Background: an optimization exercise with open tools, aiming at small area. Do not read the settings as production practice. At most, simulation tests tie the RTL to the original design; equivalence was not proved. Some runs may be left out. An edit can pass the tests and still lose a function that they never use. The RTL of runs 2 and 4 to 6 was laid out without a check of its function.

Run 1, met3 routing:
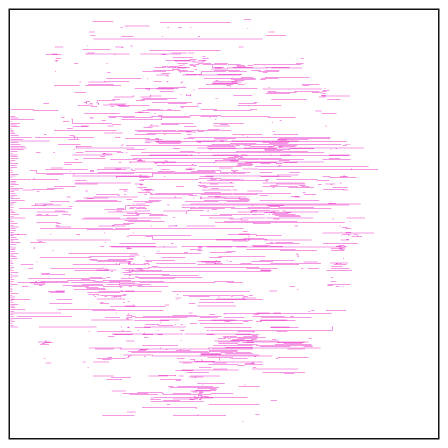
Run 1, wire density map:
The die is cut into 33 by 33 equal tiles; black is low, pale yellow is high, scaled to the fullest tile. Values are wire area over tile area, all layers added.
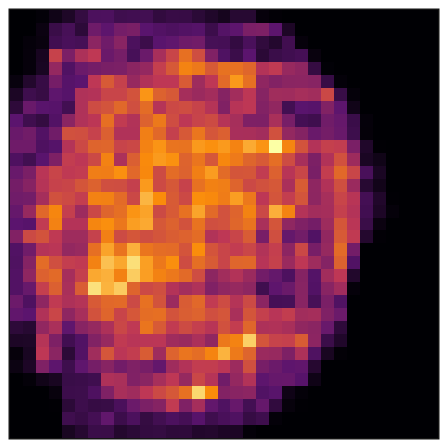
Run 1, cell classes on the final placement:
Fill, decap, tap and diode cells in gray.
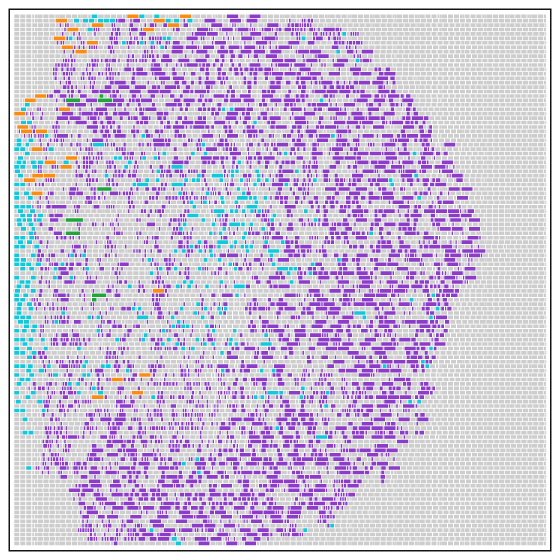
--- flow/run.sh ---
#!/bin/bash
# synth_recipe.tcl (not shown) runs the flow's synth.tcl, then flattens the netlist and writes it again
# the make line also repeats each setting of config.mk as NAME=value (left out here)
make -C /OpenROAD-flow-scripts/flow DESIGN_CONFIG=/design/flow/config.mk WORK_HOME=/design/flow/orfs CLKGATE_MAP_FILE= SYNTH_SCRIPT=/design/flow/synth_recipe.tcl finish
--- flow/config.mk ---
export PLATFORM = sky130hd
export DESIGN_NAME = two_stage_combined_functional_unit
export DESIGN_NICKNAME = two_stage_combined_functional_unit
export VERILOG_FILES = /design/flow/design.v
export SDC_FILE = /design/flow/constraint.sdc
export NUM_CORES = 4
export LEC_CHECK = 0
export ABC_AREA = 1
export CAP_MARGIN = 20
export CORE_MARGIN = 2
export CORE_UTILIZATION = 30
export PLACE_DENSITY = 0.5
export SLEW_MARGIN = 20
--- flow/constraint.sdc ---
create_clock -name core_clock -period 13.0 [get_ports {clock}]
set_input_delay 2.6000 -clock core_clock [delete_from_list [all_inputs] [get_ports {clock}]]
set_output_delay 2.6000 -clock core_clock [all_outputs]
set_load 0.01 [all_outputs]
--- flow/design.v ---
module two_stage_combined_functional_unit
    (input logic clock,  
     input logic reset,  
     input logic enable,  
     input logic [5:0] op,  
     input logic [31:0] operand_0,
     input logic [31:0] operand_1,
     input logic [31:0] operand_2,
     output logic [31:0] result);  
    logic [31:0] a, b, c;
    assign a = operand_0;
    assign b = operand_1;
    assign c = operand_2;
    logic o_mov, o_add, o_sub, o_sl, o_asr, o_lsr, o_eq, o_ne;
    logic o_sgt, o_ugt, o_slt, o_ult, o_sge, o_uge, o_sle, o_ule;
    logic o_band, o_bnand, o_bor, o_bnor, o_bxor, o_bxnor;
    logic o_land, o_lnand, o_lor, o_lnor, o_lxor, o_lxnor;
    logic o_gb, o_sb, o_cb, o_mb, o_clz, o_ctz;
    logic o_lmul, o_shmul, o_uhmul, o_mac;
    assign o_mov   = op == 6'd1;
    assign o_add   = op == 6'd2;
    assign o_sub   = op == 6'd3;
    assign o_sl    = op == 6'd4;
    assign o_asr   = op == 6'd5;
    assign o_lsr   = op == 6'd6;
    assign o_eq    = op == 6'd7;
    assign o_ne    = op == 6'd8;
    assign o_sgt   = op == 6'd9;
    assign o_ugt   = op == 6'd10;
    assign o_slt   = op == 6'd11;
    assign o_ult   = op == 6'd12;
    assign o_sge   = op == 6'd13;
    assign o_uge   = op == 6'd14;
    assign o_sle   = op == 6'd15;
    assign o_ule   = op == 6'd16;
    assign o_band  = op == 6'd17;
    assign o_bnand = op == 6'd18;
    assign o_bor   = op == 6'd19;
    assign o_bnor  = op == 6'd20;
    assign o_bxor  = op == 6'd21;
    assign o_bxnor = op == 6'd22;
    assign o_land  = op == 6'd23;
    assign o_lnand = op == 6'd24;
    assign o_lor   = op == 6'd25;
    assign o_lnor  = op == 6'd26;
    assign o_lxor  = op == 6'd27;
    assign o_lxnor = op == 6'd28;
    assign o_gb    = op == 6'd33;
    assign o_sb    = op == 6'd34;
    assign o_cb    = op == 6'd35;
    assign o_mb    = op == 6'd36;
    assign o_clz   = op == 6'd37;
    assign o_ctz   = op == 6'd38;
    assign o_lmul  = op == 6'd45;
    assign o_shmul = op == 6'd46;
    assign o_uhmul = op == 6'd47;
    assign o_mac   = op == 6'd48;
    logic o_scmp, o_cmp, o_rsh, o_bitw, o_bitop, o_mul;
    assign o_scmp  = o_sgt | o_slt | o_sge | o_sle;
    assign o_cmp   = o_scmp | o_ugt | o_ult | o_uge | o_ule | o_eq | o_ne;
    assign o_rsh   = o_asr | o_lsr;
    assign o_bitw  = o_band | o_bnand | o_bor | o_bnor | o_bxor | o_bxnor;
    assign o_bitop = o_sb | o_cb | o_mb;
    assign o_mul   = o_lmul | o_shmul | o_uhmul;
    logic az, bz, cz, big;
    assign az  = a == 32'd0;
    assign bz  = b == 32'd0;
    assign cz  = c == 32'd0;
    assign big = b[31:5] != 27'd0;
    logic [4:0] s, k;
    logic [31:0] dec;
    assign s = b[4:0];
    assign k = (o_rsh | o_gb) ? 5'd0 - s : s;
    assign dec = 32'd1 << k;
    logic sel_ma, sel_mb, sel_mr;
    assign sel_ma = o_mul | o_sl | o_rsh | o_gb | o_ctz;
    assign sel_mb = o_mac | o_add | o_sub | o_cmp;
    assign sel_mr = o_clz;
    logic [31:0] a_rev;
    always_comb for (int i = 0; i < 32; i++) a_rev[i] = a[31 - i];
    logic [32:0] m;
    assign m[31:0] = ({32{sel_ma}} & a) | ({32{sel_mb}} & b) | ({32{sel_mr}} & a_rev);
    assign m[32] = ((o_shmul | o_asr) & a[31]) | (o_scmp & b[31]);
    logic sel_rb, sel_rc, sel_rv, r_ones, r_one0, v_gate;
    assign sel_rb = o_mul | o_bitw;
    assign sel_rc = o_mac;
    assign sel_rv = o_sl | o_rsh | o_gb | o_bitop;
    assign v_gate = ~(big & (o_sl | o_rsh));
    assign r_ones = o_sub | o_cmp | o_ctz | o_clz;
    assign r_one0 = o_add | (o_rsh & big);
    logic [33:0] r;    
    assign r[31:0] = ({32{sel_rb}} & b) | ({32{sel_rc}} & c) | ({32{sel_rv & v_gate}} & dec)
                   | {32{r_ones}} | {31'd0, r_one0};
    assign r[32] = (o_shmul & b[31]) | r_ones;
    assign r[33] = r[32];
    logic sel_a;
    logic [31:0] ad;
    logic ad_ext;
    assign sel_a = o_mac | o_add | o_sub | o_cmp;
    assign ad = {32{sel_a}} & a;
    assign ad_ext = o_scmp & a[31];
    logic [3:0] t;
    assign t[3] = o_band | o_bor | o_bxnor | o_mov | o_mb | (o_sb & ~cz);
    assign t[2] = o_bnand | o_bor | o_bxor | o_mov | o_mb | o_cb | o_sb;
    assign t[1] = o_bnand | o_bor | o_bxor | o_mb | (o_sb & ~cz);
    assign t[0] = o_bnand | o_bnor | o_bxnor;
    logic [31:0] lu;
    always_comb for (int i = 0; i < 32; i++) lu[i] = t[{a[i], r[i]}];
    logic [16:0] bn, b1, b2;
    assign bn[0] = r[1];
    assign b1[0] = r[0] ^ 1'b0;
    assign b2[0] = (r[1] & ~r[0] & ~1'b0) | (~r[1] & r[0] & 1'b0);
    assign bn[1] = r[3];
    assign b1[1] = r[2] ^ r[1];
    assign b2[1] = (r[3] & ~r[2] & ~r[1]) | (~r[3] & r[2] & r[1]);
    assign bn[2] = r[5];
    assign b1[2] = r[4] ^ r[3];
    assign b2[2] = (r[5] & ~r[4] & ~r[3]) | (~r[5] & r[4] & r[3]);
    assign bn[3] = r[7];
    assign b1[3] = r[6] ^ r[5];
    assign b2[3] = (r[7] & ~r[6] & ~r[5]) | (~r[7] & r[6] & r[5]);
    assign bn[4] = r[9];
    assign b1[4] = r[8] ^ r[7];
    assign b2[4] = (r[9] & ~r[8] & ~r[7]) | (~r[9] & r[8] & r[7]);
    assign bn[5] = r[11];
    assign b1[5] = r[10] ^ r[9];
    assign b2[5] = (r[11] & ~r[10] & ~r[9]) | (~r[11] & r[10] & r[9]);
    assign bn[6] = r[13];
    assign b1[6] = r[12] ^ r[11];
    assign b2[6] = (r[13] & ~r[12] & ~r[11]) | (~r[13] & r[12] & r[11]);
    assign bn[7] = r[15];
    assign b1[7] = r[14] ^ r[13];
    assign b2[7] = (r[15] & ~r[14] & ~r[13]) | (~r[15] & r[14] & r[13]);
    assign bn[8] = r[17];
    assign b1[8] = r[16] ^ r[15];
    assign b2[8] = (r[17] & ~r[16] & ~r[15]) | (~r[17] & r[16] & r[15]);
    assign bn[9] = r[19];
    assign b1[9] = r[18] ^ r[17];
    assign b2[9] = (r[19] & ~r[18] & ~r[17]) | (~r[19] & r[18] & r[17]);
    assign bn[10] = r[21];
    assign b1[10] = r[20] ^ r[19];
    assign b2[10] = (r[21] & ~r[20] & ~r[19]) | (~r[21] & r[20] & r[19]);
    assign bn[11] = r[23];
    assign b1[11] = r[22] ^ r[21];
    assign b2[11] = (r[23] & ~r[22] & ~r[21]) | (~r[23] & r[22] & r[21]);
    assign bn[12] = r[25];
    assign b1[12] = r[24] ^ r[23];
    assign b2[12] = (r[25] & ~r[24] & ~r[23]) | (~r[25] & r[24] & r[23]);
    assign bn[13] = r[27];
    assign b1[13] = r[26] ^ r[25];
    assign b2[13] = (r[27] & ~r[26] & ~r[25]) | (~r[27] & r[26] & r[25]);
    assign bn[14] = r[29];
    assign b1[14] = r[28] ^ r[27];
    assign b2[14] = (r[29] & ~r[28] & ~r[27]) | (~r[29] & r[28] & r[27]);
    assign bn[15] = r[31];
    assign b1[15] = r[30] ^ r[29];
    assign b2[15] = (r[31] & ~r[30] & ~r[29]) | (~r[31] & r[30] & r[29]);
    assign bn[16] = r[33];
    assign b1[16] = r[32] ^ r[31];
    assign b2[16] = (r[33] & ~r[32] & ~r[31]) | (~r[33] & r[32] & r[31]);
    logic [33:0] pp0;
    assign pp0[0] = ((m[0] & b1[0])) ^ bn[0];
    assign pp0[1] = ((m[1] & b1[0]) | (m[0] & b2[0])) ^ bn[0];
    assign pp0[2] = ((m[2] & b1[0]) | (m[1] & b2[0])) ^ bn[0];
    assign pp0[3] = ((m[3] & b1[0]) | (m[2] & b2[0])) ^ bn[0];
    assign pp0[4] = ((m[4] & b1[0]) | (m[3] & b2[0])) ^ bn[0];
    assign pp0[5] = ((m[5] & b1[0]) | (m[4] & b2[0])) ^ bn[0];
    assign pp0[6] = ((m[6] & b1[0]) | (m[5] & b2[0])) ^ bn[0];
    assign pp0[7] = ((m[7] & b1[0]) | (m[6] & b2[0])) ^ bn[0];
    assign pp0[8] = ((m[8] & b1[0]) | (m[7] & b2[0])) ^ bn[0];
    assign pp0[9] = ((m[9] & b1[0]) | (m[8] & b2[0])) ^ bn[0];
    assign pp0[10] = ((m[10] & b1[0]) | (m[9] & b2[0])) ^ bn[0];
    assign pp0[11] = ((m[11] & b1[0]) | (m[10] & b2[0])) ^ bn[0];
    assign pp0[12] = ((m[12] & b1[0]) | (m[11] & b2[0])) ^ bn[0];
    assign pp0[13] = ((m[13] & b1[0]) | (m[12] & b2[0])) ^ bn[0];
    assign pp0[14] = ((m[14] & b1[0]) | (m[13] & b2[0])) ^ bn[0];
    assign pp0[15] = ((m[15] & b1[0]) | (m[14] & b2[0])) ^ bn[0];
    assign pp0[16] = ((m[16] & b1[0]) | (m[15] & b2[0])) ^ bn[0];
    assign pp0[17] = ((m[17] & b1[0]) | (m[16] & b2[0])) ^ bn[0];
    assign pp0[18] = ((m[18] & b1[0]) | (m[17] & b2[0])) ^ bn[0];
    assign pp0[19] = ((m[19] & b1[0]) | (m[18] & b2[0])) ^ bn[0];
    assign pp0[20] = ((m[20] & b1[0]) | (m[19] & b2[0])) ^ bn[0];
    assign pp0[21] = ((m[21] & b1[0]) | (m[20] & b2[0])) ^ bn[0];
    assign pp0[22] = ((m[22] & b1[0]) | (m[21] & b2[0])) ^ bn[0];
    assign pp0[23] = ((m[23] & b1[0]) | (m[22] & b2[0])) ^ bn[0];
    assign pp0[24] = ((m[24] & b1[0]) | (m[23] & b2[0])) ^ bn[0];
    assign pp0[25] = ((m[25] & b1[0]) | (m[24] & b2[0])) ^ bn[0];
    assign pp0[26] = ((m[26] & b1[0]) | (m[25] & b2[0])) ^ bn[0];
    assign pp0[27] = ((m[27] & b1[0]) | (m[26] & b2[0])) ^ bn[0];
    assign pp0[28] = ((m[28] & b1[0]) | (m[27] & b2[0])) ^ bn[0];
    assign pp0[29] = ((m[29] & b1[0]) | (m[28] & b2[0])) ^ bn[0];
    assign pp0[30] = ((m[30] & b1[0]) | (m[29] & b2[0])) ^ bn[0];
    assign pp0[31] = ((m[31] & b1[0]) | (m[30] & b2[0])) ^ bn[0];
    assign pp0[32] = ((m[32] & b1[0]) | (m[31] & b2[0])) ^ bn[0];
    assign pp0[33] = ((m[32] & b1[0]) | (m[32] & b2[0])) ^ bn[0];
    logic [33:0] pp1;
    assign pp1[0] = ((m[0] & b1[1])) ^ bn[1];
    assign pp1[1] = ((m[1] & b1[1]) | (m[0] & b2[1])) ^ bn[1];
    assign pp1[2] = ((m[2] & b1[1]) | (m[1] & b2[1])) ^ bn[1];
    assign pp1[3] = ((m[3] & b1[1]) | (m[2] & b2[1])) ^ bn[1];
    assign pp1[4] = ((m[4] & b1[1]) | (m[3] & b2[1])) ^ bn[1];
    assign pp1[5] = ((m[5] & b1[1]) | (m[4] & b2[1])) ^ bn[1];
    assign pp1[6] = ((m[6] & b1[1]) | (m[5] & b2[1])) ^ bn[1];
    assign pp1[7] = ((m[7] & b1[1]) | (m[6] & b2[1])) ^ bn[1];
    assign pp1[8] = ((m[8] & b1[1]) | (m[7] & b2[1])) ^ bn[1];
    assign pp1[9] = ((m[9] & b1[1]) | (m[8] & b2[1])) ^ bn[1];
    assign pp1[10] = ((m[10] & b1[1]) | (m[9] & b2[1])) ^ bn[1];
    assign pp1[11] = ((m[11] & b1[1]) | (m[10] & b2[1])) ^ bn[1];
    assign pp1[12] = ((m[12] & b1[1]) | (m[11] & b2[1])) ^ bn[1];
    assign pp1[13] = ((m[13] & b1[1]) | (m[12] & b2[1])) ^ bn[1];
    assign pp1[14] = ((m[14] & b1[1]) | (m[13] & b2[1])) ^ bn[1];
    assign pp1[15] = ((m[15] & b1[1]) | (m[14] & b2[1])) ^ bn[1];
    assign pp1[16] = ((m[16] & b1[1]) | (m[15] & b2[1])) ^ bn[1];
    assign pp1[17] = ((m[17] & b1[1]) | (m[16] & b2[1])) ^ bn[1];
    assign pp1[18] = ((m[18] & b1[1]) | (m[17] & b2[1])) ^ bn[1];
    assign pp1[19] = ((m[19] & b1[1]) | (m[18] & b2[1])) ^ bn[1];
    assign pp1[20] = ((m[20] & b1[1]) | (m[19] & b2[1])) ^ bn[1];
    assign pp1[21] = ((m[21] & b1[1]) | (m[20] & b2[1])) ^ bn[1];
    assign pp1[22] = ((m[22] & b1[1]) | (m[21] & b2[1])) ^ bn[1];
    assign pp1[23] = ((m[23] & b1[1]) | (m[22] & b2[1])) ^ bn[1];
    assign pp1[24] = ((m[24] & b1[1]) | (m[23] & b2[1])) ^ bn[1];
    assign pp1[25] = ((m[25] & b1[1]) | (m[24] & b2[1])) ^ bn[1];
    assign pp1[26] = ((m[26] & b1[1]) | (m[25] & b2[1])) ^ bn[1];
    assign pp1[27] = ((m[27] & b1[1]) | (m[26] & b2[1])) ^ bn[1];
    assign pp1[28] = ((m[28] & b1[1]) | (m[27] & b2[1])) ^ bn[1];
    assign pp1[29] = ((m[29] & b1[1]) | (m[28] & b2[1])) ^ bn[1];
    assign pp1[30] = ((m[30] & b1[1]) | (m[29] & b2[1])) ^ bn[1];
    assign pp1[31] = ((m[31] & b1[1]) | (m[30] & b2[1])) ^ bn[1];
    assign pp1[32] = ((m[32] & b1[1]) | (m[31] & b2[1])) ^ bn[1];
    assign pp1[33] = ((m[32] & b1[1]) | (m[32] & b2[1])) ^ bn[1];
    logic [33:0] pp2;
    assign pp2[0] = ((m[0] & b1[2])) ^ bn[2];
    assign pp2[1] = ((m[1] & b1[2]) | (m[0] & b2[2])) ^ bn[2];
    assign pp2[2] = ((m[2] & b1[2]) | (m[1] & b2[2])) ^ bn[2];
    assign pp2[3] = ((m[3] & b1[2]) | (m[2] & b2[2])) ^ bn[2];
    assign pp2[4] = ((m[4] & b1[2]) | (m[3] & b2[2])) ^ bn[2];
    assign pp2[5] = ((m[5] & b1[2]) | (m[4] & b2[2])) ^ bn[2];
    assign pp2[6] = ((m[6] & b1[2]) | (m[5] & b2[2])) ^ bn[2];
    assign pp2[7] = ((m[7] & b1[2]) | (m[6] & b2[2])) ^ bn[2];
    assign pp2[8] = ((m[8] & b1[2]) | (m[7] & b2[2])) ^ bn[2];
    assign pp2[9] = ((m[9] & b1[2]) | (m[8] & b2[2])) ^ bn[2];
    assign pp2[10] = ((m[10] & b1[2]) | (m[9] & b2[2])) ^ bn[2];
    assign pp2[11] = ((m[11] & b1[2]) | (m[10] & b2[2])) ^ bn[2];
    assign pp2[12] = ((m[12] & b1[2]) | (m[11] & b2[2])) ^ bn[2];
    assign pp2[13] = ((m[13] & b1[2]) | (m[12] & b2[2])) ^ bn[2];
    assign pp2[14] = ((m[14] & b1[2]) | (m[13] & b2[2])) ^ bn[2];
    assign pp2[15] = ((m[15] & b1[2]) | (m[14] & b2[2])) ^ bn[2];
    assign pp2[16] = ((m[16] & b1[2]) | (m[15] & b2[2])) ^ bn[2];
    assign pp2[17] = ((m[17] & b1[2]) | (m[16] & b2[2])) ^ bn[2];
    assign pp2[18] = ((m[18] & b1[2]) | (m[17] & b2[2])) ^ bn[2];
    assign pp2[19] = ((m[19] & b1[2]) | (m[18] & b2[2])) ^ bn[2];
    assign pp2[20] = ((m[20] & b1[2]) | (m[19] & b2[2])) ^ bn[2];
    assign pp2[21] = ((m[21] & b1[2]) | (m[20] & b2[2])) ^ bn[2];
    assign pp2[22] = ((m[22] & b1[2]) | (m[21] & b2[2])) ^ bn[2];
    assign pp2[23] = ((m[23] & b1[2]) | (m[22] & b2[2])) ^ bn[2];
    assign pp2[24] = ((m[24] & b1[2]) | (m[23] & b2[2])) ^ bn[2];
    assign pp2[25] = ((m[25] & b1[2]) | (m[24] & b2[2])) ^ bn[2];
    assign pp2[26] = ((m[26] & b1[2]) | (m[25] & b2[2])) ^ bn[2];
    assign pp2[27] = ((m[27] & b1[2]) | (m[26] & b2[2])) ^ bn[2];
    assign pp2[28] = ((m[28] & b1[2]) | (m[27] & b2[2])) ^ bn[2];
    assign pp2[29] = ((m[29] & b1[2]) | (m[28] & b2[2])) ^ bn[2];
    assign pp2[30] = ((m[30] & b1[2]) | (m[29] & b2[2])) ^ bn[2];
    assign pp2[31] = ((m[31] & b1[2]) | (m[30] & b2[2])) ^ bn[2];
    assign pp2[32] = ((m[32] & b1[2]) | (m[31] & b2[2])) ^ bn[2];
    assign pp2[33] = ((m[32] & b1[2]) | (m[32] & b2[2])) ^ bn[2];
    logic [33:0] pp3;
    assign pp3[0] = ((m[0] & b1[3])) ^ bn[3];
    assign pp3[1] = ((m[1] & b1[3]) | (m[0] & b2[3])) ^ bn[3];
    assign pp3[2] = ((m[2] & b1[3]) | (m[1] & b2[3])) ^ bn[3];
    assign pp3[3] = ((m[3] & b1[3]) | (m[2] & b2[3])) ^ bn[3];
    assign pp3[4] = ((m[4] & b1[3]) | (m[3] & b2[3])) ^ bn[3];
    assign pp3[5] = ((m[5] & b1[3]) | (m[4] & b2[3])) ^ bn[3];
    assign pp3[6] = ((m[6] & b1[3]) | (m[5] & b2[3])) ^ bn[3];
    assign pp3[7] = ((m[7] & b1[3]) | (m[6] & b2[3])) ^ bn[3];
    assign pp3[8] = ((m[8] & b1[3]) | (m[7] & b2[3])) ^ bn[3];
    assign pp3[9] = ((m[9] & b1[3]) | (m[8] & b2[3])) ^ bn[3];
    assign pp3[10] = ((m[10] & b1[3]) | (m[9] & b2[3])) ^ bn[3];
    assign pp3[11] = ((m[11] & b1[3]) | (m[10] & b2[3])) ^ bn[3];
    assign pp3[12] = ((m[12] & b1[3]) | (m[11] & b2[3])) ^ bn[3];
    assign pp3[13] = ((m[13] & b1[3]) | (m[12] & b2[3])) ^ bn[3];
    assign pp3[14] = ((m[14] & b1[3]) | (m[13] & b2[3])) ^ bn[3];
    assign pp3[15] = ((m[15] & b1[3]) | (m[14] & b2[3])) ^ bn[3];
    assign pp3[16] = ((m[16] & b1[3]) | (m[15] & b2[3])) ^ bn[3];
    assign pp3[17] = ((m[17] & b1[3]) | (m[16] & b2[3])) ^ bn[3];
    assign pp3[18] = ((m[18] & b1[3]) | (m[17] & b2[3])) ^ bn[3];
    assign pp3[19] = ((m[19] & b1[3]) | (m[18] & b2[3])) ^ bn[3];
    assign pp3[20] = ((m[20] & b1[3]) | (m[19] & b2[3])) ^ bn[3];
    assign pp3[21] = ((m[21] & b1[3]) | (m[20] & b2[3])) ^ bn[3];
    assign pp3[22] = ((m[22] & b1[3]) | (m[21] & b2[3])) ^ bn[3];
    assign pp3[23] = ((m[23] & b1[3]) | (m[22] & b2[3])) ^ bn[3];
    assign pp3[24] = ((m[24] & b1[3]) | (m[23] & b2[3])) ^ bn[3];
    assign pp3[25] = ((m[25] & b1[3]) | (m[24] & b2[3])) ^ bn[3];
    assign pp3[26] = ((m[26] & b1[3]) | (m[25] & b2[3])) ^ bn[3];
    assign pp3[27] = ((m[27] & b1[3]) | (m[26] & b2[3])) ^ bn[3];
    assign pp3[28] = ((m[28] & b1[3]) | (m[27] & b2[3])) ^ bn[3];
    assign pp3[29] = ((m[29] & b1[3]) | (m[28] & b2[3])) ^ bn[3];
    assign pp3[30] = ((m[30] & b1[3]) | (m[29] & b2[3])) ^ bn[3];
    assign pp3[31] = ((m[31] & b1[3]) | (m[30] & b2[3])) ^ bn[3];
    assign pp3[32] = ((m[32] & b1[3]) | (m[31] & b2[3])) ^ bn[3];
    assign pp3[33] = ((m[32] & b1[3]) | (m[32] & b2[3])) ^ bn[3];
    logic [33:0] pp4;
    assign pp4[0] = ((m[0] & b1[4])) ^ bn[4];
    assign pp4[1] = ((m[1] & b1[4]) | (m[0] & b2[4])) ^ bn[4];
    assign pp4[2] = ((m[2] & b1[4]) | (m[1] & b2[4])) ^ bn[4];
    assign pp4[3] = ((m[3] & b1[4]) | (m[2] & b2[4])) ^ bn[4];
    assign pp4[4] = ((m[4] & b1[4]) | (m[3] & b2[4])) ^ bn[4];
    assign pp4[5] = ((m[5] & b1[4]) | (m[4] & b2[4])) ^ bn[4];
    assign pp4[6] = ((m[6] & b1[4]) | (m[5] & b2[4])) ^ bn[4];
    assign pp4[7] = ((m[7] & b1[4]) | (m[6] & b2[4])) ^ bn[4];
    assign pp4[8] = ((m[8] & b1[4]) | (m[7] & b2[4])) ^ bn[4];
    assign pp4[9] = ((m[9] & b1[4]) | (m[8] & b2[4])) ^ bn[4];
    assign pp4[10] = ((m[10] & b1[4]) | (m[9] & b2[4])) ^ bn[4];
    assign pp4[11] = ((m[11] & b1[4]) | (m[10] & b2[4])) ^ bn[4];
    assign pp4[12] = ((m[12] & b1[4]) | (m[11] & b2[4])) ^ bn[4];
    assign pp4[13] = ((m[13] & b1[4]) | (m[12] & b2[4])) ^ bn[4];
    assign pp4[14] = ((m[14] & b1[4]) | (m[13] & b2[4])) ^ bn[4];
    assign pp4[15] = ((m[15] & b1[4]) | (m[14] & b2[4])) ^ bn[4];
    assign pp4[16] = ((m[16] & b1[4]) | (m[15] & b2[4])) ^ bn[4];
    assign pp4[17] = ((m[17] & b1[4]) | (m[16] & b2[4])) ^ bn[4];
    assign pp4[18] = ((m[18] & b1[4]) | (m[17] & b2[4])) ^ bn[4];
    assign pp4[19] = ((m[19] & b1[4]) | (m[18] & b2[4])) ^ bn[4];
    assign pp4[20] = ((m[20] & b1[4]) | (m[19] & b2[4])) ^ bn[4];
    assign pp4[21] = ((m[21] & b1[4]) | (m[20] & b2[4])) ^ bn[4];
    assign pp4[22] = ((m[22] & b1[4]) | (m[21] & b2[4])) ^ bn[4];
    assign pp4[23] = ((m[23] & b1[4]) | (m[22] & b2[4])) ^ bn[4];
    assign pp4[24] = ((m[24] & b1[4]) | (m[23] & b2[4])) ^ bn[4];
    assign pp4[25] = ((m[25] & b1[4]) | (m[24] & b2[4])) ^ bn[4];
    assign pp4[26] = ((m[26] & b1[4]) | (m[25] & b2[4])) ^ bn[4];
    assign pp4[27] = ((m[27] & b1[4]) | (m[26] & b2[4])) ^ bn[4];
    assign pp4[28] = ((m[28] & b1[4]) | (m[27] & b2[4])) ^ bn[4];
    assign pp4[29] = ((m[29] & b1[4]) | (m[28] & b2[4])) ^ bn[4];
    assign pp4[30] = ((m[30] & b1[4]) | (m[29] & b2[4])) ^ bn[4];
    assign pp4[31] = ((m[31] & b1[4]) | (m[30] & b2[4])) ^ bn[4];
    assign pp4[32] = ((m[32] & b1[4]) | (m[31] & b2[4])) ^ bn[4];
    assign pp4[33] = ((m[32] & b1[4]) | (m[32] & b2[4])) ^ bn[4];
    logic [33:0] pp5;
    assign pp5[0] = ((m[0] & b1[5])) ^ bn[5];
    assign pp5[1] = ((m[1] & b1[5]) | (m[0] & b2[5])) ^ bn[5];
    assign pp5[2] = ((m[2] & b1[5]) | (m[1] & b2[5])) ^ bn[5];
    assign pp5[3] = ((m[3] & b1[5]) | (m[2] & b2[5])) ^ bn[5];
    assign pp5[4] = ((m[4] & b1[5]) | (m[3] & b2[5])) ^ bn[5];
    assign pp5[5] = ((m[5] & b1[5]) | (m[4] & b2[5])) ^ bn[5];
    assign pp5[6] = ((m[6] & b1[5]) | (m[5] & b2[5])) ^ bn[5];
    assign pp5[7] = ((m[7] & b1[5]) | (m[6] & b2[5])) ^ bn[5];
    assign pp5[8] = ((m[8] & b1[5]) | (m[7] & b2[5])) ^ bn[5];
    assign pp5[9] = ((m[9] & b1[5]) | (m[8] & b2[5])) ^ bn[5];
    assign pp5[10] = ((m[10] & b1[5]) | (m[9] & b2[5])) ^ bn[5];
    assign pp5[11] = ((m[11] & b1[5]) | (m[10] & b2[5])) ^ bn[5];
    assign pp5[12] = ((m[12] & b1[5]) | (m[11] & b2[5])) ^ bn[5];
    assign pp5[13] = ((m[13] & b1[5]) | (m[12] & b2[5])) ^ bn[5];
    assign pp5[14] = ((m[14] & b1[5]) | (m[13] & b2[5])) ^ bn[5];
    assign pp5[15] = ((m[15] & b1[5]) | (m[14] & b2[5])) ^ bn[5];
    assign pp5[16] = ((m[16] & b1[5]) | (m[15] & b2[5])) ^ bn[5];
    assign pp5[17] = ((m[17] & b1[5]) | (m[16] & b2[5])) ^ bn[5];
    assign pp5[18] = ((m[18] & b1[5]) | (m[17] & b2[5])) ^ bn[5];
    assign pp5[19] = ((m[19] & b1[5]) | (m[18] & b2[5])) ^ bn[5];
    assign pp5[20] = ((m[20] & b1[5]) | (m[19] & b2[5])) ^ bn[5];
    assign pp5[21] = ((m[21] & b1[5]) | (m[20] & b2[5])) ^ bn[5];
    assign pp5[22] = ((m[22] & b1[5]) | (m[21] & b2[5])) ^ bn[5];
    assign pp5[23] = ((m[23] & b1[5]) | (m[22] & b2[5])) ^ bn[5];
    assign pp5[24] = ((m[24] & b1[5]) | (m[23] & b2[5])) ^ bn[5];
    assign pp5[25] = ((m[25] & b1[5]) | (m[24] & b2[5])) ^ bn[5];
    assign pp5[26] = ((m[26] & b1[5]) | (m[25] & b2[5])) ^ bn[5];
    assign pp5[27] = ((m[27] & b1[5]) | (m[26] & b2[5])) ^ bn[5];
    assign pp5[28] = ((m[28] & b1[5]) | (m[27] & b2[5])) ^ bn[5];
    assign pp5[29] = ((m[29] & b1[5]) | (m[28] & b2[5])) ^ bn[5];
    assign pp5[30] = ((m[30] & b1[5]) | (m[29] & b2[5])) ^ bn[5];
    assign pp5[31] = ((m[31] & b1[5]) | (m[30] & b2[5])) ^ bn[5];
    assign pp5[32] = ((m[32] & b1[5]) | (m[31] & b2[5])) ^ bn[5];
    assign pp5[33] = ((m[32] & b1[5]) | (m[32] & b2[5])) ^ bn[5];
    logic [33:0] pp6;
    assign pp6[0] = ((m[0] & b1[6])) ^ bn[6];
    assign pp6[1] = ((m[1] & b1[6]) | (m[0] & b2[6])) ^ bn[6];
    assign pp6[2] = ((m[2] & b1[6]) | (m[1] & b2[6])) ^ bn[6];
    assign pp6[3] = ((m[3] & b1[6]) | (m[2] & b2[6])) ^ bn[6];
    assign pp6[4] = ((m[4] & b1[6]) | (m[3] & b2[6])) ^ bn[6];
    assign pp6[5] = ((m[5] & b1[6]) | (m[4] & b2[6])) ^ bn[6];
    assign pp6[6] = ((m[6] & b1[6]) | (m[5] & b2[6])) ^ bn[6];
    assign pp6[7] = ((m[7] & b1[6]) | (m[6] & b2[6])) ^ bn[6];
    assign pp6[8] = ((m[8] & b1[6]) | (m[7] & b2[6])) ^ bn[6];
    assign pp6[9] = ((m[9] & b1[6]) | (m[8] & b2[6])) ^ bn[6];
    assign pp6[10] = ((m[10] & b1[6]) | (m[9] & b2[6])) ^ bn[6];
    assign pp6[11] = ((m[11] & b1[6]) | (m[10] & b2[6])) ^ bn[6];
    assign pp6[12] = ((m[12] & b1[6]) | (m[11] & b2[6])) ^ bn[6];
    assign pp6[13] = ((m[13] & b1[6]) | (m[12] & b2[6])) ^ bn[6];
    assign pp6[14] = ((m[14] & b1[6]) | (m[13] & b2[6])) ^ bn[6];
    assign pp6[15] = ((m[15] & b1[6]) | (m[14] & b2[6])) ^ bn[6];
    assign pp6[16] = ((m[16] & b1[6]) | (m[15] & b2[6])) ^ bn[6];
    assign pp6[17] = ((m[17] & b1[6]) | (m[16] & b2[6])) ^ bn[6];
    assign pp6[18] = ((m[18] & b1[6]) | (m[17] & b2[6])) ^ bn[6];
    assign pp6[19] = ((m[19] & b1[6]) | (m[18] & b2[6])) ^ bn[6];
    assign pp6[20] = ((m[20] & b1[6]) | (m[19] & b2[6])) ^ bn[6];
    assign pp6[21] = ((m[21] & b1[6]) | (m[20] & b2[6])) ^ bn[6];
    assign pp6[22] = ((m[22] & b1[6]) | (m[21] & b2[6])) ^ bn[6];
    assign pp6[23] = ((m[23] & b1[6]) | (m[22] & b2[6])) ^ bn[6];
    assign pp6[24] = ((m[24] & b1[6]) | (m[23] & b2[6])) ^ bn[6];
    assign pp6[25] = ((m[25] & b1[6]) | (m[24] & b2[6])) ^ bn[6];
    assign pp6[26] = ((m[26] & b1[6]) | (m[25] & b2[6])) ^ bn[6];
    assign pp6[27] = ((m[27] & b1[6]) | (m[26] & b2[6])) ^ bn[6];
    assign pp6[28] = ((m[28] & b1[6]) | (m[27] & b2[6])) ^ bn[6];
    assign pp6[29] = ((m[29] & b1[6]) | (m[28] & b2[6])) ^ bn[6];
    assign pp6[30] = ((m[30] & b1[6]) | (m[29] & b2[6])) ^ bn[6];
    assign pp6[31] = ((m[31] & b1[6]) | (m[30] & b2[6])) ^ bn[6];
    assign pp6[32] = ((m[32] & b1[6]) | (m[31] & b2[6])) ^ bn[6];
    assign pp6[33] = ((m[32] & b1[6]) | (m[32] & b2[6])) ^ bn[6];
    logic [33:0] pp7;
    assign pp7[0] = ((m[0] & b1[7])) ^ bn[7];
    assign pp7[1] = ((m[1] & b1[7]) | (m[0] & b2[7])) ^ bn[7];
    assign pp7[2] = ((m[2] & b1[7]) | (m[1] & b2[7])) ^ bn[7];
    assign pp7[3] = ((m[3] & b1[7]) | (m[2] & b2[7])) ^ bn[7];
    assign pp7[4] = ((m[4] & b1[7]) | (m[3] & b2[7])) ^ bn[7];
    assign pp7[5] = ((m[5] & b1[7]) | (m[4] & b2[7])) ^ bn[7];
    assign pp7[6] = ((m[6] & b1[7]) | (m[5] & b2[7])) ^ bn[7];
    assign pp7[7] = ((m[7] & b1[7]) | (m[6] & b2[7])) ^ bn[7];
    assign pp7[8] = ((m[8] & b1[7]) | (m[7] & b2[7])) ^ bn[7];
    assign pp7[9] = ((m[9] & b1[7]) | (m[8] & b2[7])) ^ bn[7];
    assign pp7[10] = ((m[10] & b1[7]) | (m[9] & b2[7])) ^ bn[7];
    assign pp7[11] = ((m[11] & b1[7]) | (m[10] & b2[7])) ^ bn[7];
    assign pp7[12] = ((m[12] & b1[7]) | (m[11] & b2[7])) ^ bn[7];
    assign pp7[13] = ((m[13] & b1[7]) | (m[12] & b2[7])) ^ bn[7];
    assign pp7[14] = ((m[14] & b1[7]) | (m[13] & b2[7])) ^ bn[7];
    assign pp7[15] = ((m[15] & b1[7]) | (m[14] & b2[7])) ^ bn[7];
    assign pp7[16] = ((m[16] & b1[7]) | (m[15] & b2[7])) ^ bn[7];
    assign pp7[17] = ((m[17] & b1[7]) | (m[16] & b2[7])) ^ bn[7];
    assign pp7[18] = ((m[18] & b1[7]) | (m[17] & b2[7])) ^ bn[7];
    assign pp7[19] = ((m[19] & b1[7]) | (m[18] & b2[7])) ^ bn[7];
    assign pp7[20] = ((m[20] & b1[7]) | (m[19] & b2[7])) ^ bn[7];
    assign pp7[21] = ((m[21] & b1[7]) | (m[20] & b2[7])) ^ bn[7];
    assign pp7[22] = ((m[22] & b1[7]) | (m[21] & b2[7])) ^ bn[7];
    assign pp7[23] = ((m[23] & b1[7]) | (m[22] & b2[7])) ^ bn[7];
    assign pp7[24] = ((m[24] & b1[7]) | (m[23] & b2[7])) ^ bn[7];
    assign pp7[25] = ((m[25] & b1[7]) | (m[24] & b2[7])) ^ bn[7];
    assign pp7[26] = ((m[26] & b1[7]) | (m[25] & b2[7])) ^ bn[7];
    assign pp7[27] = ((m[27] & b1[7]) | (m[26] & b2[7])) ^ bn[7];
    assign pp7[28] = ((m[28] & b1[7]) | (m[27] & b2[7])) ^ bn[7];
    assign pp7[29] = ((m[29] & b1[7]) | (m[28] & b2[7])) ^ bn[7];
    assign pp7[30] = ((m[30] & b1[7]) | (m[29] & b2[7])) ^ bn[7];
    assign pp7[31] = ((m[31] & b1[7]) | (m[30] & b2[7])) ^ bn[7];
    assign pp7[32] = ((m[32] & b1[7]) | (m[31] & b2[7])) ^ bn[7];
    assign pp7[33] = ((m[32] & b1[7]) | (m[32] & b2[7])) ^ bn[7];
    logic [33:0] pp8;
    assign pp8[0] = ((m[0] & b1[8])) ^ bn[8];
    assign pp8[1] = ((m[1] & b1[8]) | (m[0] & b2[8])) ^ bn[8];
    assign pp8[2] = ((m[2] & b1[8]) | (m[1] & b2[8])) ^ bn[8];
    assign pp8[3] = ((m[3] & b1[8]) | (m[2] & b2[8])) ^ bn[8];
    assign pp8[4] = ((m[4] & b1[8]) | (m[3] & b2[8])) ^ bn[8];
    assign pp8[5] = ((m[5] & b1[8]) | (m[4] & b2[8])) ^ bn[8];
    assign pp8[6] = ((m[6] & b1[8]) | (m[5] & b2[8])) ^ bn[8];
    assign pp8[7] = ((m[7] & b1[8]) | (m[6] & b2[8])) ^ bn[8];
    assign pp8[8] = ((m[8] & b1[8]) | (m[7] & b2[8])) ^ bn[8];
    assign pp8[9] = ((m[9] & b1[8]) | (m[8] & b2[8])) ^ bn[8];
    assign pp8[10] = ((m[10] & b1[8]) | (m[9] & b2[8])) ^ bn[8];
    assign pp8[11] = ((m[11] & b1[8]) | (m[10] & b2[8])) ^ bn[8];
    assign pp8[12] = ((m[12] & b1[8]) | (m[11] & b2[8])) ^ bn[8];
    assign pp8[13] = ((m[13] & b1[8]) | (m[12] & b2[8])) ^ bn[8];
    assign pp8[14] = ((m[14] & b1[8]) | (m[13] & b2[8])) ^ bn[8];
    assign pp8[15] = ((m[15] & b1[8]) | (m[14] & b2[8])) ^ bn[8];
    assign pp8[16] = ((m[16] & b1[8]) | (m[15] & b2[8])) ^ bn[8];
    assign pp8[17] = ((m[17] & b1[8]) | (m[16] & b2[8])) ^ bn[8];
    assign pp8[18] = ((m[18] & b1[8]) | (m[17] & b2[8])) ^ bn[8];
    assign pp8[19] = ((m[19] & b1[8]) | (m[18] & b2[8])) ^ bn[8];
    assign pp8[20] = ((m[20] & b1[8]) | (m[19] & b2[8])) ^ bn[8];
    assign pp8[21] = ((m[21] & b1[8]) | (m[20] & b2[8])) ^ bn[8];
    assign pp8[22] = ((m[22] & b1[8]) | (m[21] & b2[8])) ^ bn[8];
    assign pp8[23] = ((m[23] & b1[8]) | (m[22] & b2[8])) ^ bn[8];
    assign pp8[24] = ((m[24] & b1[8]) | (m[23] & b2[8])) ^ bn[8];
    assign pp8[25] = ((m[25] & b1[8]) | (m[24] & b2[8])) ^ bn[8];
    assign pp8[26] = ((m[26] & b1[8]) | (m[25] & b2[8])) ^ bn[8];
    assign pp8[27] = ((m[27] & b1[8]) | (m[26] & b2[8])) ^ bn[8];
    assign pp8[28] = ((m[28] & b1[8]) | (m[27] & b2[8])) ^ bn[8];
    assign pp8[29] = ((m[29] & b1[8]) | (m[28] & b2[8])) ^ bn[8];
    assign pp8[30] = ((m[30] & b1[8]) | (m[29] & b2[8])) ^ bn[8];
    assign pp8[31] = ((m[31] & b1[8]) | (m[30] & b2[8])) ^ bn[8];
    assign pp8[32] = ((m[32] & b1[8]) | (m[31] & b2[8])) ^ bn[8];
    assign pp8[33] = ((m[32] & b1[8]) | (m[32] & b2[8])) ^ bn[8];
    logic [33:0] pp9;
    assign pp9[0] = ((m[0] & b1[9])) ^ bn[9];
    assign pp9[1] = ((m[1] & b1[9]) | (m[0] & b2[9])) ^ bn[9];
    assign pp9[2] = ((m[2] & b1[9]) | (m[1] & b2[9])) ^ bn[9];
    assign pp9[3] = ((m[3] & b1[9]) | (m[2] & b2[9])) ^ bn[9];
    assign pp9[4] = ((m[4] & b1[9]) | (m[3] & b2[9])) ^ bn[9];
    assign pp9[5] = ((m[5] & b1[9]) | (m[4] & b2[9])) ^ bn[9];
    assign pp9[6] = ((m[6] & b1[9]) | (m[5] & b2[9])) ^ bn[9];
    assign pp9[7] = ((m[7] & b1[9]) | (m[6] & b2[9])) ^ bn[9];
    assign pp9[8] = ((m[8] & b1[9]) | (m[7] & b2[9])) ^ bn[9];
    assign pp9[9] = ((m[9] & b1[9]) | (m[8] & b2[9])) ^ bn[9];
    assign pp9[10] = ((m[10] & b1[9]) | (m[9] & b2[9])) ^ bn[9];
    assign pp9[11] = ((m[11] & b1[9]) | (m[10] & b2[9])) ^ bn[9];
    assign pp9[12] = ((m[12] & b1[9]) | (m[11] & b2[9])) ^ bn[9];
    assign pp9[13] = ((m[13] & b1[9]) | (m[12] & b2[9])) ^ bn[9];
    assign pp9[14] = ((m[14] & b1[9]) | (m[13] & b2[9])) ^ bn[9];
    assign pp9[15] = ((m[15] & b1[9]) | (m[14] & b2[9])) ^ bn[9];
    assign pp9[16] = ((m[16] & b1[9]) | (m[15] & b2[9])) ^ bn[9];
    assign pp9[17] = ((m[17] & b1[9]) | (m[16] & b2[9])) ^ bn[9];
    assign pp9[18] = ((m[18] & b1[9]) | (m[17] & b2[9])) ^ bn[9];
    assign pp9[19] = ((m[19] & b1[9]) | (m[18] & b2[9])) ^ bn[9];
    assign pp9[20] = ((m[20] & b1[9]) | (m[19] & b2[9])) ^ bn[9];
    assign pp9[21] = ((m[21] & b1[9]) | (m[20] & b2[9])) ^ bn[9];
    assign pp9[22] = ((m[22] & b1[9]) | (m[21] & b2[9])) ^ bn[9];
    assign pp9[23] = ((m[23] & b1[9]) | (m[22] & b2[9])) ^ bn[9];
    assign pp9[24] = ((m[24] & b1[9]) | (m[23] & b2[9])) ^ bn[9];
    assign pp9[25] = ((m[25] & b1[9]) | (m[24] & b2[9])) ^ bn[9];
    assign pp9[26] = ((m[26] & b1[9]) | (m[25] & b2[9])) ^ bn[9];
    assign pp9[27] = ((m[27] & b1[9]) | (m[26] & b2[9])) ^ bn[9];
    assign pp9[28] = ((m[28] & b1[9]) | (m[27] & b2[9])) ^ bn[9];
    assign pp9[29] = ((m[29] & b1[9]) | (m[28] & b2[9])) ^ bn[9];
    assign pp9[30] = ((m[30] & b1[9]) | (m[29] & b2[9])) ^ bn[9];
    assign pp9[31] = ((m[31] & b1[9]) | (m[30] & b2[9])) ^ bn[9];
    assign pp9[32] = ((m[32] & b1[9]) | (m[31] & b2[9])) ^ bn[9];
    assign pp9[33] = ((m[32] & b1[9]) | (m[32] & b2[9])) ^ bn[9];
    logic [33:0] pp10;
    assign pp10[0] = ((m[0] & b1[10])) ^ bn[10];
    assign pp10[1] = ((m[1] & b1[10]) | (m[0] & b2[10])) ^ bn[10];
    assign pp10[2] = ((m[2] & b1[10]) | (m[1] & b2[10])) ^ bn[10];
    assign pp10[3] = ((m[3] & b1[10]) | (m[2] & b2[10])) ^ bn[10];
    assign pp10[4] = ((m[4] & b1[10]) | (m[3] & b2[10])) ^ bn[10];
    assign pp10[5] = ((m[5] & b1[10]) | (m[4] & b2[10])) ^ bn[10];
    assign pp10[6] = ((m[6] & b1[10]) | (m[5] & b2[10])) ^ bn[10];
    assign pp10[7] = ((m[7] & b1[10]) | (m[6] & b2[10])) ^ bn[10];
    assign pp10[8] = ((m[8] & b1[10]) | (m[7] & b2[10])) ^ bn[10];
    assign pp10[9] = ((m[9] & b1[10]) | (m[8] & b2[10])) ^ bn[10];
    assign pp10[10] = ((m[10] & b1[10]) | (m[9] & b2[10])) ^ bn[10];
    assign pp10[11] = ((m[11] & b1[10]) | (m[10] & b2[10])) ^ bn[10];
    assign pp10[12] = ((m[12] & b1[10]) | (m[11] & b2[10])) ^ bn[10];
    assign pp10[13] = ((m[13] & b1[10]) | (m[12] & b2[10])) ^ bn[10];
    assign pp10[14] = ((m[14] & b1[10]) | (m[13] & b2[10])) ^ bn[10];
    assign pp10[15] = ((m[15] & b1[10]) | (m[14] & b2[10])) ^ bn[10];
    assign pp10[16] = ((m[16] & b1[10]) | (m[15] & b2[10])) ^ bn[10];
    assign pp10[17] = ((m[17] & b1[10]) | (m[16] & b2[10])) ^ bn[10];
    assign pp10[18] = ((m[18] & b1[10]) | (m[17] & b2[10])) ^ bn[10];
    assign pp10[19] = ((m[19] & b1[10]) | (m[18] & b2[10])) ^ bn[10];
    assign pp10[20] = ((m[20] & b1[10]) | (m[19] & b2[10])) ^ bn[10];
    assign pp10[21] = ((m[21] & b1[10]) | (m[20] & b2[10])) ^ bn[10];
    assign pp10[22] = ((m[22] & b1[10]) | (m[21] & b2[10])) ^ bn[10];
    assign pp10[23] = ((m[23] & b1[10]) | (m[22] & b2[10])) ^ bn[10];
    assign pp10[24] = ((m[24] & b1[10]) | (m[23] & b2[10])) ^ bn[10];
    assign pp10[25] = ((m[25] & b1[10]) | (m[24] & b2[10])) ^ bn[10];
    assign pp10[26] = ((m[26] & b1[10]) | (m[25] & b2[10])) ^ bn[10];
    assign pp10[27] = ((m[27] & b1[10]) | (m[26] & b2[10])) ^ bn[10];
    assign pp10[28] = ((m[28] & b1[10]) | (m[27] & b2[10])) ^ bn[10];
    assign pp10[29] = ((m[29] & b1[10]) | (m[28] & b2[10])) ^ bn[10];
    assign pp10[30] = ((m[30] & b1[10]) | (m[29] & b2[10])) ^ bn[10];
    assign pp10[31] = ((m[31] & b1[10]) | (m[30] & b2[10])) ^ bn[10];
    assign pp10[32] = ((m[32] & b1[10]) | (m[31] & b2[10])) ^ bn[10];
    assign pp10[33] = ((m[32] & b1[10]) | (m[32] & b2[10])) ^ bn[10];
    logic [33:0] pp11;
    assign pp11[0] = ((m[0] & b1[11])) ^ bn[11];
    assign pp11[1] = ((m[1] & b1[11]) | (m[0] & b2[11])) ^ bn[11];
    assign pp11[2] = ((m[2] & b1[11]) | (m[1] & b2[11])) ^ bn[11];
    assign pp11[3] = ((m[3] & b1[11]) | (m[2] & b2[11])) ^ bn[11];
    assign pp11[4] = ((m[4] & b1[11]) | (m[3] & b2[11])) ^ bn[11];
    assign pp11[5] = ((m[5] & b1[11]) | (m[4] & b2[11])) ^ bn[11];
    assign pp11[6] = ((m[6] & b1[11]) | (m[5] & b2[11])) ^ bn[11];
    assign pp11[7] = ((m[7] & b1[11]) | (m[6] & b2[11])) ^ bn[11];
    assign pp11[8] = ((m[8] & b1[11]) | (m[7] & b2[11])) ^ bn[11];
    assign pp11[9] = ((m[9] & b1[11]) | (m[8] & b2[11])) ^ bn[11];
    assign pp11[10] = ((m[10] & b1[11]) | (m[9] & b2[11])) ^ bn[11];
    assign pp11[11] = ((m[11] & b1[11]) | (m[10] & b2[11])) ^ bn[11];
    assign pp11[12] = ((m[12] & b1[11]) | (m[11] & b2[11])) ^ bn[11];
    assign pp11[13] = ((m[13] & b1[11]) | (m[12] & b2[11])) ^ bn[11];
    assign pp11[14] = ((m[14] & b1[11]) | (m[13] & b2[11])) ^ bn[11];
    assign pp11[15] = ((m[15] & b1[11]) | (m[14] & b2[11])) ^ bn[11];
    assign pp11[16] = ((m[16] & b1[11]) | (m[15] & b2[11])) ^ bn[11];
    assign pp11[17] = ((m[17] & b1[11]) | (m[16] & b2[11])) ^ bn[11];
    assign pp11[18] = ((m[18] & b1[11]) | (m[17] & b2[11])) ^ bn[11];
    assign pp11[19] = ((m[19] & b1[11]) | (m[18] & b2[11])) ^ bn[11];
    assign pp11[20] = ((m[20] & b1[11]) | (m[19] & b2[11])) ^ bn[11];
    assign pp11[21] = ((m[21] & b1[11]) | (m[20] & b2[11])) ^ bn[11];
    assign pp11[22] = ((m[22] & b1[11]) | (m[21] & b2[11])) ^ bn[11];
    assign pp11[23] = ((m[23] & b1[11]) | (m[22] & b2[11])) ^ bn[11];
    assign pp11[24] = ((m[24] & b1[11]) | (m[23] & b2[11])) ^ bn[11];
    assign pp11[25] = ((m[25] & b1[11]) | (m[24] & b2[11])) ^ bn[11];
    assign pp11[26] = ((m[26] & b1[11]) | (m[25] & b2[11])) ^ bn[11];
    assign pp11[27] = ((m[27] & b1[11]) | (m[26] & b2[11])) ^ bn[11];
    assign pp11[28] = ((m[28] & b1[11]) | (m[27] & b2[11])) ^ bn[11];
    assign pp11[29] = ((m[29] & b1[11]) | (m[28] & b2[11])) ^ bn[11];
    assign pp11[30] = ((m[30] & b1[11]) | (m[29] & b2[11])) ^ bn[11];
    assign pp11[31] = ((m[31] & b1[11]) | (m[30] & b2[11])) ^ bn[11];
    assign pp11[32] = ((m[32] & b1[11]) | (m[31] & b2[11])) ^ bn[11];
    assign pp11[33] = ((m[32] & b1[11]) | (m[32] & b2[11])) ^ bn[11];
    logic [33:0] pp12;
    assign pp12[0] = ((m[0] & b1[12])) ^ bn[12];
    assign pp12[1] = ((m[1] & b1[12]) | (m[0] & b2[12])) ^ bn[12];
    assign pp12[2] = ((m[2] & b1[12]) | (m[1] & b2[12])) ^ bn[12];
    assign pp12[3] = ((m[3] & b1[12]) | (m[2] & b2[12])) ^ bn[12];
    assign pp12[4] = ((m[4] & b1[12]) | (m[3] & b2[12])) ^ bn[12];
    assign pp12[5] = ((m[5] & b1[12]) | (m[4] & b2[12])) ^ bn[12];
    assign pp12[6] = ((m[6] & b1[12]) | (m[5] & b2[12])) ^ bn[12];
    assign pp12[7] = ((m[7] & b1[12]) | (m[6] & b2[12])) ^ bn[12];
    assign pp12[8] = ((m[8] & b1[12]) | (m[7] & b2[12])) ^ bn[12];
    assign pp12[9] = ((m[9] & b1[12]) | (m[8] & b2[12])) ^ bn[12];
    assign pp12[10] = ((m[10] & b1[12]) | (m[9] & b2[12])) ^ bn[12];
    assign pp12[11] = ((m[11] & b1[12]) | (m[10] & b2[12])) ^ bn[12];
    assign pp12[12] = ((m[12] & b1[12]) | (m[11] & b2[12])) ^ bn[12];
    assign pp12[13] = ((m[13] & b1[12]) | (m[12] & b2[12])) ^ bn[12];
    assign pp12[14] = ((m[14] & b1[12]) | (m[13] & b2[12])) ^ bn[12];
    assign pp12[15] = ((m[15] & b1[12]) | (m[14] & b2[12])) ^ bn[12];
    assign pp12[16] = ((m[16] & b1[12]) | (m[15] & b2[12])) ^ bn[12];
    assign pp12[17] = ((m[17] & b1[12]) | (m[16] & b2[12])) ^ bn[12];
    assign pp12[18] = ((m[18] & b1[12]) | (m[17] & b2[12])) ^ bn[12];
    assign pp12[19] = ((m[19] & b1[12]) | (m[18] & b2[12])) ^ bn[12];
    assign pp12[20] = ((m[20] & b1[12]) | (m[19] & b2[12])) ^ bn[12];
    assign pp12[21] = ((m[21] & b1[12]) | (m[20] & b2[12])) ^ bn[12];
    assign pp12[22] = ((m[22] & b1[12]) | (m[21] & b2[12])) ^ bn[12];
    assign pp12[23] = ((m[23] & b1[12]) | (m[22] & b2[12])) ^ bn[12];
    assign pp12[24] = ((m[24] & b1[12]) | (m[23] & b2[12])) ^ bn[12];
    assign pp12[25] = ((m[25] & b1[12]) | (m[24] & b2[12])) ^ bn[12];
    assign pp12[26] = ((m[26] & b1[12]) | (m[25] & b2[12])) ^ bn[12];
    assign pp12[27] = ((m[27] & b1[12]) | (m[26] & b2[12])) ^ bn[12];
    assign pp12[28] = ((m[28] & b1[12]) | (m[27] & b2[12])) ^ bn[12];
    assign pp12[29] = ((m[29] & b1[12]) | (m[28] & b2[12])) ^ bn[12];
    assign pp12[30] = ((m[30] & b1[12]) | (m[29] & b2[12])) ^ bn[12];
    assign pp12[31] = ((m[31] & b1[12]) | (m[30] & b2[12])) ^ bn[12];
    assign pp12[32] = ((m[32] & b1[12]) | (m[31] & b2[12])) ^ bn[12];
    assign pp12[33] = ((m[32] & b1[12]) | (m[32] & b2[12])) ^ bn[12];
    logic [33:0] pp13;
    assign pp13[0] = ((m[0] & b1[13])) ^ bn[13];
    assign pp13[1] = ((m[1] & b1[13]) | (m[0] & b2[13])) ^ bn[13];
    assign pp13[2] = ((m[2] & b1[13]) | (m[1] & b2[13])) ^ bn[13];
    assign pp13[3] = ((m[3] & b1[13]) | (m[2] & b2[13])) ^ bn[13];
    assign pp13[4] = ((m[4] & b1[13]) | (m[3] & b2[13])) ^ bn[13];
    assign pp13[5] = ((m[5] & b1[13]) | (m[4] & b2[13])) ^ bn[13];
    assign pp13[6] = ((m[6] & b1[13]) | (m[5] & b2[13])) ^ bn[13];
    assign pp13[7] = ((m[7] & b1[13]) | (m[6] & b2[13])) ^ bn[13];
    assign pp13[8] = ((m[8] & b1[13]) | (m[7] & b2[13])) ^ bn[13];
    assign pp13[9] = ((m[9] & b1[13]) | (m[8] & b2[13])) ^ bn[13];
    assign pp13[10] = ((m[10] & b1[13]) | (m[9] & b2[13])) ^ bn[13];
    assign pp13[11] = ((m[11] & b1[13]) | (m[10] & b2[13])) ^ bn[13];
    assign pp13[12] = ((m[12] & b1[13]) | (m[11] & b2[13])) ^ bn[13];
    assign pp13[13] = ((m[13] & b1[13]) | (m[12] & b2[13])) ^ bn[13];
    assign pp13[14] = ((m[14] & b1[13]) | (m[13] & b2[13])) ^ bn[13];
    assign pp13[15] = ((m[15] & b1[13]) | (m[14] & b2[13])) ^ bn[13];
    assign pp13[16] = ((m[16] & b1[13]) | (m[15] & b2[13])) ^ bn[13];
    assign pp13[17] = ((m[17] & b1[13]) | (m[16] & b2[13])) ^ bn[13];
    assign pp13[18] = ((m[18] & b1[13]) | (m[17] & b2[13])) ^ bn[13];
    assign pp13[19] = ((m[19] & b1[13]) | (m[18] & b2[13])) ^ bn[13];
    assign pp13[20] = ((m[20] & b1[13]) | (m[19] & b2[13])) ^ bn[13];
    assign pp13[21] = ((m[21] & b1[13]) | (m[20] & b2[13])) ^ bn[13];
    assign pp13[22] = ((m[22] & b1[13]) | (m[21] & b2[13])) ^ bn[13];
    assign pp13[23] = ((m[23] & b1[13]) | (m[22] & b2[13])) ^ bn[13];
    assign pp13[24] = ((m[24] & b1[13]) | (m[23] & b2[13])) ^ bn[13];
    assign pp13[25] = ((m[25] & b1[13]) | (m[24] & b2[13])) ^ bn[13];
    assign pp13[26] = ((m[26] & b1[13]) | (m[25] & b2[13])) ^ bn[13];
    assign pp13[27] = ((m[27] & b1[13]) | (m[26] & b2[13])) ^ bn[13];
    assign pp13[28] = ((m[28] & b1[13]) | (m[27] & b2[13])) ^ bn[13];
    assign pp13[29] = ((m[29] & b1[13]) | (m[28] & b2[13])) ^ bn[13];
    assign pp13[30] = ((m[30] & b1[13]) | (m[29] & b2[13])) ^ bn[13];
    assign pp13[31] = ((m[31] & b1[13]) | (m[30] & b2[13])) ^ bn[13];
    assign pp13[32] = ((m[32] & b1[13]) | (m[31] & b2[13])) ^ bn[13];
    assign pp13[33] = ((m[32] & b1[13]) | (m[32] & b2[13])) ^ bn[13];
    logic [33:0] pp14;
    assign pp14[0] = ((m[0] & b1[14])) ^ bn[14];
    assign pp14[1] = ((m[1] & b1[14]) | (m[0] & b2[14])) ^ bn[14];
    assign pp14[2] = ((m[2] & b1[14]) | (m[1] & b2[14])) ^ bn[14];
    assign pp14[3] = ((m[3] & b1[14]) | (m[2] & b2[14])) ^ bn[14];
    assign pp14[4] = ((m[4] & b1[14]) | (m[3] & b2[14])) ^ bn[14];
    assign pp14[5] = ((m[5] & b1[14]) | (m[4] & b2[14])) ^ bn[14];
    assign pp14[6] = ((m[6] & b1[14]) | (m[5] & b2[14])) ^ bn[14];
    assign pp14[7] = ((m[7] & b1[14]) | (m[6] & b2[14])) ^ bn[14];
    assign pp14[8] = ((m[8] & b1[14]) | (m[7] & b2[14])) ^ bn[14];
    assign pp14[9] = ((m[9] & b1[14]) | (m[8] & b2[14])) ^ bn[14];
    assign pp14[10] = ((m[10] & b1[14]) | (m[9] & b2[14])) ^ bn[14];
    assign pp14[11] = ((m[11] & b1[14]) | (m[10] & b2[14])) ^ bn[14];
    assign pp14[12] = ((m[12] & b1[14]) | (m[11] & b2[14])) ^ bn[14];
    assign pp14[13] = ((m[13] & b1[14]) | (m[12] & b2[14])) ^ bn[14];
    assign pp14[14] = ((m[14] & b1[14]) | (m[13] & b2[14])) ^ bn[14];
    assign pp14[15] = ((m[15] & b1[14]) | (m[14] & b2[14])) ^ bn[14];
    assign pp14[16] = ((m[16] & b1[14]) | (m[15] & b2[14])) ^ bn[14];
    assign pp14[17] = ((m[17] & b1[14]) | (m[16] & b2[14])) ^ bn[14];
    assign pp14[18] = ((m[18] & b1[14]) | (m[17] & b2[14])) ^ bn[14];
    assign pp14[19] = ((m[19] & b1[14]) | (m[18] & b2[14])) ^ bn[14];
    assign pp14[20] = ((m[20] & b1[14]) | (m[19] & b2[14])) ^ bn[14];
    assign pp14[21] = ((m[21] & b1[14]) | (m[20] & b2[14])) ^ bn[14];
    assign pp14[22] = ((m[22] & b1[14]) | (m[21] & b2[14])) ^ bn[14];
    assign pp14[23] = ((m[23] & b1[14]) | (m[22] & b2[14])) ^ bn[14];
    assign pp14[24] = ((m[24] & b1[14]) | (m[23] & b2[14])) ^ bn[14];
    assign pp14[25] = ((m[25] & b1[14]) | (m[24] & b2[14])) ^ bn[14];
    assign pp14[26] = ((m[26] & b1[14]) | (m[25] & b2[14])) ^ bn[14];
    assign pp14[27] = ((m[27] & b1[14]) | (m[26] & b2[14])) ^ bn[14];
    assign pp14[28] = ((m[28] & b1[14]) | (m[27] & b2[14])) ^ bn[14];
    assign pp14[29] = ((m[29] & b1[14]) | (m[28] & b2[14])) ^ bn[14];
    assign pp14[30] = ((m[30] & b1[14]) | (m[29] & b2[14])) ^ bn[14];
    assign pp14[31] = ((m[31] & b1[14]) | (m[30] & b2[14])) ^ bn[14];
    assign pp14[32] = ((m[32] & b1[14]) | (m[31] & b2[14])) ^ bn[14];
    assign pp14[33] = ((m[32] & b1[14]) | (m[32] & b2[14])) ^ bn[14];
    logic [33:0] pp15;
    assign pp15[0] = ((m[0] & b1[15])) ^ bn[15];
    assign pp15[1] = ((m[1] & b1[15]) | (m[0] & b2[15])) ^ bn[15];
    assign pp15[2] = ((m[2] & b1[15]) | (m[1] & b2[15])) ^ bn[15];
    assign pp15[3] = ((m[3] & b1[15]) | (m[2] & b2[15])) ^ bn[15];
    assign pp15[4] = ((m[4] & b1[15]) | (m[3] & b2[15])) ^ bn[15];
    assign pp15[5] = ((m[5] & b1[15]) | (m[4] & b2[15])) ^ bn[15];
    assign pp15[6] = ((m[6] & b1[15]) | (m[5] & b2[15])) ^ bn[15];
    assign pp15[7] = ((m[7] & b1[15]) | (m[6] & b2[15])) ^ bn[15];
    assign pp15[8] = ((m[8] & b1[15]) | (m[7] & b2[15])) ^ bn[15];
    assign pp15[9] = ((m[9] & b1[15]) | (m[8] & b2[15])) ^ bn[15];
    assign pp15[10] = ((m[10] & b1[15]) | (m[9] & b2[15])) ^ bn[15];
    assign pp15[11] = ((m[11] & b1[15]) | (m[10] & b2[15])) ^ bn[15];
    assign pp15[12] = ((m[12] & b1[15]) | (m[11] & b2[15])) ^ bn[15];
    assign pp15[13] = ((m[13] & b1[15]) | (m[12] & b2[15])) ^ bn[15];
    assign pp15[14] = ((m[14] & b1[15]) | (m[13] & b2[15])) ^ bn[15];
    assign pp15[15] = ((m[15] & b1[15]) | (m[14] & b2[15])) ^ bn[15];
    assign pp15[16] = ((m[16] & b1[15]) | (m[15] & b2[15])) ^ bn[15];
    assign pp15[17] = ((m[17] & b1[15]) | (m[16] & b2[15])) ^ bn[15];
    assign pp15[18] = ((m[18] & b1[15]) | (m[17] & b2[15])) ^ bn[15];
    assign pp15[19] = ((m[19] & b1[15]) | (m[18] & b2[15])) ^ bn[15];
    assign pp15[20] = ((m[20] & b1[15]) | (m[19] & b2[15])) ^ bn[15];
    assign pp15[21] = ((m[21] & b1[15]) | (m[20] & b2[15])) ^ bn[15];
    assign pp15[22] = ((m[22] & b1[15]) | (m[21] & b2[15])) ^ bn[15];
    assign pp15[23] = ((m[23] & b1[15]) | (m[22] & b2[15])) ^ bn[15];
    assign pp15[24] = ((m[24] & b1[15]) | (m[23] & b2[15])) ^ bn[15];
    assign pp15[25] = ((m[25] & b1[15]) | (m[24] & b2[15])) ^ bn[15];
    assign pp15[26] = ((m[26] & b1[15]) | (m[25] & b2[15])) ^ bn[15];
    assign pp15[27] = ((m[27] & b1[15]) | (m[26] & b2[15])) ^ bn[15];
    assign pp15[28] = ((m[28] & b1[15]) | (m[27] & b2[15])) ^ bn[15];
    assign pp15[29] = ((m[29] & b1[15]) | (m[28] & b2[15])) ^ bn[15];
    assign pp15[30] = ((m[30] & b1[15]) | (m[29] & b2[15])) ^ bn[15];
    assign pp15[31] = ((m[31] & b1[15]) | (m[30] & b2[15])) ^ bn[15];
    assign pp15[32] = ((m[32] & b1[15]) | (m[31] & b2[15])) ^ bn[15];
    assign pp15[33] = ((m[32] & b1[15]) | (m[32] & b2[15])) ^ bn[15];
    logic [33:0] pp16;
    assign pp16[0] = ((m[0] & b1[16])) ^ bn[16];
    assign pp16[1] = ((m[1] & b1[16]) | (m[0] & b2[16])) ^ bn[16];
    assign pp16[2] = ((m[2] & b1[16]) | (m[1] & b2[16])) ^ bn[16];
    assign pp16[3] = ((m[3] & b1[16]) | (m[2] & b2[16])) ^ bn[16];
    assign pp16[4] = ((m[4] & b1[16]) | (m[3] & b2[16])) ^ bn[16];
    assign pp16[5] = ((m[5] & b1[16]) | (m[4] & b2[16])) ^ bn[16];
    assign pp16[6] = ((m[6] & b1[16]) | (m[5] & b2[16])) ^ bn[16];
    assign pp16[7] = ((m[7] & b1[16]) | (m[6] & b2[16])) ^ bn[16];
    assign pp16[8] = ((m[8] & b1[16]) | (m[7] & b2[16])) ^ bn[16];
    assign pp16[9] = ((m[9] & b1[16]) | (m[8] & b2[16])) ^ bn[16];
    assign pp16[10] = ((m[10] & b1[16]) | (m[9] & b2[16])) ^ bn[16];
    assign pp16[11] = ((m[11] & b1[16]) | (m[10] & b2[16])) ^ bn[16];
    assign pp16[12] = ((m[12] & b1[16]) | (m[11] & b2[16])) ^ bn[16];
    assign pp16[13] = ((m[13] & b1[16]) | (m[12] & b2[16])) ^ bn[16];
    assign pp16[14] = ((m[14] & b1[16]) | (m[13] & b2[16])) ^ bn[16];
    assign pp16[15] = ((m[15] & b1[16]) | (m[14] & b2[16])) ^ bn[16];
    assign pp16[16] = ((m[16] & b1[16]) | (m[15] & b2[16])) ^ bn[16];
    assign pp16[17] = ((m[17] & b1[16]) | (m[16] & b2[16])) ^ bn[16];
    assign pp16[18] = ((m[18] & b1[16]) | (m[17] & b2[16])) ^ bn[16];
    assign pp16[19] = ((m[19] & b1[16]) | (m[18] & b2[16])) ^ bn[16];
    assign pp16[20] = ((m[20] & b1[16]) | (m[19] & b2[16])) ^ bn[16];
    assign pp16[21] = ((m[21] & b1[16]) | (m[20] & b2[16])) ^ bn[16];
    assign pp16[22] = ((m[22] & b1[16]) | (m[21] & b2[16])) ^ bn[16];
    assign pp16[23] = ((m[23] & b1[16]) | (m[22] & b2[16])) ^ bn[16];
    assign pp16[24] = ((m[24] & b1[16]) | (m[23] & b2[16])) ^ bn[16];
    assign pp16[25] = ((m[25] & b1[16]) | (m[24] & b2[16])) ^ bn[16];
    assign pp16[26] = ((m[26] & b1[16]) | (m[25] & b2[16])) ^ bn[16];
    assign pp16[27] = ((m[27] & b1[16]) | (m[26] & b2[16])) ^ bn[16];
    assign pp16[28] = ((m[28] & b1[16]) | (m[27] & b2[16])) ^ bn[16];
    assign pp16[29] = ((m[29] & b1[16]) | (m[28] & b2[16])) ^ bn[16];
    assign pp16[30] = ((m[30] & b1[16]) | (m[29] & b2[16])) ^ bn[16];
    assign pp16[31] = ((m[31] & b1[16]) | (m[30] & b2[16])) ^ bn[16];
    assign pp16[32] = ((m[32] & b1[16]) | (m[31] & b2[16])) ^ bn[16];
    assign pp16[33] = ((m[32] & b1[16]) | (m[32] & b2[16])) ^ bn[16];
    logic s1;
    assign s1 = bn[16] ^ ~ad_ext;
    logic c2;
    assign c2 = bn[16] & ~ad_ext;
    logic s3;
    assign s3 = bn[11] ^ ad[22];
    logic c4;
    assign c4 = bn[11] & ad[22];
    logic s5;
    assign s5 = ad[23] ^ pp0[23];
    logic c6;
    assign c6 = ad[23] & pp0[23];
    logic s7;
    logic c8;
    assign s7 = bn[12] ^ ad[24] ^ pp0[24];
    assign c8 = (bn[12] & ad[24]) | (bn[12] & pp0[24]) | (ad[24] & pp0[24]);
    logic s9;
    assign s9 = pp1[22] ^ pp2[20];
    logic c10;
    assign c10 = pp1[22] & pp2[20];
    logic s11;
    logic c12;
    assign s11 = ad[25] ^ pp0[25] ^ pp1[23];
    assign c12 = (ad[25] & pp0[25]) | (ad[25] & pp1[23]) | (pp0[25] & pp1[23]);
    logic s13;
    assign s13 = pp2[21] ^ pp3[19];
    logic c14;
    assign c14 = pp2[21] & pp3[19];
    logic s15;
    logic c16;
    assign s15 = bn[13] ^ ad[26] ^ pp0[26];
    assign c16 = (bn[13] & ad[26]) | (bn[13] & pp0[26]) | (ad[26] & pp0[26]);
    logic s17;
    logic c18;
    assign s17 = pp1[24] ^ pp2[22] ^ pp3[20];
    assign c18 = (pp1[24] & pp2[22]) | (pp1[24] & pp3[20]) | (pp2[22] & pp3[20]);
    logic s19;
    assign s19 = pp4[18] ^ pp5[16];
    logic c20;
    assign c20 = pp4[18] & pp5[16];
    logic s21;
    logic c22;
    assign s21 = ad[27] ^ pp0[27] ^ pp1[25];
    assign c22 = (ad[27] & pp0[27]) | (ad[27] & pp1[25]) | (pp0[27] & pp1[25]);
    logic s23;
    logic c24;
    assign s23 = pp2[23] ^ pp3[21] ^ pp4[19];
    assign c24 = (pp2[23] & pp3[21]) | (pp2[23] & pp4[19]) | (pp3[21] & pp4[19]);
    logic s25;
    assign s25 = pp5[17] ^ pp6[15];
    logic c26;
    assign c26 = pp5[17] & pp6[15];
    logic s27;
    logic c28;
    assign s27 = bn[14] ^ ad[28] ^ pp0[28];
    assign c28 = (bn[14] & ad[28]) | (bn[14] & pp0[28]) | (ad[28] & pp0[28]);
    logic s29;
    logic c30;
    assign s29 = pp1[26] ^ pp2[24] ^ pp3[22];
    assign c30 = (pp1[26] & pp2[24]) | (pp1[26] & pp3[22]) | (pp2[24] & pp3[22]);
    logic s31;
    logic c32;
    assign s31 = pp4[20] ^ pp5[18] ^ pp6[16];
    assign c32 = (pp4[20] & pp5[18]) | (pp4[20] & pp6[16]) | (pp5[18] & pp6[16]);
    logic s33;
    assign s33 = pp7[14] ^ pp8[12];
    logic c34;
    assign c34 = pp7[14] & pp8[12];
    logic s35;
    logic c36;
    assign s35 = ad[29] ^ pp0[29] ^ pp1[27];
    assign c36 = (ad[29] & pp0[29]) | (ad[29] & pp1[27]) | (pp0[29] & pp1[27]);
    logic s37;
    logic c38;
    assign s37 = pp2[25] ^ pp3[23] ^ pp4[21];
    assign c38 = (pp2[25] & pp3[23]) | (pp2[25] & pp4[21]) | (pp3[23] & pp4[21]);
    logic s39;
    logic c40;
    assign s39 = pp5[19] ^ pp6[17] ^ pp7[15];
    assign c40 = (pp5[19] & pp6[17]) | (pp5[19] & pp7[15]) | (pp6[17] & pp7[15]);
    logic s41;
    assign s41 = pp8[13] ^ pp9[11];
    logic c42;
    assign c42 = pp8[13] & pp9[11];
    logic s43;
    logic c44;
    assign s43 = bn[15] ^ ad[30] ^ pp0[30];
    assign c44 = (bn[15] & ad[30]) | (bn[15] & pp0[30]) | (ad[30] & pp0[30]);
    logic s45;
    logic c46;
    assign s45 = pp1[28] ^ pp2[26] ^ pp3[24];
    assign c46 = (pp1[28] & pp2[26]) | (pp1[28] & pp3[24]) | (pp2[26] & pp3[24]);
    logic s47;
    logic c48;
    assign s47 = pp4[22] ^ pp5[20] ^ pp6[18];
    assign c48 = (pp4[22] & pp5[20]) | (pp4[22] & pp6[18]) | (pp5[20] & pp6[18]);
    logic s49;
    logic c50;
    assign s49 = pp7[16] ^ pp8[14] ^ pp9[12];
    assign c50 = (pp7[16] & pp8[14]) | (pp7[16] & pp9[12]) | (pp8[14] & pp9[12]);
    logic s51;
    assign s51 = pp10[10] ^ pp11[8];
    logic c52;
    assign c52 = pp10[10] & pp11[8];
    logic s53;
    logic c54;
    assign s53 = ad[31] ^ pp0[31] ^ pp1[29];
    assign c54 = (ad[31] & pp0[31]) | (ad[31] & pp1[29]) | (pp0[31] & pp1[29]);
    logic s55;
    logic c56;
    assign s55 = pp2[27] ^ pp3[25] ^ pp4[23];
    assign c56 = (pp2[27] & pp3[25]) | (pp2[27] & pp4[23]) | (pp3[25] & pp4[23]);
    logic s57;
    logic c58;
    assign s57 = pp5[21] ^ pp6[19] ^ pp7[17];
    assign c58 = (pp5[21] & pp6[19]) | (pp5[21] & pp7[17]) | (pp6[19] & pp7[17]);
    logic s59;
    logic c60;
    assign s59 = pp8[15] ^ pp9[13] ^ pp10[11];
    assign c60 = (pp8[15] & pp9[13]) | (pp8[15] & pp10[11]) | (pp9[13] & pp10[11]);
    logic s61;
    assign s61 = pp11[9] ^ pp12[7];
    logic c62;
    assign c62 = pp11[9] & pp12[7];
    logic s63;
    logic c64;
    assign s63 = ~(s1 ^ pp0[32]);
    assign c64 = s1 | pp0[32];
    logic s65;
    logic c66;
    assign s65 = pp1[30] ^ pp2[28] ^ pp3[26];
    assign c66 = (pp1[30] & pp2[28]) | (pp1[30] & pp3[26]) | (pp2[28] & pp3[26]);
    logic s67;
    logic c68;
    assign s67 = pp4[24] ^ pp5[22] ^ pp6[20];
    assign c68 = (pp4[24] & pp5[22]) | (pp4[24] & pp6[20]) | (pp5[22] & pp6[20]);
    logic s69;
    logic c70;
    assign s69 = pp7[18] ^ pp8[16] ^ pp9[14];
    assign c70 = (pp7[18] & pp8[16]) | (pp7[18] & pp9[14]) | (pp8[16] & pp9[14]);
    logic s71;
    logic c72;
    assign s71 = pp10[12] ^ pp11[10] ^ pp12[8];
    assign c72 = (pp10[12] & pp11[10]) | (pp10[12] & pp12[8]) | (pp11[10] & pp12[8]);
    logic s73;
    assign s73 = pp13[6] ^ pp14[4];
    logic c74;
    assign c74 = pp13[6] & pp14[4];
    logic s75;
    logic c76;
    assign s75 = c2 ^ ~pp0[33] ^ pp1[31];
    assign c76 = (c2 & ~pp0[33]) | (c2 & pp1[31]) | (~pp0[33] & pp1[31]);
    logic s77;
    logic c78;
    assign s77 = pp2[29] ^ pp3[27] ^ pp4[25];
    assign c78 = (pp2[29] & pp3[27]) | (pp2[29] & pp4[25]) | (pp3[27] & pp4[25]);
    logic s79;
    logic c80;
    assign s79 = pp5[23] ^ pp6[21] ^ pp7[19];
    assign c80 = (pp5[23] & pp6[21]) | (pp5[23] & pp7[19]) | (pp6[21] & pp7[19]);
    logic s81;
    logic c82;
    assign s81 = pp8[17] ^ pp9[15] ^ pp10[13];
    assign c82 = (pp8[17] & pp9[15]) | (pp8[17] & pp10[13]) | (pp9[15] & pp10[13]);
    logic s83;
    logic c84;
    assign s83 = pp11[11] ^ pp12[9] ^ pp13[7];
    assign c84 = (pp11[11] & pp12[9]) | (pp11[11] & pp13[7]) | (pp12[9] & pp13[7]);
    logic s85;
    assign s85 = pp14[5] ^ pp15[3];
    logic c86;
    assign c86 = pp14[5] & pp15[3];
    logic s87;
    logic c88;
    assign s87 = ~(pp1[32] ^ pp2[30]);
    assign c88 = pp1[32] | pp2[30];
    logic s89;
    logic c90;
    assign s89 = pp3[28] ^ pp4[26] ^ pp5[24];
    assign c90 = (pp3[28] & pp4[26]) | (pp3[28] & pp5[24]) | (pp4[26] & pp5[24]);
    logic s91;
    logic c92;
    assign s91 = pp6[22] ^ pp7[20] ^ pp8[18];
    assign c92 = (pp6[22] & pp7[20]) | (pp6[22] & pp8[18]) | (pp7[20] & pp8[18]);
    logic s93;
    logic c94;
    assign s93 = pp9[16] ^ pp10[14] ^ pp11[12];
    assign c94 = (pp9[16] & pp10[14]) | (pp9[16] & pp11[12]) | (pp10[14] & pp11[12]);
    logic s95;
    logic c96;
    assign s95 = pp12[10] ^ pp13[8] ^ pp14[6];
    assign c96 = (pp12[10] & pp13[8]) | (pp12[10] & pp14[6]) | (pp13[8] & pp14[6]);
    logic s97;
    logic c98;
    assign s97 = ~pp1[33] ^ pp2[31] ^ pp3[29];
    assign c98 = (~pp1[33] & pp2[31]) | (~pp1[33] & pp3[29]) | (pp2[31] & pp3[29]);
    logic s99;
    logic c100;
    assign s99 = pp4[27] ^ pp5[25] ^ pp6[23];
    assign c100 = (pp4[27] & pp5[25]) | (pp4[27] & pp6[23]) | (pp5[25] & pp6[23]);
    logic s101;
    logic c102;
    assign s101 = pp7[21] ^ pp8[19] ^ pp9[17];
    assign c102 = (pp7[21] & pp8[19]) | (pp7[21] & pp9[17]) | (pp8[19] & pp9[17]);
    logic s103;
    logic c104;
    assign s103 = pp10[15] ^ pp11[13] ^ pp12[11];
    assign c104 = (pp10[15] & pp11[13]) | (pp10[15] & pp12[11]) | (pp11[13] & pp12[11]);
    logic s105;
    logic c106;
    assign s105 = ~(pp2[32] ^ pp3[30]);
    assign c106 = pp2[32] | pp3[30];
    logic s107;
    logic c108;
    assign s107 = pp4[28] ^ pp5[26] ^ pp6[24];
    assign c108 = (pp4[28] & pp5[26]) | (pp4[28] & pp6[24]) | (pp5[26] & pp6[24]);
    logic s109;
    logic c110;
    assign s109 = pp7[22] ^ pp8[20] ^ pp9[18];
    assign c110 = (pp7[22] & pp8[20]) | (pp7[22] & pp9[18]) | (pp8[20] & pp9[18]);
    logic s111;
    assign s111 = pp10[16] ^ pp11[14];
    logic c112;
    assign c112 = pp10[16] & pp11[14];
    logic s113;
    logic c114;
    assign s113 = ~pp2[33] ^ pp3[31] ^ pp4[29];
    assign c114 = (~pp2[33] & pp3[31]) | (~pp2[33] & pp4[29]) | (pp3[31] & pp4[29]);
    logic s115;
    logic c116;
    assign s115 = pp5[27] ^ pp6[25] ^ pp7[23];
    assign c116 = (pp5[27] & pp6[25]) | (pp5[27] & pp7[23]) | (pp6[25] & pp7[23]);
    logic s117;
    logic c118;
    assign s117 = pp8[21] ^ pp9[19] ^ pp10[17];
    assign c118 = (pp8[21] & pp9[19]) | (pp8[21] & pp10[17]) | (pp9[19] & pp10[17]);
    logic s119;
    logic c120;
    assign s119 = ~(pp3[32] ^ pp4[30]);
    assign c120 = pp3[32] | pp4[30];
    logic s121;
    logic c122;
    assign s121 = pp5[28] ^ pp6[26] ^ pp7[24];
    assign c122 = (pp5[28] & pp6[26]) | (pp5[28] & pp7[24]) | (pp6[26] & pp7[24]);
    logic s123;
    assign s123 = pp8[22] ^ pp9[20];
    logic c124;
    assign c124 = pp8[22] & pp9[20];
    logic s125;
    logic c126;
    assign s125 = ~pp3[33] ^ pp4[31] ^ pp5[29];
    assign c126 = (~pp3[33] & pp4[31]) | (~pp3[33] & pp5[29]) | (pp4[31] & pp5[29]);
    logic s127;
    logic c128;
    assign s127 = pp6[27] ^ pp7[25] ^ pp8[23];
    assign c128 = (pp6[27] & pp7[25]) | (pp6[27] & pp8[23]) | (pp7[25] & pp8[23]);
    logic s129;
    logic c130;
    assign s129 = ~(pp4[32] ^ pp5[30]);
    assign c130 = pp4[32] | pp5[30];
    logic s131;
    assign s131 = pp6[28] ^ pp7[26];
    logic c132;
    assign c132 = pp6[28] & pp7[26];
    logic s133;
    logic c134;
    assign s133 = ~pp4[33] ^ pp5[31] ^ pp6[29];
    assign c134 = (~pp4[33] & pp5[31]) | (~pp4[33] & pp6[29]) | (pp5[31] & pp6[29]);
    logic s135;
    assign s135 = 1'b1 ^ pp5[32];
    logic c136;
    assign c136 = 1'b1 & pp5[32];
    logic s137;
    assign s137 = bn[7] ^ ad[14];
    logic c138;
    assign c138 = bn[7] & ad[14];
    logic s139;
    assign s139 = ad[15] ^ pp0[15];
    logic c140;
    assign c140 = ad[15] & pp0[15];
    logic s141;
    logic c142;
    assign s141 = bn[8] ^ ad[16] ^ pp0[16];
    assign c142 = (bn[8] & ad[16]) | (bn[8] & pp0[16]) | (ad[16] & pp0[16]);
    logic s143;
    assign s143 = pp1[14] ^ pp2[12];
    logic c144;
    assign c144 = pp1[14] & pp2[12];
    logic s145;
    logic c146;
    assign s145 = ad[17] ^ pp0[17] ^ pp1[15];
    assign c146 = (ad[17] & pp0[17]) | (ad[17] & pp1[15]) | (pp0[17] & pp1[15]);
    logic s147;
    assign s147 = pp2[13] ^ pp3[11];
    logic c148;
    assign c148 = pp2[13] & pp3[11];
    logic s149;
    logic c150;
    assign s149 = bn[9] ^ ad[18] ^ pp0[18];
    assign c150 = (bn[9] & ad[18]) | (bn[9] & pp0[18]) | (ad[18] & pp0[18]);
    logic s151;
    logic c152;
    assign s151 = pp1[16] ^ pp2[14] ^ pp3[12];
    assign c152 = (pp1[16] & pp2[14]) | (pp1[16] & pp3[12]) | (pp2[14] & pp3[12]);
    logic s153;
    assign s153 = pp4[10] ^ pp5[8];
    logic c154;
    assign c154 = pp4[10] & pp5[8];
    logic s155;
    logic c156;
    assign s155 = ad[19] ^ pp0[19] ^ pp1[17];
    assign c156 = (ad[19] & pp0[19]) | (ad[19] & pp1[17]) | (pp0[19] & pp1[17]);
    logic s157;
    logic c158;
    assign s157 = pp2[15] ^ pp3[13] ^ pp4[11];
    assign c158 = (pp2[15] & pp3[13]) | (pp2[15] & pp4[11]) | (pp3[13] & pp4[11]);
    logic s159;
    assign s159 = pp5[9] ^ pp6[7];
    logic c160;
    assign c160 = pp5[9] & pp6[7];
    logic s161;
    logic c162;
    assign s161 = bn[10] ^ ad[20] ^ pp0[20];
    assign c162 = (bn[10] & ad[20]) | (bn[10] & pp0[20]) | (ad[20] & pp0[20]);
    logic s163;
    logic c164;
    assign s163 = pp1[18] ^ pp2[16] ^ pp3[14];
    assign c164 = (pp1[18] & pp2[16]) | (pp1[18] & pp3[14]) | (pp2[16] & pp3[14]);
    logic s165;
    logic c166;
    assign s165 = pp4[12] ^ pp5[10] ^ pp6[8];
    assign c166 = (pp4[12] & pp5[10]) | (pp4[12] & pp6[8]) | (pp5[10] & pp6[8]);
    logic s167;
    assign s167 = pp7[6] ^ pp8[4];
    logic c168;
    assign c168 = pp7[6] & pp8[4];
    logic s169;
    logic c170;
    assign s169 = ad[21] ^ pp0[21] ^ pp1[19];
    assign c170 = (ad[21] & pp0[21]) | (ad[21] & pp1[19]) | (pp0[21] & pp1[19]);
    logic s171;
    logic c172;
    assign s171 = pp2[17] ^ pp3[15] ^ pp4[13];
    assign c172 = (pp2[17] & pp3[15]) | (pp2[17] & pp4[13]) | (pp3[15] & pp4[13]);
    logic s173;
    logic c174;
    assign s173 = pp5[11] ^ pp6[9] ^ pp7[7];
    assign c174 = (pp5[11] & pp6[9]) | (pp5[11] & pp7[7]) | (pp6[9] & pp7[7]);
    logic s175;
    assign s175 = pp8[5] ^ pp9[3];
    logic c176;
    assign c176 = pp8[5] & pp9[3];
    logic s177;
    logic c178;
    assign s177 = s3 ^ pp0[22] ^ pp1[20];
    assign c178 = (s3 & pp0[22]) | (s3 & pp1[20]) | (pp0[22] & pp1[20]);
    logic s179;
    logic c180;
    assign s179 = pp2[18] ^ pp3[16] ^ pp4[14];
    assign c180 = (pp2[18] & pp3[16]) | (pp2[18] & pp4[14]) | (pp3[16] & pp4[14]);
    logic s181;
    logic c182;
    assign s181 = pp5[12] ^ pp6[10] ^ pp7[8];
    assign c182 = (pp5[12] & pp6[10]) | (pp5[12] & pp7[8]) | (pp6[10] & pp7[8]);
    logic s183;
    logic c184;
    assign s183 = pp8[6] ^ pp9[4] ^ pp10[2];
    assign c184 = (pp8[6] & pp9[4]) | (pp8[6] & pp10[2]) | (pp9[4] & pp10[2]);
    logic s185;
    logic c186;
    assign s185 = c4 ^ pp1[21] ^ pp2[19];
    assign c186 = (c4 & pp1[21]) | (c4 & pp2[19]) | (pp1[21] & pp2[19]);
    logic s187;
    logic c188;
    assign s187 = pp3[17] ^ pp4[15] ^ pp5[13];
    assign c188 = (pp3[17] & pp4[15]) | (pp3[17] & pp5[13]) | (pp4[15] & pp5[13]);
    logic s189;
    logic c190;
    assign s189 = pp6[11] ^ pp7[9] ^ pp8[7];
    assign c190 = (pp6[11] & pp7[9]) | (pp6[11] & pp8[7]) | (pp7[9] & pp8[7]);
    logic s191;
    logic c192;
    assign s191 = pp9[5] ^ pp10[3] ^ pp11[1];
    assign c192 = (pp9[5] & pp10[3]) | (pp9[5] & pp11[1]) | (pp10[3] & pp11[1]);
    logic s193;
    logic c194;
    assign s193 = pp3[18] ^ pp4[16] ^ pp5[14];
    assign c194 = (pp3[18] & pp4[16]) | (pp3[18] & pp5[14]) | (pp4[16] & pp5[14]);
    logic s195;
    logic c196;
    assign s195 = pp6[12] ^ pp7[10] ^ pp8[8];
    assign c196 = (pp6[12] & pp7[10]) | (pp6[12] & pp8[8]) | (pp7[10] & pp8[8]);
    logic s197;
    logic c198;
    assign s197 = pp9[6] ^ pp10[4] ^ pp11[2];
    assign c198 = (pp9[6] & pp10[4]) | (pp9[6] & pp11[2]) | (pp10[4] & pp11[2]);
    logic s199;
    logic c200;
    assign s199 = pp12[0] ^ c6 ^ s7;
    assign c200 = (pp12[0] & c6) | (pp12[0] & s7) | (c6 & s7);
    logic s201;
    logic c202;
    assign s201 = pp4[17] ^ pp5[15] ^ pp6[13];
    assign c202 = (pp4[17] & pp5[15]) | (pp4[17] & pp6[13]) | (pp5[15] & pp6[13]);
    logic s203;
    logic c204;
    assign s203 = pp7[11] ^ pp8[9] ^ pp9[7];
    assign c204 = (pp7[11] & pp8[9]) | (pp7[11] & pp9[7]) | (pp8[9] & pp9[7]);
    logic s205;
    logic c206;
    assign s205 = pp10[5] ^ pp11[3] ^ pp12[1];
    assign c206 = (pp10[5] & pp11[3]) | (pp10[5] & pp12[1]) | (pp11[3] & pp12[1]);
    logic s207;
    logic c208;
    assign s207 = c8 ^ c10 ^ s11;
    assign c208 = (c8 & c10) | (c8 & s11) | (c10 & s11);
    logic s209;
    logic c210;
    assign s209 = pp6[14] ^ pp7[12] ^ pp8[10];
    assign c210 = (pp6[14] & pp7[12]) | (pp6[14] & pp8[10]) | (pp7[12] & pp8[10]);
    logic s211;
    logic c212;
    assign s211 = pp9[8] ^ pp10[6] ^ pp11[4];
    assign c212 = (pp9[8] & pp10[6]) | (pp9[8] & pp11[4]) | (pp10[6] & pp11[4]);
    logic s213;
    logic c214;
    assign s213 = pp12[2] ^ pp13[0] ^ c12;
    assign c214 = (pp12[2] & pp13[0]) | (pp12[2] & c12) | (pp13[0] & c12);
    logic s215;
    logic c216;
    assign s215 = c14 ^ s15 ^ s17;
    assign c216 = (c14 & s15) | (c14 & s17) | (s15 & s17);
    logic s217;
    logic c218;
    assign s217 = pp7[13] ^ pp8[11] ^ pp9[9];
    assign c218 = (pp7[13] & pp8[11]) | (pp7[13] & pp9[9]) | (pp8[11] & pp9[9]);
    logic s219;
    logic c220;
    assign s219 = pp10[7] ^ pp11[5] ^ pp12[3];
    assign c220 = (pp10[7] & pp11[5]) | (pp10[7] & pp12[3]) | (pp11[5] & pp12[3]);
    logic s221;
    logic c222;
    assign s221 = pp13[1] ^ c16 ^ c18;
    assign c222 = (pp13[1] & c16) | (pp13[1] & c18) | (c16 & c18);
    logic s223;
    logic c224;
    assign s223 = c20 ^ s21 ^ s23;
    assign c224 = (c20 & s21) | (c20 & s23) | (s21 & s23);
    logic s225;
    logic c226;
    assign s225 = pp9[10] ^ pp10[8] ^ pp11[6];
    assign c226 = (pp9[10] & pp10[8]) | (pp9[10] & pp11[6]) | (pp10[8] & pp11[6]);
    logic s227;
    logic c228;
    assign s227 = pp12[4] ^ pp13[2] ^ pp14[0];
    assign c228 = (pp12[4] & pp13[2]) | (pp12[4] & pp14[0]) | (pp13[2] & pp14[0]);
    logic s229;
    logic c230;
    assign s229 = c22 ^ c24 ^ c26;
    assign c230 = (c22 & c24) | (c22 & c26) | (c24 & c26);
    logic s231;
    logic c232;
    assign s231 = s27 ^ s29 ^ s31;
    assign c232 = (s27 & s29) | (s27 & s31) | (s29 & s31);
    logic s233;
    logic c234;
    assign s233 = pp10[9] ^ pp11[7] ^ pp12[5];
    assign c234 = (pp10[9] & pp11[7]) | (pp10[9] & pp12[5]) | (pp11[7] & pp12[5]);
    logic s235;
    logic c236;
    assign s235 = pp13[3] ^ pp14[1] ^ c28;
    assign c236 = (pp13[3] & pp14[1]) | (pp13[3] & c28) | (pp14[1] & c28);
    logic s237;
    logic c238;
    assign s237 = c30 ^ c32 ^ c34;
    assign c238 = (c30 & c32) | (c30 & c34) | (c32 & c34);
    logic s239;
    logic c240;
    assign s239 = s35 ^ s37 ^ s39;
    assign c240 = (s35 & s37) | (s35 & s39) | (s37 & s39);
    logic s241;
    logic c242;
    assign s241 = pp12[6] ^ pp13[4] ^ pp14[2];
    assign c242 = (pp12[6] & pp13[4]) | (pp12[6] & pp14[2]) | (pp13[4] & pp14[2]);
    logic s243;
    logic c244;
    assign s243 = pp15[0] ^ c36 ^ c38;
    assign c244 = (pp15[0] & c36) | (pp15[0] & c38) | (c36 & c38);
    logic s245;
    logic c246;
    assign s245 = c40 ^ c42 ^ s43;
    assign c246 = (c40 & c42) | (c40 & s43) | (c42 & s43);
    logic s247;
    logic c248;
    assign s247 = s45 ^ s47 ^ s49;
    assign c248 = (s45 & s47) | (s45 & s49) | (s47 & s49);
    logic s249;
    logic c250;
    assign s249 = pp13[5] ^ pp14[3] ^ pp15[1];
    assign c250 = (pp13[5] & pp14[3]) | (pp13[5] & pp15[1]) | (pp14[3] & pp15[1]);
    logic s251;
    logic c252;
    assign s251 = c44 ^ c46 ^ c48;
    assign c252 = (c44 & c46) | (c44 & c48) | (c46 & c48);
    logic s253;
    logic c254;
    assign s253 = c50 ^ c52 ^ s53;
    assign c254 = (c50 & c52) | (c50 & s53) | (c52 & s53);
    logic s255;
    logic c256;
    assign s255 = s55 ^ s57 ^ s59;
    assign c256 = (s55 & s57) | (s55 & s59) | (s57 & s59);
    logic s257;
    logic c258;
    assign s257 = pp15[2] ^ pp16[0] ^ c54;
    assign c258 = (pp15[2] & pp16[0]) | (pp15[2] & c54) | (pp16[0] & c54);
    logic s259;
    logic c260;
    assign s259 = c56 ^ c58 ^ c60;
    assign c260 = (c56 & c58) | (c56 & c60) | (c58 & c60);
    logic s261;
    logic c262;
    assign s261 = c62 ^ s63 ^ s65;
    assign c262 = (c62 & s63) | (c62 & s65) | (s63 & s65);
    logic s263;
    logic c264;
    assign s263 = s67 ^ s69 ^ s71;
    assign c264 = (s67 & s69) | (s67 & s71) | (s69 & s71);
    logic s265;
    logic c266;
    assign s265 = pp16[1] ^ c64 ^ c66;
    assign c266 = (pp16[1] & c64) | (pp16[1] & c66) | (c64 & c66);
    logic s267;
    logic c268;
    assign s267 = c68 ^ c70 ^ c72;
    assign c268 = (c68 & c70) | (c68 & c72) | (c70 & c72);
    logic s269;
    logic c270;
    assign s269 = c74 ^ s75 ^ s77;
    assign c270 = (c74 & s75) | (c74 & s77) | (s75 & s77);
    logic s271;
    logic c272;
    assign s271 = s79 ^ s81 ^ s83;
    assign c272 = (s79 & s81) | (s79 & s83) | (s81 & s83);
    logic s273;
    logic c274;
    assign s273 = pp15[4] ^ pp16[2] ^ c76;
    assign c274 = (pp15[4] & pp16[2]) | (pp15[4] & c76) | (pp16[2] & c76);
    logic s275;
    logic c276;
    assign s275 = c78 ^ c80 ^ c82;
    assign c276 = (c78 & c80) | (c78 & c82) | (c80 & c82);
    logic s277;
    logic c278;
    assign s277 = c84 ^ c86 ^ s87;
    assign c278 = (c84 & c86) | (c84 & s87) | (c86 & s87);
    logic s279;
    logic c280;
    assign s279 = s89 ^ s91 ^ s93;
    assign c280 = (s89 & s91) | (s89 & s93) | (s91 & s93);
    logic s281;
    logic c282;
    assign s281 = pp13[9] ^ pp14[7] ^ pp15[5];
    assign c282 = (pp13[9] & pp14[7]) | (pp13[9] & pp15[5]) | (pp14[7] & pp15[5]);
    logic s283;
    logic c284;
    assign s283 = pp16[3] ^ c88 ^ c90;
    assign c284 = (pp16[3] & c88) | (pp16[3] & c90) | (c88 & c90);
    logic s285;
    logic c286;
    assign s285 = c92 ^ c94 ^ c96;
    assign c286 = (c92 & c94) | (c92 & c96) | (c94 & c96);
    logic s287;
    logic c288;
    assign s287 = s97 ^ s99 ^ s101;
    assign c288 = (s97 & s99) | (s97 & s101) | (s99 & s101);
    logic s289;
    logic c290;
    assign s289 = pp12[12] ^ pp13[10] ^ pp14[8];
    assign c290 = (pp12[12] & pp13[10]) | (pp12[12] & pp14[8]) | (pp13[10] & pp14[8]);
    logic s291;
    logic c292;
    assign s291 = pp15[6] ^ pp16[4] ^ c98;
    assign c292 = (pp15[6] & pp16[4]) | (pp15[6] & c98) | (pp16[4] & c98);
    logic s293;
    logic c294;
    assign s293 = c100 ^ c102 ^ c104;
    assign c294 = (c100 & c102) | (c100 & c104) | (c102 & c104);
    logic s295;
    logic c296;
    assign s295 = s105 ^ s107 ^ s109;
    assign c296 = (s105 & s107) | (s105 & s109) | (s107 & s109);
    logic s297;
    logic c298;
    assign s297 = pp11[15] ^ pp12[13] ^ pp13[11];
    assign c298 = (pp11[15] & pp12[13]) | (pp11[15] & pp13[11]) | (pp12[13] & pp13[11]);
    logic s299;
    logic c300;
    assign s299 = pp14[9] ^ pp15[7] ^ pp16[5];
    assign c300 = (pp14[9] & pp15[7]) | (pp14[9] & pp16[5]) | (pp15[7] & pp16[5]);
    logic s301;
    logic c302;
    assign s301 = c106 ^ c108 ^ c110;
    assign c302 = (c106 & c108) | (c106 & c110) | (c108 & c110);
    logic s303;
    logic c304;
    assign s303 = c112 ^ s113 ^ s115;
    assign c304 = (c112 & s113) | (c112 & s115) | (s113 & s115);
    logic s305;
    logic c306;
    assign s305 = pp10[18] ^ pp11[16] ^ pp12[14];
    assign c306 = (pp10[18] & pp11[16]) | (pp10[18] & pp12[14]) | (pp11[16] & pp12[14]);
    logic s307;
    logic c308;
    assign s307 = pp13[12] ^ pp14[10] ^ pp15[8];
    assign c308 = (pp13[12] & pp14[10]) | (pp13[12] & pp15[8]) | (pp14[10] & pp15[8]);
    logic s309;
    logic c310;
    assign s309 = pp16[6] ^ c114 ^ c116;
    assign c310 = (pp16[6] & c114) | (pp16[6] & c116) | (c114 & c116);
    logic s311;
    logic c312;
    assign s311 = c118 ^ s119 ^ s121;
    assign c312 = (c118 & s119) | (c118 & s121) | (s119 & s121);
    logic s313;
    logic c314;
    assign s313 = pp9[21] ^ pp10[19] ^ pp11[17];
    assign c314 = (pp9[21] & pp10[19]) | (pp9[21] & pp11[17]) | (pp10[19] & pp11[17]);
    logic s315;
    logic c316;
    assign s315 = pp12[15] ^ pp13[13] ^ pp14[11];
    assign c316 = (pp12[15] & pp13[13]) | (pp12[15] & pp14[11]) | (pp13[13] & pp14[11]);
    logic s317;
    logic c318;
    assign s317 = pp15[9] ^ pp16[7] ^ c120;
    assign c318 = (pp15[9] & pp16[7]) | (pp15[9] & c120) | (pp16[7] & c120);
    logic s319;
    logic c320;
    assign s319 = c122 ^ c124 ^ s125;
    assign c320 = (c122 & c124) | (c122 & s125) | (c124 & s125);
    logic s321;
    logic c322;
    assign s321 = pp8[24] ^ pp9[22] ^ pp10[20];
    assign c322 = (pp8[24] & pp9[22]) | (pp8[24] & pp10[20]) | (pp9[22] & pp10[20]);
    logic s323;
    logic c324;
    assign s323 = pp11[18] ^ pp12[16] ^ pp13[14];
    assign c324 = (pp11[18] & pp12[16]) | (pp11[18] & pp13[14]) | (pp12[16] & pp13[14]);
    logic s325;
    logic c326;
    assign s325 = pp14[12] ^ pp15[10] ^ pp16[8];
    assign c326 = (pp14[12] & pp15[10]) | (pp14[12] & pp16[8]) | (pp15[10] & pp16[8]);
    logic s327;
    logic c328;
    assign s327 = c126 ^ c128 ^ s129;
    assign c328 = (c126 & c128) | (c126 & s129) | (c128 & s129);
    logic s329;
    logic c330;
    assign s329 = pp7[27] ^ pp8[25] ^ pp9[23];
    assign c330 = (pp7[27] & pp8[25]) | (pp7[27] & pp9[23]) | (pp8[25] & pp9[23]);
    logic s331;
    logic c332;
    assign s331 = pp10[21] ^ pp11[19] ^ pp12[17];
    assign c332 = (pp10[21] & pp11[19]) | (pp10[21] & pp12[17]) | (pp11[19] & pp12[17]);
    logic s333;
    logic c334;
    assign s333 = pp13[15] ^ pp14[13] ^ pp15[11];
    assign c334 = (pp13[15] & pp14[13]) | (pp13[15] & pp15[11]) | (pp14[13] & pp15[11]);
    logic s335;
    logic c336;
    assign s335 = pp16[9] ^ c130 ^ c132;
    assign c336 = (pp16[9] & c130) | (pp16[9] & c132) | (c130 & c132);
    logic s337;
    logic c338;
    assign s337 = pp6[30] ^ pp7[28] ^ pp8[26];
    assign c338 = (pp6[30] & pp7[28]) | (pp6[30] & pp8[26]) | (pp7[28] & pp8[26]);
    logic s339;
    logic c340;
    assign s339 = pp9[24] ^ pp10[22] ^ pp11[20];
    assign c340 = (pp9[24] & pp10[22]) | (pp9[24] & pp11[20]) | (pp10[22] & pp11[20]);
    logic s341;
    logic c342;
    assign s341 = pp12[18] ^ pp13[16] ^ pp14[14];
    assign c342 = (pp12[18] & pp13[16]) | (pp12[18] & pp14[14]) | (pp13[16] & pp14[14]);
    logic s343;
    logic c344;
    assign s343 = pp15[12] ^ pp16[10] ^ c134;
    assign c344 = (pp15[12] & pp16[10]) | (pp15[12] & c134) | (pp16[10] & c134);
    logic s345;
    logic c346;
    assign s345 = ~pp5[33] ^ pp6[31] ^ pp7[29];
    assign c346 = (~pp5[33] & pp6[31]) | (~pp5[33] & pp7[29]) | (pp6[31] & pp7[29]);
    logic s347;
    logic c348;
    assign s347 = pp8[27] ^ pp9[25] ^ pp10[23];
    assign c348 = (pp8[27] & pp9[25]) | (pp8[27] & pp10[23]) | (pp9[25] & pp10[23]);
    logic s349;
    logic c350;
    assign s349 = pp11[21] ^ pp12[19] ^ pp13[17];
    assign c350 = (pp11[21] & pp12[19]) | (pp11[21] & pp13[17]) | (pp12[19] & pp13[17]);
    logic s351;
    logic c352;
    assign s351 = pp14[15] ^ pp15[13] ^ pp16[11];
    assign c352 = (pp14[15] & pp15[13]) | (pp14[15] & pp16[11]) | (pp15[13] & pp16[11]);
    logic s353;
    logic c354;
    assign s353 = ~(pp6[32] ^ pp7[30]);
    assign c354 = pp6[32] | pp7[30];
    logic s355;
    logic c356;
    assign s355 = pp8[28] ^ pp9[26] ^ pp10[24];
    assign c356 = (pp8[28] & pp9[26]) | (pp8[28] & pp10[24]) | (pp9[26] & pp10[24]);
    logic s357;
    logic c358;
    assign s357 = pp11[22] ^ pp12[20] ^ pp13[18];
    assign c358 = (pp11[22] & pp12[20]) | (pp11[22] & pp13[18]) | (pp12[20] & pp13[18]);
    logic s359;
    assign s359 = pp14[16] ^ pp15[14];
    logic c360;
    assign c360 = pp14[16] & pp15[14];
    logic s361;
    logic c362;
    assign s361 = ~pp6[33] ^ pp7[31] ^ pp8[29];
    assign c362 = (~pp6[33] & pp7[31]) | (~pp6[33] & pp8[29]) | (pp7[31] & pp8[29]);
    logic s363;
    logic c364;
    assign s363 = pp9[27] ^ pp10[25] ^ pp11[23];
    assign c364 = (pp9[27] & pp10[25]) | (pp9[27] & pp11[23]) | (pp10[25] & pp11[23]);
    logic s365;
    logic c366;
    assign s365 = pp12[21] ^ pp13[19] ^ pp14[17];
    assign c366 = (pp12[21] & pp13[19]) | (pp12[21] & pp14[17]) | (pp13[19] & pp14[17]);
    logic s367;
    logic c368;
    assign s367 = ~(pp7[32] ^ pp8[30]);
    assign c368 = pp7[32] | pp8[30];
    logic s369;
    logic c370;
    assign s369 = pp9[28] ^ pp10[26] ^ pp11[24];
    assign c370 = (pp9[28] & pp10[26]) | (pp9[28] & pp11[24]) | (pp10[26] & pp11[24]);
    logic s371;
    assign s371 = pp12[22] ^ pp13[20];
    logic c372;
    assign c372 = pp12[22] & pp13[20];
    logic s373;
    logic c374;
    assign s373 = ~pp7[33] ^ pp8[31] ^ pp9[29];
    assign c374 = (~pp7[33] & pp8[31]) | (~pp7[33] & pp9[29]) | (pp8[31] & pp9[29]);
    logic s375;
    logic c376;
    assign s375 = pp10[27] ^ pp11[25] ^ pp12[23];
    assign c376 = (pp10[27] & pp11[25]) | (pp10[27] & pp12[23]) | (pp11[25] & pp12[23]);
    logic s377;
    logic c378;
    assign s377 = ~(pp8[32] ^ pp9[30]);
    assign c378 = pp8[32] | pp9[30];
    logic s379;
    assign s379 = pp10[28] ^ pp11[26];
    logic c380;
    assign c380 = pp10[28] & pp11[26];
    logic s381;
    logic c382;
    assign s381 = ~pp8[33] ^ pp9[31] ^ pp10[29];
    assign c382 = (~pp8[33] & pp9[31]) | (~pp8[33] & pp10[29]) | (pp9[31] & pp10[29]);
    logic s383;
    assign s383 = 1'b1 ^ pp9[32];
    logic c384;
    assign c384 = 1'b1 & pp9[32];
    logic s385;
    assign s385 = bn[4] ^ ad[8];
    logic c386;
    assign c386 = bn[4] & ad[8];
    logic s387;
    assign s387 = ad[9] ^ pp0[9];
    logic c388;
    assign c388 = ad[9] & pp0[9];
    logic s389;
    logic c390;
    assign s389 = bn[5] ^ ad[10] ^ pp0[10];
    assign c390 = (bn[5] & ad[10]) | (bn[5] & pp0[10]) | (ad[10] & pp0[10]);
    logic s391;
    assign s391 = pp1[8] ^ pp2[6];
    logic c392;
    assign c392 = pp1[8] & pp2[6];
    logic s393;
    logic c394;
    assign s393 = ad[11] ^ pp0[11] ^ pp1[9];
    assign c394 = (ad[11] & pp0[11]) | (ad[11] & pp1[9]) | (pp0[11] & pp1[9]);
    logic s395;
    assign s395 = pp2[7] ^ pp3[5];
    logic c396;
    assign c396 = pp2[7] & pp3[5];
    logic s397;
    logic c398;
    assign s397 = bn[6] ^ ad[12] ^ pp0[12];
    assign c398 = (bn[6] & ad[12]) | (bn[6] & pp0[12]) | (ad[12] & pp0[12]);
    logic s399;
    logic c400;
    assign s399 = pp1[10] ^ pp2[8] ^ pp3[6];
    assign c400 = (pp1[10] & pp2[8]) | (pp1[10] & pp3[6]) | (pp2[8] & pp3[6]);
    logic s401;
    assign s401 = pp4[4] ^ pp5[2];
    logic c402;
    assign c402 = pp4[4] & pp5[2];
    logic s403;
    logic c404;
    assign s403 = ad[13] ^ pp0[13] ^ pp1[11];
    assign c404 = (ad[13] & pp0[13]) | (ad[13] & pp1[11]) | (pp0[13] & pp1[11]);
    logic s405;
    logic c406;
    assign s405 = pp2[9] ^ pp3[7] ^ pp4[5];
    assign c406 = (pp2[9] & pp3[7]) | (pp2[9] & pp4[5]) | (pp3[7] & pp4[5]);
    logic s407;
    assign s407 = pp5[3] ^ pp6[1];
    logic c408;
    assign c408 = pp5[3] & pp6[1];
    logic s409;
    logic c410;
    assign s409 = s137 ^ pp0[14] ^ pp1[12];
    assign c410 = (s137 & pp0[14]) | (s137 & pp1[12]) | (pp0[14] & pp1[12]);
    logic s411;
    logic c412;
    assign s411 = pp2[10] ^ pp3[8] ^ pp4[6];
    assign c412 = (pp2[10] & pp3[8]) | (pp2[10] & pp4[6]) | (pp3[8] & pp4[6]);
    logic s413;
    logic c414;
    assign s413 = pp5[4] ^ pp6[2] ^ pp7[0];
    assign c414 = (pp5[4] & pp6[2]) | (pp5[4] & pp7[0]) | (pp6[2] & pp7[0]);
    logic s415;
    logic c416;
    assign s415 = c138 ^ pp1[13] ^ pp2[11];
    assign c416 = (c138 & pp1[13]) | (c138 & pp2[11]) | (pp1[13] & pp2[11]);
    logic s417;
    logic c418;
    assign s417 = pp3[9] ^ pp4[7] ^ pp5[5];
    assign c418 = (pp3[9] & pp4[7]) | (pp3[9] & pp5[5]) | (pp4[7] & pp5[5]);
    logic s419;
    logic c420;
    assign s419 = pp6[3] ^ pp7[1] ^ s139;
    assign c420 = (pp6[3] & pp7[1]) | (pp6[3] & s139) | (pp7[1] & s139);
    logic s421;
    logic c422;
    assign s421 = pp3[10] ^ pp4[8] ^ pp5[6];
    assign c422 = (pp3[10] & pp4[8]) | (pp3[10] & pp5[6]) | (pp4[8] & pp5[6]);
    logic s423;
    logic c424;
    assign s423 = pp6[4] ^ pp7[2] ^ pp8[0];
    assign c424 = (pp6[4] & pp7[2]) | (pp6[4] & pp8[0]) | (pp7[2] & pp8[0]);
    logic s425;
    logic c426;
    assign s425 = c140 ^ s141 ^ s143;
    assign c426 = (c140 & s141) | (c140 & s143) | (s141 & s143);
    logic s427;
    logic c428;
    assign s427 = pp4[9] ^ pp5[7] ^ pp6[5];
    assign c428 = (pp4[9] & pp5[7]) | (pp4[9] & pp6[5]) | (pp5[7] & pp6[5]);
    logic s429;
    logic c430;
    assign s429 = pp7[3] ^ pp8[1] ^ c142;
    assign c430 = (pp7[3] & pp8[1]) | (pp7[3] & c142) | (pp8[1] & c142);
    logic s431;
    logic c432;
    assign s431 = c144 ^ s145 ^ s147;
    assign c432 = (c144 & s145) | (c144 & s147) | (s145 & s147);
    logic s433;
    logic c434;
    assign s433 = pp6[6] ^ pp7[4] ^ pp8[2];
    assign c434 = (pp6[6] & pp7[4]) | (pp6[6] & pp8[2]) | (pp7[4] & pp8[2]);
    logic s435;
    logic c436;
    assign s435 = pp9[0] ^ c146 ^ c148;
    assign c436 = (pp9[0] & c146) | (pp9[0] & c148) | (c146 & c148);
    logic s437;
    logic c438;
    assign s437 = s149 ^ s151 ^ s153;
    assign c438 = (s149 & s151) | (s149 & s153) | (s151 & s153);
    logic s439;
    logic c440;
    assign s439 = pp7[5] ^ pp8[3] ^ pp9[1];
    assign c440 = (pp7[5] & pp8[3]) | (pp7[5] & pp9[1]) | (pp8[3] & pp9[1]);
    logic s441;
    logic c442;
    assign s441 = c150 ^ c152 ^ c154;
    assign c442 = (c150 & c152) | (c150 & c154) | (c152 & c154);
    logic s443;
    logic c444;
    assign s443 = s155 ^ s157 ^ s159;
    assign c444 = (s155 & s157) | (s155 & s159) | (s157 & s159);
    logic s445;
    logic c446;
    assign s445 = pp9[2] ^ pp10[0] ^ c156;
    assign c446 = (pp9[2] & pp10[0]) | (pp9[2] & c156) | (pp10[0] & c156);
    logic s447;
    logic c448;
    assign s447 = c158 ^ c160 ^ s161;
    assign c448 = (c158 & c160) | (c158 & s161) | (c160 & s161);
    logic s449;
    logic c450;
    assign s449 = s163 ^ s165 ^ s167;
    assign c450 = (s163 & s165) | (s163 & s167) | (s165 & s167);
    logic s451;
    logic c452;
    assign s451 = pp10[1] ^ c162 ^ c164;
    assign c452 = (pp10[1] & c162) | (pp10[1] & c164) | (c162 & c164);
    logic s453;
    logic c454;
    assign s453 = c166 ^ c168 ^ s169;
    assign c454 = (c166 & c168) | (c166 & s169) | (c168 & s169);
    logic s455;
    logic c456;
    assign s455 = s171 ^ s173 ^ s175;
    assign c456 = (s171 & s173) | (s171 & s175) | (s173 & s175);
    logic s457;
    logic c458;
    assign s457 = pp11[0] ^ c170 ^ c172;
    assign c458 = (pp11[0] & c170) | (pp11[0] & c172) | (c170 & c172);
    logic s459;
    logic c460;
    assign s459 = c174 ^ c176 ^ s177;
    assign c460 = (c174 & c176) | (c174 & s177) | (c176 & s177);
    logic s461;
    logic c462;
    assign s461 = s179 ^ s181 ^ s183;
    assign c462 = (s179 & s181) | (s179 & s183) | (s181 & s183);
    logic s463;
    logic c464;
    assign s463 = c178 ^ c180 ^ c182;
    assign c464 = (c178 & c180) | (c178 & c182) | (c180 & c182);
    logic s465;
    logic c466;
    assign s465 = c184 ^ s185 ^ s187;
    assign c466 = (c184 & s185) | (c184 & s187) | (s185 & s187);
    logic s467;
    logic c468;
    assign s467 = s189 ^ s191 ^ s5;
    assign c468 = (s189 & s191) | (s189 & s5) | (s191 & s5);
    logic s469;
    logic c470;
    assign s469 = c186 ^ c188 ^ c190;
    assign c470 = (c186 & c188) | (c186 & c190) | (c188 & c190);
    logic s471;
    logic c472;
    assign s471 = c192 ^ s193 ^ s195;
    assign c472 = (c192 & s193) | (c192 & s195) | (s193 & s195);
    logic s473;
    logic c474;
    assign s473 = s197 ^ s9 ^ s199;
    assign c474 = (s197 & s9) | (s197 & s199) | (s9 & s199);
    logic s475;
    logic c476;
    assign s475 = c194 ^ c196 ^ c198;
    assign c476 = (c194 & c196) | (c194 & c198) | (c196 & c198);
    logic s477;
    logic c478;
    assign s477 = s201 ^ s203 ^ s205;
    assign c478 = (s201 & s203) | (s201 & s205) | (s203 & s205);
    logic s479;
    logic c480;
    assign s479 = s13 ^ c200 ^ s207;
    assign c480 = (s13 & c200) | (s13 & s207) | (c200 & s207);
    logic s481;
    logic c482;
    assign s481 = c202 ^ c204 ^ c206;
    assign c482 = (c202 & c204) | (c202 & c206) | (c204 & c206);
    logic s483;
    logic c484;
    assign s483 = s209 ^ s211 ^ s19;
    assign c484 = (s209 & s211) | (s209 & s19) | (s211 & s19);
    logic s485;
    logic c486;
    assign s485 = c208 ^ s213 ^ s215;
    assign c486 = (c208 & s213) | (c208 & s215) | (s213 & s215);
    logic s487;
    logic c488;
    assign s487 = c210 ^ c212 ^ s217;
    assign c488 = (c210 & c212) | (c210 & s217) | (c212 & s217);
    logic s489;
    logic c490;
    assign s489 = s219 ^ s25 ^ c214;
    assign c490 = (s219 & s25) | (s219 & c214) | (s25 & c214);
    logic s491;
    logic c492;
    assign s491 = c216 ^ s221 ^ s223;
    assign c492 = (c216 & s221) | (c216 & s223) | (s221 & s223);
    logic s493;
    logic c494;
    assign s493 = c218 ^ c220 ^ s225;
    assign c494 = (c218 & c220) | (c218 & s225) | (c220 & s225);
    logic s495;
    logic c496;
    assign s495 = s227 ^ s33 ^ c222;
    assign c496 = (s227 & s33) | (s227 & c222) | (s33 & c222);
    logic s497;
    logic c498;
    assign s497 = c224 ^ s229 ^ s231;
    assign c498 = (c224 & s229) | (c224 & s231) | (s229 & s231);
    logic s499;
    logic c500;
    assign s499 = c226 ^ c228 ^ s233;
    assign c500 = (c226 & c228) | (c226 & s233) | (c228 & s233);
    logic s501;
    logic c502;
    assign s501 = s41 ^ c230 ^ c232;
    assign c502 = (s41 & c230) | (s41 & c232) | (c230 & c232);
    logic s503;
    logic c504;
    assign s503 = s235 ^ s237 ^ s239;
    assign c504 = (s235 & s237) | (s235 & s239) | (s237 & s239);
    logic s505;
    logic c506;
    assign s505 = c234 ^ s241 ^ s51;
    assign c506 = (c234 & s241) | (c234 & s51) | (s241 & s51);
    logic s507;
    logic c508;
    assign s507 = c236 ^ c238 ^ c240;
    assign c508 = (c236 & c238) | (c236 & c240) | (c238 & c240);
    logic s509;
    logic c510;
    assign s509 = s243 ^ s245 ^ s247;
    assign c510 = (s243 & s245) | (s243 & s247) | (s245 & s247);
    logic s511;
    logic c512;
    assign s511 = c242 ^ s249 ^ s61;
    assign c512 = (c242 & s249) | (c242 & s61) | (s249 & s61);
    logic s513;
    logic c514;
    assign s513 = c244 ^ c246 ^ c248;
    assign c514 = (c244 & c246) | (c244 & c248) | (c246 & c248);
    logic s515;
    logic c516;
    assign s515 = s251 ^ s253 ^ s255;
    assign c516 = (s251 & s253) | (s251 & s255) | (s253 & s255);
    logic s517;
    logic c518;
    assign s517 = c250 ^ s73 ^ c252;
    assign c518 = (c250 & s73) | (c250 & c252) | (s73 & c252);
    logic s519;
    logic c520;
    assign s519 = c254 ^ c256 ^ s257;
    assign c520 = (c254 & c256) | (c254 & s257) | (c256 & s257);
    logic s521;
    logic c522;
    assign s521 = s259 ^ s261 ^ s263;
    assign c522 = (s259 & s261) | (s259 & s263) | (s261 & s263);
    logic s523;
    logic c524;
    assign s523 = s85 ^ c258 ^ c260;
    assign c524 = (s85 & c258) | (s85 & c260) | (c258 & c260);
    logic s525;
    logic c526;
    assign s525 = c262 ^ c264 ^ s265;
    assign c526 = (c262 & c264) | (c262 & s265) | (c264 & s265);
    logic s527;
    logic c528;
    assign s527 = s267 ^ s269 ^ s271;
    assign c528 = (s267 & s269) | (s267 & s271) | (s269 & s271);
    logic s529;
    logic c530;
    assign s529 = s95 ^ c266 ^ c268;
    assign c530 = (s95 & c266) | (s95 & c268) | (c266 & c268);
    logic s531;
    logic c532;
    assign s531 = c270 ^ c272 ^ s273;
    assign c532 = (c270 & c272) | (c270 & s273) | (c272 & s273);
    logic s533;
    logic c534;
    assign s533 = s275 ^ s277 ^ s279;
    assign c534 = (s275 & s277) | (s275 & s279) | (s277 & s279);
    logic s535;
    logic c536;
    assign s535 = s281 ^ s103 ^ c274;
    assign c536 = (s281 & s103) | (s281 & c274) | (s103 & c274);
    logic s537;
    logic c538;
    assign s537 = c276 ^ c278 ^ c280;
    assign c538 = (c276 & c278) | (c276 & c280) | (c278 & c280);
    logic s539;
    logic c540;
    assign s539 = s283 ^ s285 ^ s287;
    assign c540 = (s283 & s285) | (s283 & s287) | (s285 & s287);
    logic s541;
    logic c542;
    assign s541 = c282 ^ s289 ^ s111;
    assign c542 = (c282 & s289) | (c282 & s111) | (s289 & s111);
    logic s543;
    logic c544;
    assign s543 = c284 ^ c286 ^ c288;
    assign c544 = (c284 & c286) | (c284 & c288) | (c286 & c288);
    logic s545;
    logic c546;
    assign s545 = s291 ^ s293 ^ s295;
    assign c546 = (s291 & s293) | (s291 & s295) | (s293 & s295);
    logic s547;
    logic c548;
    assign s547 = c290 ^ s297 ^ s299;
    assign c548 = (c290 & s297) | (c290 & s299) | (s297 & s299);
    logic s549;
    logic c550;
    assign s549 = s117 ^ c292 ^ c294;
    assign c550 = (s117 & c292) | (s117 & c294) | (c292 & c294);
    logic s551;
    logic c552;
    assign s551 = c296 ^ s301 ^ s303;
    assign c552 = (c296 & s301) | (c296 & s303) | (s301 & s303);
    logic s553;
    logic c554;
    assign s553 = c298 ^ c300 ^ s305;
    assign c554 = (c298 & c300) | (c298 & s305) | (c300 & s305);
    logic s555;
    logic c556;
    assign s555 = s307 ^ s123 ^ c302;
    assign c556 = (s307 & s123) | (s307 & c302) | (s123 & c302);
    logic s557;
    logic c558;
    assign s557 = c304 ^ s309 ^ s311;
    assign c558 = (c304 & s309) | (c304 & s311) | (s309 & s311);
    logic s559;
    logic c560;
    assign s559 = c306 ^ c308 ^ s313;
    assign c560 = (c306 & c308) | (c306 & s313) | (c308 & s313);
    logic s561;
    logic c562;
    assign s561 = s315 ^ s127 ^ c310;
    assign c562 = (s315 & s127) | (s315 & c310) | (s127 & c310);
    logic s563;
    logic c564;
    assign s563 = c312 ^ s317 ^ s319;
    assign c564 = (c312 & s317) | (c312 & s319) | (s317 & s319);
    logic s565;
    logic c566;
    assign s565 = c314 ^ c316 ^ s321;
    assign c566 = (c314 & c316) | (c314 & s321) | (c316 & s321);
    logic s567;
    logic c568;
    assign s567 = s323 ^ s325 ^ s131;
    assign c568 = (s323 & s325) | (s323 & s131) | (s325 & s131);
    logic s569;
    logic c570;
    assign s569 = c318 ^ c320 ^ s327;
    assign c570 = (c318 & c320) | (c318 & s327) | (c320 & s327);
    logic s571;
    logic c572;
    assign s571 = c322 ^ c324 ^ c326;
    assign c572 = (c322 & c324) | (c322 & c326) | (c324 & c326);
    logic s573;
    logic c574;
    assign s573 = s329 ^ s331 ^ s333;
    assign c574 = (s329 & s331) | (s329 & s333) | (s331 & s333);
    logic s575;
    logic c576;
    assign s575 = s133 ^ c328 ^ s335;
    assign c576 = (s133 & c328) | (s133 & s335) | (c328 & s335);
    logic s577;
    logic c578;
    assign s577 = c330 ^ c332 ^ c334;
    assign c578 = (c330 & c332) | (c330 & c334) | (c332 & c334);
    logic s579;
    logic c580;
    assign s579 = s337 ^ s339 ^ s341;
    assign c580 = (s337 & s339) | (s337 & s341) | (s339 & s341);
    logic s581;
    logic c582;
    assign s581 = s135 ^ c336 ^ s343;
    assign c582 = (s135 & c336) | (s135 & s343) | (c336 & s343);
    logic s583;
    logic c584;
    assign s583 = c338 ^ c340 ^ c342;
    assign c584 = (c338 & c340) | (c338 & c342) | (c340 & c342);
    logic s585;
    logic c586;
    assign s585 = s345 ^ s347 ^ s349;
    assign c586 = (s345 & s347) | (s345 & s349) | (s347 & s349);
    logic s587;
    logic c588;
    assign s587 = s351 ^ c136 ^ c344;
    assign c588 = (s351 & c136) | (s351 & c344) | (c136 & c344);
    logic s589;
    logic c590;
    assign s589 = pp16[12] ^ c346 ^ c348;
    assign c590 = (pp16[12] & c346) | (pp16[12] & c348) | (c346 & c348);
    logic s591;
    logic c592;
    assign s591 = c350 ^ c352 ^ s353;
    assign c592 = (c350 & c352) | (c350 & s353) | (c352 & s353);
    logic s593;
    logic c594;
    assign s593 = s355 ^ s357 ^ s359;
    assign c594 = (s355 & s357) | (s355 & s359) | (s357 & s359);
    logic s595;
    logic c596;
    assign s595 = pp15[15] ^ pp16[13] ^ c354;
    assign c596 = (pp15[15] & pp16[13]) | (pp15[15] & c354) | (pp16[13] & c354);
    logic s597;
    logic c598;
    assign s597 = c356 ^ c358 ^ c360;
    assign c598 = (c356 & c358) | (c356 & c360) | (c358 & c360);
    logic s599;
    logic c600;
    assign s599 = s361 ^ s363 ^ s365;
    assign c600 = (s361 & s363) | (s361 & s365) | (s363 & s365);
    logic s601;
    logic c602;
    assign s601 = pp14[18] ^ pp15[16] ^ pp16[14];
    assign c602 = (pp14[18] & pp15[16]) | (pp14[18] & pp16[14]) | (pp15[16] & pp16[14]);
    logic s603;
    logic c604;
    assign s603 = c362 ^ c364 ^ c366;
    assign c604 = (c362 & c364) | (c362 & c366) | (c364 & c366);
    logic s605;
    logic c606;
    assign s605 = s367 ^ s369 ^ s371;
    assign c606 = (s367 & s369) | (s367 & s371) | (s369 & s371);
    logic s607;
    logic c608;
    assign s607 = pp13[21] ^ pp14[19] ^ pp15[17];
    assign c608 = (pp13[21] & pp14[19]) | (pp13[21] & pp15[17]) | (pp14[19] & pp15[17]);
    logic s609;
    logic c610;
    assign s609 = pp16[15] ^ c368 ^ c370;
    assign c610 = (pp16[15] & c368) | (pp16[15] & c370) | (c368 & c370);
    logic s611;
    logic c612;
    assign s611 = c372 ^ s373 ^ s375;
    assign c612 = (c372 & s373) | (c372 & s375) | (s373 & s375);
    logic s613;
    logic c614;
    assign s613 = pp12[24] ^ pp13[22] ^ pp14[20];
    assign c614 = (pp12[24] & pp13[22]) | (pp12[24] & pp14[20]) | (pp13[22] & pp14[20]);
    logic s615;
    logic c616;
    assign s615 = pp15[18] ^ pp16[16] ^ c374;
    assign c616 = (pp15[18] & pp16[16]) | (pp15[18] & c374) | (pp16[16] & c374);
    logic s617;
    logic c618;
    assign s617 = c376 ^ s377 ^ s379;
    assign c618 = (c376 & s377) | (c376 & s379) | (s377 & s379);
    logic s619;
    logic c620;
    assign s619 = pp11[27] ^ pp12[25] ^ pp13[23];
    assign c620 = (pp11[27] & pp12[25]) | (pp11[27] & pp13[23]) | (pp12[25] & pp13[23]);
    logic s621;
    logic c622;
    assign s621 = pp14[21] ^ pp15[19] ^ pp16[17];
    assign c622 = (pp14[21] & pp15[19]) | (pp14[21] & pp16[17]) | (pp15[19] & pp16[17]);
    logic s623;
    logic c624;
    assign s623 = c378 ^ c380 ^ s381;
    assign c624 = (c378 & c380) | (c378 & s381) | (c380 & s381);
    logic s625;
    logic c626;
    assign s625 = pp10[30] ^ pp11[28] ^ pp12[26];
    assign c626 = (pp10[30] & pp11[28]) | (pp10[30] & pp12[26]) | (pp11[28] & pp12[26]);
    logic s627;
    logic c628;
    assign s627 = pp13[24] ^ pp14[22] ^ pp15[20];
    assign c628 = (pp13[24] & pp14[22]) | (pp13[24] & pp15[20]) | (pp14[22] & pp15[20]);
    logic s629;
    logic c630;
    assign s629 = pp16[18] ^ c382 ^ s383;
    assign c630 = (pp16[18] & c382) | (pp16[18] & s383) | (c382 & s383);
    logic s631;
    logic c632;
    assign s631 = ~pp9[33] ^ pp10[31] ^ pp11[29];
    assign c632 = (~pp9[33] & pp10[31]) | (~pp9[33] & pp11[29]) | (pp10[31] & pp11[29]);
    logic s633;
    logic c634;
    assign s633 = pp12[27] ^ pp13[25] ^ pp14[23];
    assign c634 = (pp12[27] & pp13[25]) | (pp12[27] & pp14[23]) | (pp13[25] & pp14[23]);
    logic s635;
    logic c636;
    assign s635 = pp15[21] ^ pp16[19] ^ c384;
    assign c636 = (pp15[21] & pp16[19]) | (pp15[21] & c384) | (pp16[19] & c384);
    logic s637;
    logic c638;
    assign s637 = ~(pp10[32] ^ pp11[30]);
    assign c638 = pp10[32] | pp11[30];
    logic s639;
    logic c640;
    assign s639 = pp12[28] ^ pp13[26] ^ pp14[24];
    assign c640 = (pp12[28] & pp13[26]) | (pp12[28] & pp14[24]) | (pp13[26] & pp14[24]);
    logic s641;
    assign s641 = pp15[22] ^ pp16[20];
    logic c642;
    assign c642 = pp15[22] & pp16[20];
    logic s643;
    logic c644;
    assign s643 = ~pp10[33] ^ pp11[31] ^ pp12[29];
    assign c644 = (~pp10[33] & pp11[31]) | (~pp10[33] & pp12[29]) | (pp11[31] & pp12[29]);
    logic s645;
    logic c646;
    assign s645 = pp13[27] ^ pp14[25] ^ pp15[23];
    assign c646 = (pp13[27] & pp14[25]) | (pp13[27] & pp15[23]) | (pp14[25] & pp15[23]);
    logic s647;
    logic c648;
    assign s647 = ~(pp11[32] ^ pp12[30]);
    assign c648 = pp11[32] | pp12[30];
    logic s649;
    assign s649 = pp13[28] ^ pp14[26];
    logic c650;
    assign c650 = pp13[28] & pp14[26];
    logic s651;
    logic c652;
    assign s651 = ~pp11[33] ^ pp12[31] ^ pp13[29];
    assign c652 = (~pp11[33] & pp12[31]) | (~pp11[33] & pp13[29]) | (pp12[31] & pp13[29]);
    logic s653;
    assign s653 = 1'b1 ^ pp12[32];
    logic c654;
    assign c654 = 1'b1 & pp12[32];
    logic s655;
    assign s655 = bn[2] ^ ad[4];
    logic c656;
    assign c656 = bn[2] & ad[4];
    logic s657;
    assign s657 = ad[5] ^ pp0[5];
    logic c658;
    assign c658 = ad[5] & pp0[5];
    logic s659;
    logic c660;
    assign s659 = bn[3] ^ ad[6] ^ pp0[6];
    assign c660 = (bn[3] & ad[6]) | (bn[3] & pp0[6]) | (ad[6] & pp0[6]);
    logic s661;
    assign s661 = pp1[4] ^ pp2[2];
    logic c662;
    assign c662 = pp1[4] & pp2[2];
    logic s663;
    logic c664;
    assign s663 = ad[7] ^ pp0[7] ^ pp1[5];
    assign c664 = (ad[7] & pp0[7]) | (ad[7] & pp1[5]) | (pp0[7] & pp1[5]);
    logic s665;
    assign s665 = pp2[3] ^ pp3[1];
    logic c666;
    assign c666 = pp2[3] & pp3[1];
    logic s667;
    logic c668;
    assign s667 = s385 ^ pp0[8] ^ pp1[6];
    assign c668 = (s385 & pp0[8]) | (s385 & pp1[6]) | (pp0[8] & pp1[6]);
    logic s669;
    logic c670;
    assign s669 = pp2[4] ^ pp3[2] ^ pp4[0];
    assign c670 = (pp2[4] & pp3[2]) | (pp2[4] & pp4[0]) | (pp3[2] & pp4[0]);
    logic s671;
    logic c672;
    assign s671 = c386 ^ pp1[7] ^ pp2[5];
    assign c672 = (c386 & pp1[7]) | (c386 & pp2[5]) | (pp1[7] & pp2[5]);
    logic s673;
    logic c674;
    assign s673 = pp3[3] ^ pp4[1] ^ s387;
    assign c674 = (pp3[3] & pp4[1]) | (pp3[3] & s387) | (pp4[1] & s387);
    logic s675;
    logic c676;
    assign s675 = pp3[4] ^ pp4[2] ^ pp5[0];
    assign c676 = (pp3[4] & pp4[2]) | (pp3[4] & pp5[0]) | (pp4[2] & pp5[0]);
    logic s677;
    logic c678;
    assign s677 = c388 ^ s389 ^ s391;
    assign c678 = (c388 & s389) | (c388 & s391) | (s389 & s391);
    logic s679;
    logic c680;
    assign s679 = pp4[3] ^ pp5[1] ^ c390;
    assign c680 = (pp4[3] & pp5[1]) | (pp4[3] & c390) | (pp5[1] & c390);
    logic s681;
    logic c682;
    assign s681 = c392 ^ s393 ^ s395;
    assign c682 = (c392 & s393) | (c392 & s395) | (s393 & s395);
    logic s683;
    logic c684;
    assign s683 = pp6[0] ^ c394 ^ c396;
    assign c684 = (pp6[0] & c394) | (pp6[0] & c396) | (c394 & c396);
    logic s685;
    logic c686;
    assign s685 = s397 ^ s399 ^ s401;
    assign c686 = (s397 & s399) | (s397 & s401) | (s399 & s401);
    logic s687;
    logic c688;
    assign s687 = c398 ^ c400 ^ c402;
    assign c688 = (c398 & c400) | (c398 & c402) | (c400 & c402);
    logic s689;
    logic c690;
    assign s689 = s403 ^ s405 ^ s407;
    assign c690 = (s403 & s405) | (s403 & s407) | (s405 & s407);
    logic s691;
    logic c692;
    assign s691 = c404 ^ c406 ^ c408;
    assign c692 = (c404 & c406) | (c404 & c408) | (c406 & c408);
    logic s693;
    logic c694;
    assign s693 = s409 ^ s411 ^ s413;
    assign c694 = (s409 & s411) | (s409 & s413) | (s411 & s413);
    logic s695;
    logic c696;
    assign s695 = c410 ^ c412 ^ c414;
    assign c696 = (c410 & c412) | (c410 & c414) | (c412 & c414);
    logic s697;
    logic c698;
    assign s697 = s415 ^ s417 ^ s419;
    assign c698 = (s415 & s417) | (s415 & s419) | (s417 & s419);
    logic s699;
    logic c700;
    assign s699 = c416 ^ c418 ^ s421;
    assign c700 = (c416 & c418) | (c416 & s421) | (c418 & s421);
    logic s701;
    logic c702;
    assign s701 = s423 ^ c420 ^ s425;
    assign c702 = (s423 & c420) | (s423 & s425) | (c420 & s425);
    logic s703;
    logic c704;
    assign s703 = c422 ^ c424 ^ s427;
    assign c704 = (c422 & c424) | (c422 & s427) | (c424 & s427);
    logic s705;
    logic c706;
    assign s705 = c426 ^ s429 ^ s431;
    assign c706 = (c426 & s429) | (c426 & s431) | (s429 & s431);
    logic s707;
    logic c708;
    assign s707 = c428 ^ s433 ^ c430;
    assign c708 = (c428 & s433) | (c428 & c430) | (s433 & c430);
    logic s709;
    logic c710;
    assign s709 = c432 ^ s435 ^ s437;
    assign c710 = (c432 & s435) | (c432 & s437) | (s435 & s437);
    logic s711;
    logic c712;
    assign s711 = c434 ^ s439 ^ c436;
    assign c712 = (c434 & s439) | (c434 & c436) | (s439 & c436);
    logic s713;
    logic c714;
    assign s713 = c438 ^ s441 ^ s443;
    assign c714 = (c438 & s441) | (c438 & s443) | (s441 & s443);
    logic s715;
    logic c716;
    assign s715 = c440 ^ c442 ^ c444;
    assign c716 = (c440 & c442) | (c440 & c444) | (c442 & c444);
    logic s717;
    logic c718;
    assign s717 = s445 ^ s447 ^ s449;
    assign c718 = (s445 & s447) | (s445 & s449) | (s447 & s449);
    logic s719;
    logic c720;
    assign s719 = c446 ^ c448 ^ c450;
    assign c720 = (c446 & c448) | (c446 & c450) | (c448 & c450);
    logic s721;
    logic c722;
    assign s721 = s451 ^ s453 ^ s455;
    assign c722 = (s451 & s453) | (s451 & s455) | (s453 & s455);
    logic s723;
    logic c724;
    assign s723 = c452 ^ c454 ^ c456;
    assign c724 = (c452 & c454) | (c452 & c456) | (c454 & c456);
    logic s725;
    logic c726;
    assign s725 = s457 ^ s459 ^ s461;
    assign c726 = (s457 & s459) | (s457 & s461) | (s459 & s461);
    logic s727;
    logic c728;
    assign s727 = c458 ^ c460 ^ c462;
    assign c728 = (c458 & c460) | (c458 & c462) | (c460 & c462);
    logic s729;
    logic c730;
    assign s729 = s463 ^ s465 ^ s467;
    assign c730 = (s463 & s465) | (s463 & s467) | (s465 & s467);
    logic s731;
    logic c732;
    assign s731 = c464 ^ c466 ^ c468;
    assign c732 = (c464 & c466) | (c464 & c468) | (c466 & c468);
    logic s733;
    logic c734;
    assign s733 = s469 ^ s471 ^ s473;
    assign c734 = (s469 & s471) | (s469 & s473) | (s471 & s473);
    logic s735;
    logic c736;
    assign s735 = c470 ^ c472 ^ s475;
    assign c736 = (c470 & c472) | (c470 & s475) | (c472 & s475);
    logic s737;
    logic c738;
    assign s737 = s477 ^ c474 ^ s479;
    assign c738 = (s477 & c474) | (s477 & s479) | (c474 & s479);
    logic s739;
    logic c740;
    assign s739 = c476 ^ c478 ^ s481;
    assign c740 = (c476 & c478) | (c476 & s481) | (c478 & s481);
    logic s741;
    logic c742;
    assign s741 = s483 ^ c480 ^ s485;
    assign c742 = (s483 & c480) | (s483 & s485) | (c480 & s485);
    logic s743;
    logic c744;
    assign s743 = c482 ^ c484 ^ s487;
    assign c744 = (c482 & c484) | (c482 & s487) | (c484 & s487);
    logic s745;
    logic c746;
    assign s745 = c486 ^ s489 ^ s491;
    assign c746 = (c486 & s489) | (c486 & s491) | (s489 & s491);
    logic s747;
    logic c748;
    assign s747 = c488 ^ s493 ^ c490;
    assign c748 = (c488 & s493) | (c488 & c490) | (s493 & c490);
    logic s749;
    logic c750;
    assign s749 = c492 ^ s495 ^ s497;
    assign c750 = (c492 & s495) | (c492 & s497) | (s495 & s497);
    logic s751;
    logic c752;
    assign s751 = c494 ^ s499 ^ c496;
    assign c752 = (c494 & s499) | (c494 & c496) | (s499 & c496);
    logic s753;
    logic c754;
    assign s753 = c498 ^ s501 ^ s503;
    assign c754 = (c498 & s501) | (c498 & s503) | (s501 & s503);
    logic s755;
    logic c756;
    assign s755 = c500 ^ s505 ^ c502;
    assign c756 = (c500 & s505) | (c500 & c502) | (s505 & c502);
    logic s757;
    logic c758;
    assign s757 = c504 ^ s507 ^ s509;
    assign c758 = (c504 & s507) | (c504 & s509) | (s507 & s509);
    logic s759;
    logic c760;
    assign s759 = c506 ^ s511 ^ c508;
    assign c760 = (c506 & s511) | (c506 & c508) | (s511 & c508);
    logic s761;
    logic c762;
    assign s761 = c510 ^ s513 ^ s515;
    assign c762 = (c510 & s513) | (c510 & s515) | (s513 & s515);
    logic s763;
    logic c764;
    assign s763 = c512 ^ c514 ^ c516;
    assign c764 = (c512 & c514) | (c512 & c516) | (c514 & c516);
    logic s765;
    logic c766;
    assign s765 = s517 ^ s519 ^ s521;
    assign c766 = (s517 & s519) | (s517 & s521) | (s519 & s521);
    logic s767;
    logic c768;
    assign s767 = c518 ^ c520 ^ c522;
    assign c768 = (c518 & c520) | (c518 & c522) | (c520 & c522);
    logic s769;
    logic c770;
    assign s769 = s523 ^ s525 ^ s527;
    assign c770 = (s523 & s525) | (s523 & s527) | (s525 & s527);
    logic s771;
    logic c772;
    assign s771 = c524 ^ c526 ^ c528;
    assign c772 = (c524 & c526) | (c524 & c528) | (c526 & c528);
    logic s773;
    logic c774;
    assign s773 = s529 ^ s531 ^ s533;
    assign c774 = (s529 & s531) | (s529 & s533) | (s531 & s533);
    logic s775;
    logic c776;
    assign s775 = c530 ^ c532 ^ c534;
    assign c776 = (c530 & c532) | (c530 & c534) | (c532 & c534);
    logic s777;
    logic c778;
    assign s777 = s535 ^ s537 ^ s539;
    assign c778 = (s535 & s537) | (s535 & s539) | (s537 & s539);
    logic s779;
    logic c780;
    assign s779 = s541 ^ c536 ^ c538;
    assign c780 = (s541 & c536) | (s541 & c538) | (c536 & c538);
    logic s781;
    logic c782;
    assign s781 = c540 ^ s543 ^ s545;
    assign c782 = (c540 & s543) | (c540 & s545) | (s543 & s545);
    logic s783;
    logic c784;
    assign s783 = c542 ^ s547 ^ c544;
    assign c784 = (c542 & s547) | (c542 & c544) | (s547 & c544);
    logic s785;
    logic c786;
    assign s785 = c546 ^ s549 ^ s551;
    assign c786 = (c546 & s549) | (c546 & s551) | (s549 & s551);
    logic s787;
    logic c788;
    assign s787 = c548 ^ s553 ^ c550;
    assign c788 = (c548 & s553) | (c548 & c550) | (s553 & c550);
    logic s789;
    logic c790;
    assign s789 = c552 ^ s555 ^ s557;
    assign c790 = (c552 & s555) | (c552 & s557) | (s555 & s557);
    logic s791;
    logic c792;
    assign s791 = c554 ^ s559 ^ c556;
    assign c792 = (c554 & s559) | (c554 & c556) | (s559 & c556);
    logic s793;
    logic c794;
    assign s793 = c558 ^ s561 ^ s563;
    assign c794 = (c558 & s561) | (c558 & s563) | (s561 & s563);
    logic s795;
    logic c796;
    assign s795 = c560 ^ s565 ^ s567;
    assign c796 = (c560 & s565) | (c560 & s567) | (s565 & s567);
    logic s797;
    logic c798;
    assign s797 = c562 ^ c564 ^ s569;
    assign c798 = (c562 & c564) | (c562 & s569) | (c564 & s569);
    logic s799;
    logic c800;
    assign s799 = c566 ^ c568 ^ s571;
    assign c800 = (c566 & c568) | (c566 & s571) | (c568 & s571);
    logic s801;
    logic c802;
    assign s801 = s573 ^ c570 ^ s575;
    assign c802 = (s573 & c570) | (s573 & s575) | (c570 & s575);
    logic s803;
    logic c804;
    assign s803 = c572 ^ c574 ^ s577;
    assign c804 = (c572 & c574) | (c572 & s577) | (c574 & s577);
    logic s805;
    logic c806;
    assign s805 = s579 ^ c576 ^ s581;
    assign c806 = (s579 & c576) | (s579 & s581) | (c576 & s581);
    logic s807;
    logic c808;
    assign s807 = c578 ^ c580 ^ s583;
    assign c808 = (c578 & c580) | (c578 & s583) | (c580 & s583);
    logic s809;
    logic c810;
    assign s809 = s585 ^ c582 ^ s587;
    assign c810 = (s585 & c582) | (s585 & s587) | (c582 & s587);
    logic s811;
    logic c812;
    assign s811 = c584 ^ c586 ^ s589;
    assign c812 = (c584 & c586) | (c584 & s589) | (c586 & s589);
    logic s813;
    logic c814;
    assign s813 = s591 ^ s593 ^ c588;
    assign c814 = (s591 & s593) | (s591 & c588) | (s593 & c588);
    logic s815;
    logic c816;
    assign s815 = c590 ^ c592 ^ c594;
    assign c816 = (c590 & c592) | (c590 & c594) | (c592 & c594);
    logic s817;
    logic c818;
    assign s817 = s595 ^ s597 ^ s599;
    assign c818 = (s595 & s597) | (s595 & s599) | (s597 & s599);
    logic s819;
    logic c820;
    assign s819 = s601 ^ c596 ^ c598;
    assign c820 = (s601 & c596) | (s601 & c598) | (c596 & c598);
    logic s821;
    logic c822;
    assign s821 = c600 ^ s603 ^ s605;
    assign c822 = (c600 & s603) | (c600 & s605) | (s603 & s605);
    logic s823;
    logic c824;
    assign s823 = c602 ^ s607 ^ c604;
    assign c824 = (c602 & s607) | (c602 & c604) | (s607 & c604);
    logic s825;
    logic c826;
    assign s825 = c606 ^ s609 ^ s611;
    assign c826 = (c606 & s609) | (c606 & s611) | (s609 & s611);
    logic s827;
    logic c828;
    assign s827 = c608 ^ s613 ^ c610;
    assign c828 = (c608 & s613) | (c608 & c610) | (s613 & c610);
    logic s829;
    logic c830;
    assign s829 = c612 ^ s615 ^ s617;
    assign c830 = (c612 & s615) | (c612 & s617) | (s615 & s617);
    logic s831;
    logic c832;
    assign s831 = c614 ^ s619 ^ s621;
    assign c832 = (c614 & s619) | (c614 & s621) | (s619 & s621);
    logic s833;
    logic c834;
    assign s833 = c616 ^ c618 ^ s623;
    assign c834 = (c616 & c618) | (c616 & s623) | (c618 & s623);
    logic s835;
    logic c836;
    assign s835 = c620 ^ c622 ^ s625;
    assign c836 = (c620 & c622) | (c620 & s625) | (c622 & s625);
    logic s837;
    logic c838;
    assign s837 = s627 ^ c624 ^ s629;
    assign c838 = (s627 & c624) | (s627 & s629) | (c624 & s629);
    logic s839;
    logic c840;
    assign s839 = c626 ^ c628 ^ s631;
    assign c840 = (c626 & c628) | (c626 & s631) | (c628 & s631);
    logic s841;
    logic c842;
    assign s841 = s633 ^ c630 ^ s635;
    assign c842 = (s633 & c630) | (s633 & s635) | (c630 & s635);
    logic s843;
    logic c844;
    assign s843 = c632 ^ c634 ^ s637;
    assign c844 = (c632 & c634) | (c632 & s637) | (c634 & s637);
    logic s845;
    logic c846;
    assign s845 = s639 ^ s641 ^ c636;
    assign c846 = (s639 & s641) | (s639 & c636) | (s641 & c636);
    logic s847;
    logic c848;
    assign s847 = pp16[21] ^ c638 ^ c640;
    assign c848 = (pp16[21] & c638) | (pp16[21] & c640) | (c638 & c640);
    logic s849;
    logic c850;
    assign s849 = c642 ^ s643 ^ s645;
    assign c850 = (c642 & s643) | (c642 & s645) | (s643 & s645);
    logic s851;
    logic c852;
    assign s851 = pp15[24] ^ pp16[22] ^ c644;
    assign c852 = (pp15[24] & pp16[22]) | (pp15[24] & c644) | (pp16[22] & c644);
    logic s853;
    logic c854;
    assign s853 = c646 ^ s647 ^ s649;
    assign c854 = (c646 & s647) | (c646 & s649) | (s647 & s649);
    logic s855;
    logic c856;
    assign s855 = pp14[27] ^ pp15[25] ^ pp16[23];
    assign c856 = (pp14[27] & pp15[25]) | (pp14[27] & pp16[23]) | (pp15[25] & pp16[23]);
    logic s857;
    logic c858;
    assign s857 = c648 ^ c650 ^ s651;
    assign c858 = (c648 & c650) | (c648 & s651) | (c650 & s651);
    logic s859;
    logic c860;
    assign s859 = pp13[30] ^ pp14[28] ^ pp15[26];
    assign c860 = (pp13[30] & pp14[28]) | (pp13[30] & pp15[26]) | (pp14[28] & pp15[26]);
    logic s861;
    logic c862;
    assign s861 = pp16[24] ^ c652 ^ s653;
    assign c862 = (pp16[24] & c652) | (pp16[24] & s653) | (c652 & s653);
    logic s863;
    logic c864;
    assign s863 = ~pp12[33] ^ pp13[31] ^ pp14[29];
    assign c864 = (~pp12[33] & pp13[31]) | (~pp12[33] & pp14[29]) | (pp13[31] & pp14[29]);
    logic s865;
    logic c866;
    assign s865 = pp15[27] ^ pp16[25] ^ c654;
    assign c866 = (pp15[27] & pp16[25]) | (pp15[27] & c654) | (pp16[25] & c654);
    logic s867;
    logic c868;
    assign s867 = ~(pp13[32] ^ pp14[30]);
    assign c868 = pp13[32] | pp14[30];
    logic s869;
    assign s869 = pp15[28] ^ pp16[26];
    logic c870;
    assign c870 = pp15[28] & pp16[26];
    logic s871;
    logic c872;
    assign s871 = ~pp13[33] ^ pp14[31] ^ pp15[29];
    assign c872 = (~pp13[33] & pp14[31]) | (~pp13[33] & pp15[29]) | (pp14[31] & pp15[29]);
    logic s873;
    assign s873 = 1'b1 ^ pp14[32];
    logic c874;
    assign c874 = 1'b1 & pp14[32];
    logic s875;
    assign s875 = bn[1] ^ ad[2];
    logic c876;
    assign c876 = bn[1] & ad[2];
    logic s877;
    assign s877 = ad[3] ^ pp0[3];
    logic c878;
    assign c878 = ad[3] & pp0[3];
    logic s879;
    logic c880;
    assign s879 = s655 ^ pp0[4] ^ pp1[2];
    assign c880 = (s655 & pp0[4]) | (s655 & pp1[2]) | (pp0[4] & pp1[2]);
    logic s881;
    logic c882;
    assign s881 = c656 ^ pp1[3] ^ pp2[1];
    assign c882 = (c656 & pp1[3]) | (c656 & pp2[1]) | (pp1[3] & pp2[1]);
    logic s883;
    logic c884;
    assign s883 = pp3[0] ^ c658 ^ s659;
    assign c884 = (pp3[0] & c658) | (pp3[0] & s659) | (c658 & s659);
    logic s885;
    logic c886;
    assign s885 = c660 ^ c662 ^ s663;
    assign c886 = (c660 & c662) | (c660 & s663) | (c662 & s663);
    logic s887;
    logic c888;
    assign s887 = c664 ^ c666 ^ s667;
    assign c888 = (c664 & c666) | (c664 & s667) | (c666 & s667);
    logic s889;
    logic c890;
    assign s889 = c668 ^ c670 ^ s671;
    assign c890 = (c668 & c670) | (c668 & s671) | (c670 & s671);
    logic s891;
    logic c892;
    assign s891 = c672 ^ s675 ^ c674;
    assign c892 = (c672 & s675) | (c672 & c674) | (s675 & c674);
    logic s893;
    logic c894;
    assign s893 = c676 ^ c678 ^ s679;
    assign c894 = (c676 & c678) | (c676 & s679) | (c678 & s679);
    logic s895;
    logic c896;
    assign s895 = c680 ^ c682 ^ s683;
    assign c896 = (c680 & c682) | (c680 & s683) | (c682 & s683);
    logic s897;
    logic c898;
    assign s897 = c684 ^ c686 ^ s687;
    assign c898 = (c684 & c686) | (c684 & s687) | (c686 & s687);
    logic s899;
    logic c900;
    assign s899 = c688 ^ c690 ^ s691;
    assign c900 = (c688 & c690) | (c688 & s691) | (c690 & s691);
    logic s901;
    logic c902;
    assign s901 = c692 ^ c694 ^ s695;
    assign c902 = (c692 & c694) | (c692 & s695) | (c694 & s695);
    logic s903;
    logic c904;
    assign s903 = c696 ^ s699 ^ c698;
    assign c904 = (c696 & s699) | (c696 & c698) | (s699 & c698);
    logic s905;
    logic c906;
    assign s905 = c700 ^ s703 ^ c702;
    assign c906 = (c700 & s703) | (c700 & c702) | (s703 & c702);
    logic s907;
    logic c908;
    assign s907 = c704 ^ c706 ^ s707;
    assign c908 = (c704 & c706) | (c704 & s707) | (c706 & s707);
    logic s909;
    logic c910;
    assign s909 = c708 ^ c710 ^ s711;
    assign c910 = (c708 & c710) | (c708 & s711) | (c710 & s711);
    logic s911;
    logic c912;
    assign s911 = c712 ^ c714 ^ s715;
    assign c912 = (c712 & c714) | (c712 & s715) | (c714 & s715);
    logic s913;
    logic c914;
    assign s913 = c716 ^ c718 ^ s719;
    assign c914 = (c716 & c718) | (c716 & s719) | (c718 & s719);
    logic s915;
    logic c916;
    assign s915 = c720 ^ c722 ^ s723;
    assign c916 = (c720 & c722) | (c720 & s723) | (c722 & s723);
    logic s917;
    logic c918;
    assign s917 = c724 ^ c726 ^ s727;
    assign c918 = (c724 & c726) | (c724 & s727) | (c726 & s727);
    logic s919;
    logic c920;
    assign s919 = c728 ^ c730 ^ s731;
    assign c920 = (c728 & c730) | (c728 & s731) | (c730 & s731);
    logic s921;
    logic c922;
    assign s921 = c732 ^ s735 ^ c734;
    assign c922 = (c732 & s735) | (c732 & c734) | (s735 & c734);
    logic s923;
    logic c924;
    assign s923 = c736 ^ s739 ^ c738;
    assign c924 = (c736 & s739) | (c736 & c738) | (s739 & c738);
    logic s925;
    logic c926;
    assign s925 = c740 ^ s743 ^ c742;
    assign c926 = (c740 & s743) | (c740 & c742) | (s743 & c742);
    logic s927;
    logic c928;
    assign s927 = c744 ^ c746 ^ s747;
    assign c928 = (c744 & c746) | (c744 & s747) | (c746 & s747);
    logic s929;
    logic c930;
    assign s929 = c748 ^ c750 ^ s751;
    assign c930 = (c748 & c750) | (c748 & s751) | (c750 & s751);
    logic s931;
    logic c932;
    assign s931 = c752 ^ c754 ^ s755;
    assign c932 = (c752 & c754) | (c752 & s755) | (c754 & s755);
    logic s933;
    logic c934;
    assign s933 = c756 ^ c758 ^ s759;
    assign c934 = (c756 & c758) | (c756 & s759) | (c758 & s759);
    logic s935;
    logic c936;
    assign s935 = c760 ^ c762 ^ s763;
    assign c936 = (c760 & c762) | (c760 & s763) | (c762 & s763);
    logic s937;
    logic c938;
    assign s937 = c764 ^ c766 ^ s767;
    assign c938 = (c764 & c766) | (c764 & s767) | (c766 & s767);
    logic s939;
    logic c940;
    assign s939 = c768 ^ c770 ^ s771;
    assign c940 = (c768 & c770) | (c768 & s771) | (c770 & s771);
    logic s941;
    logic c942;
    assign s941 = c772 ^ c774 ^ s775;
    assign c942 = (c772 & c774) | (c772 & s775) | (c774 & s775);
    logic s943;
    logic c944;
    assign s943 = c776 ^ c778 ^ s779;
    assign c944 = (c776 & c778) | (c776 & s779) | (c778 & s779);
    logic s945;
    logic c946;
    assign s945 = c780 ^ c782 ^ s783;
    assign c946 = (c780 & c782) | (c780 & s783) | (c782 & s783);
    logic s947;
    logic c948;
    assign s947 = c784 ^ c786 ^ s787;
    assign c948 = (c784 & c786) | (c784 & s787) | (c786 & s787);
    logic s949;
    logic c950;
    assign s949 = c788 ^ c790 ^ s791;
    assign c950 = (c788 & c790) | (c788 & s791) | (c790 & s791);
    logic s951;
    logic c952;
    assign s951 = s795 ^ c792 ^ c794;
    assign c952 = (s795 & c792) | (s795 & c794) | (c792 & c794);
    logic s953;
    logic c954;
    assign s953 = c796 ^ s799 ^ c798;
    assign c954 = (c796 & s799) | (c796 & c798) | (s799 & c798);
    logic s955;
    logic c956;
    assign s955 = c800 ^ s803 ^ c802;
    assign c956 = (c800 & s803) | (c800 & c802) | (s803 & c802);
    logic s957;
    logic c958;
    assign s957 = c804 ^ s807 ^ c806;
    assign c958 = (c804 & s807) | (c804 & c806) | (s807 & c806);
    logic s959;
    logic c960;
    assign s959 = c808 ^ s811 ^ c810;
    assign c960 = (c808 & s811) | (c808 & c810) | (s811 & c810);
    logic s961;
    logic c962;
    assign s961 = c812 ^ s815 ^ s817;
    assign c962 = (c812 & s815) | (c812 & s817) | (s815 & s817);
    logic s963;
    logic c964;
    assign s963 = c816 ^ c818 ^ s819;
    assign c964 = (c816 & c818) | (c816 & s819) | (c818 & s819);
    logic s965;
    logic c966;
    assign s965 = c820 ^ c822 ^ s823;
    assign c966 = (c820 & c822) | (c820 & s823) | (c822 & s823);
    logic s967;
    logic c968;
    assign s967 = c824 ^ c826 ^ s827;
    assign c968 = (c824 & c826) | (c824 & s827) | (c826 & s827);
    logic s969;
    logic c970;
    assign s969 = s831 ^ c828 ^ c830;
    assign c970 = (s831 & c828) | (s831 & c830) | (c828 & c830);
    logic s971;
    logic c972;
    assign s971 = c832 ^ s835 ^ c834;
    assign c972 = (c832 & s835) | (c832 & c834) | (s835 & c834);
    logic s973;
    logic c974;
    assign s973 = c836 ^ s839 ^ c838;
    assign c974 = (c836 & s839) | (c836 & c838) | (s839 & c838);
    logic s975;
    logic c976;
    assign s975 = c840 ^ s843 ^ c842;
    assign c976 = (c840 & s843) | (c840 & c842) | (s843 & c842);
    logic s977;
    logic c978;
    assign s977 = c844 ^ s847 ^ s849;
    assign c978 = (c844 & s847) | (c844 & s849) | (s847 & s849);
    logic s979;
    logic c980;
    assign s979 = c848 ^ c850 ^ s851;
    assign c980 = (c848 & c850) | (c848 & s851) | (c850 & s851);
    logic s981;
    logic c982;
    assign s981 = s855 ^ c852 ^ c854;
    assign c982 = (s855 & c852) | (s855 & c854) | (c852 & c854);
    logic s983;
    logic c984;
    assign s983 = c856 ^ s859 ^ c858;
    assign c984 = (c856 & s859) | (c856 & c858) | (s859 & c858);
    logic s985;
    logic c986;
    assign s985 = c860 ^ s863 ^ c862;
    assign c986 = (c860 & s863) | (c860 & c862) | (s863 & c862);
    logic s987;
    logic c988;
    assign s987 = c864 ^ s867 ^ s869;
    assign c988 = (c864 & s867) | (c864 & s869) | (s867 & s869);
    logic s989;
    logic c990;
    assign s989 = pp16[27] ^ c868 ^ c870;
    assign c990 = (pp16[27] & c868) | (pp16[27] & c870) | (c868 & c870);
    logic s991;
    logic c992;
    assign s991 = pp15[30] ^ pp16[28] ^ c872;
    assign c992 = (pp15[30] & pp16[28]) | (pp15[30] & c872) | (pp16[28] & c872);
    logic s993;
    logic c994;
    assign s993 = ~pp14[33] ^ pp15[31] ^ pp16[29];
    assign c994 = (~pp14[33] & pp15[31]) | (~pp14[33] & pp16[29]) | (pp15[31] & pp16[29]);
    logic s995;
    assign s995 = 1'b1 ^ pp15[32];
    logic c996;
    assign c996 = 1'b1 & pp15[32];
    logic s997;
    assign s997 = bn[0] ^ ad[0];
    logic c998;
    assign c998 = bn[0] & ad[0];
    logic s999;
    assign s999 = ad[1] ^ pp0[1];
    logic c1000;
    assign c1000 = ad[1] & pp0[1];
    logic s1001;
    logic c1002;
    assign s1001 = s875 ^ pp0[2] ^ pp1[0];
    assign c1002 = (s875 & pp0[2]) | (s875 & pp1[0]) | (pp0[2] & pp1[0]);
    logic s1003;
    logic c1004;
    assign s1003 = c876 ^ pp1[1] ^ s877;
    assign c1004 = (c876 & pp1[1]) | (c876 & s877) | (pp1[1] & s877);
    logic s1005;
    logic c1006;
    assign s1005 = pp2[0] ^ c878 ^ s879;
    assign c1006 = (pp2[0] & c878) | (pp2[0] & s879) | (c878 & s879);
    logic s1007;
    logic c1008;
    assign s1007 = c880 ^ s881 ^ s657;
    assign c1008 = (c880 & s881) | (c880 & s657) | (s881 & s657);
    logic s1009;
    logic c1010;
    assign s1009 = c882 ^ s661 ^ s883;
    assign c1010 = (c882 & s661) | (c882 & s883) | (s661 & s883);
    logic s1011;
    logic c1012;
    assign s1011 = s665 ^ c884 ^ s885;
    assign c1012 = (s665 & c884) | (s665 & s885) | (c884 & s885);
    logic s1013;
    logic c1014;
    assign s1013 = s669 ^ c886 ^ s887;
    assign c1014 = (s669 & c886) | (s669 & s887) | (c886 & s887);
    logic s1015;
    logic c1016;
    assign s1015 = c888 ^ s889 ^ s673;
    assign c1016 = (c888 & s889) | (c888 & s673) | (s889 & s673);
    logic s1017;
    logic c1018;
    assign s1017 = c890 ^ s677 ^ s891;
    assign c1018 = (c890 & s677) | (c890 & s891) | (s677 & s891);
    logic s1019;
    logic c1020;
    assign s1019 = s681 ^ c892 ^ s893;
    assign c1020 = (s681 & c892) | (s681 & s893) | (c892 & s893);
    logic s1021;
    logic c1022;
    assign s1021 = s685 ^ c894 ^ s895;
    assign c1022 = (s685 & c894) | (s685 & s895) | (c894 & s895);
    logic s1023;
    logic c1024;
    assign s1023 = s689 ^ c896 ^ s897;
    assign c1024 = (s689 & c896) | (s689 & s897) | (c896 & s897);
    logic s1025;
    logic c1026;
    assign s1025 = s693 ^ c898 ^ s899;
    assign c1026 = (s693 & c898) | (s693 & s899) | (c898 & s899);
    logic s1027;
    logic c1028;
    assign s1027 = c900 ^ s901 ^ s697;
    assign c1028 = (c900 & s901) | (c900 & s697) | (s901 & s697);
    logic s1029;
    logic c1030;
    assign s1029 = c902 ^ s701 ^ s903;
    assign c1030 = (c902 & s701) | (c902 & s903) | (s701 & s903);
    logic s1031;
    logic c1032;
    assign s1031 = s705 ^ c904 ^ s905;
    assign c1032 = (s705 & c904) | (s705 & s905) | (c904 & s905);
    logic s1033;
    logic c1034;
    assign s1033 = s709 ^ c906 ^ s907;
    assign c1034 = (s709 & c906) | (s709 & s907) | (c906 & s907);
    logic s1035;
    logic c1036;
    assign s1035 = s713 ^ c908 ^ s909;
    assign c1036 = (s713 & c908) | (s713 & s909) | (c908 & s909);
    logic s1037;
    logic c1038;
    assign s1037 = s717 ^ c910 ^ s911;
    assign c1038 = (s717 & c910) | (s717 & s911) | (c910 & s911);
    logic s1039;
    logic c1040;
    assign s1039 = s721 ^ c912 ^ s913;
    assign c1040 = (s721 & c912) | (s721 & s913) | (c912 & s913);
    logic s1041;
    logic c1042;
    assign s1041 = s725 ^ c914 ^ s915;
    assign c1042 = (s725 & c914) | (s725 & s915) | (c914 & s915);
    logic s1043;
    logic c1044;
    assign s1043 = s729 ^ c916 ^ s917;
    assign c1044 = (s729 & c916) | (s729 & s917) | (c916 & s917);
    logic s1045;
    logic c1046;
    assign s1045 = c918 ^ s919 ^ s733;
    assign c1046 = (c918 & s919) | (c918 & s733) | (s919 & s733);
    logic s1047;
    logic c1048;
    assign s1047 = c920 ^ s737 ^ s921;
    assign c1048 = (c920 & s737) | (c920 & s921) | (s737 & s921);
    logic s1049;
    logic c1050;
    assign s1049 = s741 ^ c922 ^ s923;
    assign c1050 = (s741 & c922) | (s741 & s923) | (c922 & s923);
    logic s1051;
    logic c1052;
    assign s1051 = s745 ^ c924 ^ s925;
    assign c1052 = (s745 & c924) | (s745 & s925) | (c924 & s925);
    logic s1053;
    logic c1054;
    assign s1053 = s749 ^ c926 ^ s927;
    assign c1054 = (s749 & c926) | (s749 & s927) | (c926 & s927);
    logic s1055;
    logic c1056;
    assign s1055 = s753 ^ c928 ^ s929;
    assign c1056 = (s753 & c928) | (s753 & s929) | (c928 & s929);
    logic s1057;
    logic c1058;
    assign s1057 = s757 ^ c930 ^ s931;
    assign c1058 = (s757 & c930) | (s757 & s931) | (c930 & s931);
    logic s1059;
    logic c1060;
    assign s1059 = s761 ^ c932 ^ s933;
    assign c1060 = (s761 & c932) | (s761 & s933) | (c932 & s933);
    logic s1061;
    logic c1062;
    assign s1061 = s765 ^ c934 ^ s935;
    assign c1062 = (s765 & c934) | (s765 & s935) | (c934 & s935);
    logic s1063;
    logic c1064;
    assign s1063 = s769 ^ c936 ^ s937;
    assign c1064 = (s769 & c936) | (s769 & s937) | (c936 & s937);
    logic s1065;
    logic c1066;
    assign s1065 = s773 ^ c938 ^ s939;
    assign c1066 = (s773 & c938) | (s773 & s939) | (c938 & s939);
    logic s1067;
    logic c1068;
    assign s1067 = s777 ^ c940 ^ s941;
    assign c1068 = (s777 & c940) | (s777 & s941) | (c940 & s941);
    logic s1069;
    logic c1070;
    assign s1069 = s781 ^ c942 ^ s943;
    assign c1070 = (s781 & c942) | (s781 & s943) | (c942 & s943);
    logic s1071;
    logic c1072;
    assign s1071 = s785 ^ c944 ^ s945;
    assign c1072 = (s785 & c944) | (s785 & s945) | (c944 & s945);
    logic s1073;
    logic c1074;
    assign s1073 = s789 ^ c946 ^ s947;
    assign c1074 = (s789 & c946) | (s789 & s947) | (c946 & s947);
    logic s1075;
    logic c1076;
    assign s1075 = s793 ^ c948 ^ s949;
    assign c1076 = (s793 & c948) | (s793 & s949) | (c948 & s949);
    logic s1077;
    logic c1078;
    assign s1077 = s797 ^ c950 ^ s951;
    assign c1078 = (s797 & c950) | (s797 & s951) | (c950 & s951);
    logic s1079;
    logic c1080;
    assign s1079 = s801 ^ c952 ^ s953;
    assign c1080 = (s801 & c952) | (s801 & s953) | (c952 & s953);
    logic s1081;
    logic c1082;
    assign s1081 = s805 ^ c954 ^ s955;
    assign c1082 = (s805 & c954) | (s805 & s955) | (c954 & s955);
    logic s1083;
    logic c1084;
    assign s1083 = s809 ^ c956 ^ s957;
    assign c1084 = (s809 & c956) | (s809 & s957) | (c956 & s957);
    logic s1085;
    logic c1086;
    assign s1085 = s813 ^ c958 ^ s959;
    assign c1086 = (s813 & c958) | (s813 & s959) | (c958 & s959);
    logic s1087;
    logic c1088;
    assign s1087 = s961 ^ c814 ^ c960;
    assign c1088 = (s961 & c814) | (s961 & c960) | (c814 & c960);
    logic s1089;
    logic c1090;
    assign s1089 = s821 ^ c962 ^ s963;
    assign c1090 = (s821 & c962) | (s821 & s963) | (c962 & s963);
    logic s1091;
    logic c1092;
    assign s1091 = s825 ^ c964 ^ s965;
    assign c1092 = (s825 & c964) | (s825 & s965) | (c964 & s965);
    logic s1093;
    logic c1094;
    assign s1093 = s829 ^ c966 ^ s967;
    assign c1094 = (s829 & c966) | (s829 & s967) | (c966 & s967);
    logic s1095;
    logic c1096;
    assign s1095 = s833 ^ c968 ^ s969;
    assign c1096 = (s833 & c968) | (s833 & s969) | (c968 & s969);
    logic s1097;
    logic c1098;
    assign s1097 = s837 ^ c970 ^ s971;
    assign c1098 = (s837 & c970) | (s837 & s971) | (c970 & s971);
    logic s1099;
    logic c1100;
    assign s1099 = s841 ^ c972 ^ s973;
    assign c1100 = (s841 & c972) | (s841 & s973) | (c972 & s973);
    logic s1101;
    logic c1102;
    assign s1101 = s845 ^ c974 ^ s975;
    assign c1102 = (s845 & c974) | (s845 & s975) | (c974 & s975);
    logic s1103;
    logic c1104;
    assign s1103 = s977 ^ c846 ^ c976;
    assign c1104 = (s977 & c846) | (s977 & c976) | (c846 & c976);
    logic s1105;
    logic c1106;
    assign s1105 = s853 ^ c978 ^ s979;
    assign c1106 = (s853 & c978) | (s853 & s979) | (c978 & s979);
    logic s1107;
    logic c1108;
    assign s1107 = s857 ^ c980 ^ s981;
    assign c1108 = (s857 & c980) | (s857 & s981) | (c980 & s981);
    logic s1109;
    logic c1110;
    assign s1109 = s861 ^ c982 ^ s983;
    assign c1110 = (s861 & c982) | (s861 & s983) | (c982 & s983);
    logic s1111;
    logic c1112;
    assign s1111 = s865 ^ c984 ^ s985;
    assign c1112 = (s865 & c984) | (s865 & s985) | (c984 & s985);
    logic s1113;
    logic c1114;
    assign s1113 = s987 ^ c866 ^ c986;
    assign c1114 = (s987 & c866) | (s987 & c986) | (c866 & c986);
    logic s1115;
    logic c1116;
    assign s1115 = s871 ^ c988 ^ s989;
    assign c1116 = (s871 & c988) | (s871 & s989) | (c988 & s989);
    logic s1117;
    logic c1118;
    assign s1117 = s873 ^ c990 ^ s991;
    assign c1118 = (s873 & c990) | (s873 & s991) | (c990 & s991);
    logic s1119;
    logic c1120;
    assign s1119 = s993 ^ c874 ^ c992;
    assign c1120 = (s993 & c874) | (s993 & c992) | (c874 & c992);
    logic s1121;
    logic c1122;
    assign s1121 = pp16[30] ^ c994 ^ s995;
    assign c1122 = (pp16[30] & c994) | (pp16[30] & s995) | (c994 & s995);
    logic s1123;
    assign s1123 = ~pp15[33] ^ pp16[31] ^ c996;
    logic [63:0] sx, sy, p;
    assign sx[0] = s997;
    assign sy[0] = pp0[0];
    assign sx[1] = c998;
    assign sy[1] = s999;
    assign sx[2] = c1000;
    assign sy[2] = s1001;
    assign sx[3] = c1002;
    assign sy[3] = s1003;
    assign sx[4] = c1004;
    assign sy[4] = s1005;
    assign sx[5] = c1006;
    assign sy[5] = s1007;
    assign sx[6] = c1008;
    assign sy[6] = s1009;
    assign sx[7] = c1010;
    assign sy[7] = s1011;
    assign sx[8] = c1012;
    assign sy[8] = s1013;
    assign sx[9] = c1014;
    assign sy[9] = s1015;
    assign sx[10] = c1016;
    assign sy[10] = s1017;
    assign sx[11] = c1018;
    assign sy[11] = s1019;
    assign sx[12] = c1020;
    assign sy[12] = s1021;
    assign sx[13] = c1022;
    assign sy[13] = s1023;
    assign sx[14] = c1024;
    assign sy[14] = s1025;
    assign sx[15] = c1026;
    assign sy[15] = s1027;
    assign sx[16] = c1028;
    assign sy[16] = s1029;
    assign sx[17] = c1030;
    assign sy[17] = s1031;
    assign sx[18] = c1032;
    assign sy[18] = s1033;
    assign sx[19] = c1034;
    assign sy[19] = s1035;
    assign sx[20] = c1036;
    assign sy[20] = s1037;
    assign sx[21] = c1038;
    assign sy[21] = s1039;
    assign sx[22] = c1040;
    assign sy[22] = s1041;
    assign sx[23] = c1042;
    assign sy[23] = s1043;
    assign sx[24] = c1044;
    assign sy[24] = s1045;
    assign sx[25] = c1046;
    assign sy[25] = s1047;
    assign sx[26] = c1048;
    assign sy[26] = s1049;
    assign sx[27] = c1050;
    assign sy[27] = s1051;
    assign sx[28] = c1052;
    assign sy[28] = s1053;
    assign sx[29] = c1054;
    assign sy[29] = s1055;
    assign sx[30] = c1056;
    assign sy[30] = s1057;
    assign sx[31] = c1058;
    assign sy[31] = s1059;
    assign sx[32] = c1060;
    assign sy[32] = s1061;
    assign sx[33] = c1062;
    assign sy[33] = s1063;
    assign sx[34] = c1064;
    assign sy[34] = s1065;
    assign sx[35] = c1066;
    assign sy[35] = s1067;
    assign sx[36] = c1068;
    assign sy[36] = s1069;
    assign sx[37] = c1070;
    assign sy[37] = s1071;
    assign sx[38] = c1072;
    assign sy[38] = s1073;
    assign sx[39] = c1074;
    assign sy[39] = s1075;
    assign sx[40] = c1076;
    assign sy[40] = s1077;
    assign sx[41] = c1078;
    assign sy[41] = s1079;
    assign sx[42] = c1080;
    assign sy[42] = s1081;
    assign sx[43] = c1082;
    assign sy[43] = s1083;
    assign sx[44] = c1084;
    assign sy[44] = s1085;
    assign sx[45] = c1086;
    assign sy[45] = s1087;
    assign sx[46] = c1088;
    assign sy[46] = s1089;
    assign sx[47] = c1090;
    assign sy[47] = s1091;
    assign sx[48] = c1092;
    assign sy[48] = s1093;
    assign sx[49] = c1094;
    assign sy[49] = s1095;
    assign sx[50] = c1096;
    assign sy[50] = s1097;
    assign sx[51] = c1098;
    assign sy[51] = s1099;
    assign sx[52] = c1100;
    assign sy[52] = s1101;
    assign sx[53] = c1102;
    assign sy[53] = s1103;
    assign sx[54] = c1104;
    assign sy[54] = s1105;
    assign sx[55] = c1106;
    assign sy[55] = s1107;
    assign sx[56] = c1108;
    assign sy[56] = s1109;
    assign sx[57] = c1110;
    assign sy[57] = s1111;
    assign sx[58] = c1112;
    assign sy[58] = s1113;
    assign sx[59] = c1114;
    assign sy[59] = s1115;
    assign sx[60] = c1116;
    assign sy[60] = s1117;
    assign sx[61] = c1118;
    assign sy[61] = s1119;
    assign sx[62] = c1120;
    assign sy[62] = s1121;
    assign sx[63] = c1122;
    assign sy[63] = s1123;
    logic [63:0] pg, pp_, cc;
    assign pg = sx & sy;
    assign pp_ = sx ^ sy;
    assign cc[0] = 1'b0;
    logic gg1, gp1;
    assign gg1 = pg[1] | (pp_[1] & pg[0]);
    assign gp1 = pp_[1] & pp_[0];
    logic gg2, gp2;
    assign gg2 = pg[3] | (pp_[3] & pg[2]);
    assign gp2 = pp_[3] & pp_[2];
    logic gg3, gp3;
    assign gg3 = pg[5] | (pp_[5] & pg[4]);
    assign gp3 = pp_[5] & pp_[4];
    logic gg4, gp4;
    assign gg4 = pg[7] | (pp_[7] & pg[6]);
    assign gp4 = pp_[7] & pp_[6];
    logic gg5, gp5;
    assign gg5 = pg[9] | (pp_[9] & pg[8]);
    assign gp5 = pp_[9] & pp_[8];
    logic gg6, gp6;
    assign gg6 = pg[11] | (pp_[11] & pg[10]);
    assign gp6 = pp_[11] & pp_[10];
    logic gg7, gp7;
    assign gg7 = pg[13] | (pp_[13] & pg[12]);
    assign gp7 = pp_[13] & pp_[12];
    logic gg8, gp8;
    assign gg8 = pg[15] | (pp_[15] & pg[14]);
    assign gp8 = pp_[15] & pp_[14];
    logic gg9, gp9;
    assign gg9 = pg[17] | (pp_[17] & pg[16]);
    assign gp9 = pp_[17] & pp_[16];
    logic gg10, gp10;
    assign gg10 = pg[19] | (pp_[19] & pg[18]);
    assign gp10 = pp_[19] & pp_[18];
    logic gg11, gp11;
    assign gg11 = pg[21] | (pp_[21] & pg[20]);
    assign gp11 = pp_[21] & pp_[20];
    logic gg12, gp12;
    assign gg12 = pg[23] | (pp_[23] & pg[22]);
    assign gp12 = pp_[23] & pp_[22];
    logic gg13, gp13;
    assign gg13 = pg[25] | (pp_[25] & pg[24]);
    assign gp13 = pp_[25] & pp_[24];
    logic gg14, gp14;
    assign gg14 = pg[27] | (pp_[27] & pg[26]);
    assign gp14 = pp_[27] & pp_[26];
    logic gg15, gp15;
    assign gg15 = pg[29] | (pp_[29] & pg[28]);
    assign gp15 = pp_[29] & pp_[28];
    logic gg16, gp16;
    assign gg16 = pg[31] | (pp_[31] & pg[30]);
    assign gp16 = pp_[31] & pp_[30];
    logic gg17, gp17;
    assign gg17 = pg[33] | (pp_[33] & pg[32]);
    assign gp17 = pp_[33] & pp_[32];
    logic gg18, gp18;
    assign gg18 = pg[35] | (pp_[35] & pg[34]);
    assign gp18 = pp_[35] & pp_[34];
    logic gg19, gp19;
    assign gg19 = pg[37] | (pp_[37] & pg[36]);
    assign gp19 = pp_[37] & pp_[36];
    logic gg20, gp20;
    assign gg20 = pg[39] | (pp_[39] & pg[38]);
    assign gp20 = pp_[39] & pp_[38];
    logic gg21, gp21;
    assign gg21 = pg[41] | (pp_[41] & pg[40]);
    assign gp21 = pp_[41] & pp_[40];
    logic gg22, gp22;
    assign gg22 = pg[43] | (pp_[43] & pg[42]);
    assign gp22 = pp_[43] & pp_[42];
    logic gg23, gp23;
    assign gg23 = pg[45] | (pp_[45] & pg[44]);
    assign gp23 = pp_[45] & pp_[44];
    logic gg24, gp24;
    assign gg24 = pg[47] | (pp_[47] & pg[46]);
    assign gp24 = pp_[47] & pp_[46];
    logic gg25, gp25;
    assign gg25 = pg[49] | (pp_[49] & pg[48]);
    assign gp25 = pp_[49] & pp_[48];
    logic gg26, gp26;
    assign gg26 = pg[51] | (pp_[51] & pg[50]);
    assign gp26 = pp_[51] & pp_[50];
    logic gg27, gp27;
    assign gg27 = pg[53] | (pp_[53] & pg[52]);
    assign gp27 = pp_[53] & pp_[52];
    logic gg28, gp28;
    assign gg28 = pg[55] | (pp_[55] & pg[54]);
    assign gp28 = pp_[55] & pp_[54];
    logic gg29, gp29;
    assign gg29 = pg[57] | (pp_[57] & pg[56]);
    assign gp29 = pp_[57] & pp_[56];
    logic gg30, gp30;
    assign gg30 = pg[59] | (pp_[59] & pg[58]);
    assign gp30 = pp_[59] & pp_[58];
    logic gg31, gp31;
    assign gg31 = pg[61] | (pp_[61] & pg[60]);
    assign gp31 = pp_[61] & pp_[60];
    logic gg32, gp32;
    assign gg32 = pg[2] | (pp_[2] & gg1);
    assign gp32 = pp_[2] & gp1;
    logic gg33, gp33;
    assign gg33 = gg2 | (gp2 & gg1);
    assign gp33 = gp2 & gp1;
    logic gg34, gp34;
    assign gg34 = pg[6] | (pp_[6] & gg3);
    assign gp34 = pp_[6] & gp3;
    logic gg35, gp35;
    assign gg35 = gg4 | (gp4 & gg3);
    assign gp35 = gp4 & gp3;
    logic gg36, gp36;
    assign gg36 = pg[10] | (pp_[10] & gg5);
    assign gp36 = pp_[10] & gp5;
    logic gg37, gp37;
    assign gg37 = gg6 | (gp6 & gg5);
    assign gp37 = gp6 & gp5;
    logic gg38, gp38;
    assign gg38 = pg[14] | (pp_[14] & gg7);
    assign gp38 = pp_[14] & gp7;
    logic gg39, gp39;
    assign gg39 = gg8 | (gp8 & gg7);
    assign gp39 = gp8 & gp7;
    logic gg40, gp40;
    assign gg40 = pg[18] | (pp_[18] & gg9);
    assign gp40 = pp_[18] & gp9;
    logic gg41, gp41;
    assign gg41 = gg10 | (gp10 & gg9);
    assign gp41 = gp10 & gp9;
    logic gg42, gp42;
    assign gg42 = pg[22] | (pp_[22] & gg11);
    assign gp42 = pp_[22] & gp11;
    logic gg43, gp43;
    assign gg43 = gg12 | (gp12 & gg11);
    assign gp43 = gp12 & gp11;
    logic gg44, gp44;
    assign gg44 = pg[26] | (pp_[26] & gg13);
    assign gp44 = pp_[26] & gp13;
    logic gg45, gp45;
    assign gg45 = gg14 | (gp14 & gg13);
    assign gp45 = gp14 & gp13;
    logic gg46, gp46;
    assign gg46 = pg[30] | (pp_[30] & gg15);
    assign gp46 = pp_[30] & gp15;
    logic gg47, gp47;
    assign gg47 = gg16 | (gp16 & gg15);
    assign gp47 = gp16 & gp15;
    logic gg48, gp48;
    assign gg48 = pg[34] | (pp_[34] & gg17);
    assign gp48 = pp_[34] & gp17;
    logic gg49, gp49;
    assign gg49 = gg18 | (gp18 & gg17);
    assign gp49 = gp18 & gp17;
    logic gg50, gp50;
    assign gg50 = pg[38] | (pp_[38] & gg19);
    assign gp50 = pp_[38] & gp19;
    logic gg51, gp51;
    assign gg51 = gg20 | (gp20 & gg19);
    assign gp51 = gp20 & gp19;
    logic gg52, gp52;
    assign gg52 = pg[42] | (pp_[42] & gg21);
    assign gp52 = pp_[42] & gp21;
    logic gg53, gp53;
    assign gg53 = gg22 | (gp22 & gg21);
    assign gp53 = gp22 & gp21;
    logic gg54, gp54;
    assign gg54 = pg[46] | (pp_[46] & gg23);
    assign gp54 = pp_[46] & gp23;
    logic gg55, gp55;
    assign gg55 = gg24 | (gp24 & gg23);
    assign gp55 = gp24 & gp23;
    logic gg56, gp56;
    assign gg56 = pg[50] | (pp_[50] & gg25);
    assign gp56 = pp_[50] & gp25;
    logic gg57, gp57;
    assign gg57 = gg26 | (gp26 & gg25);
    assign gp57 = gp26 & gp25;
    logic gg58, gp58;
    assign gg58 = pg[54] | (pp_[54] & gg27);
    assign gp58 = pp_[54] & gp27;
    logic gg59, gp59;
    assign gg59 = gg28 | (gp28 & gg27);
    assign gp59 = gp28 & gp27;
    logic gg60, gp60;
    assign gg60 = pg[58] | (pp_[58] & gg29);
    assign gp60 = pp_[58] & gp29;
    logic gg61, gp61;
    assign gg61 = gg30 | (gp30 & gg29);
    assign gp61 = gp30 & gp29;
    logic gg62, gp62;
    assign gg62 = pg[62] | (pp_[62] & gg31);
    assign gp62 = pp_[62] & gp31;
    logic gg63, gp63;
    assign gg63 = pg[4] | (pp_[4] & gg33);
    assign gp63 = pp_[4] & gp33;
    logic gg64, gp64;
    assign gg64 = gg3 | (gp3 & gg33);
    assign gp64 = gp3 & gp33;
    logic gg65, gp65;
    assign gg65 = gg34 | (gp34 & gg33);
    assign gp65 = gp34 & gp33;
    logic gg66, gp66;
    assign gg66 = gg35 | (gp35 & gg33);
    assign gp66 = gp35 & gp33;
    logic gg67, gp67;
    assign gg67 = pg[12] | (pp_[12] & gg37);
    assign gp67 = pp_[12] & gp37;
    logic gg68, gp68;
    assign gg68 = gg7 | (gp7 & gg37);
    assign gp68 = gp7 & gp37;
    logic gg69, gp69;
    assign gg69 = gg38 | (gp38 & gg37);
    assign gp69 = gp38 & gp37;
    logic gg70, gp70;
    assign gg70 = gg39 | (gp39 & gg37);
    assign gp70 = gp39 & gp37;
    logic gg71, gp71;
    assign gg71 = pg[20] | (pp_[20] & gg41);
    assign gp71 = pp_[20] & gp41;
    logic gg72, gp72;
    assign gg72 = gg11 | (gp11 & gg41);
    assign gp72 = gp11 & gp41;
    logic gg73, gp73;
    assign gg73 = gg42 | (gp42 & gg41);
    assign gp73 = gp42 & gp41;
    logic gg74, gp74;
    assign gg74 = gg43 | (gp43 & gg41);
    assign gp74 = gp43 & gp41;
    logic gg75, gp75;
    assign gg75 = pg[28] | (pp_[28] & gg45);
    assign gp75 = pp_[28] & gp45;
    logic gg76, gp76;
    assign gg76 = gg15 | (gp15 & gg45);
    assign gp76 = gp15 & gp45;
    logic gg77, gp77;
    assign gg77 = gg46 | (gp46 & gg45);
    assign gp77 = gp46 & gp45;
    logic gg78, gp78;
    assign gg78 = gg47 | (gp47 & gg45);
    assign gp78 = gp47 & gp45;
    logic gg79, gp79;
    assign gg79 = pg[36] | (pp_[36] & gg49);
    assign gp79 = pp_[36] & gp49;
    logic gg80, gp80;
    assign gg80 = gg19 | (gp19 & gg49);
    assign gp80 = gp19 & gp49;
    logic gg81, gp81;
    assign gg81 = gg50 | (gp50 & gg49);
    assign gp81 = gp50 & gp49;
    logic gg82, gp82;
    assign gg82 = gg51 | (gp51 & gg49);
    assign gp82 = gp51 & gp49;
    logic gg83, gp83;
    assign gg83 = pg[44] | (pp_[44] & gg53);
    assign gp83 = pp_[44] & gp53;
    logic gg84, gp84;
    assign gg84 = gg23 | (gp23 & gg53);
    assign gp84 = gp23 & gp53;
    logic gg85, gp85;
    assign gg85 = gg54 | (gp54 & gg53);
    assign gp85 = gp54 & gp53;
    logic gg86, gp86;
    assign gg86 = gg55 | (gp55 & gg53);
    assign gp86 = gp55 & gp53;
    logic gg87, gp87;
    assign gg87 = pg[52] | (pp_[52] & gg57);
    assign gp87 = pp_[52] & gp57;
    logic gg88, gp88;
    assign gg88 = gg27 | (gp27 & gg57);
    assign gp88 = gp27 & gp57;
    logic gg89, gp89;
    assign gg89 = gg58 | (gp58 & gg57);
    assign gp89 = gp58 & gp57;
    logic gg90, gp90;
    assign gg90 = gg59 | (gp59 & gg57);
    assign gp90 = gp59 & gp57;
    logic gg91, gp91;
    assign gg91 = pg[60] | (pp_[60] & gg61);
    assign gp91 = pp_[60] & gp61;
    logic gg92, gp92;
    assign gg92 = gg31 | (gp31 & gg61);
    assign gp92 = gp31 & gp61;
    logic gg93, gp93;
    assign gg93 = gg62 | (gp62 & gg61);
    assign gp93 = gp62 & gp61;
    logic gg94, gp94;
    assign gg94 = pg[8] | (pp_[8] & gg66);
    assign gp94 = pp_[8] & gp66;
    logic gg95, gp95;
    assign gg95 = gg5 | (gp5 & gg66);
    assign gp95 = gp5 & gp66;
    logic gg96, gp96;
    assign gg96 = gg36 | (gp36 & gg66);
    assign gp96 = gp36 & gp66;
    logic gg97, gp97;
    assign gg97 = gg37 | (gp37 & gg66);
    assign gp97 = gp37 & gp66;
    logic gg98, gp98;
    assign gg98 = gg67 | (gp67 & gg66);
    assign gp98 = gp67 & gp66;
    logic gg99, gp99;
    assign gg99 = gg68 | (gp68 & gg66);
    assign gp99 = gp68 & gp66;
    logic gg100, gp100;
    assign gg100 = gg69 | (gp69 & gg66);
    assign gp100 = gp69 & gp66;
    logic gg101, gp101;
    assign gg101 = gg70 | (gp70 & gg66);
    assign gp101 = gp70 & gp66;
    logic gg102, gp102;
    assign gg102 = pg[24] | (pp_[24] & gg74);
    assign gp102 = pp_[24] & gp74;
    logic gg103, gp103;
    assign gg103 = gg13 | (gp13 & gg74);
    assign gp103 = gp13 & gp74;
    logic gg104, gp104;
    assign gg104 = gg44 | (gp44 & gg74);
    assign gp104 = gp44 & gp74;
    logic gg105, gp105;
    assign gg105 = gg45 | (gp45 & gg74);
    assign gp105 = gp45 & gp74;
    logic gg106, gp106;
    assign gg106 = gg75 | (gp75 & gg74);
    assign gp106 = gp75 & gp74;
    logic gg107, gp107;
    assign gg107 = gg76 | (gp76 & gg74);
    assign gp107 = gp76 & gp74;
    logic gg108, gp108;
    assign gg108 = gg77 | (gp77 & gg74);
    assign gp108 = gp77 & gp74;
    logic gg109, gp109;
    assign gg109 = gg78 | (gp78 & gg74);
    assign gp109 = gp78 & gp74;
    logic gg110, gp110;
    assign gg110 = pg[40] | (pp_[40] & gg82);
    assign gp110 = pp_[40] & gp82;
    logic gg111, gp111;
    assign gg111 = gg21 | (gp21 & gg82);
    assign gp111 = gp21 & gp82;
    logic gg112, gp112;
    assign gg112 = gg52 | (gp52 & gg82);
    assign gp112 = gp52 & gp82;
    logic gg113, gp113;
    assign gg113 = gg53 | (gp53 & gg82);
    assign gp113 = gp53 & gp82;
    logic gg114, gp114;
    assign gg114 = gg83 | (gp83 & gg82);
    assign gp114 = gp83 & gp82;
    logic gg115, gp115;
    assign gg115 = gg84 | (gp84 & gg82);
    assign gp115 = gp84 & gp82;
    logic gg116, gp116;
    assign gg116 = gg85 | (gp85 & gg82);
    assign gp116 = gp85 & gp82;
    logic gg117, gp117;
    assign gg117 = gg86 | (gp86 & gg82);
    assign gp117 = gp86 & gp82;
    logic gg118, gp118;
    assign gg118 = pg[56] | (pp_[56] & gg90);
    assign gp118 = pp_[56] & gp90;
    logic gg119, gp119;
    assign gg119 = gg29 | (gp29 & gg90);
    assign gp119 = gp29 & gp90;
    logic gg120, gp120;
    assign gg120 = gg60 | (gp60 & gg90);
    assign gp120 = gp60 & gp90;
    logic gg121, gp121;
    assign gg121 = gg61 | (gp61 & gg90);
    assign gp121 = gp61 & gp90;
    logic gg122, gp122;
    assign gg122 = gg91 | (gp91 & gg90);
    assign gp122 = gp91 & gp90;
    logic gg123, gp123;
    assign gg123 = gg92 | (gp92 & gg90);
    assign gp123 = gp92 & gp90;
    logic gg124, gp124;
    assign gg124 = gg93 | (gp93 & gg90);
    assign gp124 = gp93 & gp90;
    logic gg125, gp125;
    assign gg125 = pg[16] | (pp_[16] & gg101);
    assign gp125 = pp_[16] & gp101;
    logic gg126, gp126;
    assign gg126 = gg9 | (gp9 & gg101);
    assign gp126 = gp9 & gp101;
    logic gg127, gp127;
    assign gg127 = gg40 | (gp40 & gg101);
    assign gp127 = gp40 & gp101;
    logic gg128, gp128;
    assign gg128 = gg41 | (gp41 & gg101);
    assign gp128 = gp41 & gp101;
    logic gg129, gp129;
    assign gg129 = gg71 | (gp71 & gg101);
    assign gp129 = gp71 & gp101;
    logic gg130, gp130;
    assign gg130 = gg72 | (gp72 & gg101);
    assign gp130 = gp72 & gp101;
    logic gg131, gp131;
    assign gg131 = gg73 | (gp73 & gg101);
    assign gp131 = gp73 & gp101;
    logic gg132, gp132;
    assign gg132 = gg74 | (gp74 & gg101);
    assign gp132 = gp74 & gp101;
    logic gg133, gp133;
    assign gg133 = gg102 | (gp102 & gg101);
    assign gp133 = gp102 & gp101;
    logic gg134, gp134;
    assign gg134 = gg103 | (gp103 & gg101);
    assign gp134 = gp103 & gp101;
    logic gg135, gp135;
    assign gg135 = gg104 | (gp104 & gg101);
    assign gp135 = gp104 & gp101;
    logic gg136, gp136;
    assign gg136 = gg105 | (gp105 & gg101);
    assign gp136 = gp105 & gp101;
    logic gg137, gp137;
    assign gg137 = gg106 | (gp106 & gg101);
    assign gp137 = gp106 & gp101;
    logic gg138, gp138;
    assign gg138 = gg107 | (gp107 & gg101);
    assign gp138 = gp107 & gp101;
    logic gg139, gp139;
    assign gg139 = gg108 | (gp108 & gg101);
    assign gp139 = gp108 & gp101;
    logic gg140, gp140;
    assign gg140 = gg109 | (gp109 & gg101);
    assign gp140 = gp109 & gp101;
    logic gg141, gp141;
    assign gg141 = pg[48] | (pp_[48] & gg117);
    assign gp141 = pp_[48] & gp117;
    logic gg142, gp142;
    assign gg142 = gg25 | (gp25 & gg117);
    assign gp142 = gp25 & gp117;
    logic gg143, gp143;
    assign gg143 = gg56 | (gp56 & gg117);
    assign gp143 = gp56 & gp117;
    logic gg144, gp144;
    assign gg144 = gg57 | (gp57 & gg117);
    assign gp144 = gp57 & gp117;
    logic gg145, gp145;
    assign gg145 = gg87 | (gp87 & gg117);
    assign gp145 = gp87 & gp117;
    logic gg146, gp146;
    assign gg146 = gg88 | (gp88 & gg117);
    assign gp146 = gp88 & gp117;
    logic gg147, gp147;
    assign gg147 = gg89 | (gp89 & gg117);
    assign gp147 = gp89 & gp117;
    logic gg148, gp148;
    assign gg148 = gg90 | (gp90 & gg117);
    assign gp148 = gp90 & gp117;
    logic gg149, gp149;
    assign gg149 = gg118 | (gp118 & gg117);
    assign gp149 = gp118 & gp117;
    logic gg150, gp150;
    assign gg150 = gg119 | (gp119 & gg117);
    assign gp150 = gp119 & gp117;
    logic gg151, gp151;
    assign gg151 = gg120 | (gp120 & gg117);
    assign gp151 = gp120 & gp117;
    logic gg152, gp152;
    assign gg152 = gg121 | (gp121 & gg117);
    assign gp152 = gp121 & gp117;
    logic gg153, gp153;
    assign gg153 = gg122 | (gp122 & gg117);
    assign gp153 = gp122 & gp117;
    logic gg154, gp154;
    assign gg154 = gg123 | (gp123 & gg117);
    assign gp154 = gp123 & gp117;
    logic gg155, gp155;
    assign gg155 = gg124 | (gp124 & gg117);
    assign gp155 = gp124 & gp117;
    logic gg156, gp156;
    assign gg156 = pg[32] | (pp_[32] & gg140);
    assign gp156 = pp_[32] & gp140;
    logic gg157, gp157;
    assign gg157 = gg17 | (gp17 & gg140);
    assign gp157 = gp17 & gp140;
    logic gg158, gp158;
    assign gg158 = gg48 | (gp48 & gg140);
    assign gp158 = gp48 & gp140;
    logic gg159, gp159;
    assign gg159 = gg49 | (gp49 & gg140);
    assign gp159 = gp49 & gp140;
    logic gg160, gp160;
    assign gg160 = gg79 | (gp79 & gg140);
    assign gp160 = gp79 & gp140;
    logic gg161, gp161;
    assign gg161 = gg80 | (gp80 & gg140);
    assign gp161 = gp80 & gp140;
    logic gg162, gp162;
    assign gg162 = gg81 | (gp81 & gg140);
    assign gp162 = gp81 & gp140;
    logic gg163, gp163;
    assign gg163 = gg82 | (gp82 & gg140);
    assign gp163 = gp82 & gp140;
    logic gg164, gp164;
    assign gg164 = gg110 | (gp110 & gg140);
    assign gp164 = gp110 & gp140;
    logic gg165, gp165;
    assign gg165 = gg111 | (gp111 & gg140);
    assign gp165 = gp111 & gp140;
    logic gg166, gp166;
    assign gg166 = gg112 | (gp112 & gg140);
    assign gp166 = gp112 & gp140;
    logic gg167, gp167;
    assign gg167 = gg113 | (gp113 & gg140);
    assign gp167 = gp113 & gp140;
    logic gg168, gp168;
    assign gg168 = gg114 | (gp114 & gg140);
    assign gp168 = gp114 & gp140;
    logic gg169, gp169;
    assign gg169 = gg115 | (gp115 & gg140);
    assign gp169 = gp115 & gp140;
    logic gg170, gp170;
    assign gg170 = gg116 | (gp116 & gg140);
    assign gp170 = gp116 & gp140;
    logic gg171, gp171;
    assign gg171 = gg117 | (gp117 & gg140);
    assign gp171 = gp117 & gp140;
    logic gg172, gp172;
    assign gg172 = gg141 | (gp141 & gg140);
    assign gp172 = gp141 & gp140;
    logic gg173, gp173;
    assign gg173 = gg142 | (gp142 & gg140);
    assign gp173 = gp142 & gp140;
    logic gg174, gp174;
    assign gg174 = gg143 | (gp143 & gg140);
    assign gp174 = gp143 & gp140;
    logic gg175, gp175;
    assign gg175 = gg144 | (gp144 & gg140);
    assign gp175 = gp144 & gp140;
    logic gg176, gp176;
    assign gg176 = gg145 | (gp145 & gg140);
    assign gp176 = gp145 & gp140;
    logic gg177, gp177;
    assign gg177 = gg146 | (gp146 & gg140);
    assign gp177 = gp146 & gp140;
    logic gg178, gp178;
    assign gg178 = gg147 | (gp147 & gg140);
    assign gp178 = gp147 & gp140;
    logic gg179, gp179;
    assign gg179 = gg148 | (gp148 & gg140);
    assign gp179 = gp148 & gp140;
    logic gg180, gp180;
    assign gg180 = gg149 | (gp149 & gg140);
    assign gp180 = gp149 & gp140;
    logic gg181, gp181;
    assign gg181 = gg150 | (gp150 & gg140);
    assign gp181 = gp150 & gp140;
    logic gg182, gp182;
    assign gg182 = gg151 | (gp151 & gg140);
    assign gp182 = gp151 & gp140;
    logic gg183, gp183;
    assign gg183 = gg152 | (gp152 & gg140);
    assign gp183 = gp152 & gp140;
    logic gg184, gp184;
    assign gg184 = gg153 | (gp153 & gg140);
    assign gp184 = gp153 & gp140;
    logic gg185, gp185;
    assign gg185 = gg154 | (gp154 & gg140);
    assign gp185 = gp154 & gp140;
    logic gg186, gp186;
    assign gg186 = gg155 | (gp155 & gg140);
    assign gp186 = gp155 & gp140;
    assign cc[1] = pg[0];
    assign cc[2] = gg1;
    assign cc[3] = gg32;
    assign cc[4] = gg33;
    assign cc[5] = gg63;
    assign cc[6] = gg64;
    assign cc[7] = gg65;
    assign cc[8] = gg66;
    assign cc[9] = gg94;
    assign cc[10] = gg95;
    assign cc[11] = gg96;
    assign cc[12] = gg97;
    assign cc[13] = gg98;
    assign cc[14] = gg99;
    assign cc[15] = gg100;
    assign cc[16] = gg101;
    assign cc[17] = gg125;
    assign cc[18] = gg126;
    assign cc[19] = gg127;
    assign cc[20] = gg128;
    assign cc[21] = gg129;
    assign cc[22] = gg130;
    assign cc[23] = gg131;
    assign cc[24] = gg132;
    assign cc[25] = gg133;
    assign cc[26] = gg134;
    assign cc[27] = gg135;
    assign cc[28] = gg136;
    assign cc[29] = gg137;
    assign cc[30] = gg138;
    assign cc[31] = gg139;
    assign cc[32] = gg140;
    assign cc[33] = gg156;
    assign cc[34] = gg157;
    assign cc[35] = gg158;
    assign cc[36] = gg159;
    assign cc[37] = gg160;
    assign cc[38] = gg161;
    assign cc[39] = gg162;
    assign cc[40] = gg163;
    assign cc[41] = gg164;
    assign cc[42] = gg165;
    assign cc[43] = gg166;
    assign cc[44] = gg167;
    assign cc[45] = gg168;
    assign cc[46] = gg169;
    assign cc[47] = gg170;
    assign cc[48] = gg171;
    assign cc[49] = gg172;
    assign cc[50] = gg173;
    assign cc[51] = gg174;
    assign cc[52] = gg175;
    assign cc[53] = gg176;
    assign cc[54] = gg177;
    assign cc[55] = gg178;
    assign cc[56] = gg179;
    assign cc[57] = gg180;
    assign cc[58] = gg181;
    assign cc[59] = gg182;
    assign cc[60] = gg183;
    assign cc[61] = gg184;
    assign cc[62] = gg185;
    assign cc[63] = gg186;
    assign p = pp_ ^ cc;
    logic lt, pz;
    assign lt = p[32];
    assign pz = p[31:0] == 32'd0;
    logic [31:0] onehot;
    logic [4:0] enc;
    assign onehot = m[31:0] & p[31:0];
    assign enc[0] = onehot[1] | onehot[3] | onehot[5] | onehot[7] | onehot[9] | onehot[11] | onehot[13] | onehot[15] | onehot[17] | onehot[19] | onehot[21] | onehot[23] | onehot[25] | onehot[27] | onehot[29] | onehot[31];
    assign enc[1] = onehot[2] | onehot[3] | onehot[6] | onehot[7] | onehot[10] | onehot[11] | onehot[14] | onehot[15] | onehot[18] | onehot[19] | onehot[22] | onehot[23] | onehot[26] | onehot[27] | onehot[30] | onehot[31];
    assign enc[2] = onehot[4] | onehot[5] | onehot[6] | onehot[7] | onehot[12] | onehot[13] | onehot[14] | onehot[15] | onehot[20] | onehot[21] | onehot[22] | onehot[23] | onehot[28] | onehot[29] | onehot[30] | onehot[31];
    assign enc[3] = onehot[8] | onehot[9] | onehot[10] | onehot[11] | onehot[12] | onehot[13] | onehot[14] | onehot[15] | onehot[24] | onehot[25] | onehot[26] | onehot[27] | onehot[28] | onehot[29] | onehot[30] | onehot[31];
    assign enc[4] = onehot[16] | onehot[17] | onehot[18] | onehot[19] | onehot[20] | onehot[21] | onehot[22] | onehot[23] | onehot[24] | onehot[25] | onehot[26] | onehot[27] | onehot[28] | onehot[29] | onehot[30] | onehot[31];
    logic [4:0] zc;
    assign zc = enc ^ {5{o_clz & ~bz}};
    logic sel_lo, sel_hi, sel_lu, sel_ones, sel_zc;
    assign sel_lo = o_lmul | o_mac | o_add | o_sub | o_sl | (o_rsh & bz);
    assign sel_hi = o_shmul | o_uhmul | (o_rsh & ~bz);
    assign sel_lu = o_bitw | o_mov | o_bitop;
    assign sel_ones = (o_clz | o_ctz) & az;
    assign sel_zc = (o_clz | o_ctz) & ~az;
    logic bit0;
    assign bit0 = (o_gb & ((s == 5'd0) ? p[0] : p[32]))
                | (o_eq & pz)
                | (o_ne & ~pz)
                | ((o_sgt | o_ugt) & ~pz & ~lt)
                | ((o_slt | o_ult) & lt)
                | ((o_sge | o_uge) & ~lt)
                | ((o_sle | o_ule) & (lt | pz))
                | (o_land & ~az & ~bz)
                | (o_lnand & (az | bz))
                | (o_lor & ~(az & bz))
                | (o_lnor & az & bz)
                | (o_lxor & (az ^ bz))
                | (o_lxnor & ~(az ^ bz));
    logic [31:0] f;
    assign f = ({32{sel_lo}} & p[31:0]) | ({32{sel_hi}} & p[63:32]) | ({32{sel_lu}} & lu)
             | {32{sel_ones}} | {27'd0, {5{sel_zc}} & zc} | {31'd0, bit0};
    always_ff @(posedge clock) begin
        if (reset)
            result <= 0;
        else if (enable)
            result <= f;
    end
endmodule
==> summary.log, run 1 <==
[cells_and_area] Multi-input gate area 0.0270 mm^2
[yosys] main combinational cell family by area after synthesis adder cells
[yosys] area share of fa/ha/maj cells after synthesis 36.3%
[yosys] top-count cell post-synth inv_1
[critical_path] number of buffer and inverter stages on the critical path 8
[timing] final number of max-transition violations 0
[placement] Buffers on Ports 136
[critical_path] start point of the critical path op[0]
[yosys] post-synthesis sequential element count 32
[yosys] post-synthesis instance area 0.0322 mm^2
[cells_and_area] largest registers in the final layout result (32)
[detailed_routing] number of DRC markers after the initial detailed-route iteration 3,912
[floorplanning] full die area 0.110 mm^2
[detailed_routing] antenna viol nets, final 0
[timing] slew at the pin closest to its max-slew limit 1030 ps
[critical_path] critical path launch point type primary input
[yosys] Post-synth ARST share 0%
[yosys] leading post-synthesis cells by instance count inv_1, nand2_1, xor2_1
[cells_and_area] growth of design area from synthesis to finish 12.4%
[placement] Placed Instances 5,833
[detailed_routing] post-detailed-route DRC marker count 0
[timing] endpoints failing hold 0
[timing] final setup skew 0 ps
[yosys] count of cell types in the netlist 59
[clock_tree] total clock buffers created by CTS 5
[timing] Period Utilization, post-route 95.3%
[yosys] share of the synthesized netlist area taken by xor and xnor gates 14.6%
[job] max capacitance violation total 0
[critical_path] Critical R2R Capture result[3]
[yosys] area fraction in and, or, nand and nor cells after synthesis 13.9%
[timing] RSZ-0062 raised after global routing false
[yosys] number of flops mapped to enable cells by yosys 0
[clock_tree] count of H-tree levels built during CTS 2
[grt] initial antenna violation count 10
[timing] relative max-transition margin 31.4%
[critical_path] worst-path fanout max 31
[min_path] number of cells on the worst hold path 2
[clock_tree] TritonCTS clock tree built
[yosys] most instantiated flip-flop cell in the synthesis netlist dfxtp_1
[cells_and_area] number of flip-flops under the largest register name 32
[cells_and_area] sequential cell area 641 um^2
[grt] GRT Residual Overflow 0
[floorplanning] Initial Util 30.2%
[grt] number of global-route vias before repair 32,400
[placement] gp weighted congestion 1.03
[detailed_routing] total iterations of the first detailed-routing run 6
[yosys] leading cell types by total area after synthesis fa_1, xor2_1, inv_1
[critical_path] dominant cell type by count on the critical path nand2_1
[yosys] yosys synthesis warning count 1
[min_path] worst min-delay path class reg2reg
[clock_tree] source-to-sink clock delay at the later pin of the worst-skew pair 310 ps
[min_path] endpoint with the worst hold slack result[10]
[critical_path] R2R Path Start result[3]
[grt] largest net degree at the start of global routing 34
[cells_and_area] NumNets Final 5,171
[grt] first-pass GRT wire length 241,000 um
[timing] smallest hold slack 483 ps
[cells_and_area] register with the most flip-flops result
[yosys] fraction of the mapped netlist area in compound gates 19.0%
[timing] Fin Setup TNS 0 ps
[placement] hpwl dp 134,000 um
[timing] highest attainable clock frequency 80.7 MHz
[floorplanning] number of top-level design ports 137
[clock_tree] clock root cell clkbuf_16
[detailed_routing] detailed-route vias per instance 5.61
[yosys] mux contribution to synthesized area 0%
[critical_path] WP data arrival 12,590 ps
[critical_path] Register-to-Register Path Depth 2
[min_path] Hold Path Origin result[10]
[outcome] status complete, no violations
[clock_tree] deepest clock path buffer count 2
[cells_and_area] post-route insts no fill 5,844
[clock_tree] CTS hold repair buffers 0
[critical_path] worst setup slack for register-to-register paths 12,100 ps
[cells_and_area] total of fill cells in the finished design 11,400
[timing] Final setup violation count 0
[yosys] Syn Inst Count 4,355
[yosys] share of the synthesized area in the top cell type 31.5%
[yosys] cell accounting for the most synthesized area fa_1
[critical_path] CP Capture Type flip-flop
[critical_path] worst setup path category in2reg
[critical_path] kind of cell adding the most delay to the critical path adder cells
[critical_path] Worst Path Required 13,210 ps
[yosys] synthesized area per cell 7.39 um^2
[yosys] part of the Yosys area used for sequential elements 1.99%
[clock_tree] total number of clock tree sinks 32
[timing] min Tclk post-route 12,390 ps
[floorplanning] die outline height 332 um
[critical_path] CP peak stage delay 620 ps
[critical_path] slowest library cell on the worst path clkdlybuf4s50_1
[cells_and_area] share of final-layout standard cells stronger than drive strength 1 9.10%
[floorplanning] chip width 332 um
[placement] placed inst area 0.0360 mm^2
[clock_tree] CTS clk-pin slew, worst paths 60 ps
Notes on 'met3 routing' above:
The layer carries 17,300 um of wire. The layer holds 10% of the routed length. 631 nets have wire on it. The wires run mostly horizontal. The longest straight run is 170 um.
number of vias after detailed routing: 32,800
wire length reported by the detailed router: 169,000 um
routing usage on met3: 6.79%

Notes on 'wire density map' above:
The emptiest ninth of the die: lower right. The mean over all tiles is 0.27. 31% of the tiles are over half the peak. The fullest tile reaches 0.83. 26% of the tiles are nearly empty.
post-DR wirelength/cell: 29.0 um
aggregate global-route resource usage: 30.2%

Notes on 'cell classes on the final placement' above:
Key: all other logic = purple [cells 4,012]; other buffers and delay cells = cyan [cells 386]; flip-flops = orange [cells 32]; clock drivers and dummy loads = green [cells 8]
Core Area: 0.107 mm^2
Post-Layout Inst Area: 0.0362 mm^2
proportion of cell area occupied by registers: 1.77%
final core utilization: 33.9%
row count: 120

[run 1: worst min-delay path, delay by kind of cell (launching register included)]
| family | cells | cell delay (ps) |
|---|---|---|
| buffers and inverters | 1 | 50 |
| AO/OA/AOI/OAI | 1 | 80 |
| flip-flops | 1 | 320 |
[run 1: worst max path at each step]
stage                             to  slack [ps]  depth (start not counted)
final                      result[7]         610                         39
after floorplan            result[0]        2420                         44
after CTS                 result[19]         680                         39
after detailed placement  result[19]         400                         39
after global placement    result[19]         310                         39
after global routing      result[22]         150                         42
[run 1: stage by stage]
stage                     setup WS [ps]
after CTS                           684
after floorplan                    2420
after global routing                153
after detailed placement            397
final                               612
after global placement              314
[run 1: layout make-up]
cell class | instances | area share, %
clock inverter | 3 | 0.128
multi-input combinational | 3183 | 74.7
inverter | 829 | 8.62
timing repair buffer | 386 | 9.61
antenna | 3 | 0.0208
clock buffer | 5 | 0.346
sequential | 32 | 1.77
tap | 1403 | 4.85
[run 1: repair_timing]
item / CTS / global route
buffers inserted: 0 / 0
endpoints found under the setup margin: 0 / 1
gates resized for setup: 0 / 1
[run 1: placed cells by master (no fill, tap or decap), types with 33 or more instances in the layout]
| master | synthesis | routed |
|---|---|---|
| a21oi_1 | 129 | 129 |
| buf_4 | 20 | 231 |
| clkdlybuf4s50_1 | 0 | 136 |
| fa_1 | 507 | 507 |
| ha_1 | 122 | 122 |
| inv_1 | 787 | 786 |
| inv_2 | 35 | 36 |
| nand2_1 | 577 | 577 |
| nand3_1 | 137 | 137 |
| nor2_1 | 224 | 222 |
| o21ai_0 | 173 | 171 |
| o21ai_1 | 68 | 67 |
| o22ai_1 | 416 | 416 |
| o22ai_2 | 33 | 33 |
| xor2_1 | 532 | 532 |
[run 1: metal layers]
layer  vias to the layer above  GRT usage (%)  share of wire [%]
li1                      14200              -                  -
met1                     16200           39.9                 41
met2                      1986           45.3                 42
met3                       442           6.79                 10
met4                        10           17.1                6.9
met5                         -              0              0.037
## Run 2: files that changed since run 1, shown whole
==> flow/design.v <==
module two_stage_combined_functional_unit
    (input logic clock,  
     input logic reset,  
     input logic enable,  
     input logic [5:0] op,  
     input logic [31:0] operand_0,
     input logic [31:0] operand_1,
     input logic [31:0] operand_2,
     output logic [31:0] result);  
    localparam TIA_WORD_WIDTH = 32;
    localparam TIA_NUM_OPS = 63;
    localparam TIA_OP_WIDTH = $clog2(TIA_NUM_OPS);
    localparam TIA_OP_NOP = 0;
    localparam TIA_OP_MOV = 1;
    localparam TIA_OP_ADD = 2;
    localparam TIA_OP_SUB = 3;
    localparam TIA_OP_SL = 4;
    localparam TIA_OP_ASR = 5;
    localparam TIA_OP_LSR = 6;
    localparam TIA_OP_EQ = 7;
    localparam TIA_OP_NE = 8;
    localparam TIA_OP_SGT = 9;
    localparam TIA_OP_UGT = 10;
    localparam TIA_OP_SLT = 11;
    localparam TIA_OP_ULT = 12;
    localparam TIA_OP_SGE = 13;
    localparam TIA_OP_UGE = 14;
    localparam TIA_OP_SLE = 15;
    localparam TIA_OP_ULE = 16;
    localparam TIA_OP_BAND = 17;
    localparam TIA_OP_BNAND = 18;
    localparam TIA_OP_BOR = 19;
    localparam TIA_OP_BNOR = 20;
    localparam TIA_OP_BXOR = 21;
    localparam TIA_OP_BXNOR = 22;
    localparam TIA_OP_LAND = 23;
    localparam TIA_OP_LNAND = 24;
    localparam TIA_OP_LOR = 25;
    localparam TIA_OP_LNOR = 26;
    localparam TIA_OP_LXOR = 27;
    localparam TIA_OP_LXNOR = 28;
    localparam TIA_OP_GB = 33;
    localparam TIA_OP_SB = 34;
    localparam TIA_OP_CB = 35;
    localparam TIA_OP_MB = 36;
    localparam TIA_OP_CLZ = 37;
    localparam TIA_OP_CTZ = 38;
    localparam TIA_OP_HALT = 39;
    localparam TIA_OP_LMUL = 45;
    localparam TIA_OP_SHMUL = 46;
    localparam TIA_OP_UHMUL = 47;
    localparam TIA_OP_MAC = 48;
    logic signed [TIA_WORD_WIDTH - 1:0] signed_operand_0, signed_operand_1, signed_operand_2;
    logic [TIA_WORD_WIDTH - 1:0] unsigned_operand_0, unsigned_operand_1, unsigned_operand_2;
    logic signed [TIA_WORD_WIDTH - 1:0] signed_factor_0, signed_factor_1;
    logic [TIA_WORD_WIDTH - 1:0] unsigned_factor_0, unsigned_factor_1;
    logic signed [TIA_WORD_WIDTH - 1:0] signed_result;
    logic [TIA_WORD_WIDTH - 1:0] unsigned_result;
    logic signed [2 * TIA_WORD_WIDTH - 1:0] signed_product;
    logic [2 * TIA_WORD_WIDTH - 1:0] unsigned_product;
    integer candidate_index_clz, candidate_index_ctz;
    logic [TIA_WORD_WIDTH - 1:0] first_stage_result;
    assign signed_operand_0 = operand_0;
    assign signed_operand_1 = operand_1;
    assign signed_operand_2 = operand_2;
    assign unsigned_operand_0 = operand_0;
    assign unsigned_operand_1 = operand_1;
    assign unsigned_operand_2 = operand_2;
    always_comb begin
        unique case (op)
            TIA_OP_ASR: signed_result = signed_operand_0 >>> signed_operand_1;
            TIA_OP_SGT: signed_result = signed_operand_0 > signed_operand_1;
            TIA_OP_SLT: signed_result = signed_operand_0 < signed_operand_1;
            TIA_OP_SGE: signed_result = signed_operand_0 >= signed_operand_1;
            TIA_OP_SLE: signed_result = signed_operand_0 <= signed_operand_1;
            default: signed_result = 0;
        endcase
    end
    always_comb begin
        candidate_index_clz = TIA_WORD_WIDTH;
        candidate_index_ctz = TIA_WORD_WIDTH;
        unique case (op)
            TIA_OP_NOP: unsigned_result = 0;
            TIA_OP_MOV: unsigned_result = unsigned_operand_0;
            TIA_OP_ADD: unsigned_result = unsigned_operand_0 + unsigned_operand_1;
            TIA_OP_SUB: unsigned_result = unsigned_operand_0 - unsigned_operand_1;
            TIA_OP_SL: unsigned_result = unsigned_operand_0 << unsigned_operand_1;
            TIA_OP_LSR: unsigned_result = unsigned_operand_0 >> unsigned_operand_1;
            TIA_OP_EQ: unsigned_result = unsigned_operand_0 == unsigned_operand_1;
            TIA_OP_NE: unsigned_result = unsigned_operand_0 != unsigned_operand_1;
            TIA_OP_UGT: unsigned_result = unsigned_operand_0 > unsigned_operand_1;
            TIA_OP_ULT: unsigned_result = unsigned_operand_0 < unsigned_operand_1;
            TIA_OP_UGE: unsigned_result = unsigned_operand_0 >= unsigned_operand_1;
            TIA_OP_ULE: unsigned_result = unsigned_operand_0 <= unsigned_operand_1;
            TIA_OP_BAND: unsigned_result = unsigned_operand_0 & unsigned_operand_1;
            TIA_OP_BNAND: unsigned_result = ~(unsigned_operand_0 & unsigned_operand_1);
            TIA_OP_BOR: unsigned_result = unsigned_operand_0 | unsigned_operand_1;
            TIA_OP_BNOR: unsigned_result = ~(unsigned_operand_0 | unsigned_operand_1);
            TIA_OP_BXOR: unsigned_result = unsigned_operand_0 ^ unsigned_operand_1;
            TIA_OP_BXNOR: unsigned_result = ~(unsigned_operand_0 ^ unsigned_operand_1);
            TIA_OP_LAND: unsigned_result = unsigned_operand_0 && unsigned_operand_1;
            TIA_OP_LNAND: unsigned_result = !(unsigned_operand_0 && unsigned_operand_1);
            TIA_OP_LOR: unsigned_result = unsigned_operand_0 || unsigned_operand_1;
            TIA_OP_LNOR: unsigned_result = !(unsigned_operand_0 || unsigned_operand_1);
            TIA_OP_LXOR: unsigned_result = !unsigned_operand_0 ^ !unsigned_operand_1;
            TIA_OP_LXNOR: unsigned_result = !(!unsigned_operand_0 ^ !unsigned_operand_1);
            TIA_OP_GB: unsigned_result = unsigned_operand_0[unsigned_operand_1[$clog2(TIA_WORD_WIDTH) - 1:0]];
            TIA_OP_SB: begin
                if (unsigned_operand_2)
                    unsigned_result = unsigned_operand_0 | (1 << unsigned_operand_1[$clog2(TIA_WORD_WIDTH) - 1:0]);
                else
                    unsigned_result = unsigned_operand_0 & ~(1 << unsigned_operand_1[$clog2(TIA_WORD_WIDTH) - 1:0]);
            end
            TIA_OP_CB: unsigned_result = unsigned_operand_0 & ~(1 << unsigned_operand_1[$clog2(TIA_WORD_WIDTH) - 1:0]);
            TIA_OP_MB: unsigned_result = unsigned_operand_0 | (1 << unsigned_operand_1[$clog2(TIA_WORD_WIDTH) - 1:0]);
            TIA_OP_CLZ: begin
                candidate_index_clz = TIA_WORD_WIDTH;
                for (int i = 0; i < TIA_WORD_WIDTH; i++) begin
                    if (unsigned_operand_0[i] == 1)
                        candidate_index_clz = i;
                end
                if (unsigned_operand_1) begin
                    if (candidate_index_clz == TIA_WORD_WIDTH)
                        unsigned_result = {TIA_WORD_WIDTH{1'b1}};
                    else
                        unsigned_result = candidate_index_clz;
                end else begin
                    if (candidate_index_clz == TIA_WORD_WIDTH)
                        unsigned_result = {TIA_WORD_WIDTH{1'b1}};
                    else
                        unsigned_result = TIA_WORD_WIDTH - 1 - candidate_index_clz;
                end
            end
            TIA_OP_CTZ: begin
                candidate_index_ctz = TIA_WORD_WIDTH;
                for (int j = TIA_WORD_WIDTH - 1; j >= 0; j--) begin
                    if (unsigned_operand_0[j] == 1)
                        candidate_index_ctz = j;
                end
                if (candidate_index_ctz == TIA_WORD_WIDTH)
                    unsigned_result = {TIA_WORD_WIDTH{1'b1}};
                else
                    unsigned_result = candidate_index_ctz;
            end
            TIA_OP_HALT: unsigned_result = 0;
            default: unsigned_result = 0;
        endcase
    end
    always_comb begin
        unique case (op)
            TIA_OP_SHMUL: begin
                signed_factor_0 = signed_operand_0;
                signed_factor_1 = signed_operand_1;
                unsigned_factor_0 = 0;
                unsigned_factor_1 = 0;
            end
            TIA_OP_LMUL, TIA_OP_UHMUL: begin
                signed_factor_0 = 0;
                signed_factor_1 = 0;
                unsigned_factor_0 = unsigned_operand_0;
                unsigned_factor_1 = unsigned_operand_1;
            end
            TIA_OP_MAC: begin
                signed_factor_0 = operand_1;
                signed_factor_1 = operand_2;
                unsigned_factor_0 = 0;
                unsigned_factor_1 = 0;
            end
            default: begin
                signed_factor_0 = 0;
                signed_factor_1 = 0;
                unsigned_factor_0 = 0;
                unsigned_factor_1 = 0;
            end
        endcase
        signed_product = signed_factor_0 * signed_factor_1;
        unsigned_product = unsigned_factor_0 * unsigned_factor_1;
    end
    always_comb begin
        unique case (op)
            TIA_OP_ASR, TIA_OP_SGT, TIA_OP_SLT, TIA_OP_SGE, TIA_OP_SLE:
                first_stage_result = signed_result;
            TIA_OP_NOP, TIA_OP_MOV, TIA_OP_ADD, TIA_OP_SUB, TIA_OP_SL, TIA_OP_LSR, TIA_OP_EQ, TIA_OP_NE,
            TIA_OP_UGT, TIA_OP_ULT, TIA_OP_UGE, TIA_OP_ULE, TIA_OP_BAND, TIA_OP_BNAND, TIA_OP_BOR,
            TIA_OP_BNOR, TIA_OP_BXOR, TIA_OP_BXNOR, TIA_OP_LAND, TIA_OP_LNAND, TIA_OP_LOR, TIA_OP_LNOR,
            TIA_OP_LXOR, TIA_OP_LXNOR, TIA_OP_GB, TIA_OP_SB, TIA_OP_CB, TIA_OP_MB,
            TIA_OP_CLZ, TIA_OP_CTZ, TIA_OP_HALT:
                first_stage_result = unsigned_result;
            TIA_OP_LMUL: first_stage_result = unsigned_product[TIA_WORD_WIDTH - 1:0];
                TIA_OP_SHMUL: first_stage_result = signed_product[2 * TIA_WORD_WIDTH - 1:TIA_WORD_WIDTH];
                TIA_OP_UHMUL: first_stage_result = unsigned_product[2 * TIA_WORD_WIDTH - 1:TIA_WORD_WIDTH];
            TIA_OP_MAC: first_stage_result = signed_operand_0 + signed_product[TIA_WORD_WIDTH - 1:0];
            default: first_stage_result = 0;
        endcase
    end
    always_ff @(posedge clock) begin
        if (reset)
            result <= 0;
        else if (enable)
            result <= first_stage_result;
    end
endmodule
==> flow/config.mk <==
export PLATFORM = sky130hd
export DESIGN_NAME = two_stage_combined_functional_unit
export DESIGN_NICKNAME = two_stage_combined_functional_unit
export VERILOG_FILES = /design/flow/design.v
export SDC_FILE = /design/flow/constraint.sdc
export NUM_CORES = 4
export LEC_CHECK = 0
export CAP_MARGIN = 20
export CORE_MARGIN = 2
export CORE_UTILIZATION = 30
export PLACE_DENSITY = 0.5
export SLEW_MARGIN = 20
Run 2, clock tree branches:
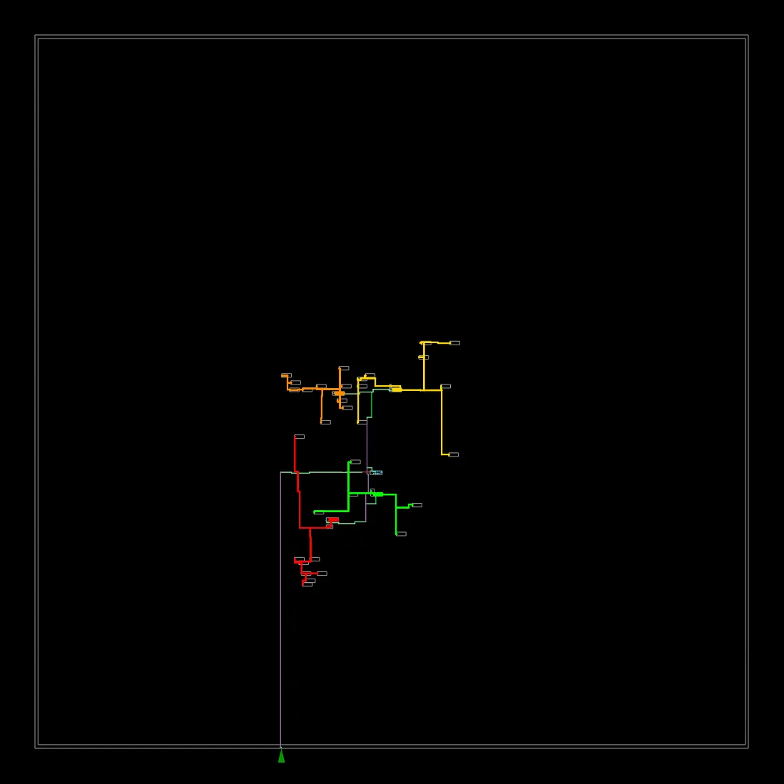
clock root cell: clkbuf_16
count of flip-flops and latches: 32
total number of clock tree sinks: 32

Run 2, signal wires on met4:
Scale bar: 200 um. Supply wires on this layer in gray. Cells faint in the background.
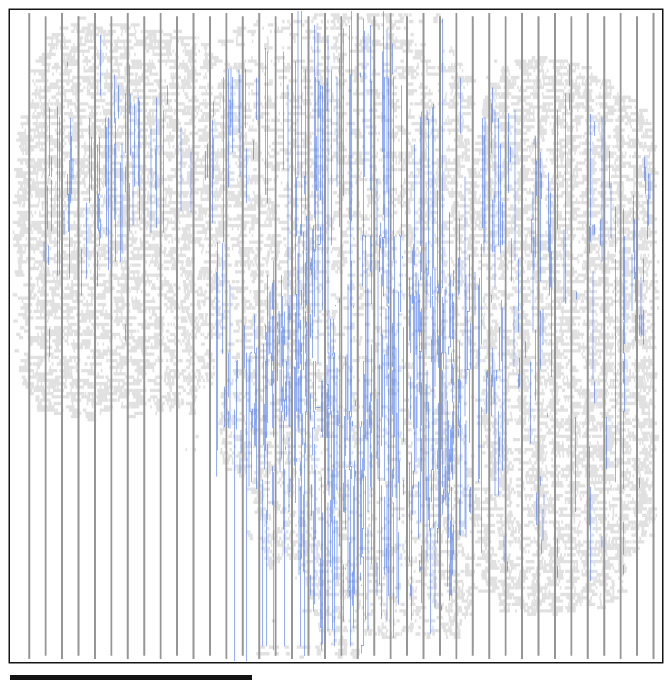
The layer holds 7.5% of the routed length. The wires run mostly vertical. The layer carries 35.1 mm of wire. 398 nets have wire on it. The longest straight run is 278 um.
wire length reported by the detailed router: 466,000 um
number of vias after detailed routing: 81,600

Run 2, wire density map:
The die is cut into 27 by 27 equal tiles; black is low, pale yellow is high, scaled to the fullest tile. Values are wire area over tile area, all layers added.
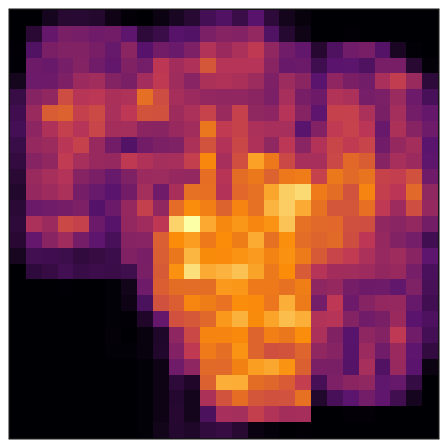
18% of the tiles are nearly empty. The emptiest ninth of the die: lower left. The densest ninth of the die: center. 28% of the tiles are over half the peak. The mean over all tiles is 0.27.
post-DR wirelength/cell: 31.8 um
aggregate global-route resource usage: 31.6%

==> summary.log, run 2 <==
[placement] hpwl dp 385,000 um [was 134,000 um]
[floorplanning] Core Area 0.285 mm^2 [was 0.107 mm^2]
[critical_path] WP data arrival 12,900 ps [was 12,590 ps]
[critical_path] kind of cell adding the most delay to the critical path adder cells [unchanged]
[critical_path] R2R Path Start result[27] [was result[3]]
[cells_and_area] most common cell after layout, fill and taps aside inv_1 [unchanged]
[yosys] fraction of the mapped netlist area in compound gates 11.9% [was 19.0%]
[critical_path] critical path launch point type primary input [unchanged]
[job] max capacitance violation total 0 [unchanged]
[cells_and_area] number of flip-flops under the largest register name 32 [unchanged]
[grt] number of global-route vias before repair 84,000 [was 32,400]
[yosys] area fraction in and, or, nand and nor cells after synthesis 17.0% [was 13.9%]
[placement] Placed Instances 14,600 [was 5,833]
[yosys] synthesized area per cell 8.12 um^2 [was 7.39 um^2]
[critical_path] worst-path fanout max 25 [was 31]
[yosys] share of the synthesized area in the top cell type 46.3% [was 31.5%]
[critical_path] CP peak stage delay 690 ps [was 620 ps]
[grt] GRT Residual Overflow 0 [unchanged]
[yosys] main combinational cell family by area after synthesis adder cells [unchanged]
[yosys] leading cell types by total area after synthesis fa_1, inv_1, ha_1 [was fa_1, xor2_1, inv_1]
[outcome] status complete, no violations [unchanged]
[placement] placed inst area 0.0967 mm^2 [was 0.0360 mm^2]
[critical_path] slowest library cell on the worst path o21ai_2 [was clkdlybuf4s50_1]
[floorplanning] die outline height 539 um [was 332 um]
[cells_and_area] largest registers in the final layout result (32) [unchanged]
[yosys] post-synthesis sequential element count 32 [unchanged]
[timing] smallest hold slack 556 ps [was 483 ps]
[critical_path] dominant cell type by count on the critical path fa_1 [was nand2_1]
[timing] Worst Setup Slack, final 290 ps [was 612 ps]
[yosys] most instantiated flip-flop cell in the synthesis netlist dfxtp_1 [unchanged]
[yosys] number of flops mapped to enable cells by yosys 0 [unchanged]
[timing] relative max-transition margin 9.42% [was 31.4%]
[timing] Fin Setup TNS 0 ps [unchanged]
[timing] Final setup violation count 0 [unchanged]
[detailed_routing] Met3 Wirelength 37,600 um [was 17,300 um]
[min_path] worst min-delay path class reg2reg [unchanged]
[floorplanning] row count 196 [was 120]
[yosys] Post-synth ARST share 0% [unchanged]
[grt] initial antenna violation count 47 [was 10]
[yosys] yosys synthesis warning count 1 [unchanged]
[clock_tree] cells resized by post-CTS repair 0 [unchanged]
[critical_path] Worst Path Required 13,190 ps [was 13,210 ps]
[cells_and_area] final core utilization 34.0% [was 33.9%]
[floorplanning] full die area 0.290 mm^2 [was 0.110 mm^2]
[critical_path] capturing element of the worst setup path result[28] [was result[7]]
[clock_tree] TritonCTS clock tree built [unchanged]
[detailed_routing] post-detailed-route DRC marker count 0 [unchanged]
[cells_and_area] post-route insts no fill 14,700 [was 5,844]
[cells_and_area] growth of design area from synthesis to finish 13.1% [was 12.4%]
[floorplanning] number of top-level design ports 137 [unchanged]
[detailed_routing] highest signal layer in the routed design met5 [unchanged]
[cells_and_area] Post-Layout Inst Area 0.0969 mm^2 [was 0.0362 mm^2]
[yosys] share of the synthesized netlist area taken by xor and xnor gates 1.42% [was 14.6%]
[timing] final setup skew 0 ps [unchanged]
[timing] endpoints failing hold 0 [unchanged]
[cells_and_area] register with the most flip-flops result [unchanged]
[detailed_routing] detailed-route vias per instance 5.56 [was 5.61]
[placement] gp weighted congestion 1.06 [was 1.03]
[clock_tree] CTS hold repair buffers 0 [unchanged]
[critical_path] CP Capture Type flip-flop [unchanged]
[detailed_routing] number of DRC markers after the initial detailed-route iteration 8,642 [was 3,912]
[critical_path] Register-to-Register Path Depth 9 [was 2]
[yosys] post-synthesis instance area 0.0857 mm^2 [was 0.0322 mm^2]
[critical_path] number of buffer and inverter stages on the critical path 7 [was 8]
[yosys] cell accounting for the most synthesized area fa_1 [unchanged]
[critical_path] worst setup slack for register-to-register paths 9540 ps [was 12,100 ps]
run 2: per-layer routing:
layer | track usage (%) | vias up
met2 | 50.7 | 4472
met4 | 19.5 | 16
li1 | - | 33400
met3 | 5.22 | 1141
met1 | 39.8 | 42500
met5 | 0 | -
run 2: worst min-delay path by stage:
stage | from | endpoint | slack [ps]
floorplan | result[4] | result[4] | 470
global placement | result[28] | result[28] | 560
detailed placement | result[28] | result[28] | 560
CTS | result[28] | result[28] | 570
global route | result[4] | result[4] | 590
finish | result[4] | result[4] | 560
run 2: kinds of logic (layout without fill, tap and decap cells):
kind of cell | count (synthesis) | after routing
buf+inv | 2824 | 3148
compound gates | 1533 | 1533
other cells | 0 | 19
simple gates | 3359 | 3359
fa+ha+maj | 2557 | 2557
mux | 113 | 113
flops | 32 | 32
xor+xnor | 139 | 139
run 2: cell type report:
| class | instances | area (um^2) |
|---|---|---|
| diodes | 19 | 47.5 |
| clock buffers | 7 | 143 |
| clock inverters | 1 | 7.51 |
| fillers | 30000 | 188000 |
| inverters | 2148 | 8060 |
| multi-input cells | 7701 | 74900 |
| flip-flops and latches | 32 | 641 |
| well taps | 3762 | 4710 |
| repair buffers | 992 | 8460 |
run 2: worst reg2reg max path, cell delays in order, from the launching register on:
cell and delay (ps):
dfxtp_1 380, a221o_1 330, a2111oi_0 800, o2111ai_1 350, a221o_1 400, a21oi_1 130
o21ai_0 290, a21oi_1 310, a41oi_1 190, buf_4 180
==> run 3: too many edits to list; what changed since run 2 <==
flow/design.v: 202 -> 3257 lines; modules unchanged: 0
  two_stage_combined_functional_unit: edited, 202 -> 3249 lines
  tia_fa: new, 4 lines
  tia_ha: new, 4 lines
==> module tia_fa as of run 3 <==
module tia_fa (input logic a, input logic b, input logic c, output logic s, output logic co);
    assign s = a ^ b ^ c;
    assign co = (a & b) | (a & c) | (b & c);
endmodule
==> module tia_ha as of run 3 <==
module tia_ha (input logic a, input logic b, output logic s, output logic co);
    assign s = a ^ b;
    assign co = a & b;
endmodule
==> flow/flow/run.sh (new file) <==
#!/bin/bash
# Standard ORFS layout; only the ABC mapping script of synthesis is replaced by an
# area-oriented one (flow/abc_area.script). Each step's output goes to its own log.
set -euo pipefail
W=$(pwd)
rm -rf "$W/myscripts"
cp -r "$FLOW_HOME/scripts" "$W/myscripts"
cp "$W/flow/abc_area.script" "$W/myscripts/abc_area.script"
bash standard.sh SCRIPTS_DIR="$W/myscripts" synth > "$W/synth.log" 2>&1
bash standard.sh finish > "$W/layout.log" 2>&1
==> flow/flow/abc_area.script (new file) <==
strash
dch
map -a
topo
stime -c
==> flow/standard.sh (new file) <==
#!/bin/bash
# synth_recipe.tcl (not shown) runs the flow's synth.tcl, then flattens the netlist and writes it again
# the make line also repeats each setting of config.mk as NAME=value (left out here)
make -C /OpenROAD-flow-scripts/flow DESIGN_CONFIG=/design/flow/config.mk WORK_HOME=/design/flow/orfs CLKGATE_MAP_FILE= SYNTH_SCRIPT=/design/flow/synth_recipe.tcl "${@:-finish}"
--- a/flow/config.mk
+++ b/flow/config.mk
@@ -6,7 +6,10 @@
 export NUM_CORES = 4
 export LEC_CHECK = 0
+export ABC_AREA = 1
 export CAP_MARGIN = 20
 export CORE_MARGIN = 2
-export CORE_UTILIZATION = 30
-export PLACE_DENSITY = 0.5
+export CORE_UTILIZATION = 50
+export PLACE_DENSITY = 0.6
 export SLEW_MARGIN = 20
+export SYNTH_HIERARCHICAL = 1
+export SYNTH_MINIMUM_KEEP_SIZE = 0
removed: flow/run.sh
Run 3, clock tree branches:
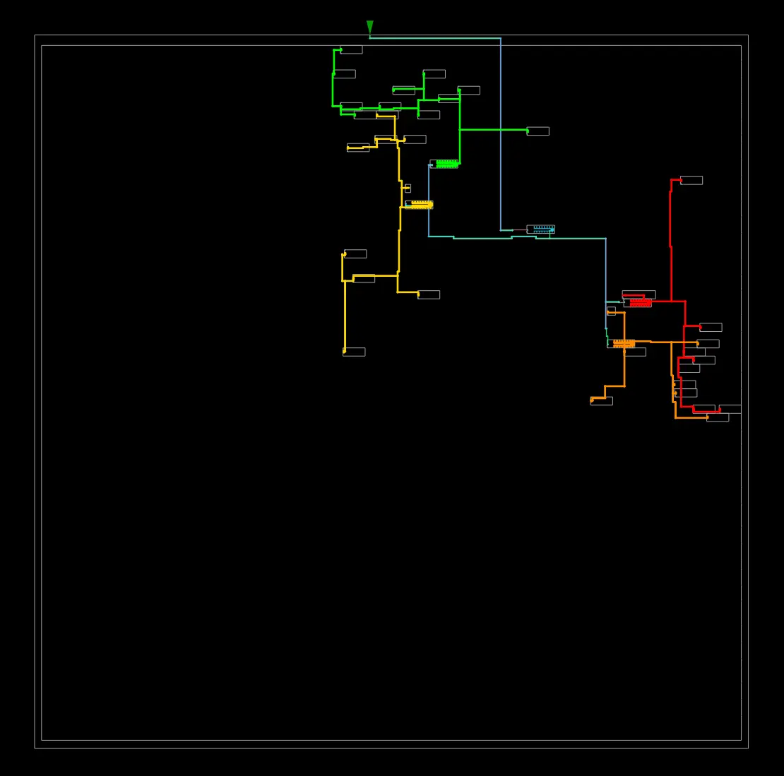
count of H-tree levels built during CTS: 2
total clock buffers created by CTS: 5

Run 3, met3 routing:
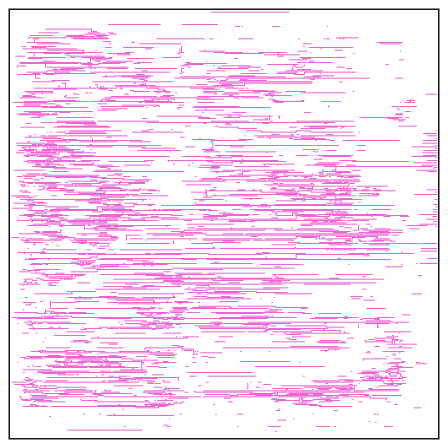
The layer holds 14% of the routed length. The wires run mostly horizontal. The longest straight run is 129 um. The layer carries 19,300 um of wire. 704 nets have wire on it.
number of vias after detailed routing: 31,600
wire length reported by the detailed router: 143,000 um
routing usage on met3: 15.3%

Run 3, signal wires on met4:
Scale bar: 50 um. Supply wires on this layer in gray. Cells faint in the background.
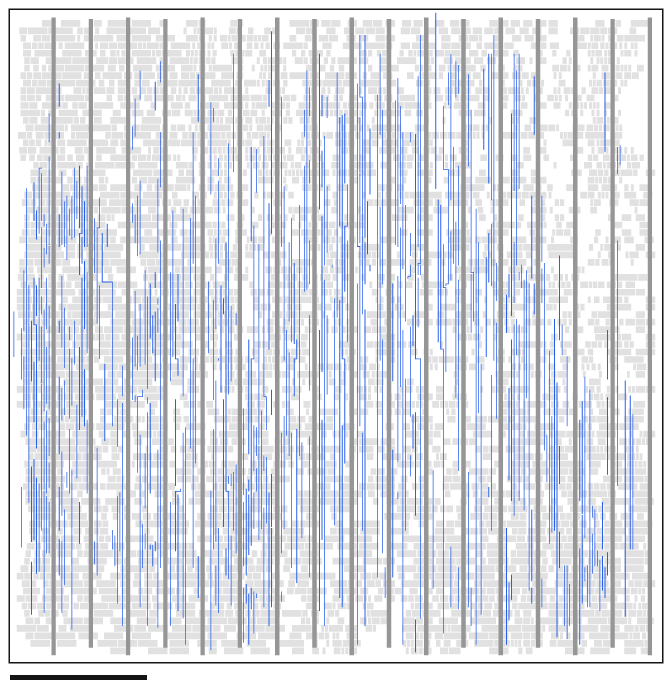
The wires run mostly vertical. The layer holds 9.9% of the routed length. The layer carries 14,100 um of wire.

==> summary.log, run 3 <==
[detailed_routing] antenna viol nets, final 0 [unchanged]
[yosys] count of cell types in the netlist 36 [was 119]
[timing] relative max-transition margin 27.8% [was 9.42%]
[grt] largest net degree at the start of global routing 38 [was 67]
[detailed_routing] detailed-route vias per instance 6.90 [was 5.56]
[timing] min Tclk post-route 12,680 ps [was 12,710 ps]
[yosys] leading post-synthesis cells by instance count o22ai_1, xor2_1, fa_1 [was inv_1, fa_1, nand2_1]
[cells_and_area] total of fill cells in the finished design 4,604 [was 30,000]
[critical_path] worst-path fanout max 22 [was 25]
[outcome] status complete, no violations [unchanged]
[clock_tree] CTS clk-pin slew, worst paths 70 ps [about the same]
[clock_tree] total number of clock tree sinks 32 [unchanged]
[cells_and_area] NumNets Final 4,625 [was 13,500]
[yosys] yosys synthesis warning count 7 [was 1]
[placement] gp weighted congestion 1.12 [was 1.06]
[cells_and_area] largest registers in the final layout result (32) [unchanged]
[critical_path] CP Capture Type flip-flop [unchanged]
[timing] Final setup violation count 0 [unchanged]
[yosys] Post-synth ARST share 0% [unchanged]
[detailed_routing] number of DRC markers after the initial detailed-route iteration 4,196 [was 8,642]
[clock_tree] clock root cell clkbuf_16 [unchanged]
[placement] hpwl dp 111,000 um [was 385,000 um]
[critical_path] start point of the critical path op[0] [was op[1]]
[grt] initial antenna violation count 2 [was 47]
[grt] GRT Residual Overflow 0 [unchanged]
[critical_path] worst setup slack for register-to-register paths 12,180 ps [was 9540 ps]
[critical_path] kind of cell adding the most delay to the critical path simple AND/OR/NAND/NOR gates [was adder cells]
[critical_path] Worst Path Required 13,220 ps [was 13,190 ps]
[clock_tree] source-to-sink clock delay at the later pin of the worst-skew pair 290 ps [was 320 ps]
[critical_path] CP peak stage delay 600 ps [was 690 ps]
[critical_path] number of buffer and inverter stages on the critical path 15 [was 7]
[yosys] main combinational cell family by area after synthesis adder cells [unchanged]
[detailed_routing] total iterations of the first detailed-routing run 8 [was 6]
[cells_and_area] number of flip-flops under the largest register name 32 [unchanged]
[detailed_routing] post-detailed-route DRC marker count 0 [unchanged]
[critical_path] capturing element of the worst setup path result[0] [was result[28]]
[timing] highest attainable clock frequency 78.8 MHz [was 78.7 MHz]
[critical_path] WP data arrival 12,900 ps [about the same]
[yosys] top-count cell post-synth o22ai_1 [was inv_1]
[placement] Buffers on Ports 136 [unchanged]
[yosys] number of flops mapped to enable cells by yosys 0 [unchanged]
[yosys] share of the synthesized area in the top cell type 37.3% [was 46.3%]
[critical_path] Crit path depth 47 [was 36]
[critical_path] Critical R2R Capture result[0] [was result[27]]
[timing] endpoints failing hold 0 [unchanged]
[yosys] post-synthesis instance area 0.0272 mm^2 [was 0.0857 mm^2]
[timing] Worst Setup Slack, final 317 ps [was 290 ps]
[yosys] synthesized area per cell 8.53 um^2 [was 8.12 um^2]
[yosys] cell accounting for the most synthesized area fa_1 [unchanged]
[yosys] area fraction in and, or, nand and nor cells after synthesis 9.26% [was 17.0%]
[critical_path] dominant cell type by count on the critical path buf_4 [was fa_1]
[cells_and_area] share of final-layout standard cells stronger than drive strength 1 18.1% [was 10.5%]
[critical_path] critical path launch point type primary input [unchanged]
[floorplanning] chip width 237 um [was 539 um]
[grt] number of global-route vias before repair 32,100 [was 84,000]
[grt] aggregate global-route resource usage 50.2% [was 31.6%]
[cells_and_area] growth of design area from synthesis to finish 27.4% [was 13.1%]
[cells_and_area] register with the most flip-flops result [unchanged]
[yosys] most instantiated flip-flop cell in the synthesis netlist dfxtp_1 [unchanged]
[yosys] share of the synthesized netlist area taken by xor and xnor gates 17.8% [was 1.42%]
[critical_path] worst setup path category in2reg [unchanged]
[yosys] leading cell types by total area after synthesis fa_1, xor2_1, o22ai_1 [was fa_1, inv_1, ha_1]
[floorplanning] row count 85 [was 196]
[critical_path] slowest library cell on the worst path fa_2 [was o21ai_2]
[floorplanning] Initial Util 50.6% [was 30.1%]
[floorplanning] full die area 0.0564 mm^2 [was 0.290 mm^2]
[yosys] part of the Yosys area used for sequential elements 2.35% [was 0.747%]
[grt] first-pass GRT wire length 209,000 um [was 652,000 um]
[yosys] mux contribution to synthesized area 0% [was 1.74%]
[critical_path] R2R Path Start result[0] [was result[27]]
[yosys] area share of fa/ha/maj cells after synthesis 43.2% [was 54.7%]
[floorplanning] Core Area 0.0538 mm^2 [was 0.285 mm^2]
[min_path] worst min-delay path class reg2reg [unchanged]
[clock_tree] CTS hold repair buffers 0 [unchanged]
[cells_and_area] most frequent cells in the layout xor2_1, o22ai_1, buf_4, fa_1, clkinv_1 [was inv_1, fa_1, nand2_1, buf_4, nor2_1]
[detailed_routing] post-DR wirelength/cell 31.2 um [was 31.8 um]
[clock_tree] deepest clock path buffer count 2 [unchanged]
[critical_path] Register-to-Register Path Depth 2 [was 9]
[floorplanning] number of top-level design ports 137 [unchanged]
[placement] setup slack at placement -301 ps [was 55.6 ps]
[yosys] post-synthesis sequential element count 32 [unchanged]
[yosys] fraction of the mapped netlist area in compound gates 23.0% [was 11.9%]
[cells_and_area] Post-Layout Inst Area 0.0347 mm^2 [was 0.0969 mm^2]
[timing] final setup skew 0 ps [unchanged]
[job] max capacitance violation total 0 [unchanged]
[placement] placed inst area 0.0342 mm^2 [was 0.0967 mm^2]
==> run 3: worst register-to-register path, stage by stage, from the launching register on <==
cell	delay [ps]
dfxtp_1	400
o21ai_0	130
a41oi_2	220
==> run 3: layout make-up <==
type                       count  area (um^2)  share of cell area, %
clock buffer                   5          125                  0.360
clock inverter                 3         42.5                  0.123
sequential                    32          641                   1.85
antenna                        1         2.50                0.00721
multi-input combinational   2852        26300                   75.7
timing repair buffer         678         5530                   15.9
tap                          696          871                   2.51
inverter                     315         1200                   3.47
==> run 3: metrics by stage <==
stage / hold slack (ps) / TNS (ps) / utilization (%) / std cells
after detailed placement: 519 / -637 / 63.5 / 4567
after global placement: 504 / -707 / 63.5 / 4567
after floorplan: 554 / 0 / - / 3199
after CTS: 540 / 0 / 63.8 / 4575
final: 546 / 0 / 64.5 / 4582
after global routing: 573 / -137 / 64.5 / 4581
==> run 3: repair_timing <==
action	4_1_cts	5_1_grt
gates resized for setup	1	92
endpoints found under the setup margin	1	32
endpoints found under the hold margin	0	0
pin swaps	0	21
cloned	0	0
setup buffers	0	6
==> run 3: worst min-delay path by stage <==
stage	cells past startpoint	end	slack, ps	start
finish	2	result[26]	550	result[26]
global route	2	result[16]	570	result[16]
CTS	2	result[26]	540	result[26]
detailed placement	2	result[26]	520	result[26]
global placement	2	result[2]	500	result[2]
floorplan	2	result[3]	550	result[3]
==> run 3: metal layers <==
layer	vias to the layer above	track usage [%]	wire, um
met3	889	15.3	19300
met2	2908	75.8	60200
met4	4	35.5	14100
met1	15000	61.5	49200
met5	-	0.260	68
li1	12800	-	-
==> run 3: per-module statistics from Yosys, one instance, submodules excluded <==
module                              cells inside  times used  area [um^2]
two_stage_combined_functional_unit          2644           1        16600
tia_fa                                         1         502         20.0
tia_ha                                         1          49         12.5
## Run 4: large edit since run 3, in outline
flow/design.v: 3257 -> 2974 lines; modules unchanged: 2
  two_stage_combined_functional_unit: edited, 3249 -> 2550 lines
  tia_cpa: new, 412 lines
  tia_bsel: new, 4 lines
==> module tia_bsel as of run 4 <==
module tia_bsel (input logic m1, input logic m0, input logic one, input logic two, input logic neg,
                 output logic pp);
    assign pp = ((m1 & one) | (m0 & two)) ^ neg;
endmodule
==> flow/flow/run.sh (replaced) <==
#!/bin/bash
# Standard ORFS layout (standard.sh), with one change in synthesis: the
# modules named in flow/area_modules.txt (Booth selector cell, final adder, ...) are
# technology-mapped by ABC with an area-oriented script (strash; dch; map -a) before
# the standard ABC call maps the rest. Each step's output goes to its own log file.
set -euo pipefail
W=$(pwd)
rm -rf "$W/myscripts"
cp -r "$FLOW_HOME/scripts" "$W/myscripts"
printf 'strash\ndch\nmap -a\n' > "$W/myscripts/abc_map_a.script"
python3 - "$W/myscripts/synth.tcl" > "$W/patch.log" 2>&1 <<'PY'
import sys
p = sys.argv[1]
s = open(p).read()
old = "  log_cmd abc {*}$abc_args\n"
assert s.count(old) == 1
new = """  if { [info exists ::env(AREA_MAP_MODULES)] } {
    set area_args [lreplace $abc_args 1 1 $::env(SCRIPTS_DIR)/abc_map_a.script]
    foreach m $::env(AREA_MAP_MODULES) {
      log_cmd abc {*}$area_args $m
    }
  }
  log_cmd abc {*}$abc_args
"""
open(p, "w").write(s.replace(old, new))
print("patched", p)
PY
export AREA_MAP_MODULES="$(cat "$W/flow/area_modules.txt")"
bash standard.sh SCRIPTS_DIR="$W/myscripts" synth > "$W/synth.log" 2>&1
bash standard.sh finish > "$W/layout.log" 2>&1
==> flow/flow/area_modules.txt (new file) <==
tia_bsel tia_cpa
removed: flow/flow/abc_area.script
Run 4, clock tree branches:
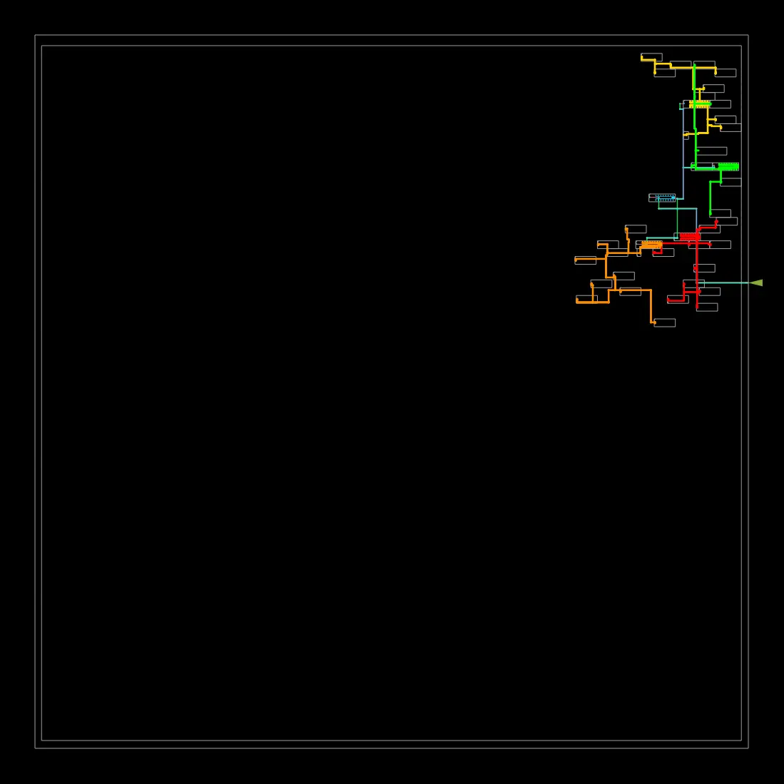

Run 4, met3 routing:
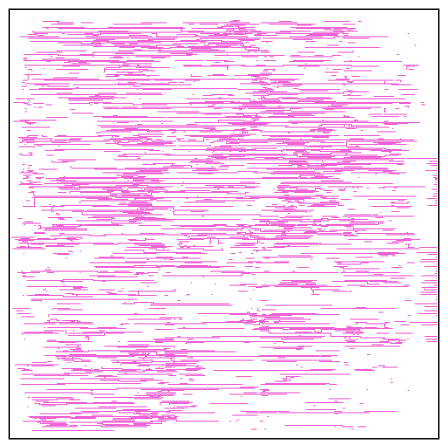
The longest straight run is 145 um. 720 nets have wire on it. The layer holds 15% of the routed length. The wires run mostly horizontal.
number of vias after detailed routing: 32,300
routing usage on met3: 17.3%
wire length reported by the detailed router: 156,000 um

Run 4, signal wires on met4:
Scale bar: 50 um. Supply wires on this layer in gray. Cells faint in the background.
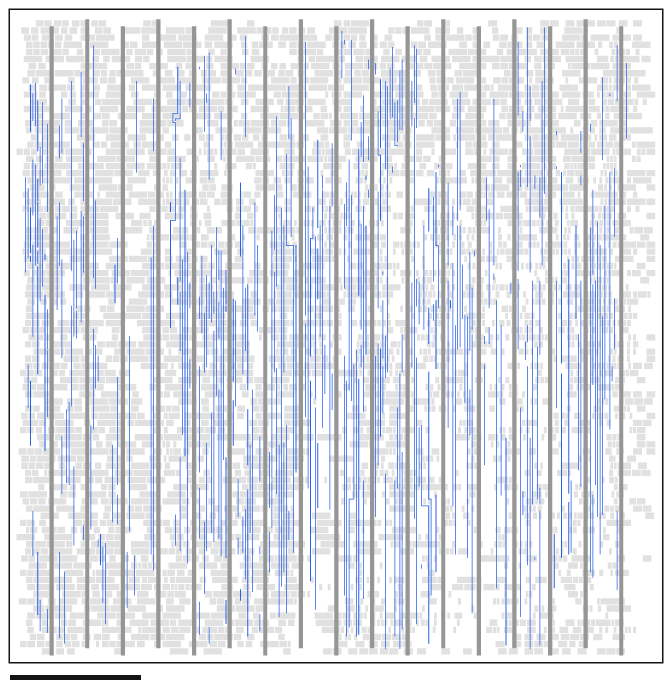
The longest straight run is 152 um. 229 nets have wire on it. The layer holds 8.0% of the routed length. The layer carries 12,500 um of wire.

==> summary.log, run 4 <==
[clock_tree] CTS hold repair buffers 0 [unchanged]
[yosys] cell accounting for the most synthesized area fa_1 [unchanged]
[grt] number of global-route vias before repair 32,700 [was 32,100]
[floorplanning] Initial Util 50.7% [was 50.6%]
[yosys] Syn Inst Count 3,500 [was 3,195]
[yosys] post-synthesis instance area 0.0299 mm^2 [was 0.0272 mm^2]
[timing] final number of max-transition violations 0 [unchanged]
[cells_and_area] most common cell after layout, fill and taps aside xnor2_1 [was xor2_1]
[clock_tree] CTS clk-pin slew, worst paths 60 ps [was 70 ps]
[critical_path] slowest library cell on the worst path clkdlybuf4s50_1 [was fa_2]
[grt] aggregate global-route resource usage 49.5% [was 50.2%]
[clock_tree] total clock buffers created by CTS 5 [unchanged]
[yosys] synthesized area per cell 8.54 um^2 [was 8.53 um^2]
[cells_and_area] most frequent cells in the layout xnor2_1, fa_1, a22oi_1, nand2_1, inv_1 [was xor2_1, o22ai_1, buf_4, fa_1, clkinv_1]
[detailed_routing] post-detailed-route DRC marker count 0 [unchanged]
[critical_path] WP data arrival 12,600 ps [was 12,900 ps]
[grt] Global Route met1 Usage 63.1% [was 61.5%]
[min_path] worst min-delay path class reg2reg [unchanged]
[cells_and_area] share of final-layout standard cells stronger than drive strength 1 8.81% [was 18.1%]
[floorplanning] die outline height 249 um [was 237 um]
[yosys] post-synthesis sequential element count 32 [unchanged]
[yosys] number of flops mapped to enable cells by yosys 0 [unchanged]
[critical_path] Worst Path Required 13,140 ps [was 13,220 ps]
[timing] min Tclk post-route 12,450 ps [was 12,680 ps]
[timing] smallest hold slack 526 ps [was 546 ps]
[detailed_routing] post-DR wirelength/cell 34.2 um [was 31.2 um]
[clock_tree] total number of clock tree sinks 32 [unchanged]
[grt] largest net degree at the start of global routing 76 [was 38]
[critical_path] critical path launch point type primary input [unchanged]
[outcome] status complete, no violations [unchanged]
[grt] GR Util met2 71.5% [was 75.8%]
[yosys] leading cell types by total area after synthesis fa_1, xnor2_1, a22oi_1 [was fa_1, xor2_1, o22ai_1]
[cells_and_area] largest registers in the final layout result (32) [unchanged]
[cells_and_area] register with the most flip-flops result [unchanged]
[yosys] most instantiated flip-flop cell in the synthesis netlist dfxtp_1 [unchanged]
[yosys] yosys synthesis warning count 7 [unchanged]
[critical_path] dominant cell type by count on the critical path fa_1 [was buf_4]
[detailed_routing] antenna viol nets, final 0 [unchanged]
[detailed_routing] detailed-route vias per instance 7.08 [was 6.90]
[cells_and_area] number of flip-flops under the largest register name 32 [unchanged]
[timing] endpoints failing hold 0 [unchanged]
[placement] gp weighted congestion 1.09 [was 1.12]
[floorplanning] chip width 249 um [was 237 um]
[timing] relative max-transition margin 22.8% [was 27.8%]
[timing] Period Utilization, post-route 95.8% [was 97.6%]
[timing] slew at the pin closest to its max-slew limit 1160 ps [was 1080 ps]
[timing] Fin Setup TNS 0 ps [unchanged]
[critical_path] worst setup path category in2reg [unchanged]
[yosys] part of the Yosys area used for sequential elements 2.14% [was 2.35%]
[floorplanning] number of top-level design ports 137 [unchanged]
[clock_tree] source-to-sink clock delay at the later pin of the worst-skew pair 270 ps [was 290 ps]
[clock_tree] TritonCTS clock tree built [unchanged]
[timing] highest attainable clock frequency 80.3 MHz [was 78.8 MHz]
[critical_path] kind of cell adding the most delay to the critical path adder cells [was simple AND/OR/NAND/NOR gates]
[grt] grt peak-use layer met2 [unchanged]
[yosys] Post-synth ARST share 0% [unchanged]
[detailed_routing] number of DRC markers after the initial detailed-route iteration 5,433 [was 4,196]
[placement] hpwl dp 119,000 um [was 111,000 um]
[grt] GRT Residual Overflow 0 [unchanged]
[timing] final setup skew 0 ps [unchanged]
[clock_tree] Post-CTS Setup Repair Bufs 0 [unchanged]
[yosys] count of cell types in the netlist 52 [was 36]
[cells_and_area] total of fill cells in the finished design 5,312 [was 4,604]
[cells_and_area] growth of design area from synthesis to finish 15.2% [was 27.4%]
[cells_and_area] NumNets Final 4,554 [was 4,625]
[yosys] top-count cell post-synth xnor2_1 [was o22ai_1]
[critical_path] number of buffer and inverter stages on the critical path 11 [was 15]
[timing] RSZ-0062 raised after global routing false
[grt] first-pass GRT wire length 225,000 um [was 209,000 um]
[floorplanning] row count 89 [was 85]
[floorplanning] Core Area 0.0590 mm^2 [was 0.0538 mm^2]
[critical_path] worst-path fanout max 12 [was 22]
[placement] Buffers on Ports 136 [unchanged]
[clock_tree] clock root cell clkbuf_16 [unchanged]
[cells_and_area] Multi-input gate area 0.0283 mm^2 [was 0.0263 mm^2]
[job] max capacitance violation total 0 [unchanged]
[grt] initial antenna violation count 13 [was 2]
[clock_tree] deepest clock path buffer count 2 [unchanged]
[floorplanning] full die area 0.0618 mm^2 [was 0.0564 mm^2]
[critical_path] CP peak stage delay 710 ps [was 600 ps]
[clock_tree] count of H-tree levels built during CTS 2 [unchanged]
[critical_path] CP Capture Type flip-flop [unchanged]
[timing] Final setup violation count 0 [unchanged]
[clock_tree] cells resized by post-CTS repair 0 [was 1]
[detailed_routing] total iterations of the first detailed-routing run 7 [was 8]
[yosys] leading post-synthesis cells by instance count xnor2_1, fa_1, a22oi_1 [was o22ai_1, xor2_1, fa_1]
[yosys] share of the synthesized area in the top cell type 35.6% [was 37.3%]
[cells_and_area] sequential cell area 641 um^2 [unchanged]
run 4: kinds of logic (layout without fill, tap and decap cells):
family | after synthesis | in the layout | share of synthesized area, %
xor+xnor | 579 | 579 | 17.0
fa+ha+maj | 671 | 671 | 41.4
compound gates | 859 | 859 | 20.2
simple gates | 969 | 969 | 14.0
flops | 32 | 32 | 2.14
other cells | 1 | 7 | 0.0125
mux | 1 | 1 | 0.0335
buf+inv | 388 | 663 | 5.28
run 4: worst register-to-register path: stages (launching register included):
cell and delay (ps):
dfxtp_1 380, o21ai_0 130, a21oi_1 230
run 4: metrics by stage:
| step | util, % | instances | cell area [um^2] | setup slack (ps) |
|---|---|---|---|---|
| after floorplan | - | 3504 | 29900 | 971 |
| after global placement | 58.1 | 4543 | 34300 | 682 |
| after detailed placement | 58.1 | 4544 | 34300 | 662 |
| after CTS | 58.4 | 4552 | 34400 | 892 |
| after global routing | 58.4 | 4552 | 34400 | 246 |
| final | 58.4 | 4554 | 34500 | 549 |
run 4: cell type report:
class	count	share of cell area, %
antenna	2	0.0145
timing repair buffer	348	9.43
tap	773	2.81
multi-input combinational	3084	82.1
sequential	32	1.86
clock buffer	6	0.374
inverter	307	3.34
clock inverter	2	0.102
run 4: final timing paths:
kind                   from          to  slack (ps)  cells after the start
setup / recovery      op[1]  result[29]         550                     38
hold / removal    result[0]   result[0]         530                      2
hold reg to reg   result[0]   result[0]         530                      2
setup reg to reg  result[1]   result[1]       12180                      2
run 4: Yosys stat by module (local to each module, per instance):
| module | times used | cell area [um^2] | flip-flops and latches |
|---|---|---|---|
| two_stage_combined_functional_unit | 1 | 8110 | 32 |
| tia_cpa | 1 | 2590 | 0 |
| tia_fa | 500 | 20.0 | 0 |
| tia_bsel | 528 | 16.3 | 0 |
| tia_ha | 48 | 12.5 | 0 |
run 4: metal layers:
layer	wire length, um	share of wire (%)
met1	55100	35
met2	64200	41
met3	23800	15
met4	12500	8.0
met5	187	0.12
==> run 5, diff against run 4 <==
==> flow/flow/area_modules.txt (replaced) <==
tia_bsel tia_cpa two_stage_combined_functional_unit
Run 5, met3 routing:
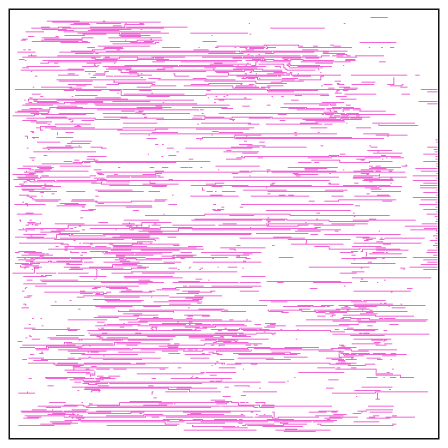
The layer carries 20.9 mm of wire. The layer holds 14% of the routed length. The longest straight run is 155 um. 687 nets have wire on it.
routing usage on met3: 16.8%
wire length reported by the detailed router: 147,000 um
number of vias after detailed routing: 30,200

Run 5, cell classes on the final placement:
Fill, decap, tap and diode cells in gray.
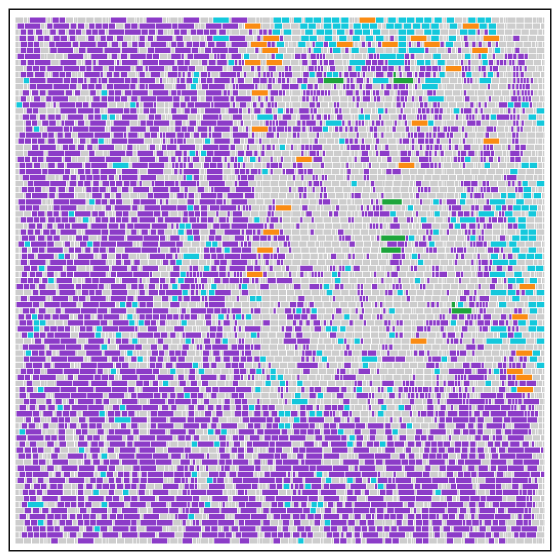
Key: flip-flops = orange [cells 32]; clock drivers and dummy loads = green [cells 8]; other buffers and delay cells = cyan [cells 385]; all other logic = purple [cells 3,101]
proportion of cell area occupied by registers: 1.91%
Post-Layout Inst Area: 0.0335 mm^2
final core utilization: 59.6%

Run 5, wire density map:
The die is cut into 24 by 24 equal tiles; black is low, pale yellow is high, scaled to the fullest tile. Values are wire area over tile area, all layers added.
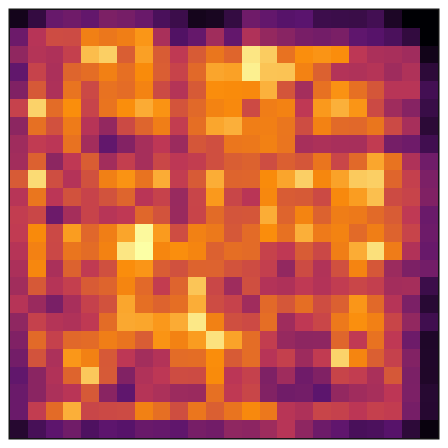
The fullest tile reaches 0.85. 0.50% of the tiles are nearly empty. 62% of the tiles are over half the peak. The mean over all tiles is 0.46.
aggregate global-route resource usage: 49.5%
post-DR wirelength/cell: 34.3 um

==> summary.log, run 5 <==
[yosys] share of the synthesized area in the top cell type 37.4% [was 35.6%]
[yosys] number of flops mapped to enable cells by yosys 0 [unchanged]
[yosys] synthesized area per cell 9.09 um^2 [was 8.54 um^2]
[critical_path] CP Capture Type flip-flop [unchanged]
[yosys] leading cell types by total area after synthesis fa_1, xnor2_1, a22oi_1 [unchanged]
[timing] RSZ-0062 raised after global routing false [unchanged]
[detailed_routing] detailed-routing wirelength on met1 51,500 um [was 55,100 um]
[yosys] part of the Yosys area used for sequential elements 2.25% [was 2.14%]
[detailed_routing] Met3 Wirelength 20,900 um [was 23,800 um]
[critical_path] worst setup slack for register-to-register paths 12,070 ps [was 12,180 ps]
[yosys] area share of fa/ha/maj cells after synthesis 43.5% [was 41.4%]
[cells_and_area] register with the most flip-flops result [unchanged]
[clock_tree] count of H-tree levels built during CTS 2 [unchanged]
[critical_path] Worst Path Required 13,180 ps [was 13,140 ps]
[floorplanning] die outline height 243 um [was 249 um]
[clock_tree] CTS clk-pin slew, worst paths 70 ps [was 60 ps]
[placement] gp weighted congestion 1.09 [about the same]
[outcome] status complete, no violations [unchanged]
[yosys] count of cell types in the netlist 38 [was 52]
[critical_path] slowest library cell on the worst path nand2_1 [was clkdlybuf4s50_1]
[timing] relative max-transition margin 21.1% [was 22.8%]
[floorplanning] number of top-level design ports 137 [unchanged]
[yosys] post-synthesis instance area 0.0285 mm^2 [was 0.0299 mm^2]
[cells_and_area] share of final-layout standard cells stronger than drive strength 1 9.16% [was 8.81%]
[critical_path] Critical R2R Capture result[29] [was result[1]]
[min_path] Hold Path Origin result[5] [was result[0]]
[critical_path] R2R Path Start result[29] [was result[1]]
[timing] Worst Setup Slack, final 390 ps [was 549 ps]
[floorplanning] full die area 0.0588 mm^2 [was 0.0618 mm^2]
[grt] initial antenna violation count 9 [was 13]
[cells_and_area] most common cell after layout, fill and taps aside a22oi_1 [was xnor2_1]
[detailed_routing] total iterations of the first detailed-routing run 7 [unchanged]
[timing] smallest hold slack 526 ps [about the same]
[cells_and_area] total of fill cells in the finished design 5,005 [was 5,312]
[clock_tree] total number of clock tree sinks 32 [unchanged]
[timing] final number of max-transition violations 0 [unchanged]
[yosys] most instantiated flip-flop cell in the synthesis netlist dfxtp_1 [unchanged]
[clock_tree] CTS hold repair buffers 0 [unchanged]
[cells_and_area] NumNets Final 4,301 [was 4,554]
[placement] setup slack at placement 95.9 ps [was 662 ps]
[grt] GRT Residual Overflow 0 [unchanged]
[timing] slew at the pin closest to its max-slew limit 1180 ps [was 1160 ps]
[yosys] Syn Inst Count 3,129 [was 3,500]
[critical_path] dominant cell type by count on the critical path fa_1 [unchanged]
[min_path] number of cells on the worst hold path 2 [unchanged]
[floorplanning] chip width 243 um [was 249 um]
[timing] highest attainable clock frequency 79.3 MHz [was 80.3 MHz]
[critical_path] worst setup path category in2reg [unchanged]
[yosys] main combinational cell family by area after synthesis adder cells [unchanged]
[critical_path] kind of cell adding the most delay to the critical path adder cells [unchanged]
[floorplanning] row count 87 [was 89]
[cells_and_area] growth of design area from synthesis to finish 17.9% [was 15.2%]
[yosys] cell accounting for the most synthesized area fa_1 [unchanged]
[timing] min Tclk post-route 12,610 ps [was 12,450 ps]
[clock_tree] deepest clock path buffer count 2 [unchanged]
[yosys] mux contribution to synthesized area 0.844% [was 0.0335%]
[timing] Fin Setup TNS 0 ps [unchanged]
[detailed_routing] detailed-route vias per instance 7.04 [was 7.08]
[yosys] area fraction in and, or, nand and nor cells after synthesis 8.97% [was 14.0%]
[min_path] endpoint with the worst hold slack result[5] [was result[0]]
[min_path] worst min-delay path class reg2reg [unchanged]
[critical_path] worst-path fanout max 27 [was 12]
[placement] Buffers on Ports 136 [unchanged]
## run 5: cell count changes in the layout (fill, tap and decap cells not counted), sizes merged, moves of 30 or more
| cell | delta |
|---|---|
| a22oi | +47 |
| o21ai | +33 |
| nor2 | +37 |
| nand2 | -234 |
| nand4 | -30 |
| nand3 | -133 |
| buf | +37 |
| clkinv | +164 |
| inv | -231 |
## run 5: logic make-up (layout without fill, tap and decap cells)
| kind of cell | after synthesis | count (layout) |
|---|---|---|
| AOI/OAI and AO/OA | 964 | 964 |
| xor gates and xnor gates | 581 | 581 |
| adders and majority gates | 671 | 671 |
| buffers and inverters | 240 | 633 |
| DFF | 32 | 32 |
| muxes | 24 | 24 |
| other | 1 | 8 |
| and+or+nand+nor | 616 | 616 |
## run 5: how the worst max path moves through the flow
stage / to / slack, ps / cells after the start
floorplan: result[31] / 420 / 32
global placement: result[31] / 240 / 41
detailed placement: result[4] / 100 / 42
CTS: result[4] / 410 / 42
global route: result[29] / 80 / 40
finish: result[29] / 390 / 37
## run 5: final cells by class
type                       instances  area, um^2  area share [%]
multi-input combinational       2861       27300            81.4
timing repair buffer             385        3590            10.7
tap                              756         946            2.82
inverter                         240         901            2.69
sequential                        32         641            1.91
clock buffer                       6         129           0.384
clock inverter                     2        35.0           0.104
antenna                            3        7.51          0.0224
## run 5: tightest hold or removal path: stages, from the launching register on
cell     delay, ps
dfxtp_1        320
o21ai_0         70
a21oi_1        100
## run 5: per-stage QoR
stage / utilization, % / area, um^2 / instances
finish: 59.6 / 33500 / 4285
global route: 59.6 / 33500 / 4283
CTS: 59.5 / 33500 / 4281
detailed placement: 59.2 / 33300 / 4273
global placement: 59.2 / 33300 / 4271
floorplan: - / 28500 / 3133
## run 5: per-layer routing
| metal | GRT usage [%] | up-vias |
|---|---|---|
| met3 | 16.8 | 674 |
| li1 | - | 12100 |
| met2 | 73.3 | 2621 |
| met4 | 32.4 | 6 |
| met1 | 61.5 | 14800 |
| met5 | 0 | - |
==> run 6, diff against run 5 <==
--- a/flow/flow/run.sh
+++ b/flow/flow/run.sh
@@ -27,4 +27,4 @@
 PY
 export AREA_MAP_MODULES="$(cat "$W/flow/area_modules.txt")"
 bash standard.sh SCRIPTS_DIR="$W/myscripts" synth > "$W/synth.log" 2>&1
-bash standard.sh finish > "$W/layout.log" 2>&1
+bash standard.sh "BUFFER_PORTS_ARGS=-buffer_cell sky130_fd_sc_hd__buf_1" finish > "$W/layout.log" 2>&1
--- a/flow/config.mk
+++ b/flow/config.mk
@@ -6,10 +6,10 @@
 export NUM_CORES = 4
 export LEC_CHECK = 0
 export ABC_AREA = 1
-export CAP_MARGIN = 20
+export CAP_MARGIN = 5
 export CORE_MARGIN = 2
 export CORE_UTILIZATION = 50
 export PLACE_DENSITY = 0.6
-export SLEW_MARGIN = 20
+export SLEW_MARGIN = 5
 export SYNTH_HIERARCHICAL = 1
 export SYNTH_MINIMUM_KEEP_SIZE = 0
Run 6, cell classes on the final placement:
Fill, decap, tap and diode cells in gray.
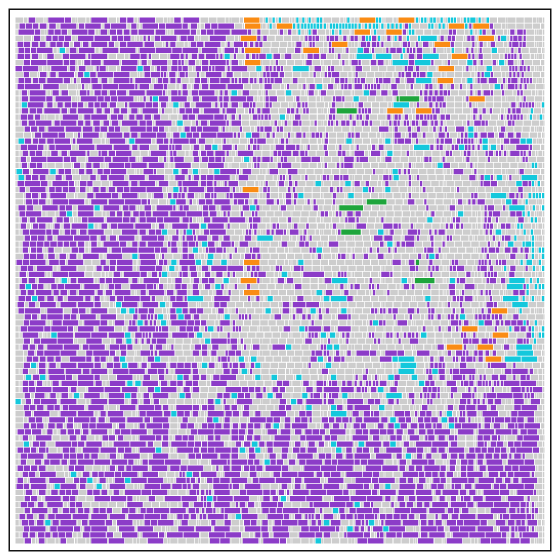
Key: flip-flops = orange [cells 32]; all other logic = purple [cells 3,101]; other buffers and delay cells = cyan [cells 377]; clock drivers and dummy loads = green [cells 8]
Post-Layout Inst Area: 0.0327 mm^2
Core Area: 0.0563 mm^2
final core utilization: 58.0%
row count: 87
proportion of cell area occupied by registers: 1.96%

Run 6, met3 routing:
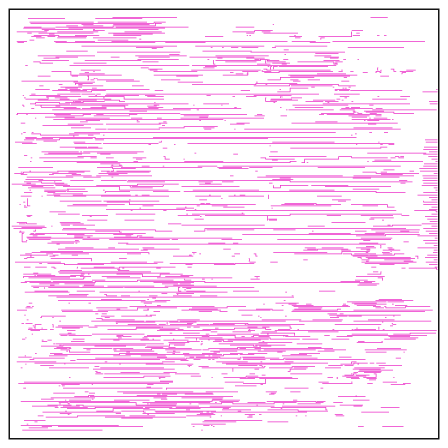
The wires run mostly horizontal. The longest straight run is 148 um. The layer carries 20.4 mm of wire.
wire length reported by the detailed router: 147,000 um
routing usage on met3: 16.2%
number of vias after detailed routing: 30,100

Run 6, signal wires on met4:
Scale bar: 50 um. Supply wires on this layer in gray. Cells faint in the background.
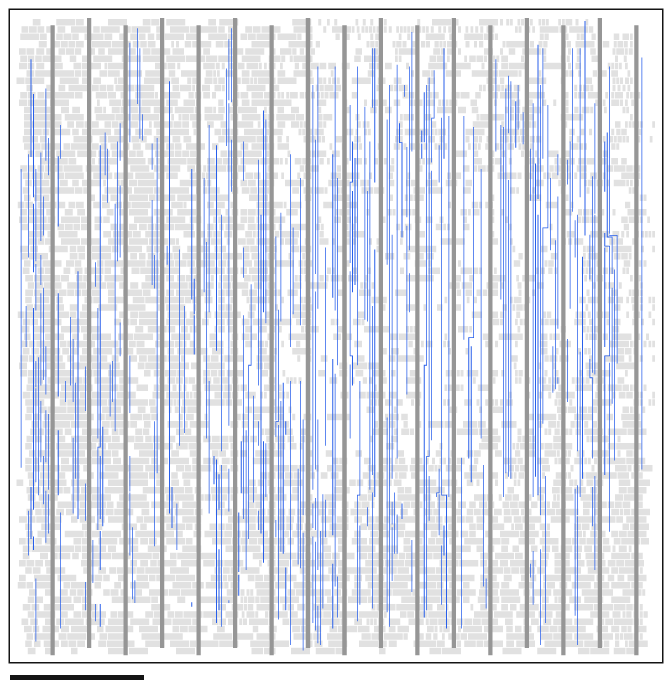
The layer carries 12,800 um of wire. The layer holds 8.7% of the routed length. 198 nets have wire on it. The longest straight run is 201 um. The wires run mostly vertical.

==> summary.log, run 6 <==
[yosys] most instantiated flip-flop cell in the synthesis netlist dfxtp_1 [unchanged]
[clock_tree] TritonCTS clock tree built [unchanged]
[grt] GR Util met2 72.8% [was 73.3%]
[outcome] status complete, no violations [unchanged]
[critical_path] dominant cell type by count on the critical path clkinv_1 [was fa_1]
[detailed_routing] post-detailed-route DRC marker count 0 [unchanged]
[cells_and_area] NumNets Final 4,293 [was 4,301]
[timing] highest attainable clock frequency 82.4 MHz [was 79.3 MHz]
[job] max capacitance violation total 0 [unchanged]
[detailed_routing] detailed-route vias per instance 7.03 [was 7.04]
[grt] largest net degree at the start of global routing 43 [unchanged]
[clock_tree] total clock buffers created by CTS 5 [unchanged]
[critical_path] CP Capture Type flip-flop [unchanged]
[clock_tree] cells resized by post-CTS repair 0 [unchanged]
[yosys] part of the Yosys area used for sequential elements 2.25% [unchanged]
[yosys] post-synthesis sequential element count 32 [unchanged]
[critical_path] Worst Path Required 13,190 ps [was 13,180 ps]
[clock_tree] deepest clock path buffer count 2 [unchanged]
[yosys] count of cell types in the netlist 38 [unchanged]
[cells_and_area] share of final-layout standard cells stronger than drive strength 1 8.87% [was 9.16%]
[placement] hpwl dp 112,000 um [about the same]
[clock_tree] source-to-sink clock delay at the later pin of the worst-skew pair 290 ps [was 310 ps]
[min_path] worst min-delay path class reg2reg [unchanged]
## run 6: cell counts after synthesis
No cell type changed its count.
## run 6: stage by stage
| step | hold WS, ps | utilization [%] |
|---|---|---|
| 5_1_grt | 559 | 58.0 |
| 6_report | 526 | 58.0 |
| 3_3_place_gp | 508 | 57.7 |
| 4_1_cts | 530 | 58.0 |
| 3_5_place_dp | 513 | 57.7 |
| 2_1_floorplan | 554 | - |
## run 6: worst max-delay path: cells and delay by family
kind	cells	cell delay, ps
buffers and inverters	11	1850
AO/OA/AOI/OAI	12	2850
AND/OR/NAND/NOR	9	1860
adder cells (fa/ha/maj)	7	2850
XOR/XNOR	2	290
## run 6: kinds of logic (layout without fill, tap and decap cells)
group | Yosys count | count (layout) | share of synthesized area (%)
xor+xnor | 581 | 581 | 17.9
simple gates | 616 | 616 | 8.97
flops | 32 | 32 | 2.25
mux | 24 | 24 | 0.844
fa+ha+maj | 671 | 671 | 43.5
buf+inv | 240 | 625 | 3.17
other cells | 1 | 12 | 0.0132
compound gates | 964 | 964 | 23.3
## run 6: final cells by class
type                            count  area, um^2
Antenna cell                        7        17.5
Clock buffer                        6         129
Clock inverter                      2        35.0
Fill cell                        5148       23600
Inverter                          240         901
Multi-Input combinational cell   2861       27300
Sequential cell                    32         641
Tap cell                          756         946
Timing Repair Buffer              377        2700
## run 6: per-module statistics from Yosys (local to each module, per instance)
| module | flops+latches | times used |
|---|---|---|
| tia_bsel | 0 | 528 |
| tia_fa | 0 | 500 |
| tia_ha | 0 | 48 |
| two_stage_combined_functional_unit | 32 | 1 |
| tia_cpa | 0 | 1 |

## Gallery

Cell classes on the final placement.
Fill, decap, tap and diode cells in gray.
image #1
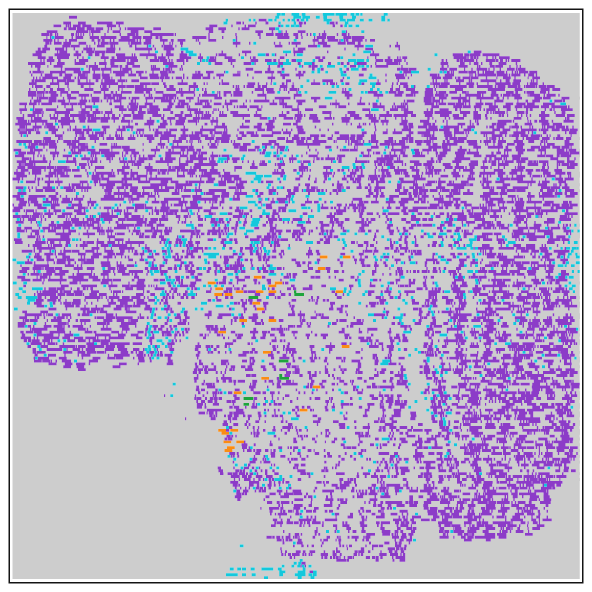
image #2
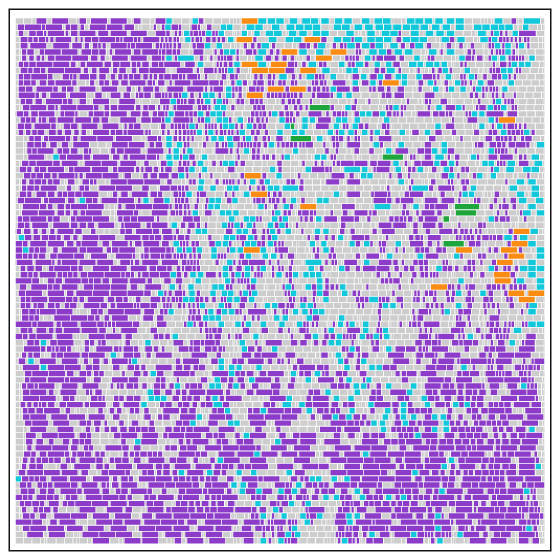
image #3
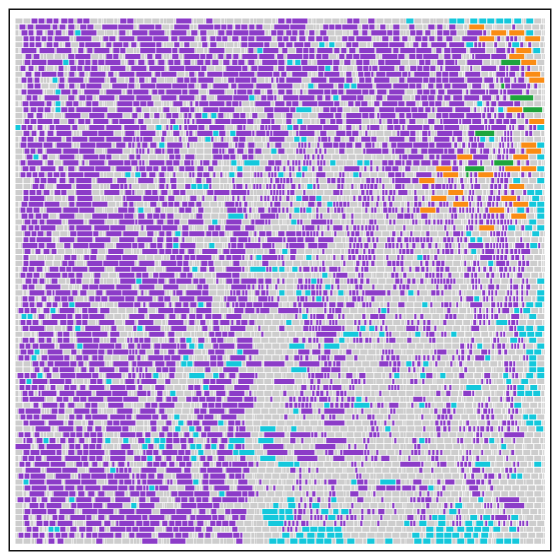
run 4: image #3
run 2: image #1
run 3: image #2
Of these, most cells: image #1

Key to image #2:
Key: other buffers and delay cells = cyan [cells 678]; clock drivers and dummy loads = green [cells 8]; all other logic = purple [cells 3,167]; flip-flops = orange [cells 32]


==> layout pictures side by side <==
Wire density map.
(a)
The die is cut into 24 by 24 equal tiles; black is low, pale yellow is high, scaled to the fullest tile. Values are wire area over tile area, all layers added.
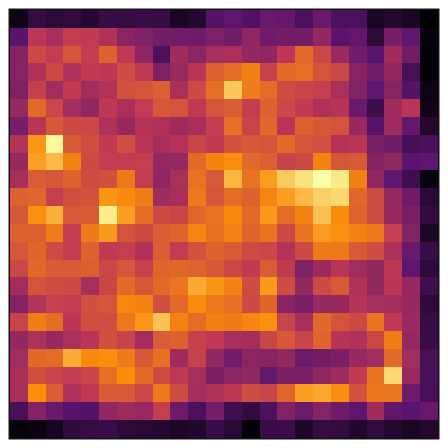
(b)
The die is cut into 25 by 25 equal tiles; black is low, pale yellow is high, scaled to the fullest tile. Values are wire area over tile area, all layers added.
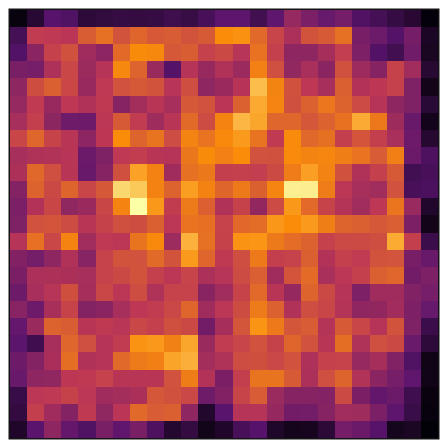
(c)
The die is cut into 24 by 24 equal tiles; black is low, pale yellow is high, scaled to the fullest tile. Values are wire area over tile area, all layers added.
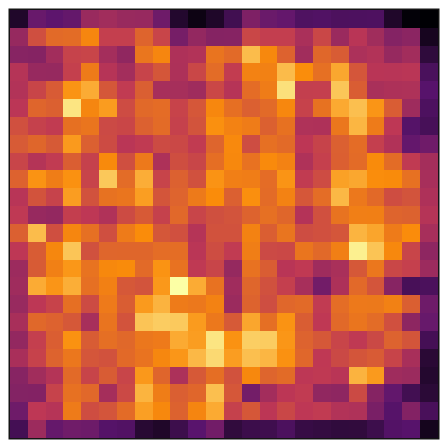
(c): run 6
(b): run 4
(a): run 3

Key to (c):
The mean over all tiles is 0.45. 0.30% of the tiles are nearly empty. The fullest tile reaches 0.81.

-- afterwards: timing with drivers on the ports --
Ports are ideal in the flow. The routed layouts listed here were re-timed in OpenROAD.
Step 1 (the two cells are an assumption about what drives the block):
set clk [get_ports {clock}]
set_driving_cell -lib_cell sky130_fd_sc_hd__clkbuf_16 $clk
set_driving_cell -lib_cell sky130_fd_sc_hd__buf_2 [delete_from_list [all_inputs] $clk]
Step 2 adds t to the input delays and takes it off the output delays; t is the mean of the earliest and latest rising clock arrival at the registers after step 1. Input paths then give back, and output paths get back, about the clock's delay inside the block.
Slacks: ideal ports / drivers / drivers and shift; pairs: ideal ports / drivers.
run	shift t [ns]	slack for setup (ns)	worst slew at a driven data input, ns
run 1	0.343	0.612 / 0.628 / 0.285	0.09
run 2	0.388	0.290 / 0.332 / -0.056	0.17
run 3	0.343	0.317 / 0.339 / -0.003	0.08
run 4	0.312	0.549 / 0.559 / 0.247	0.09
run 5	0.356	0.390 / 0.411 / 0.055	0.05
run 6	0.353	0.857 / 0.887 / 0.534	0.04
With both steps, setup timing fails in run 2 and run 3, where it was met with ideal ports. For run 2, which loses most, drivers alone change the setup slack by +0.042 ns; drivers and shift together by -0.346 ns.
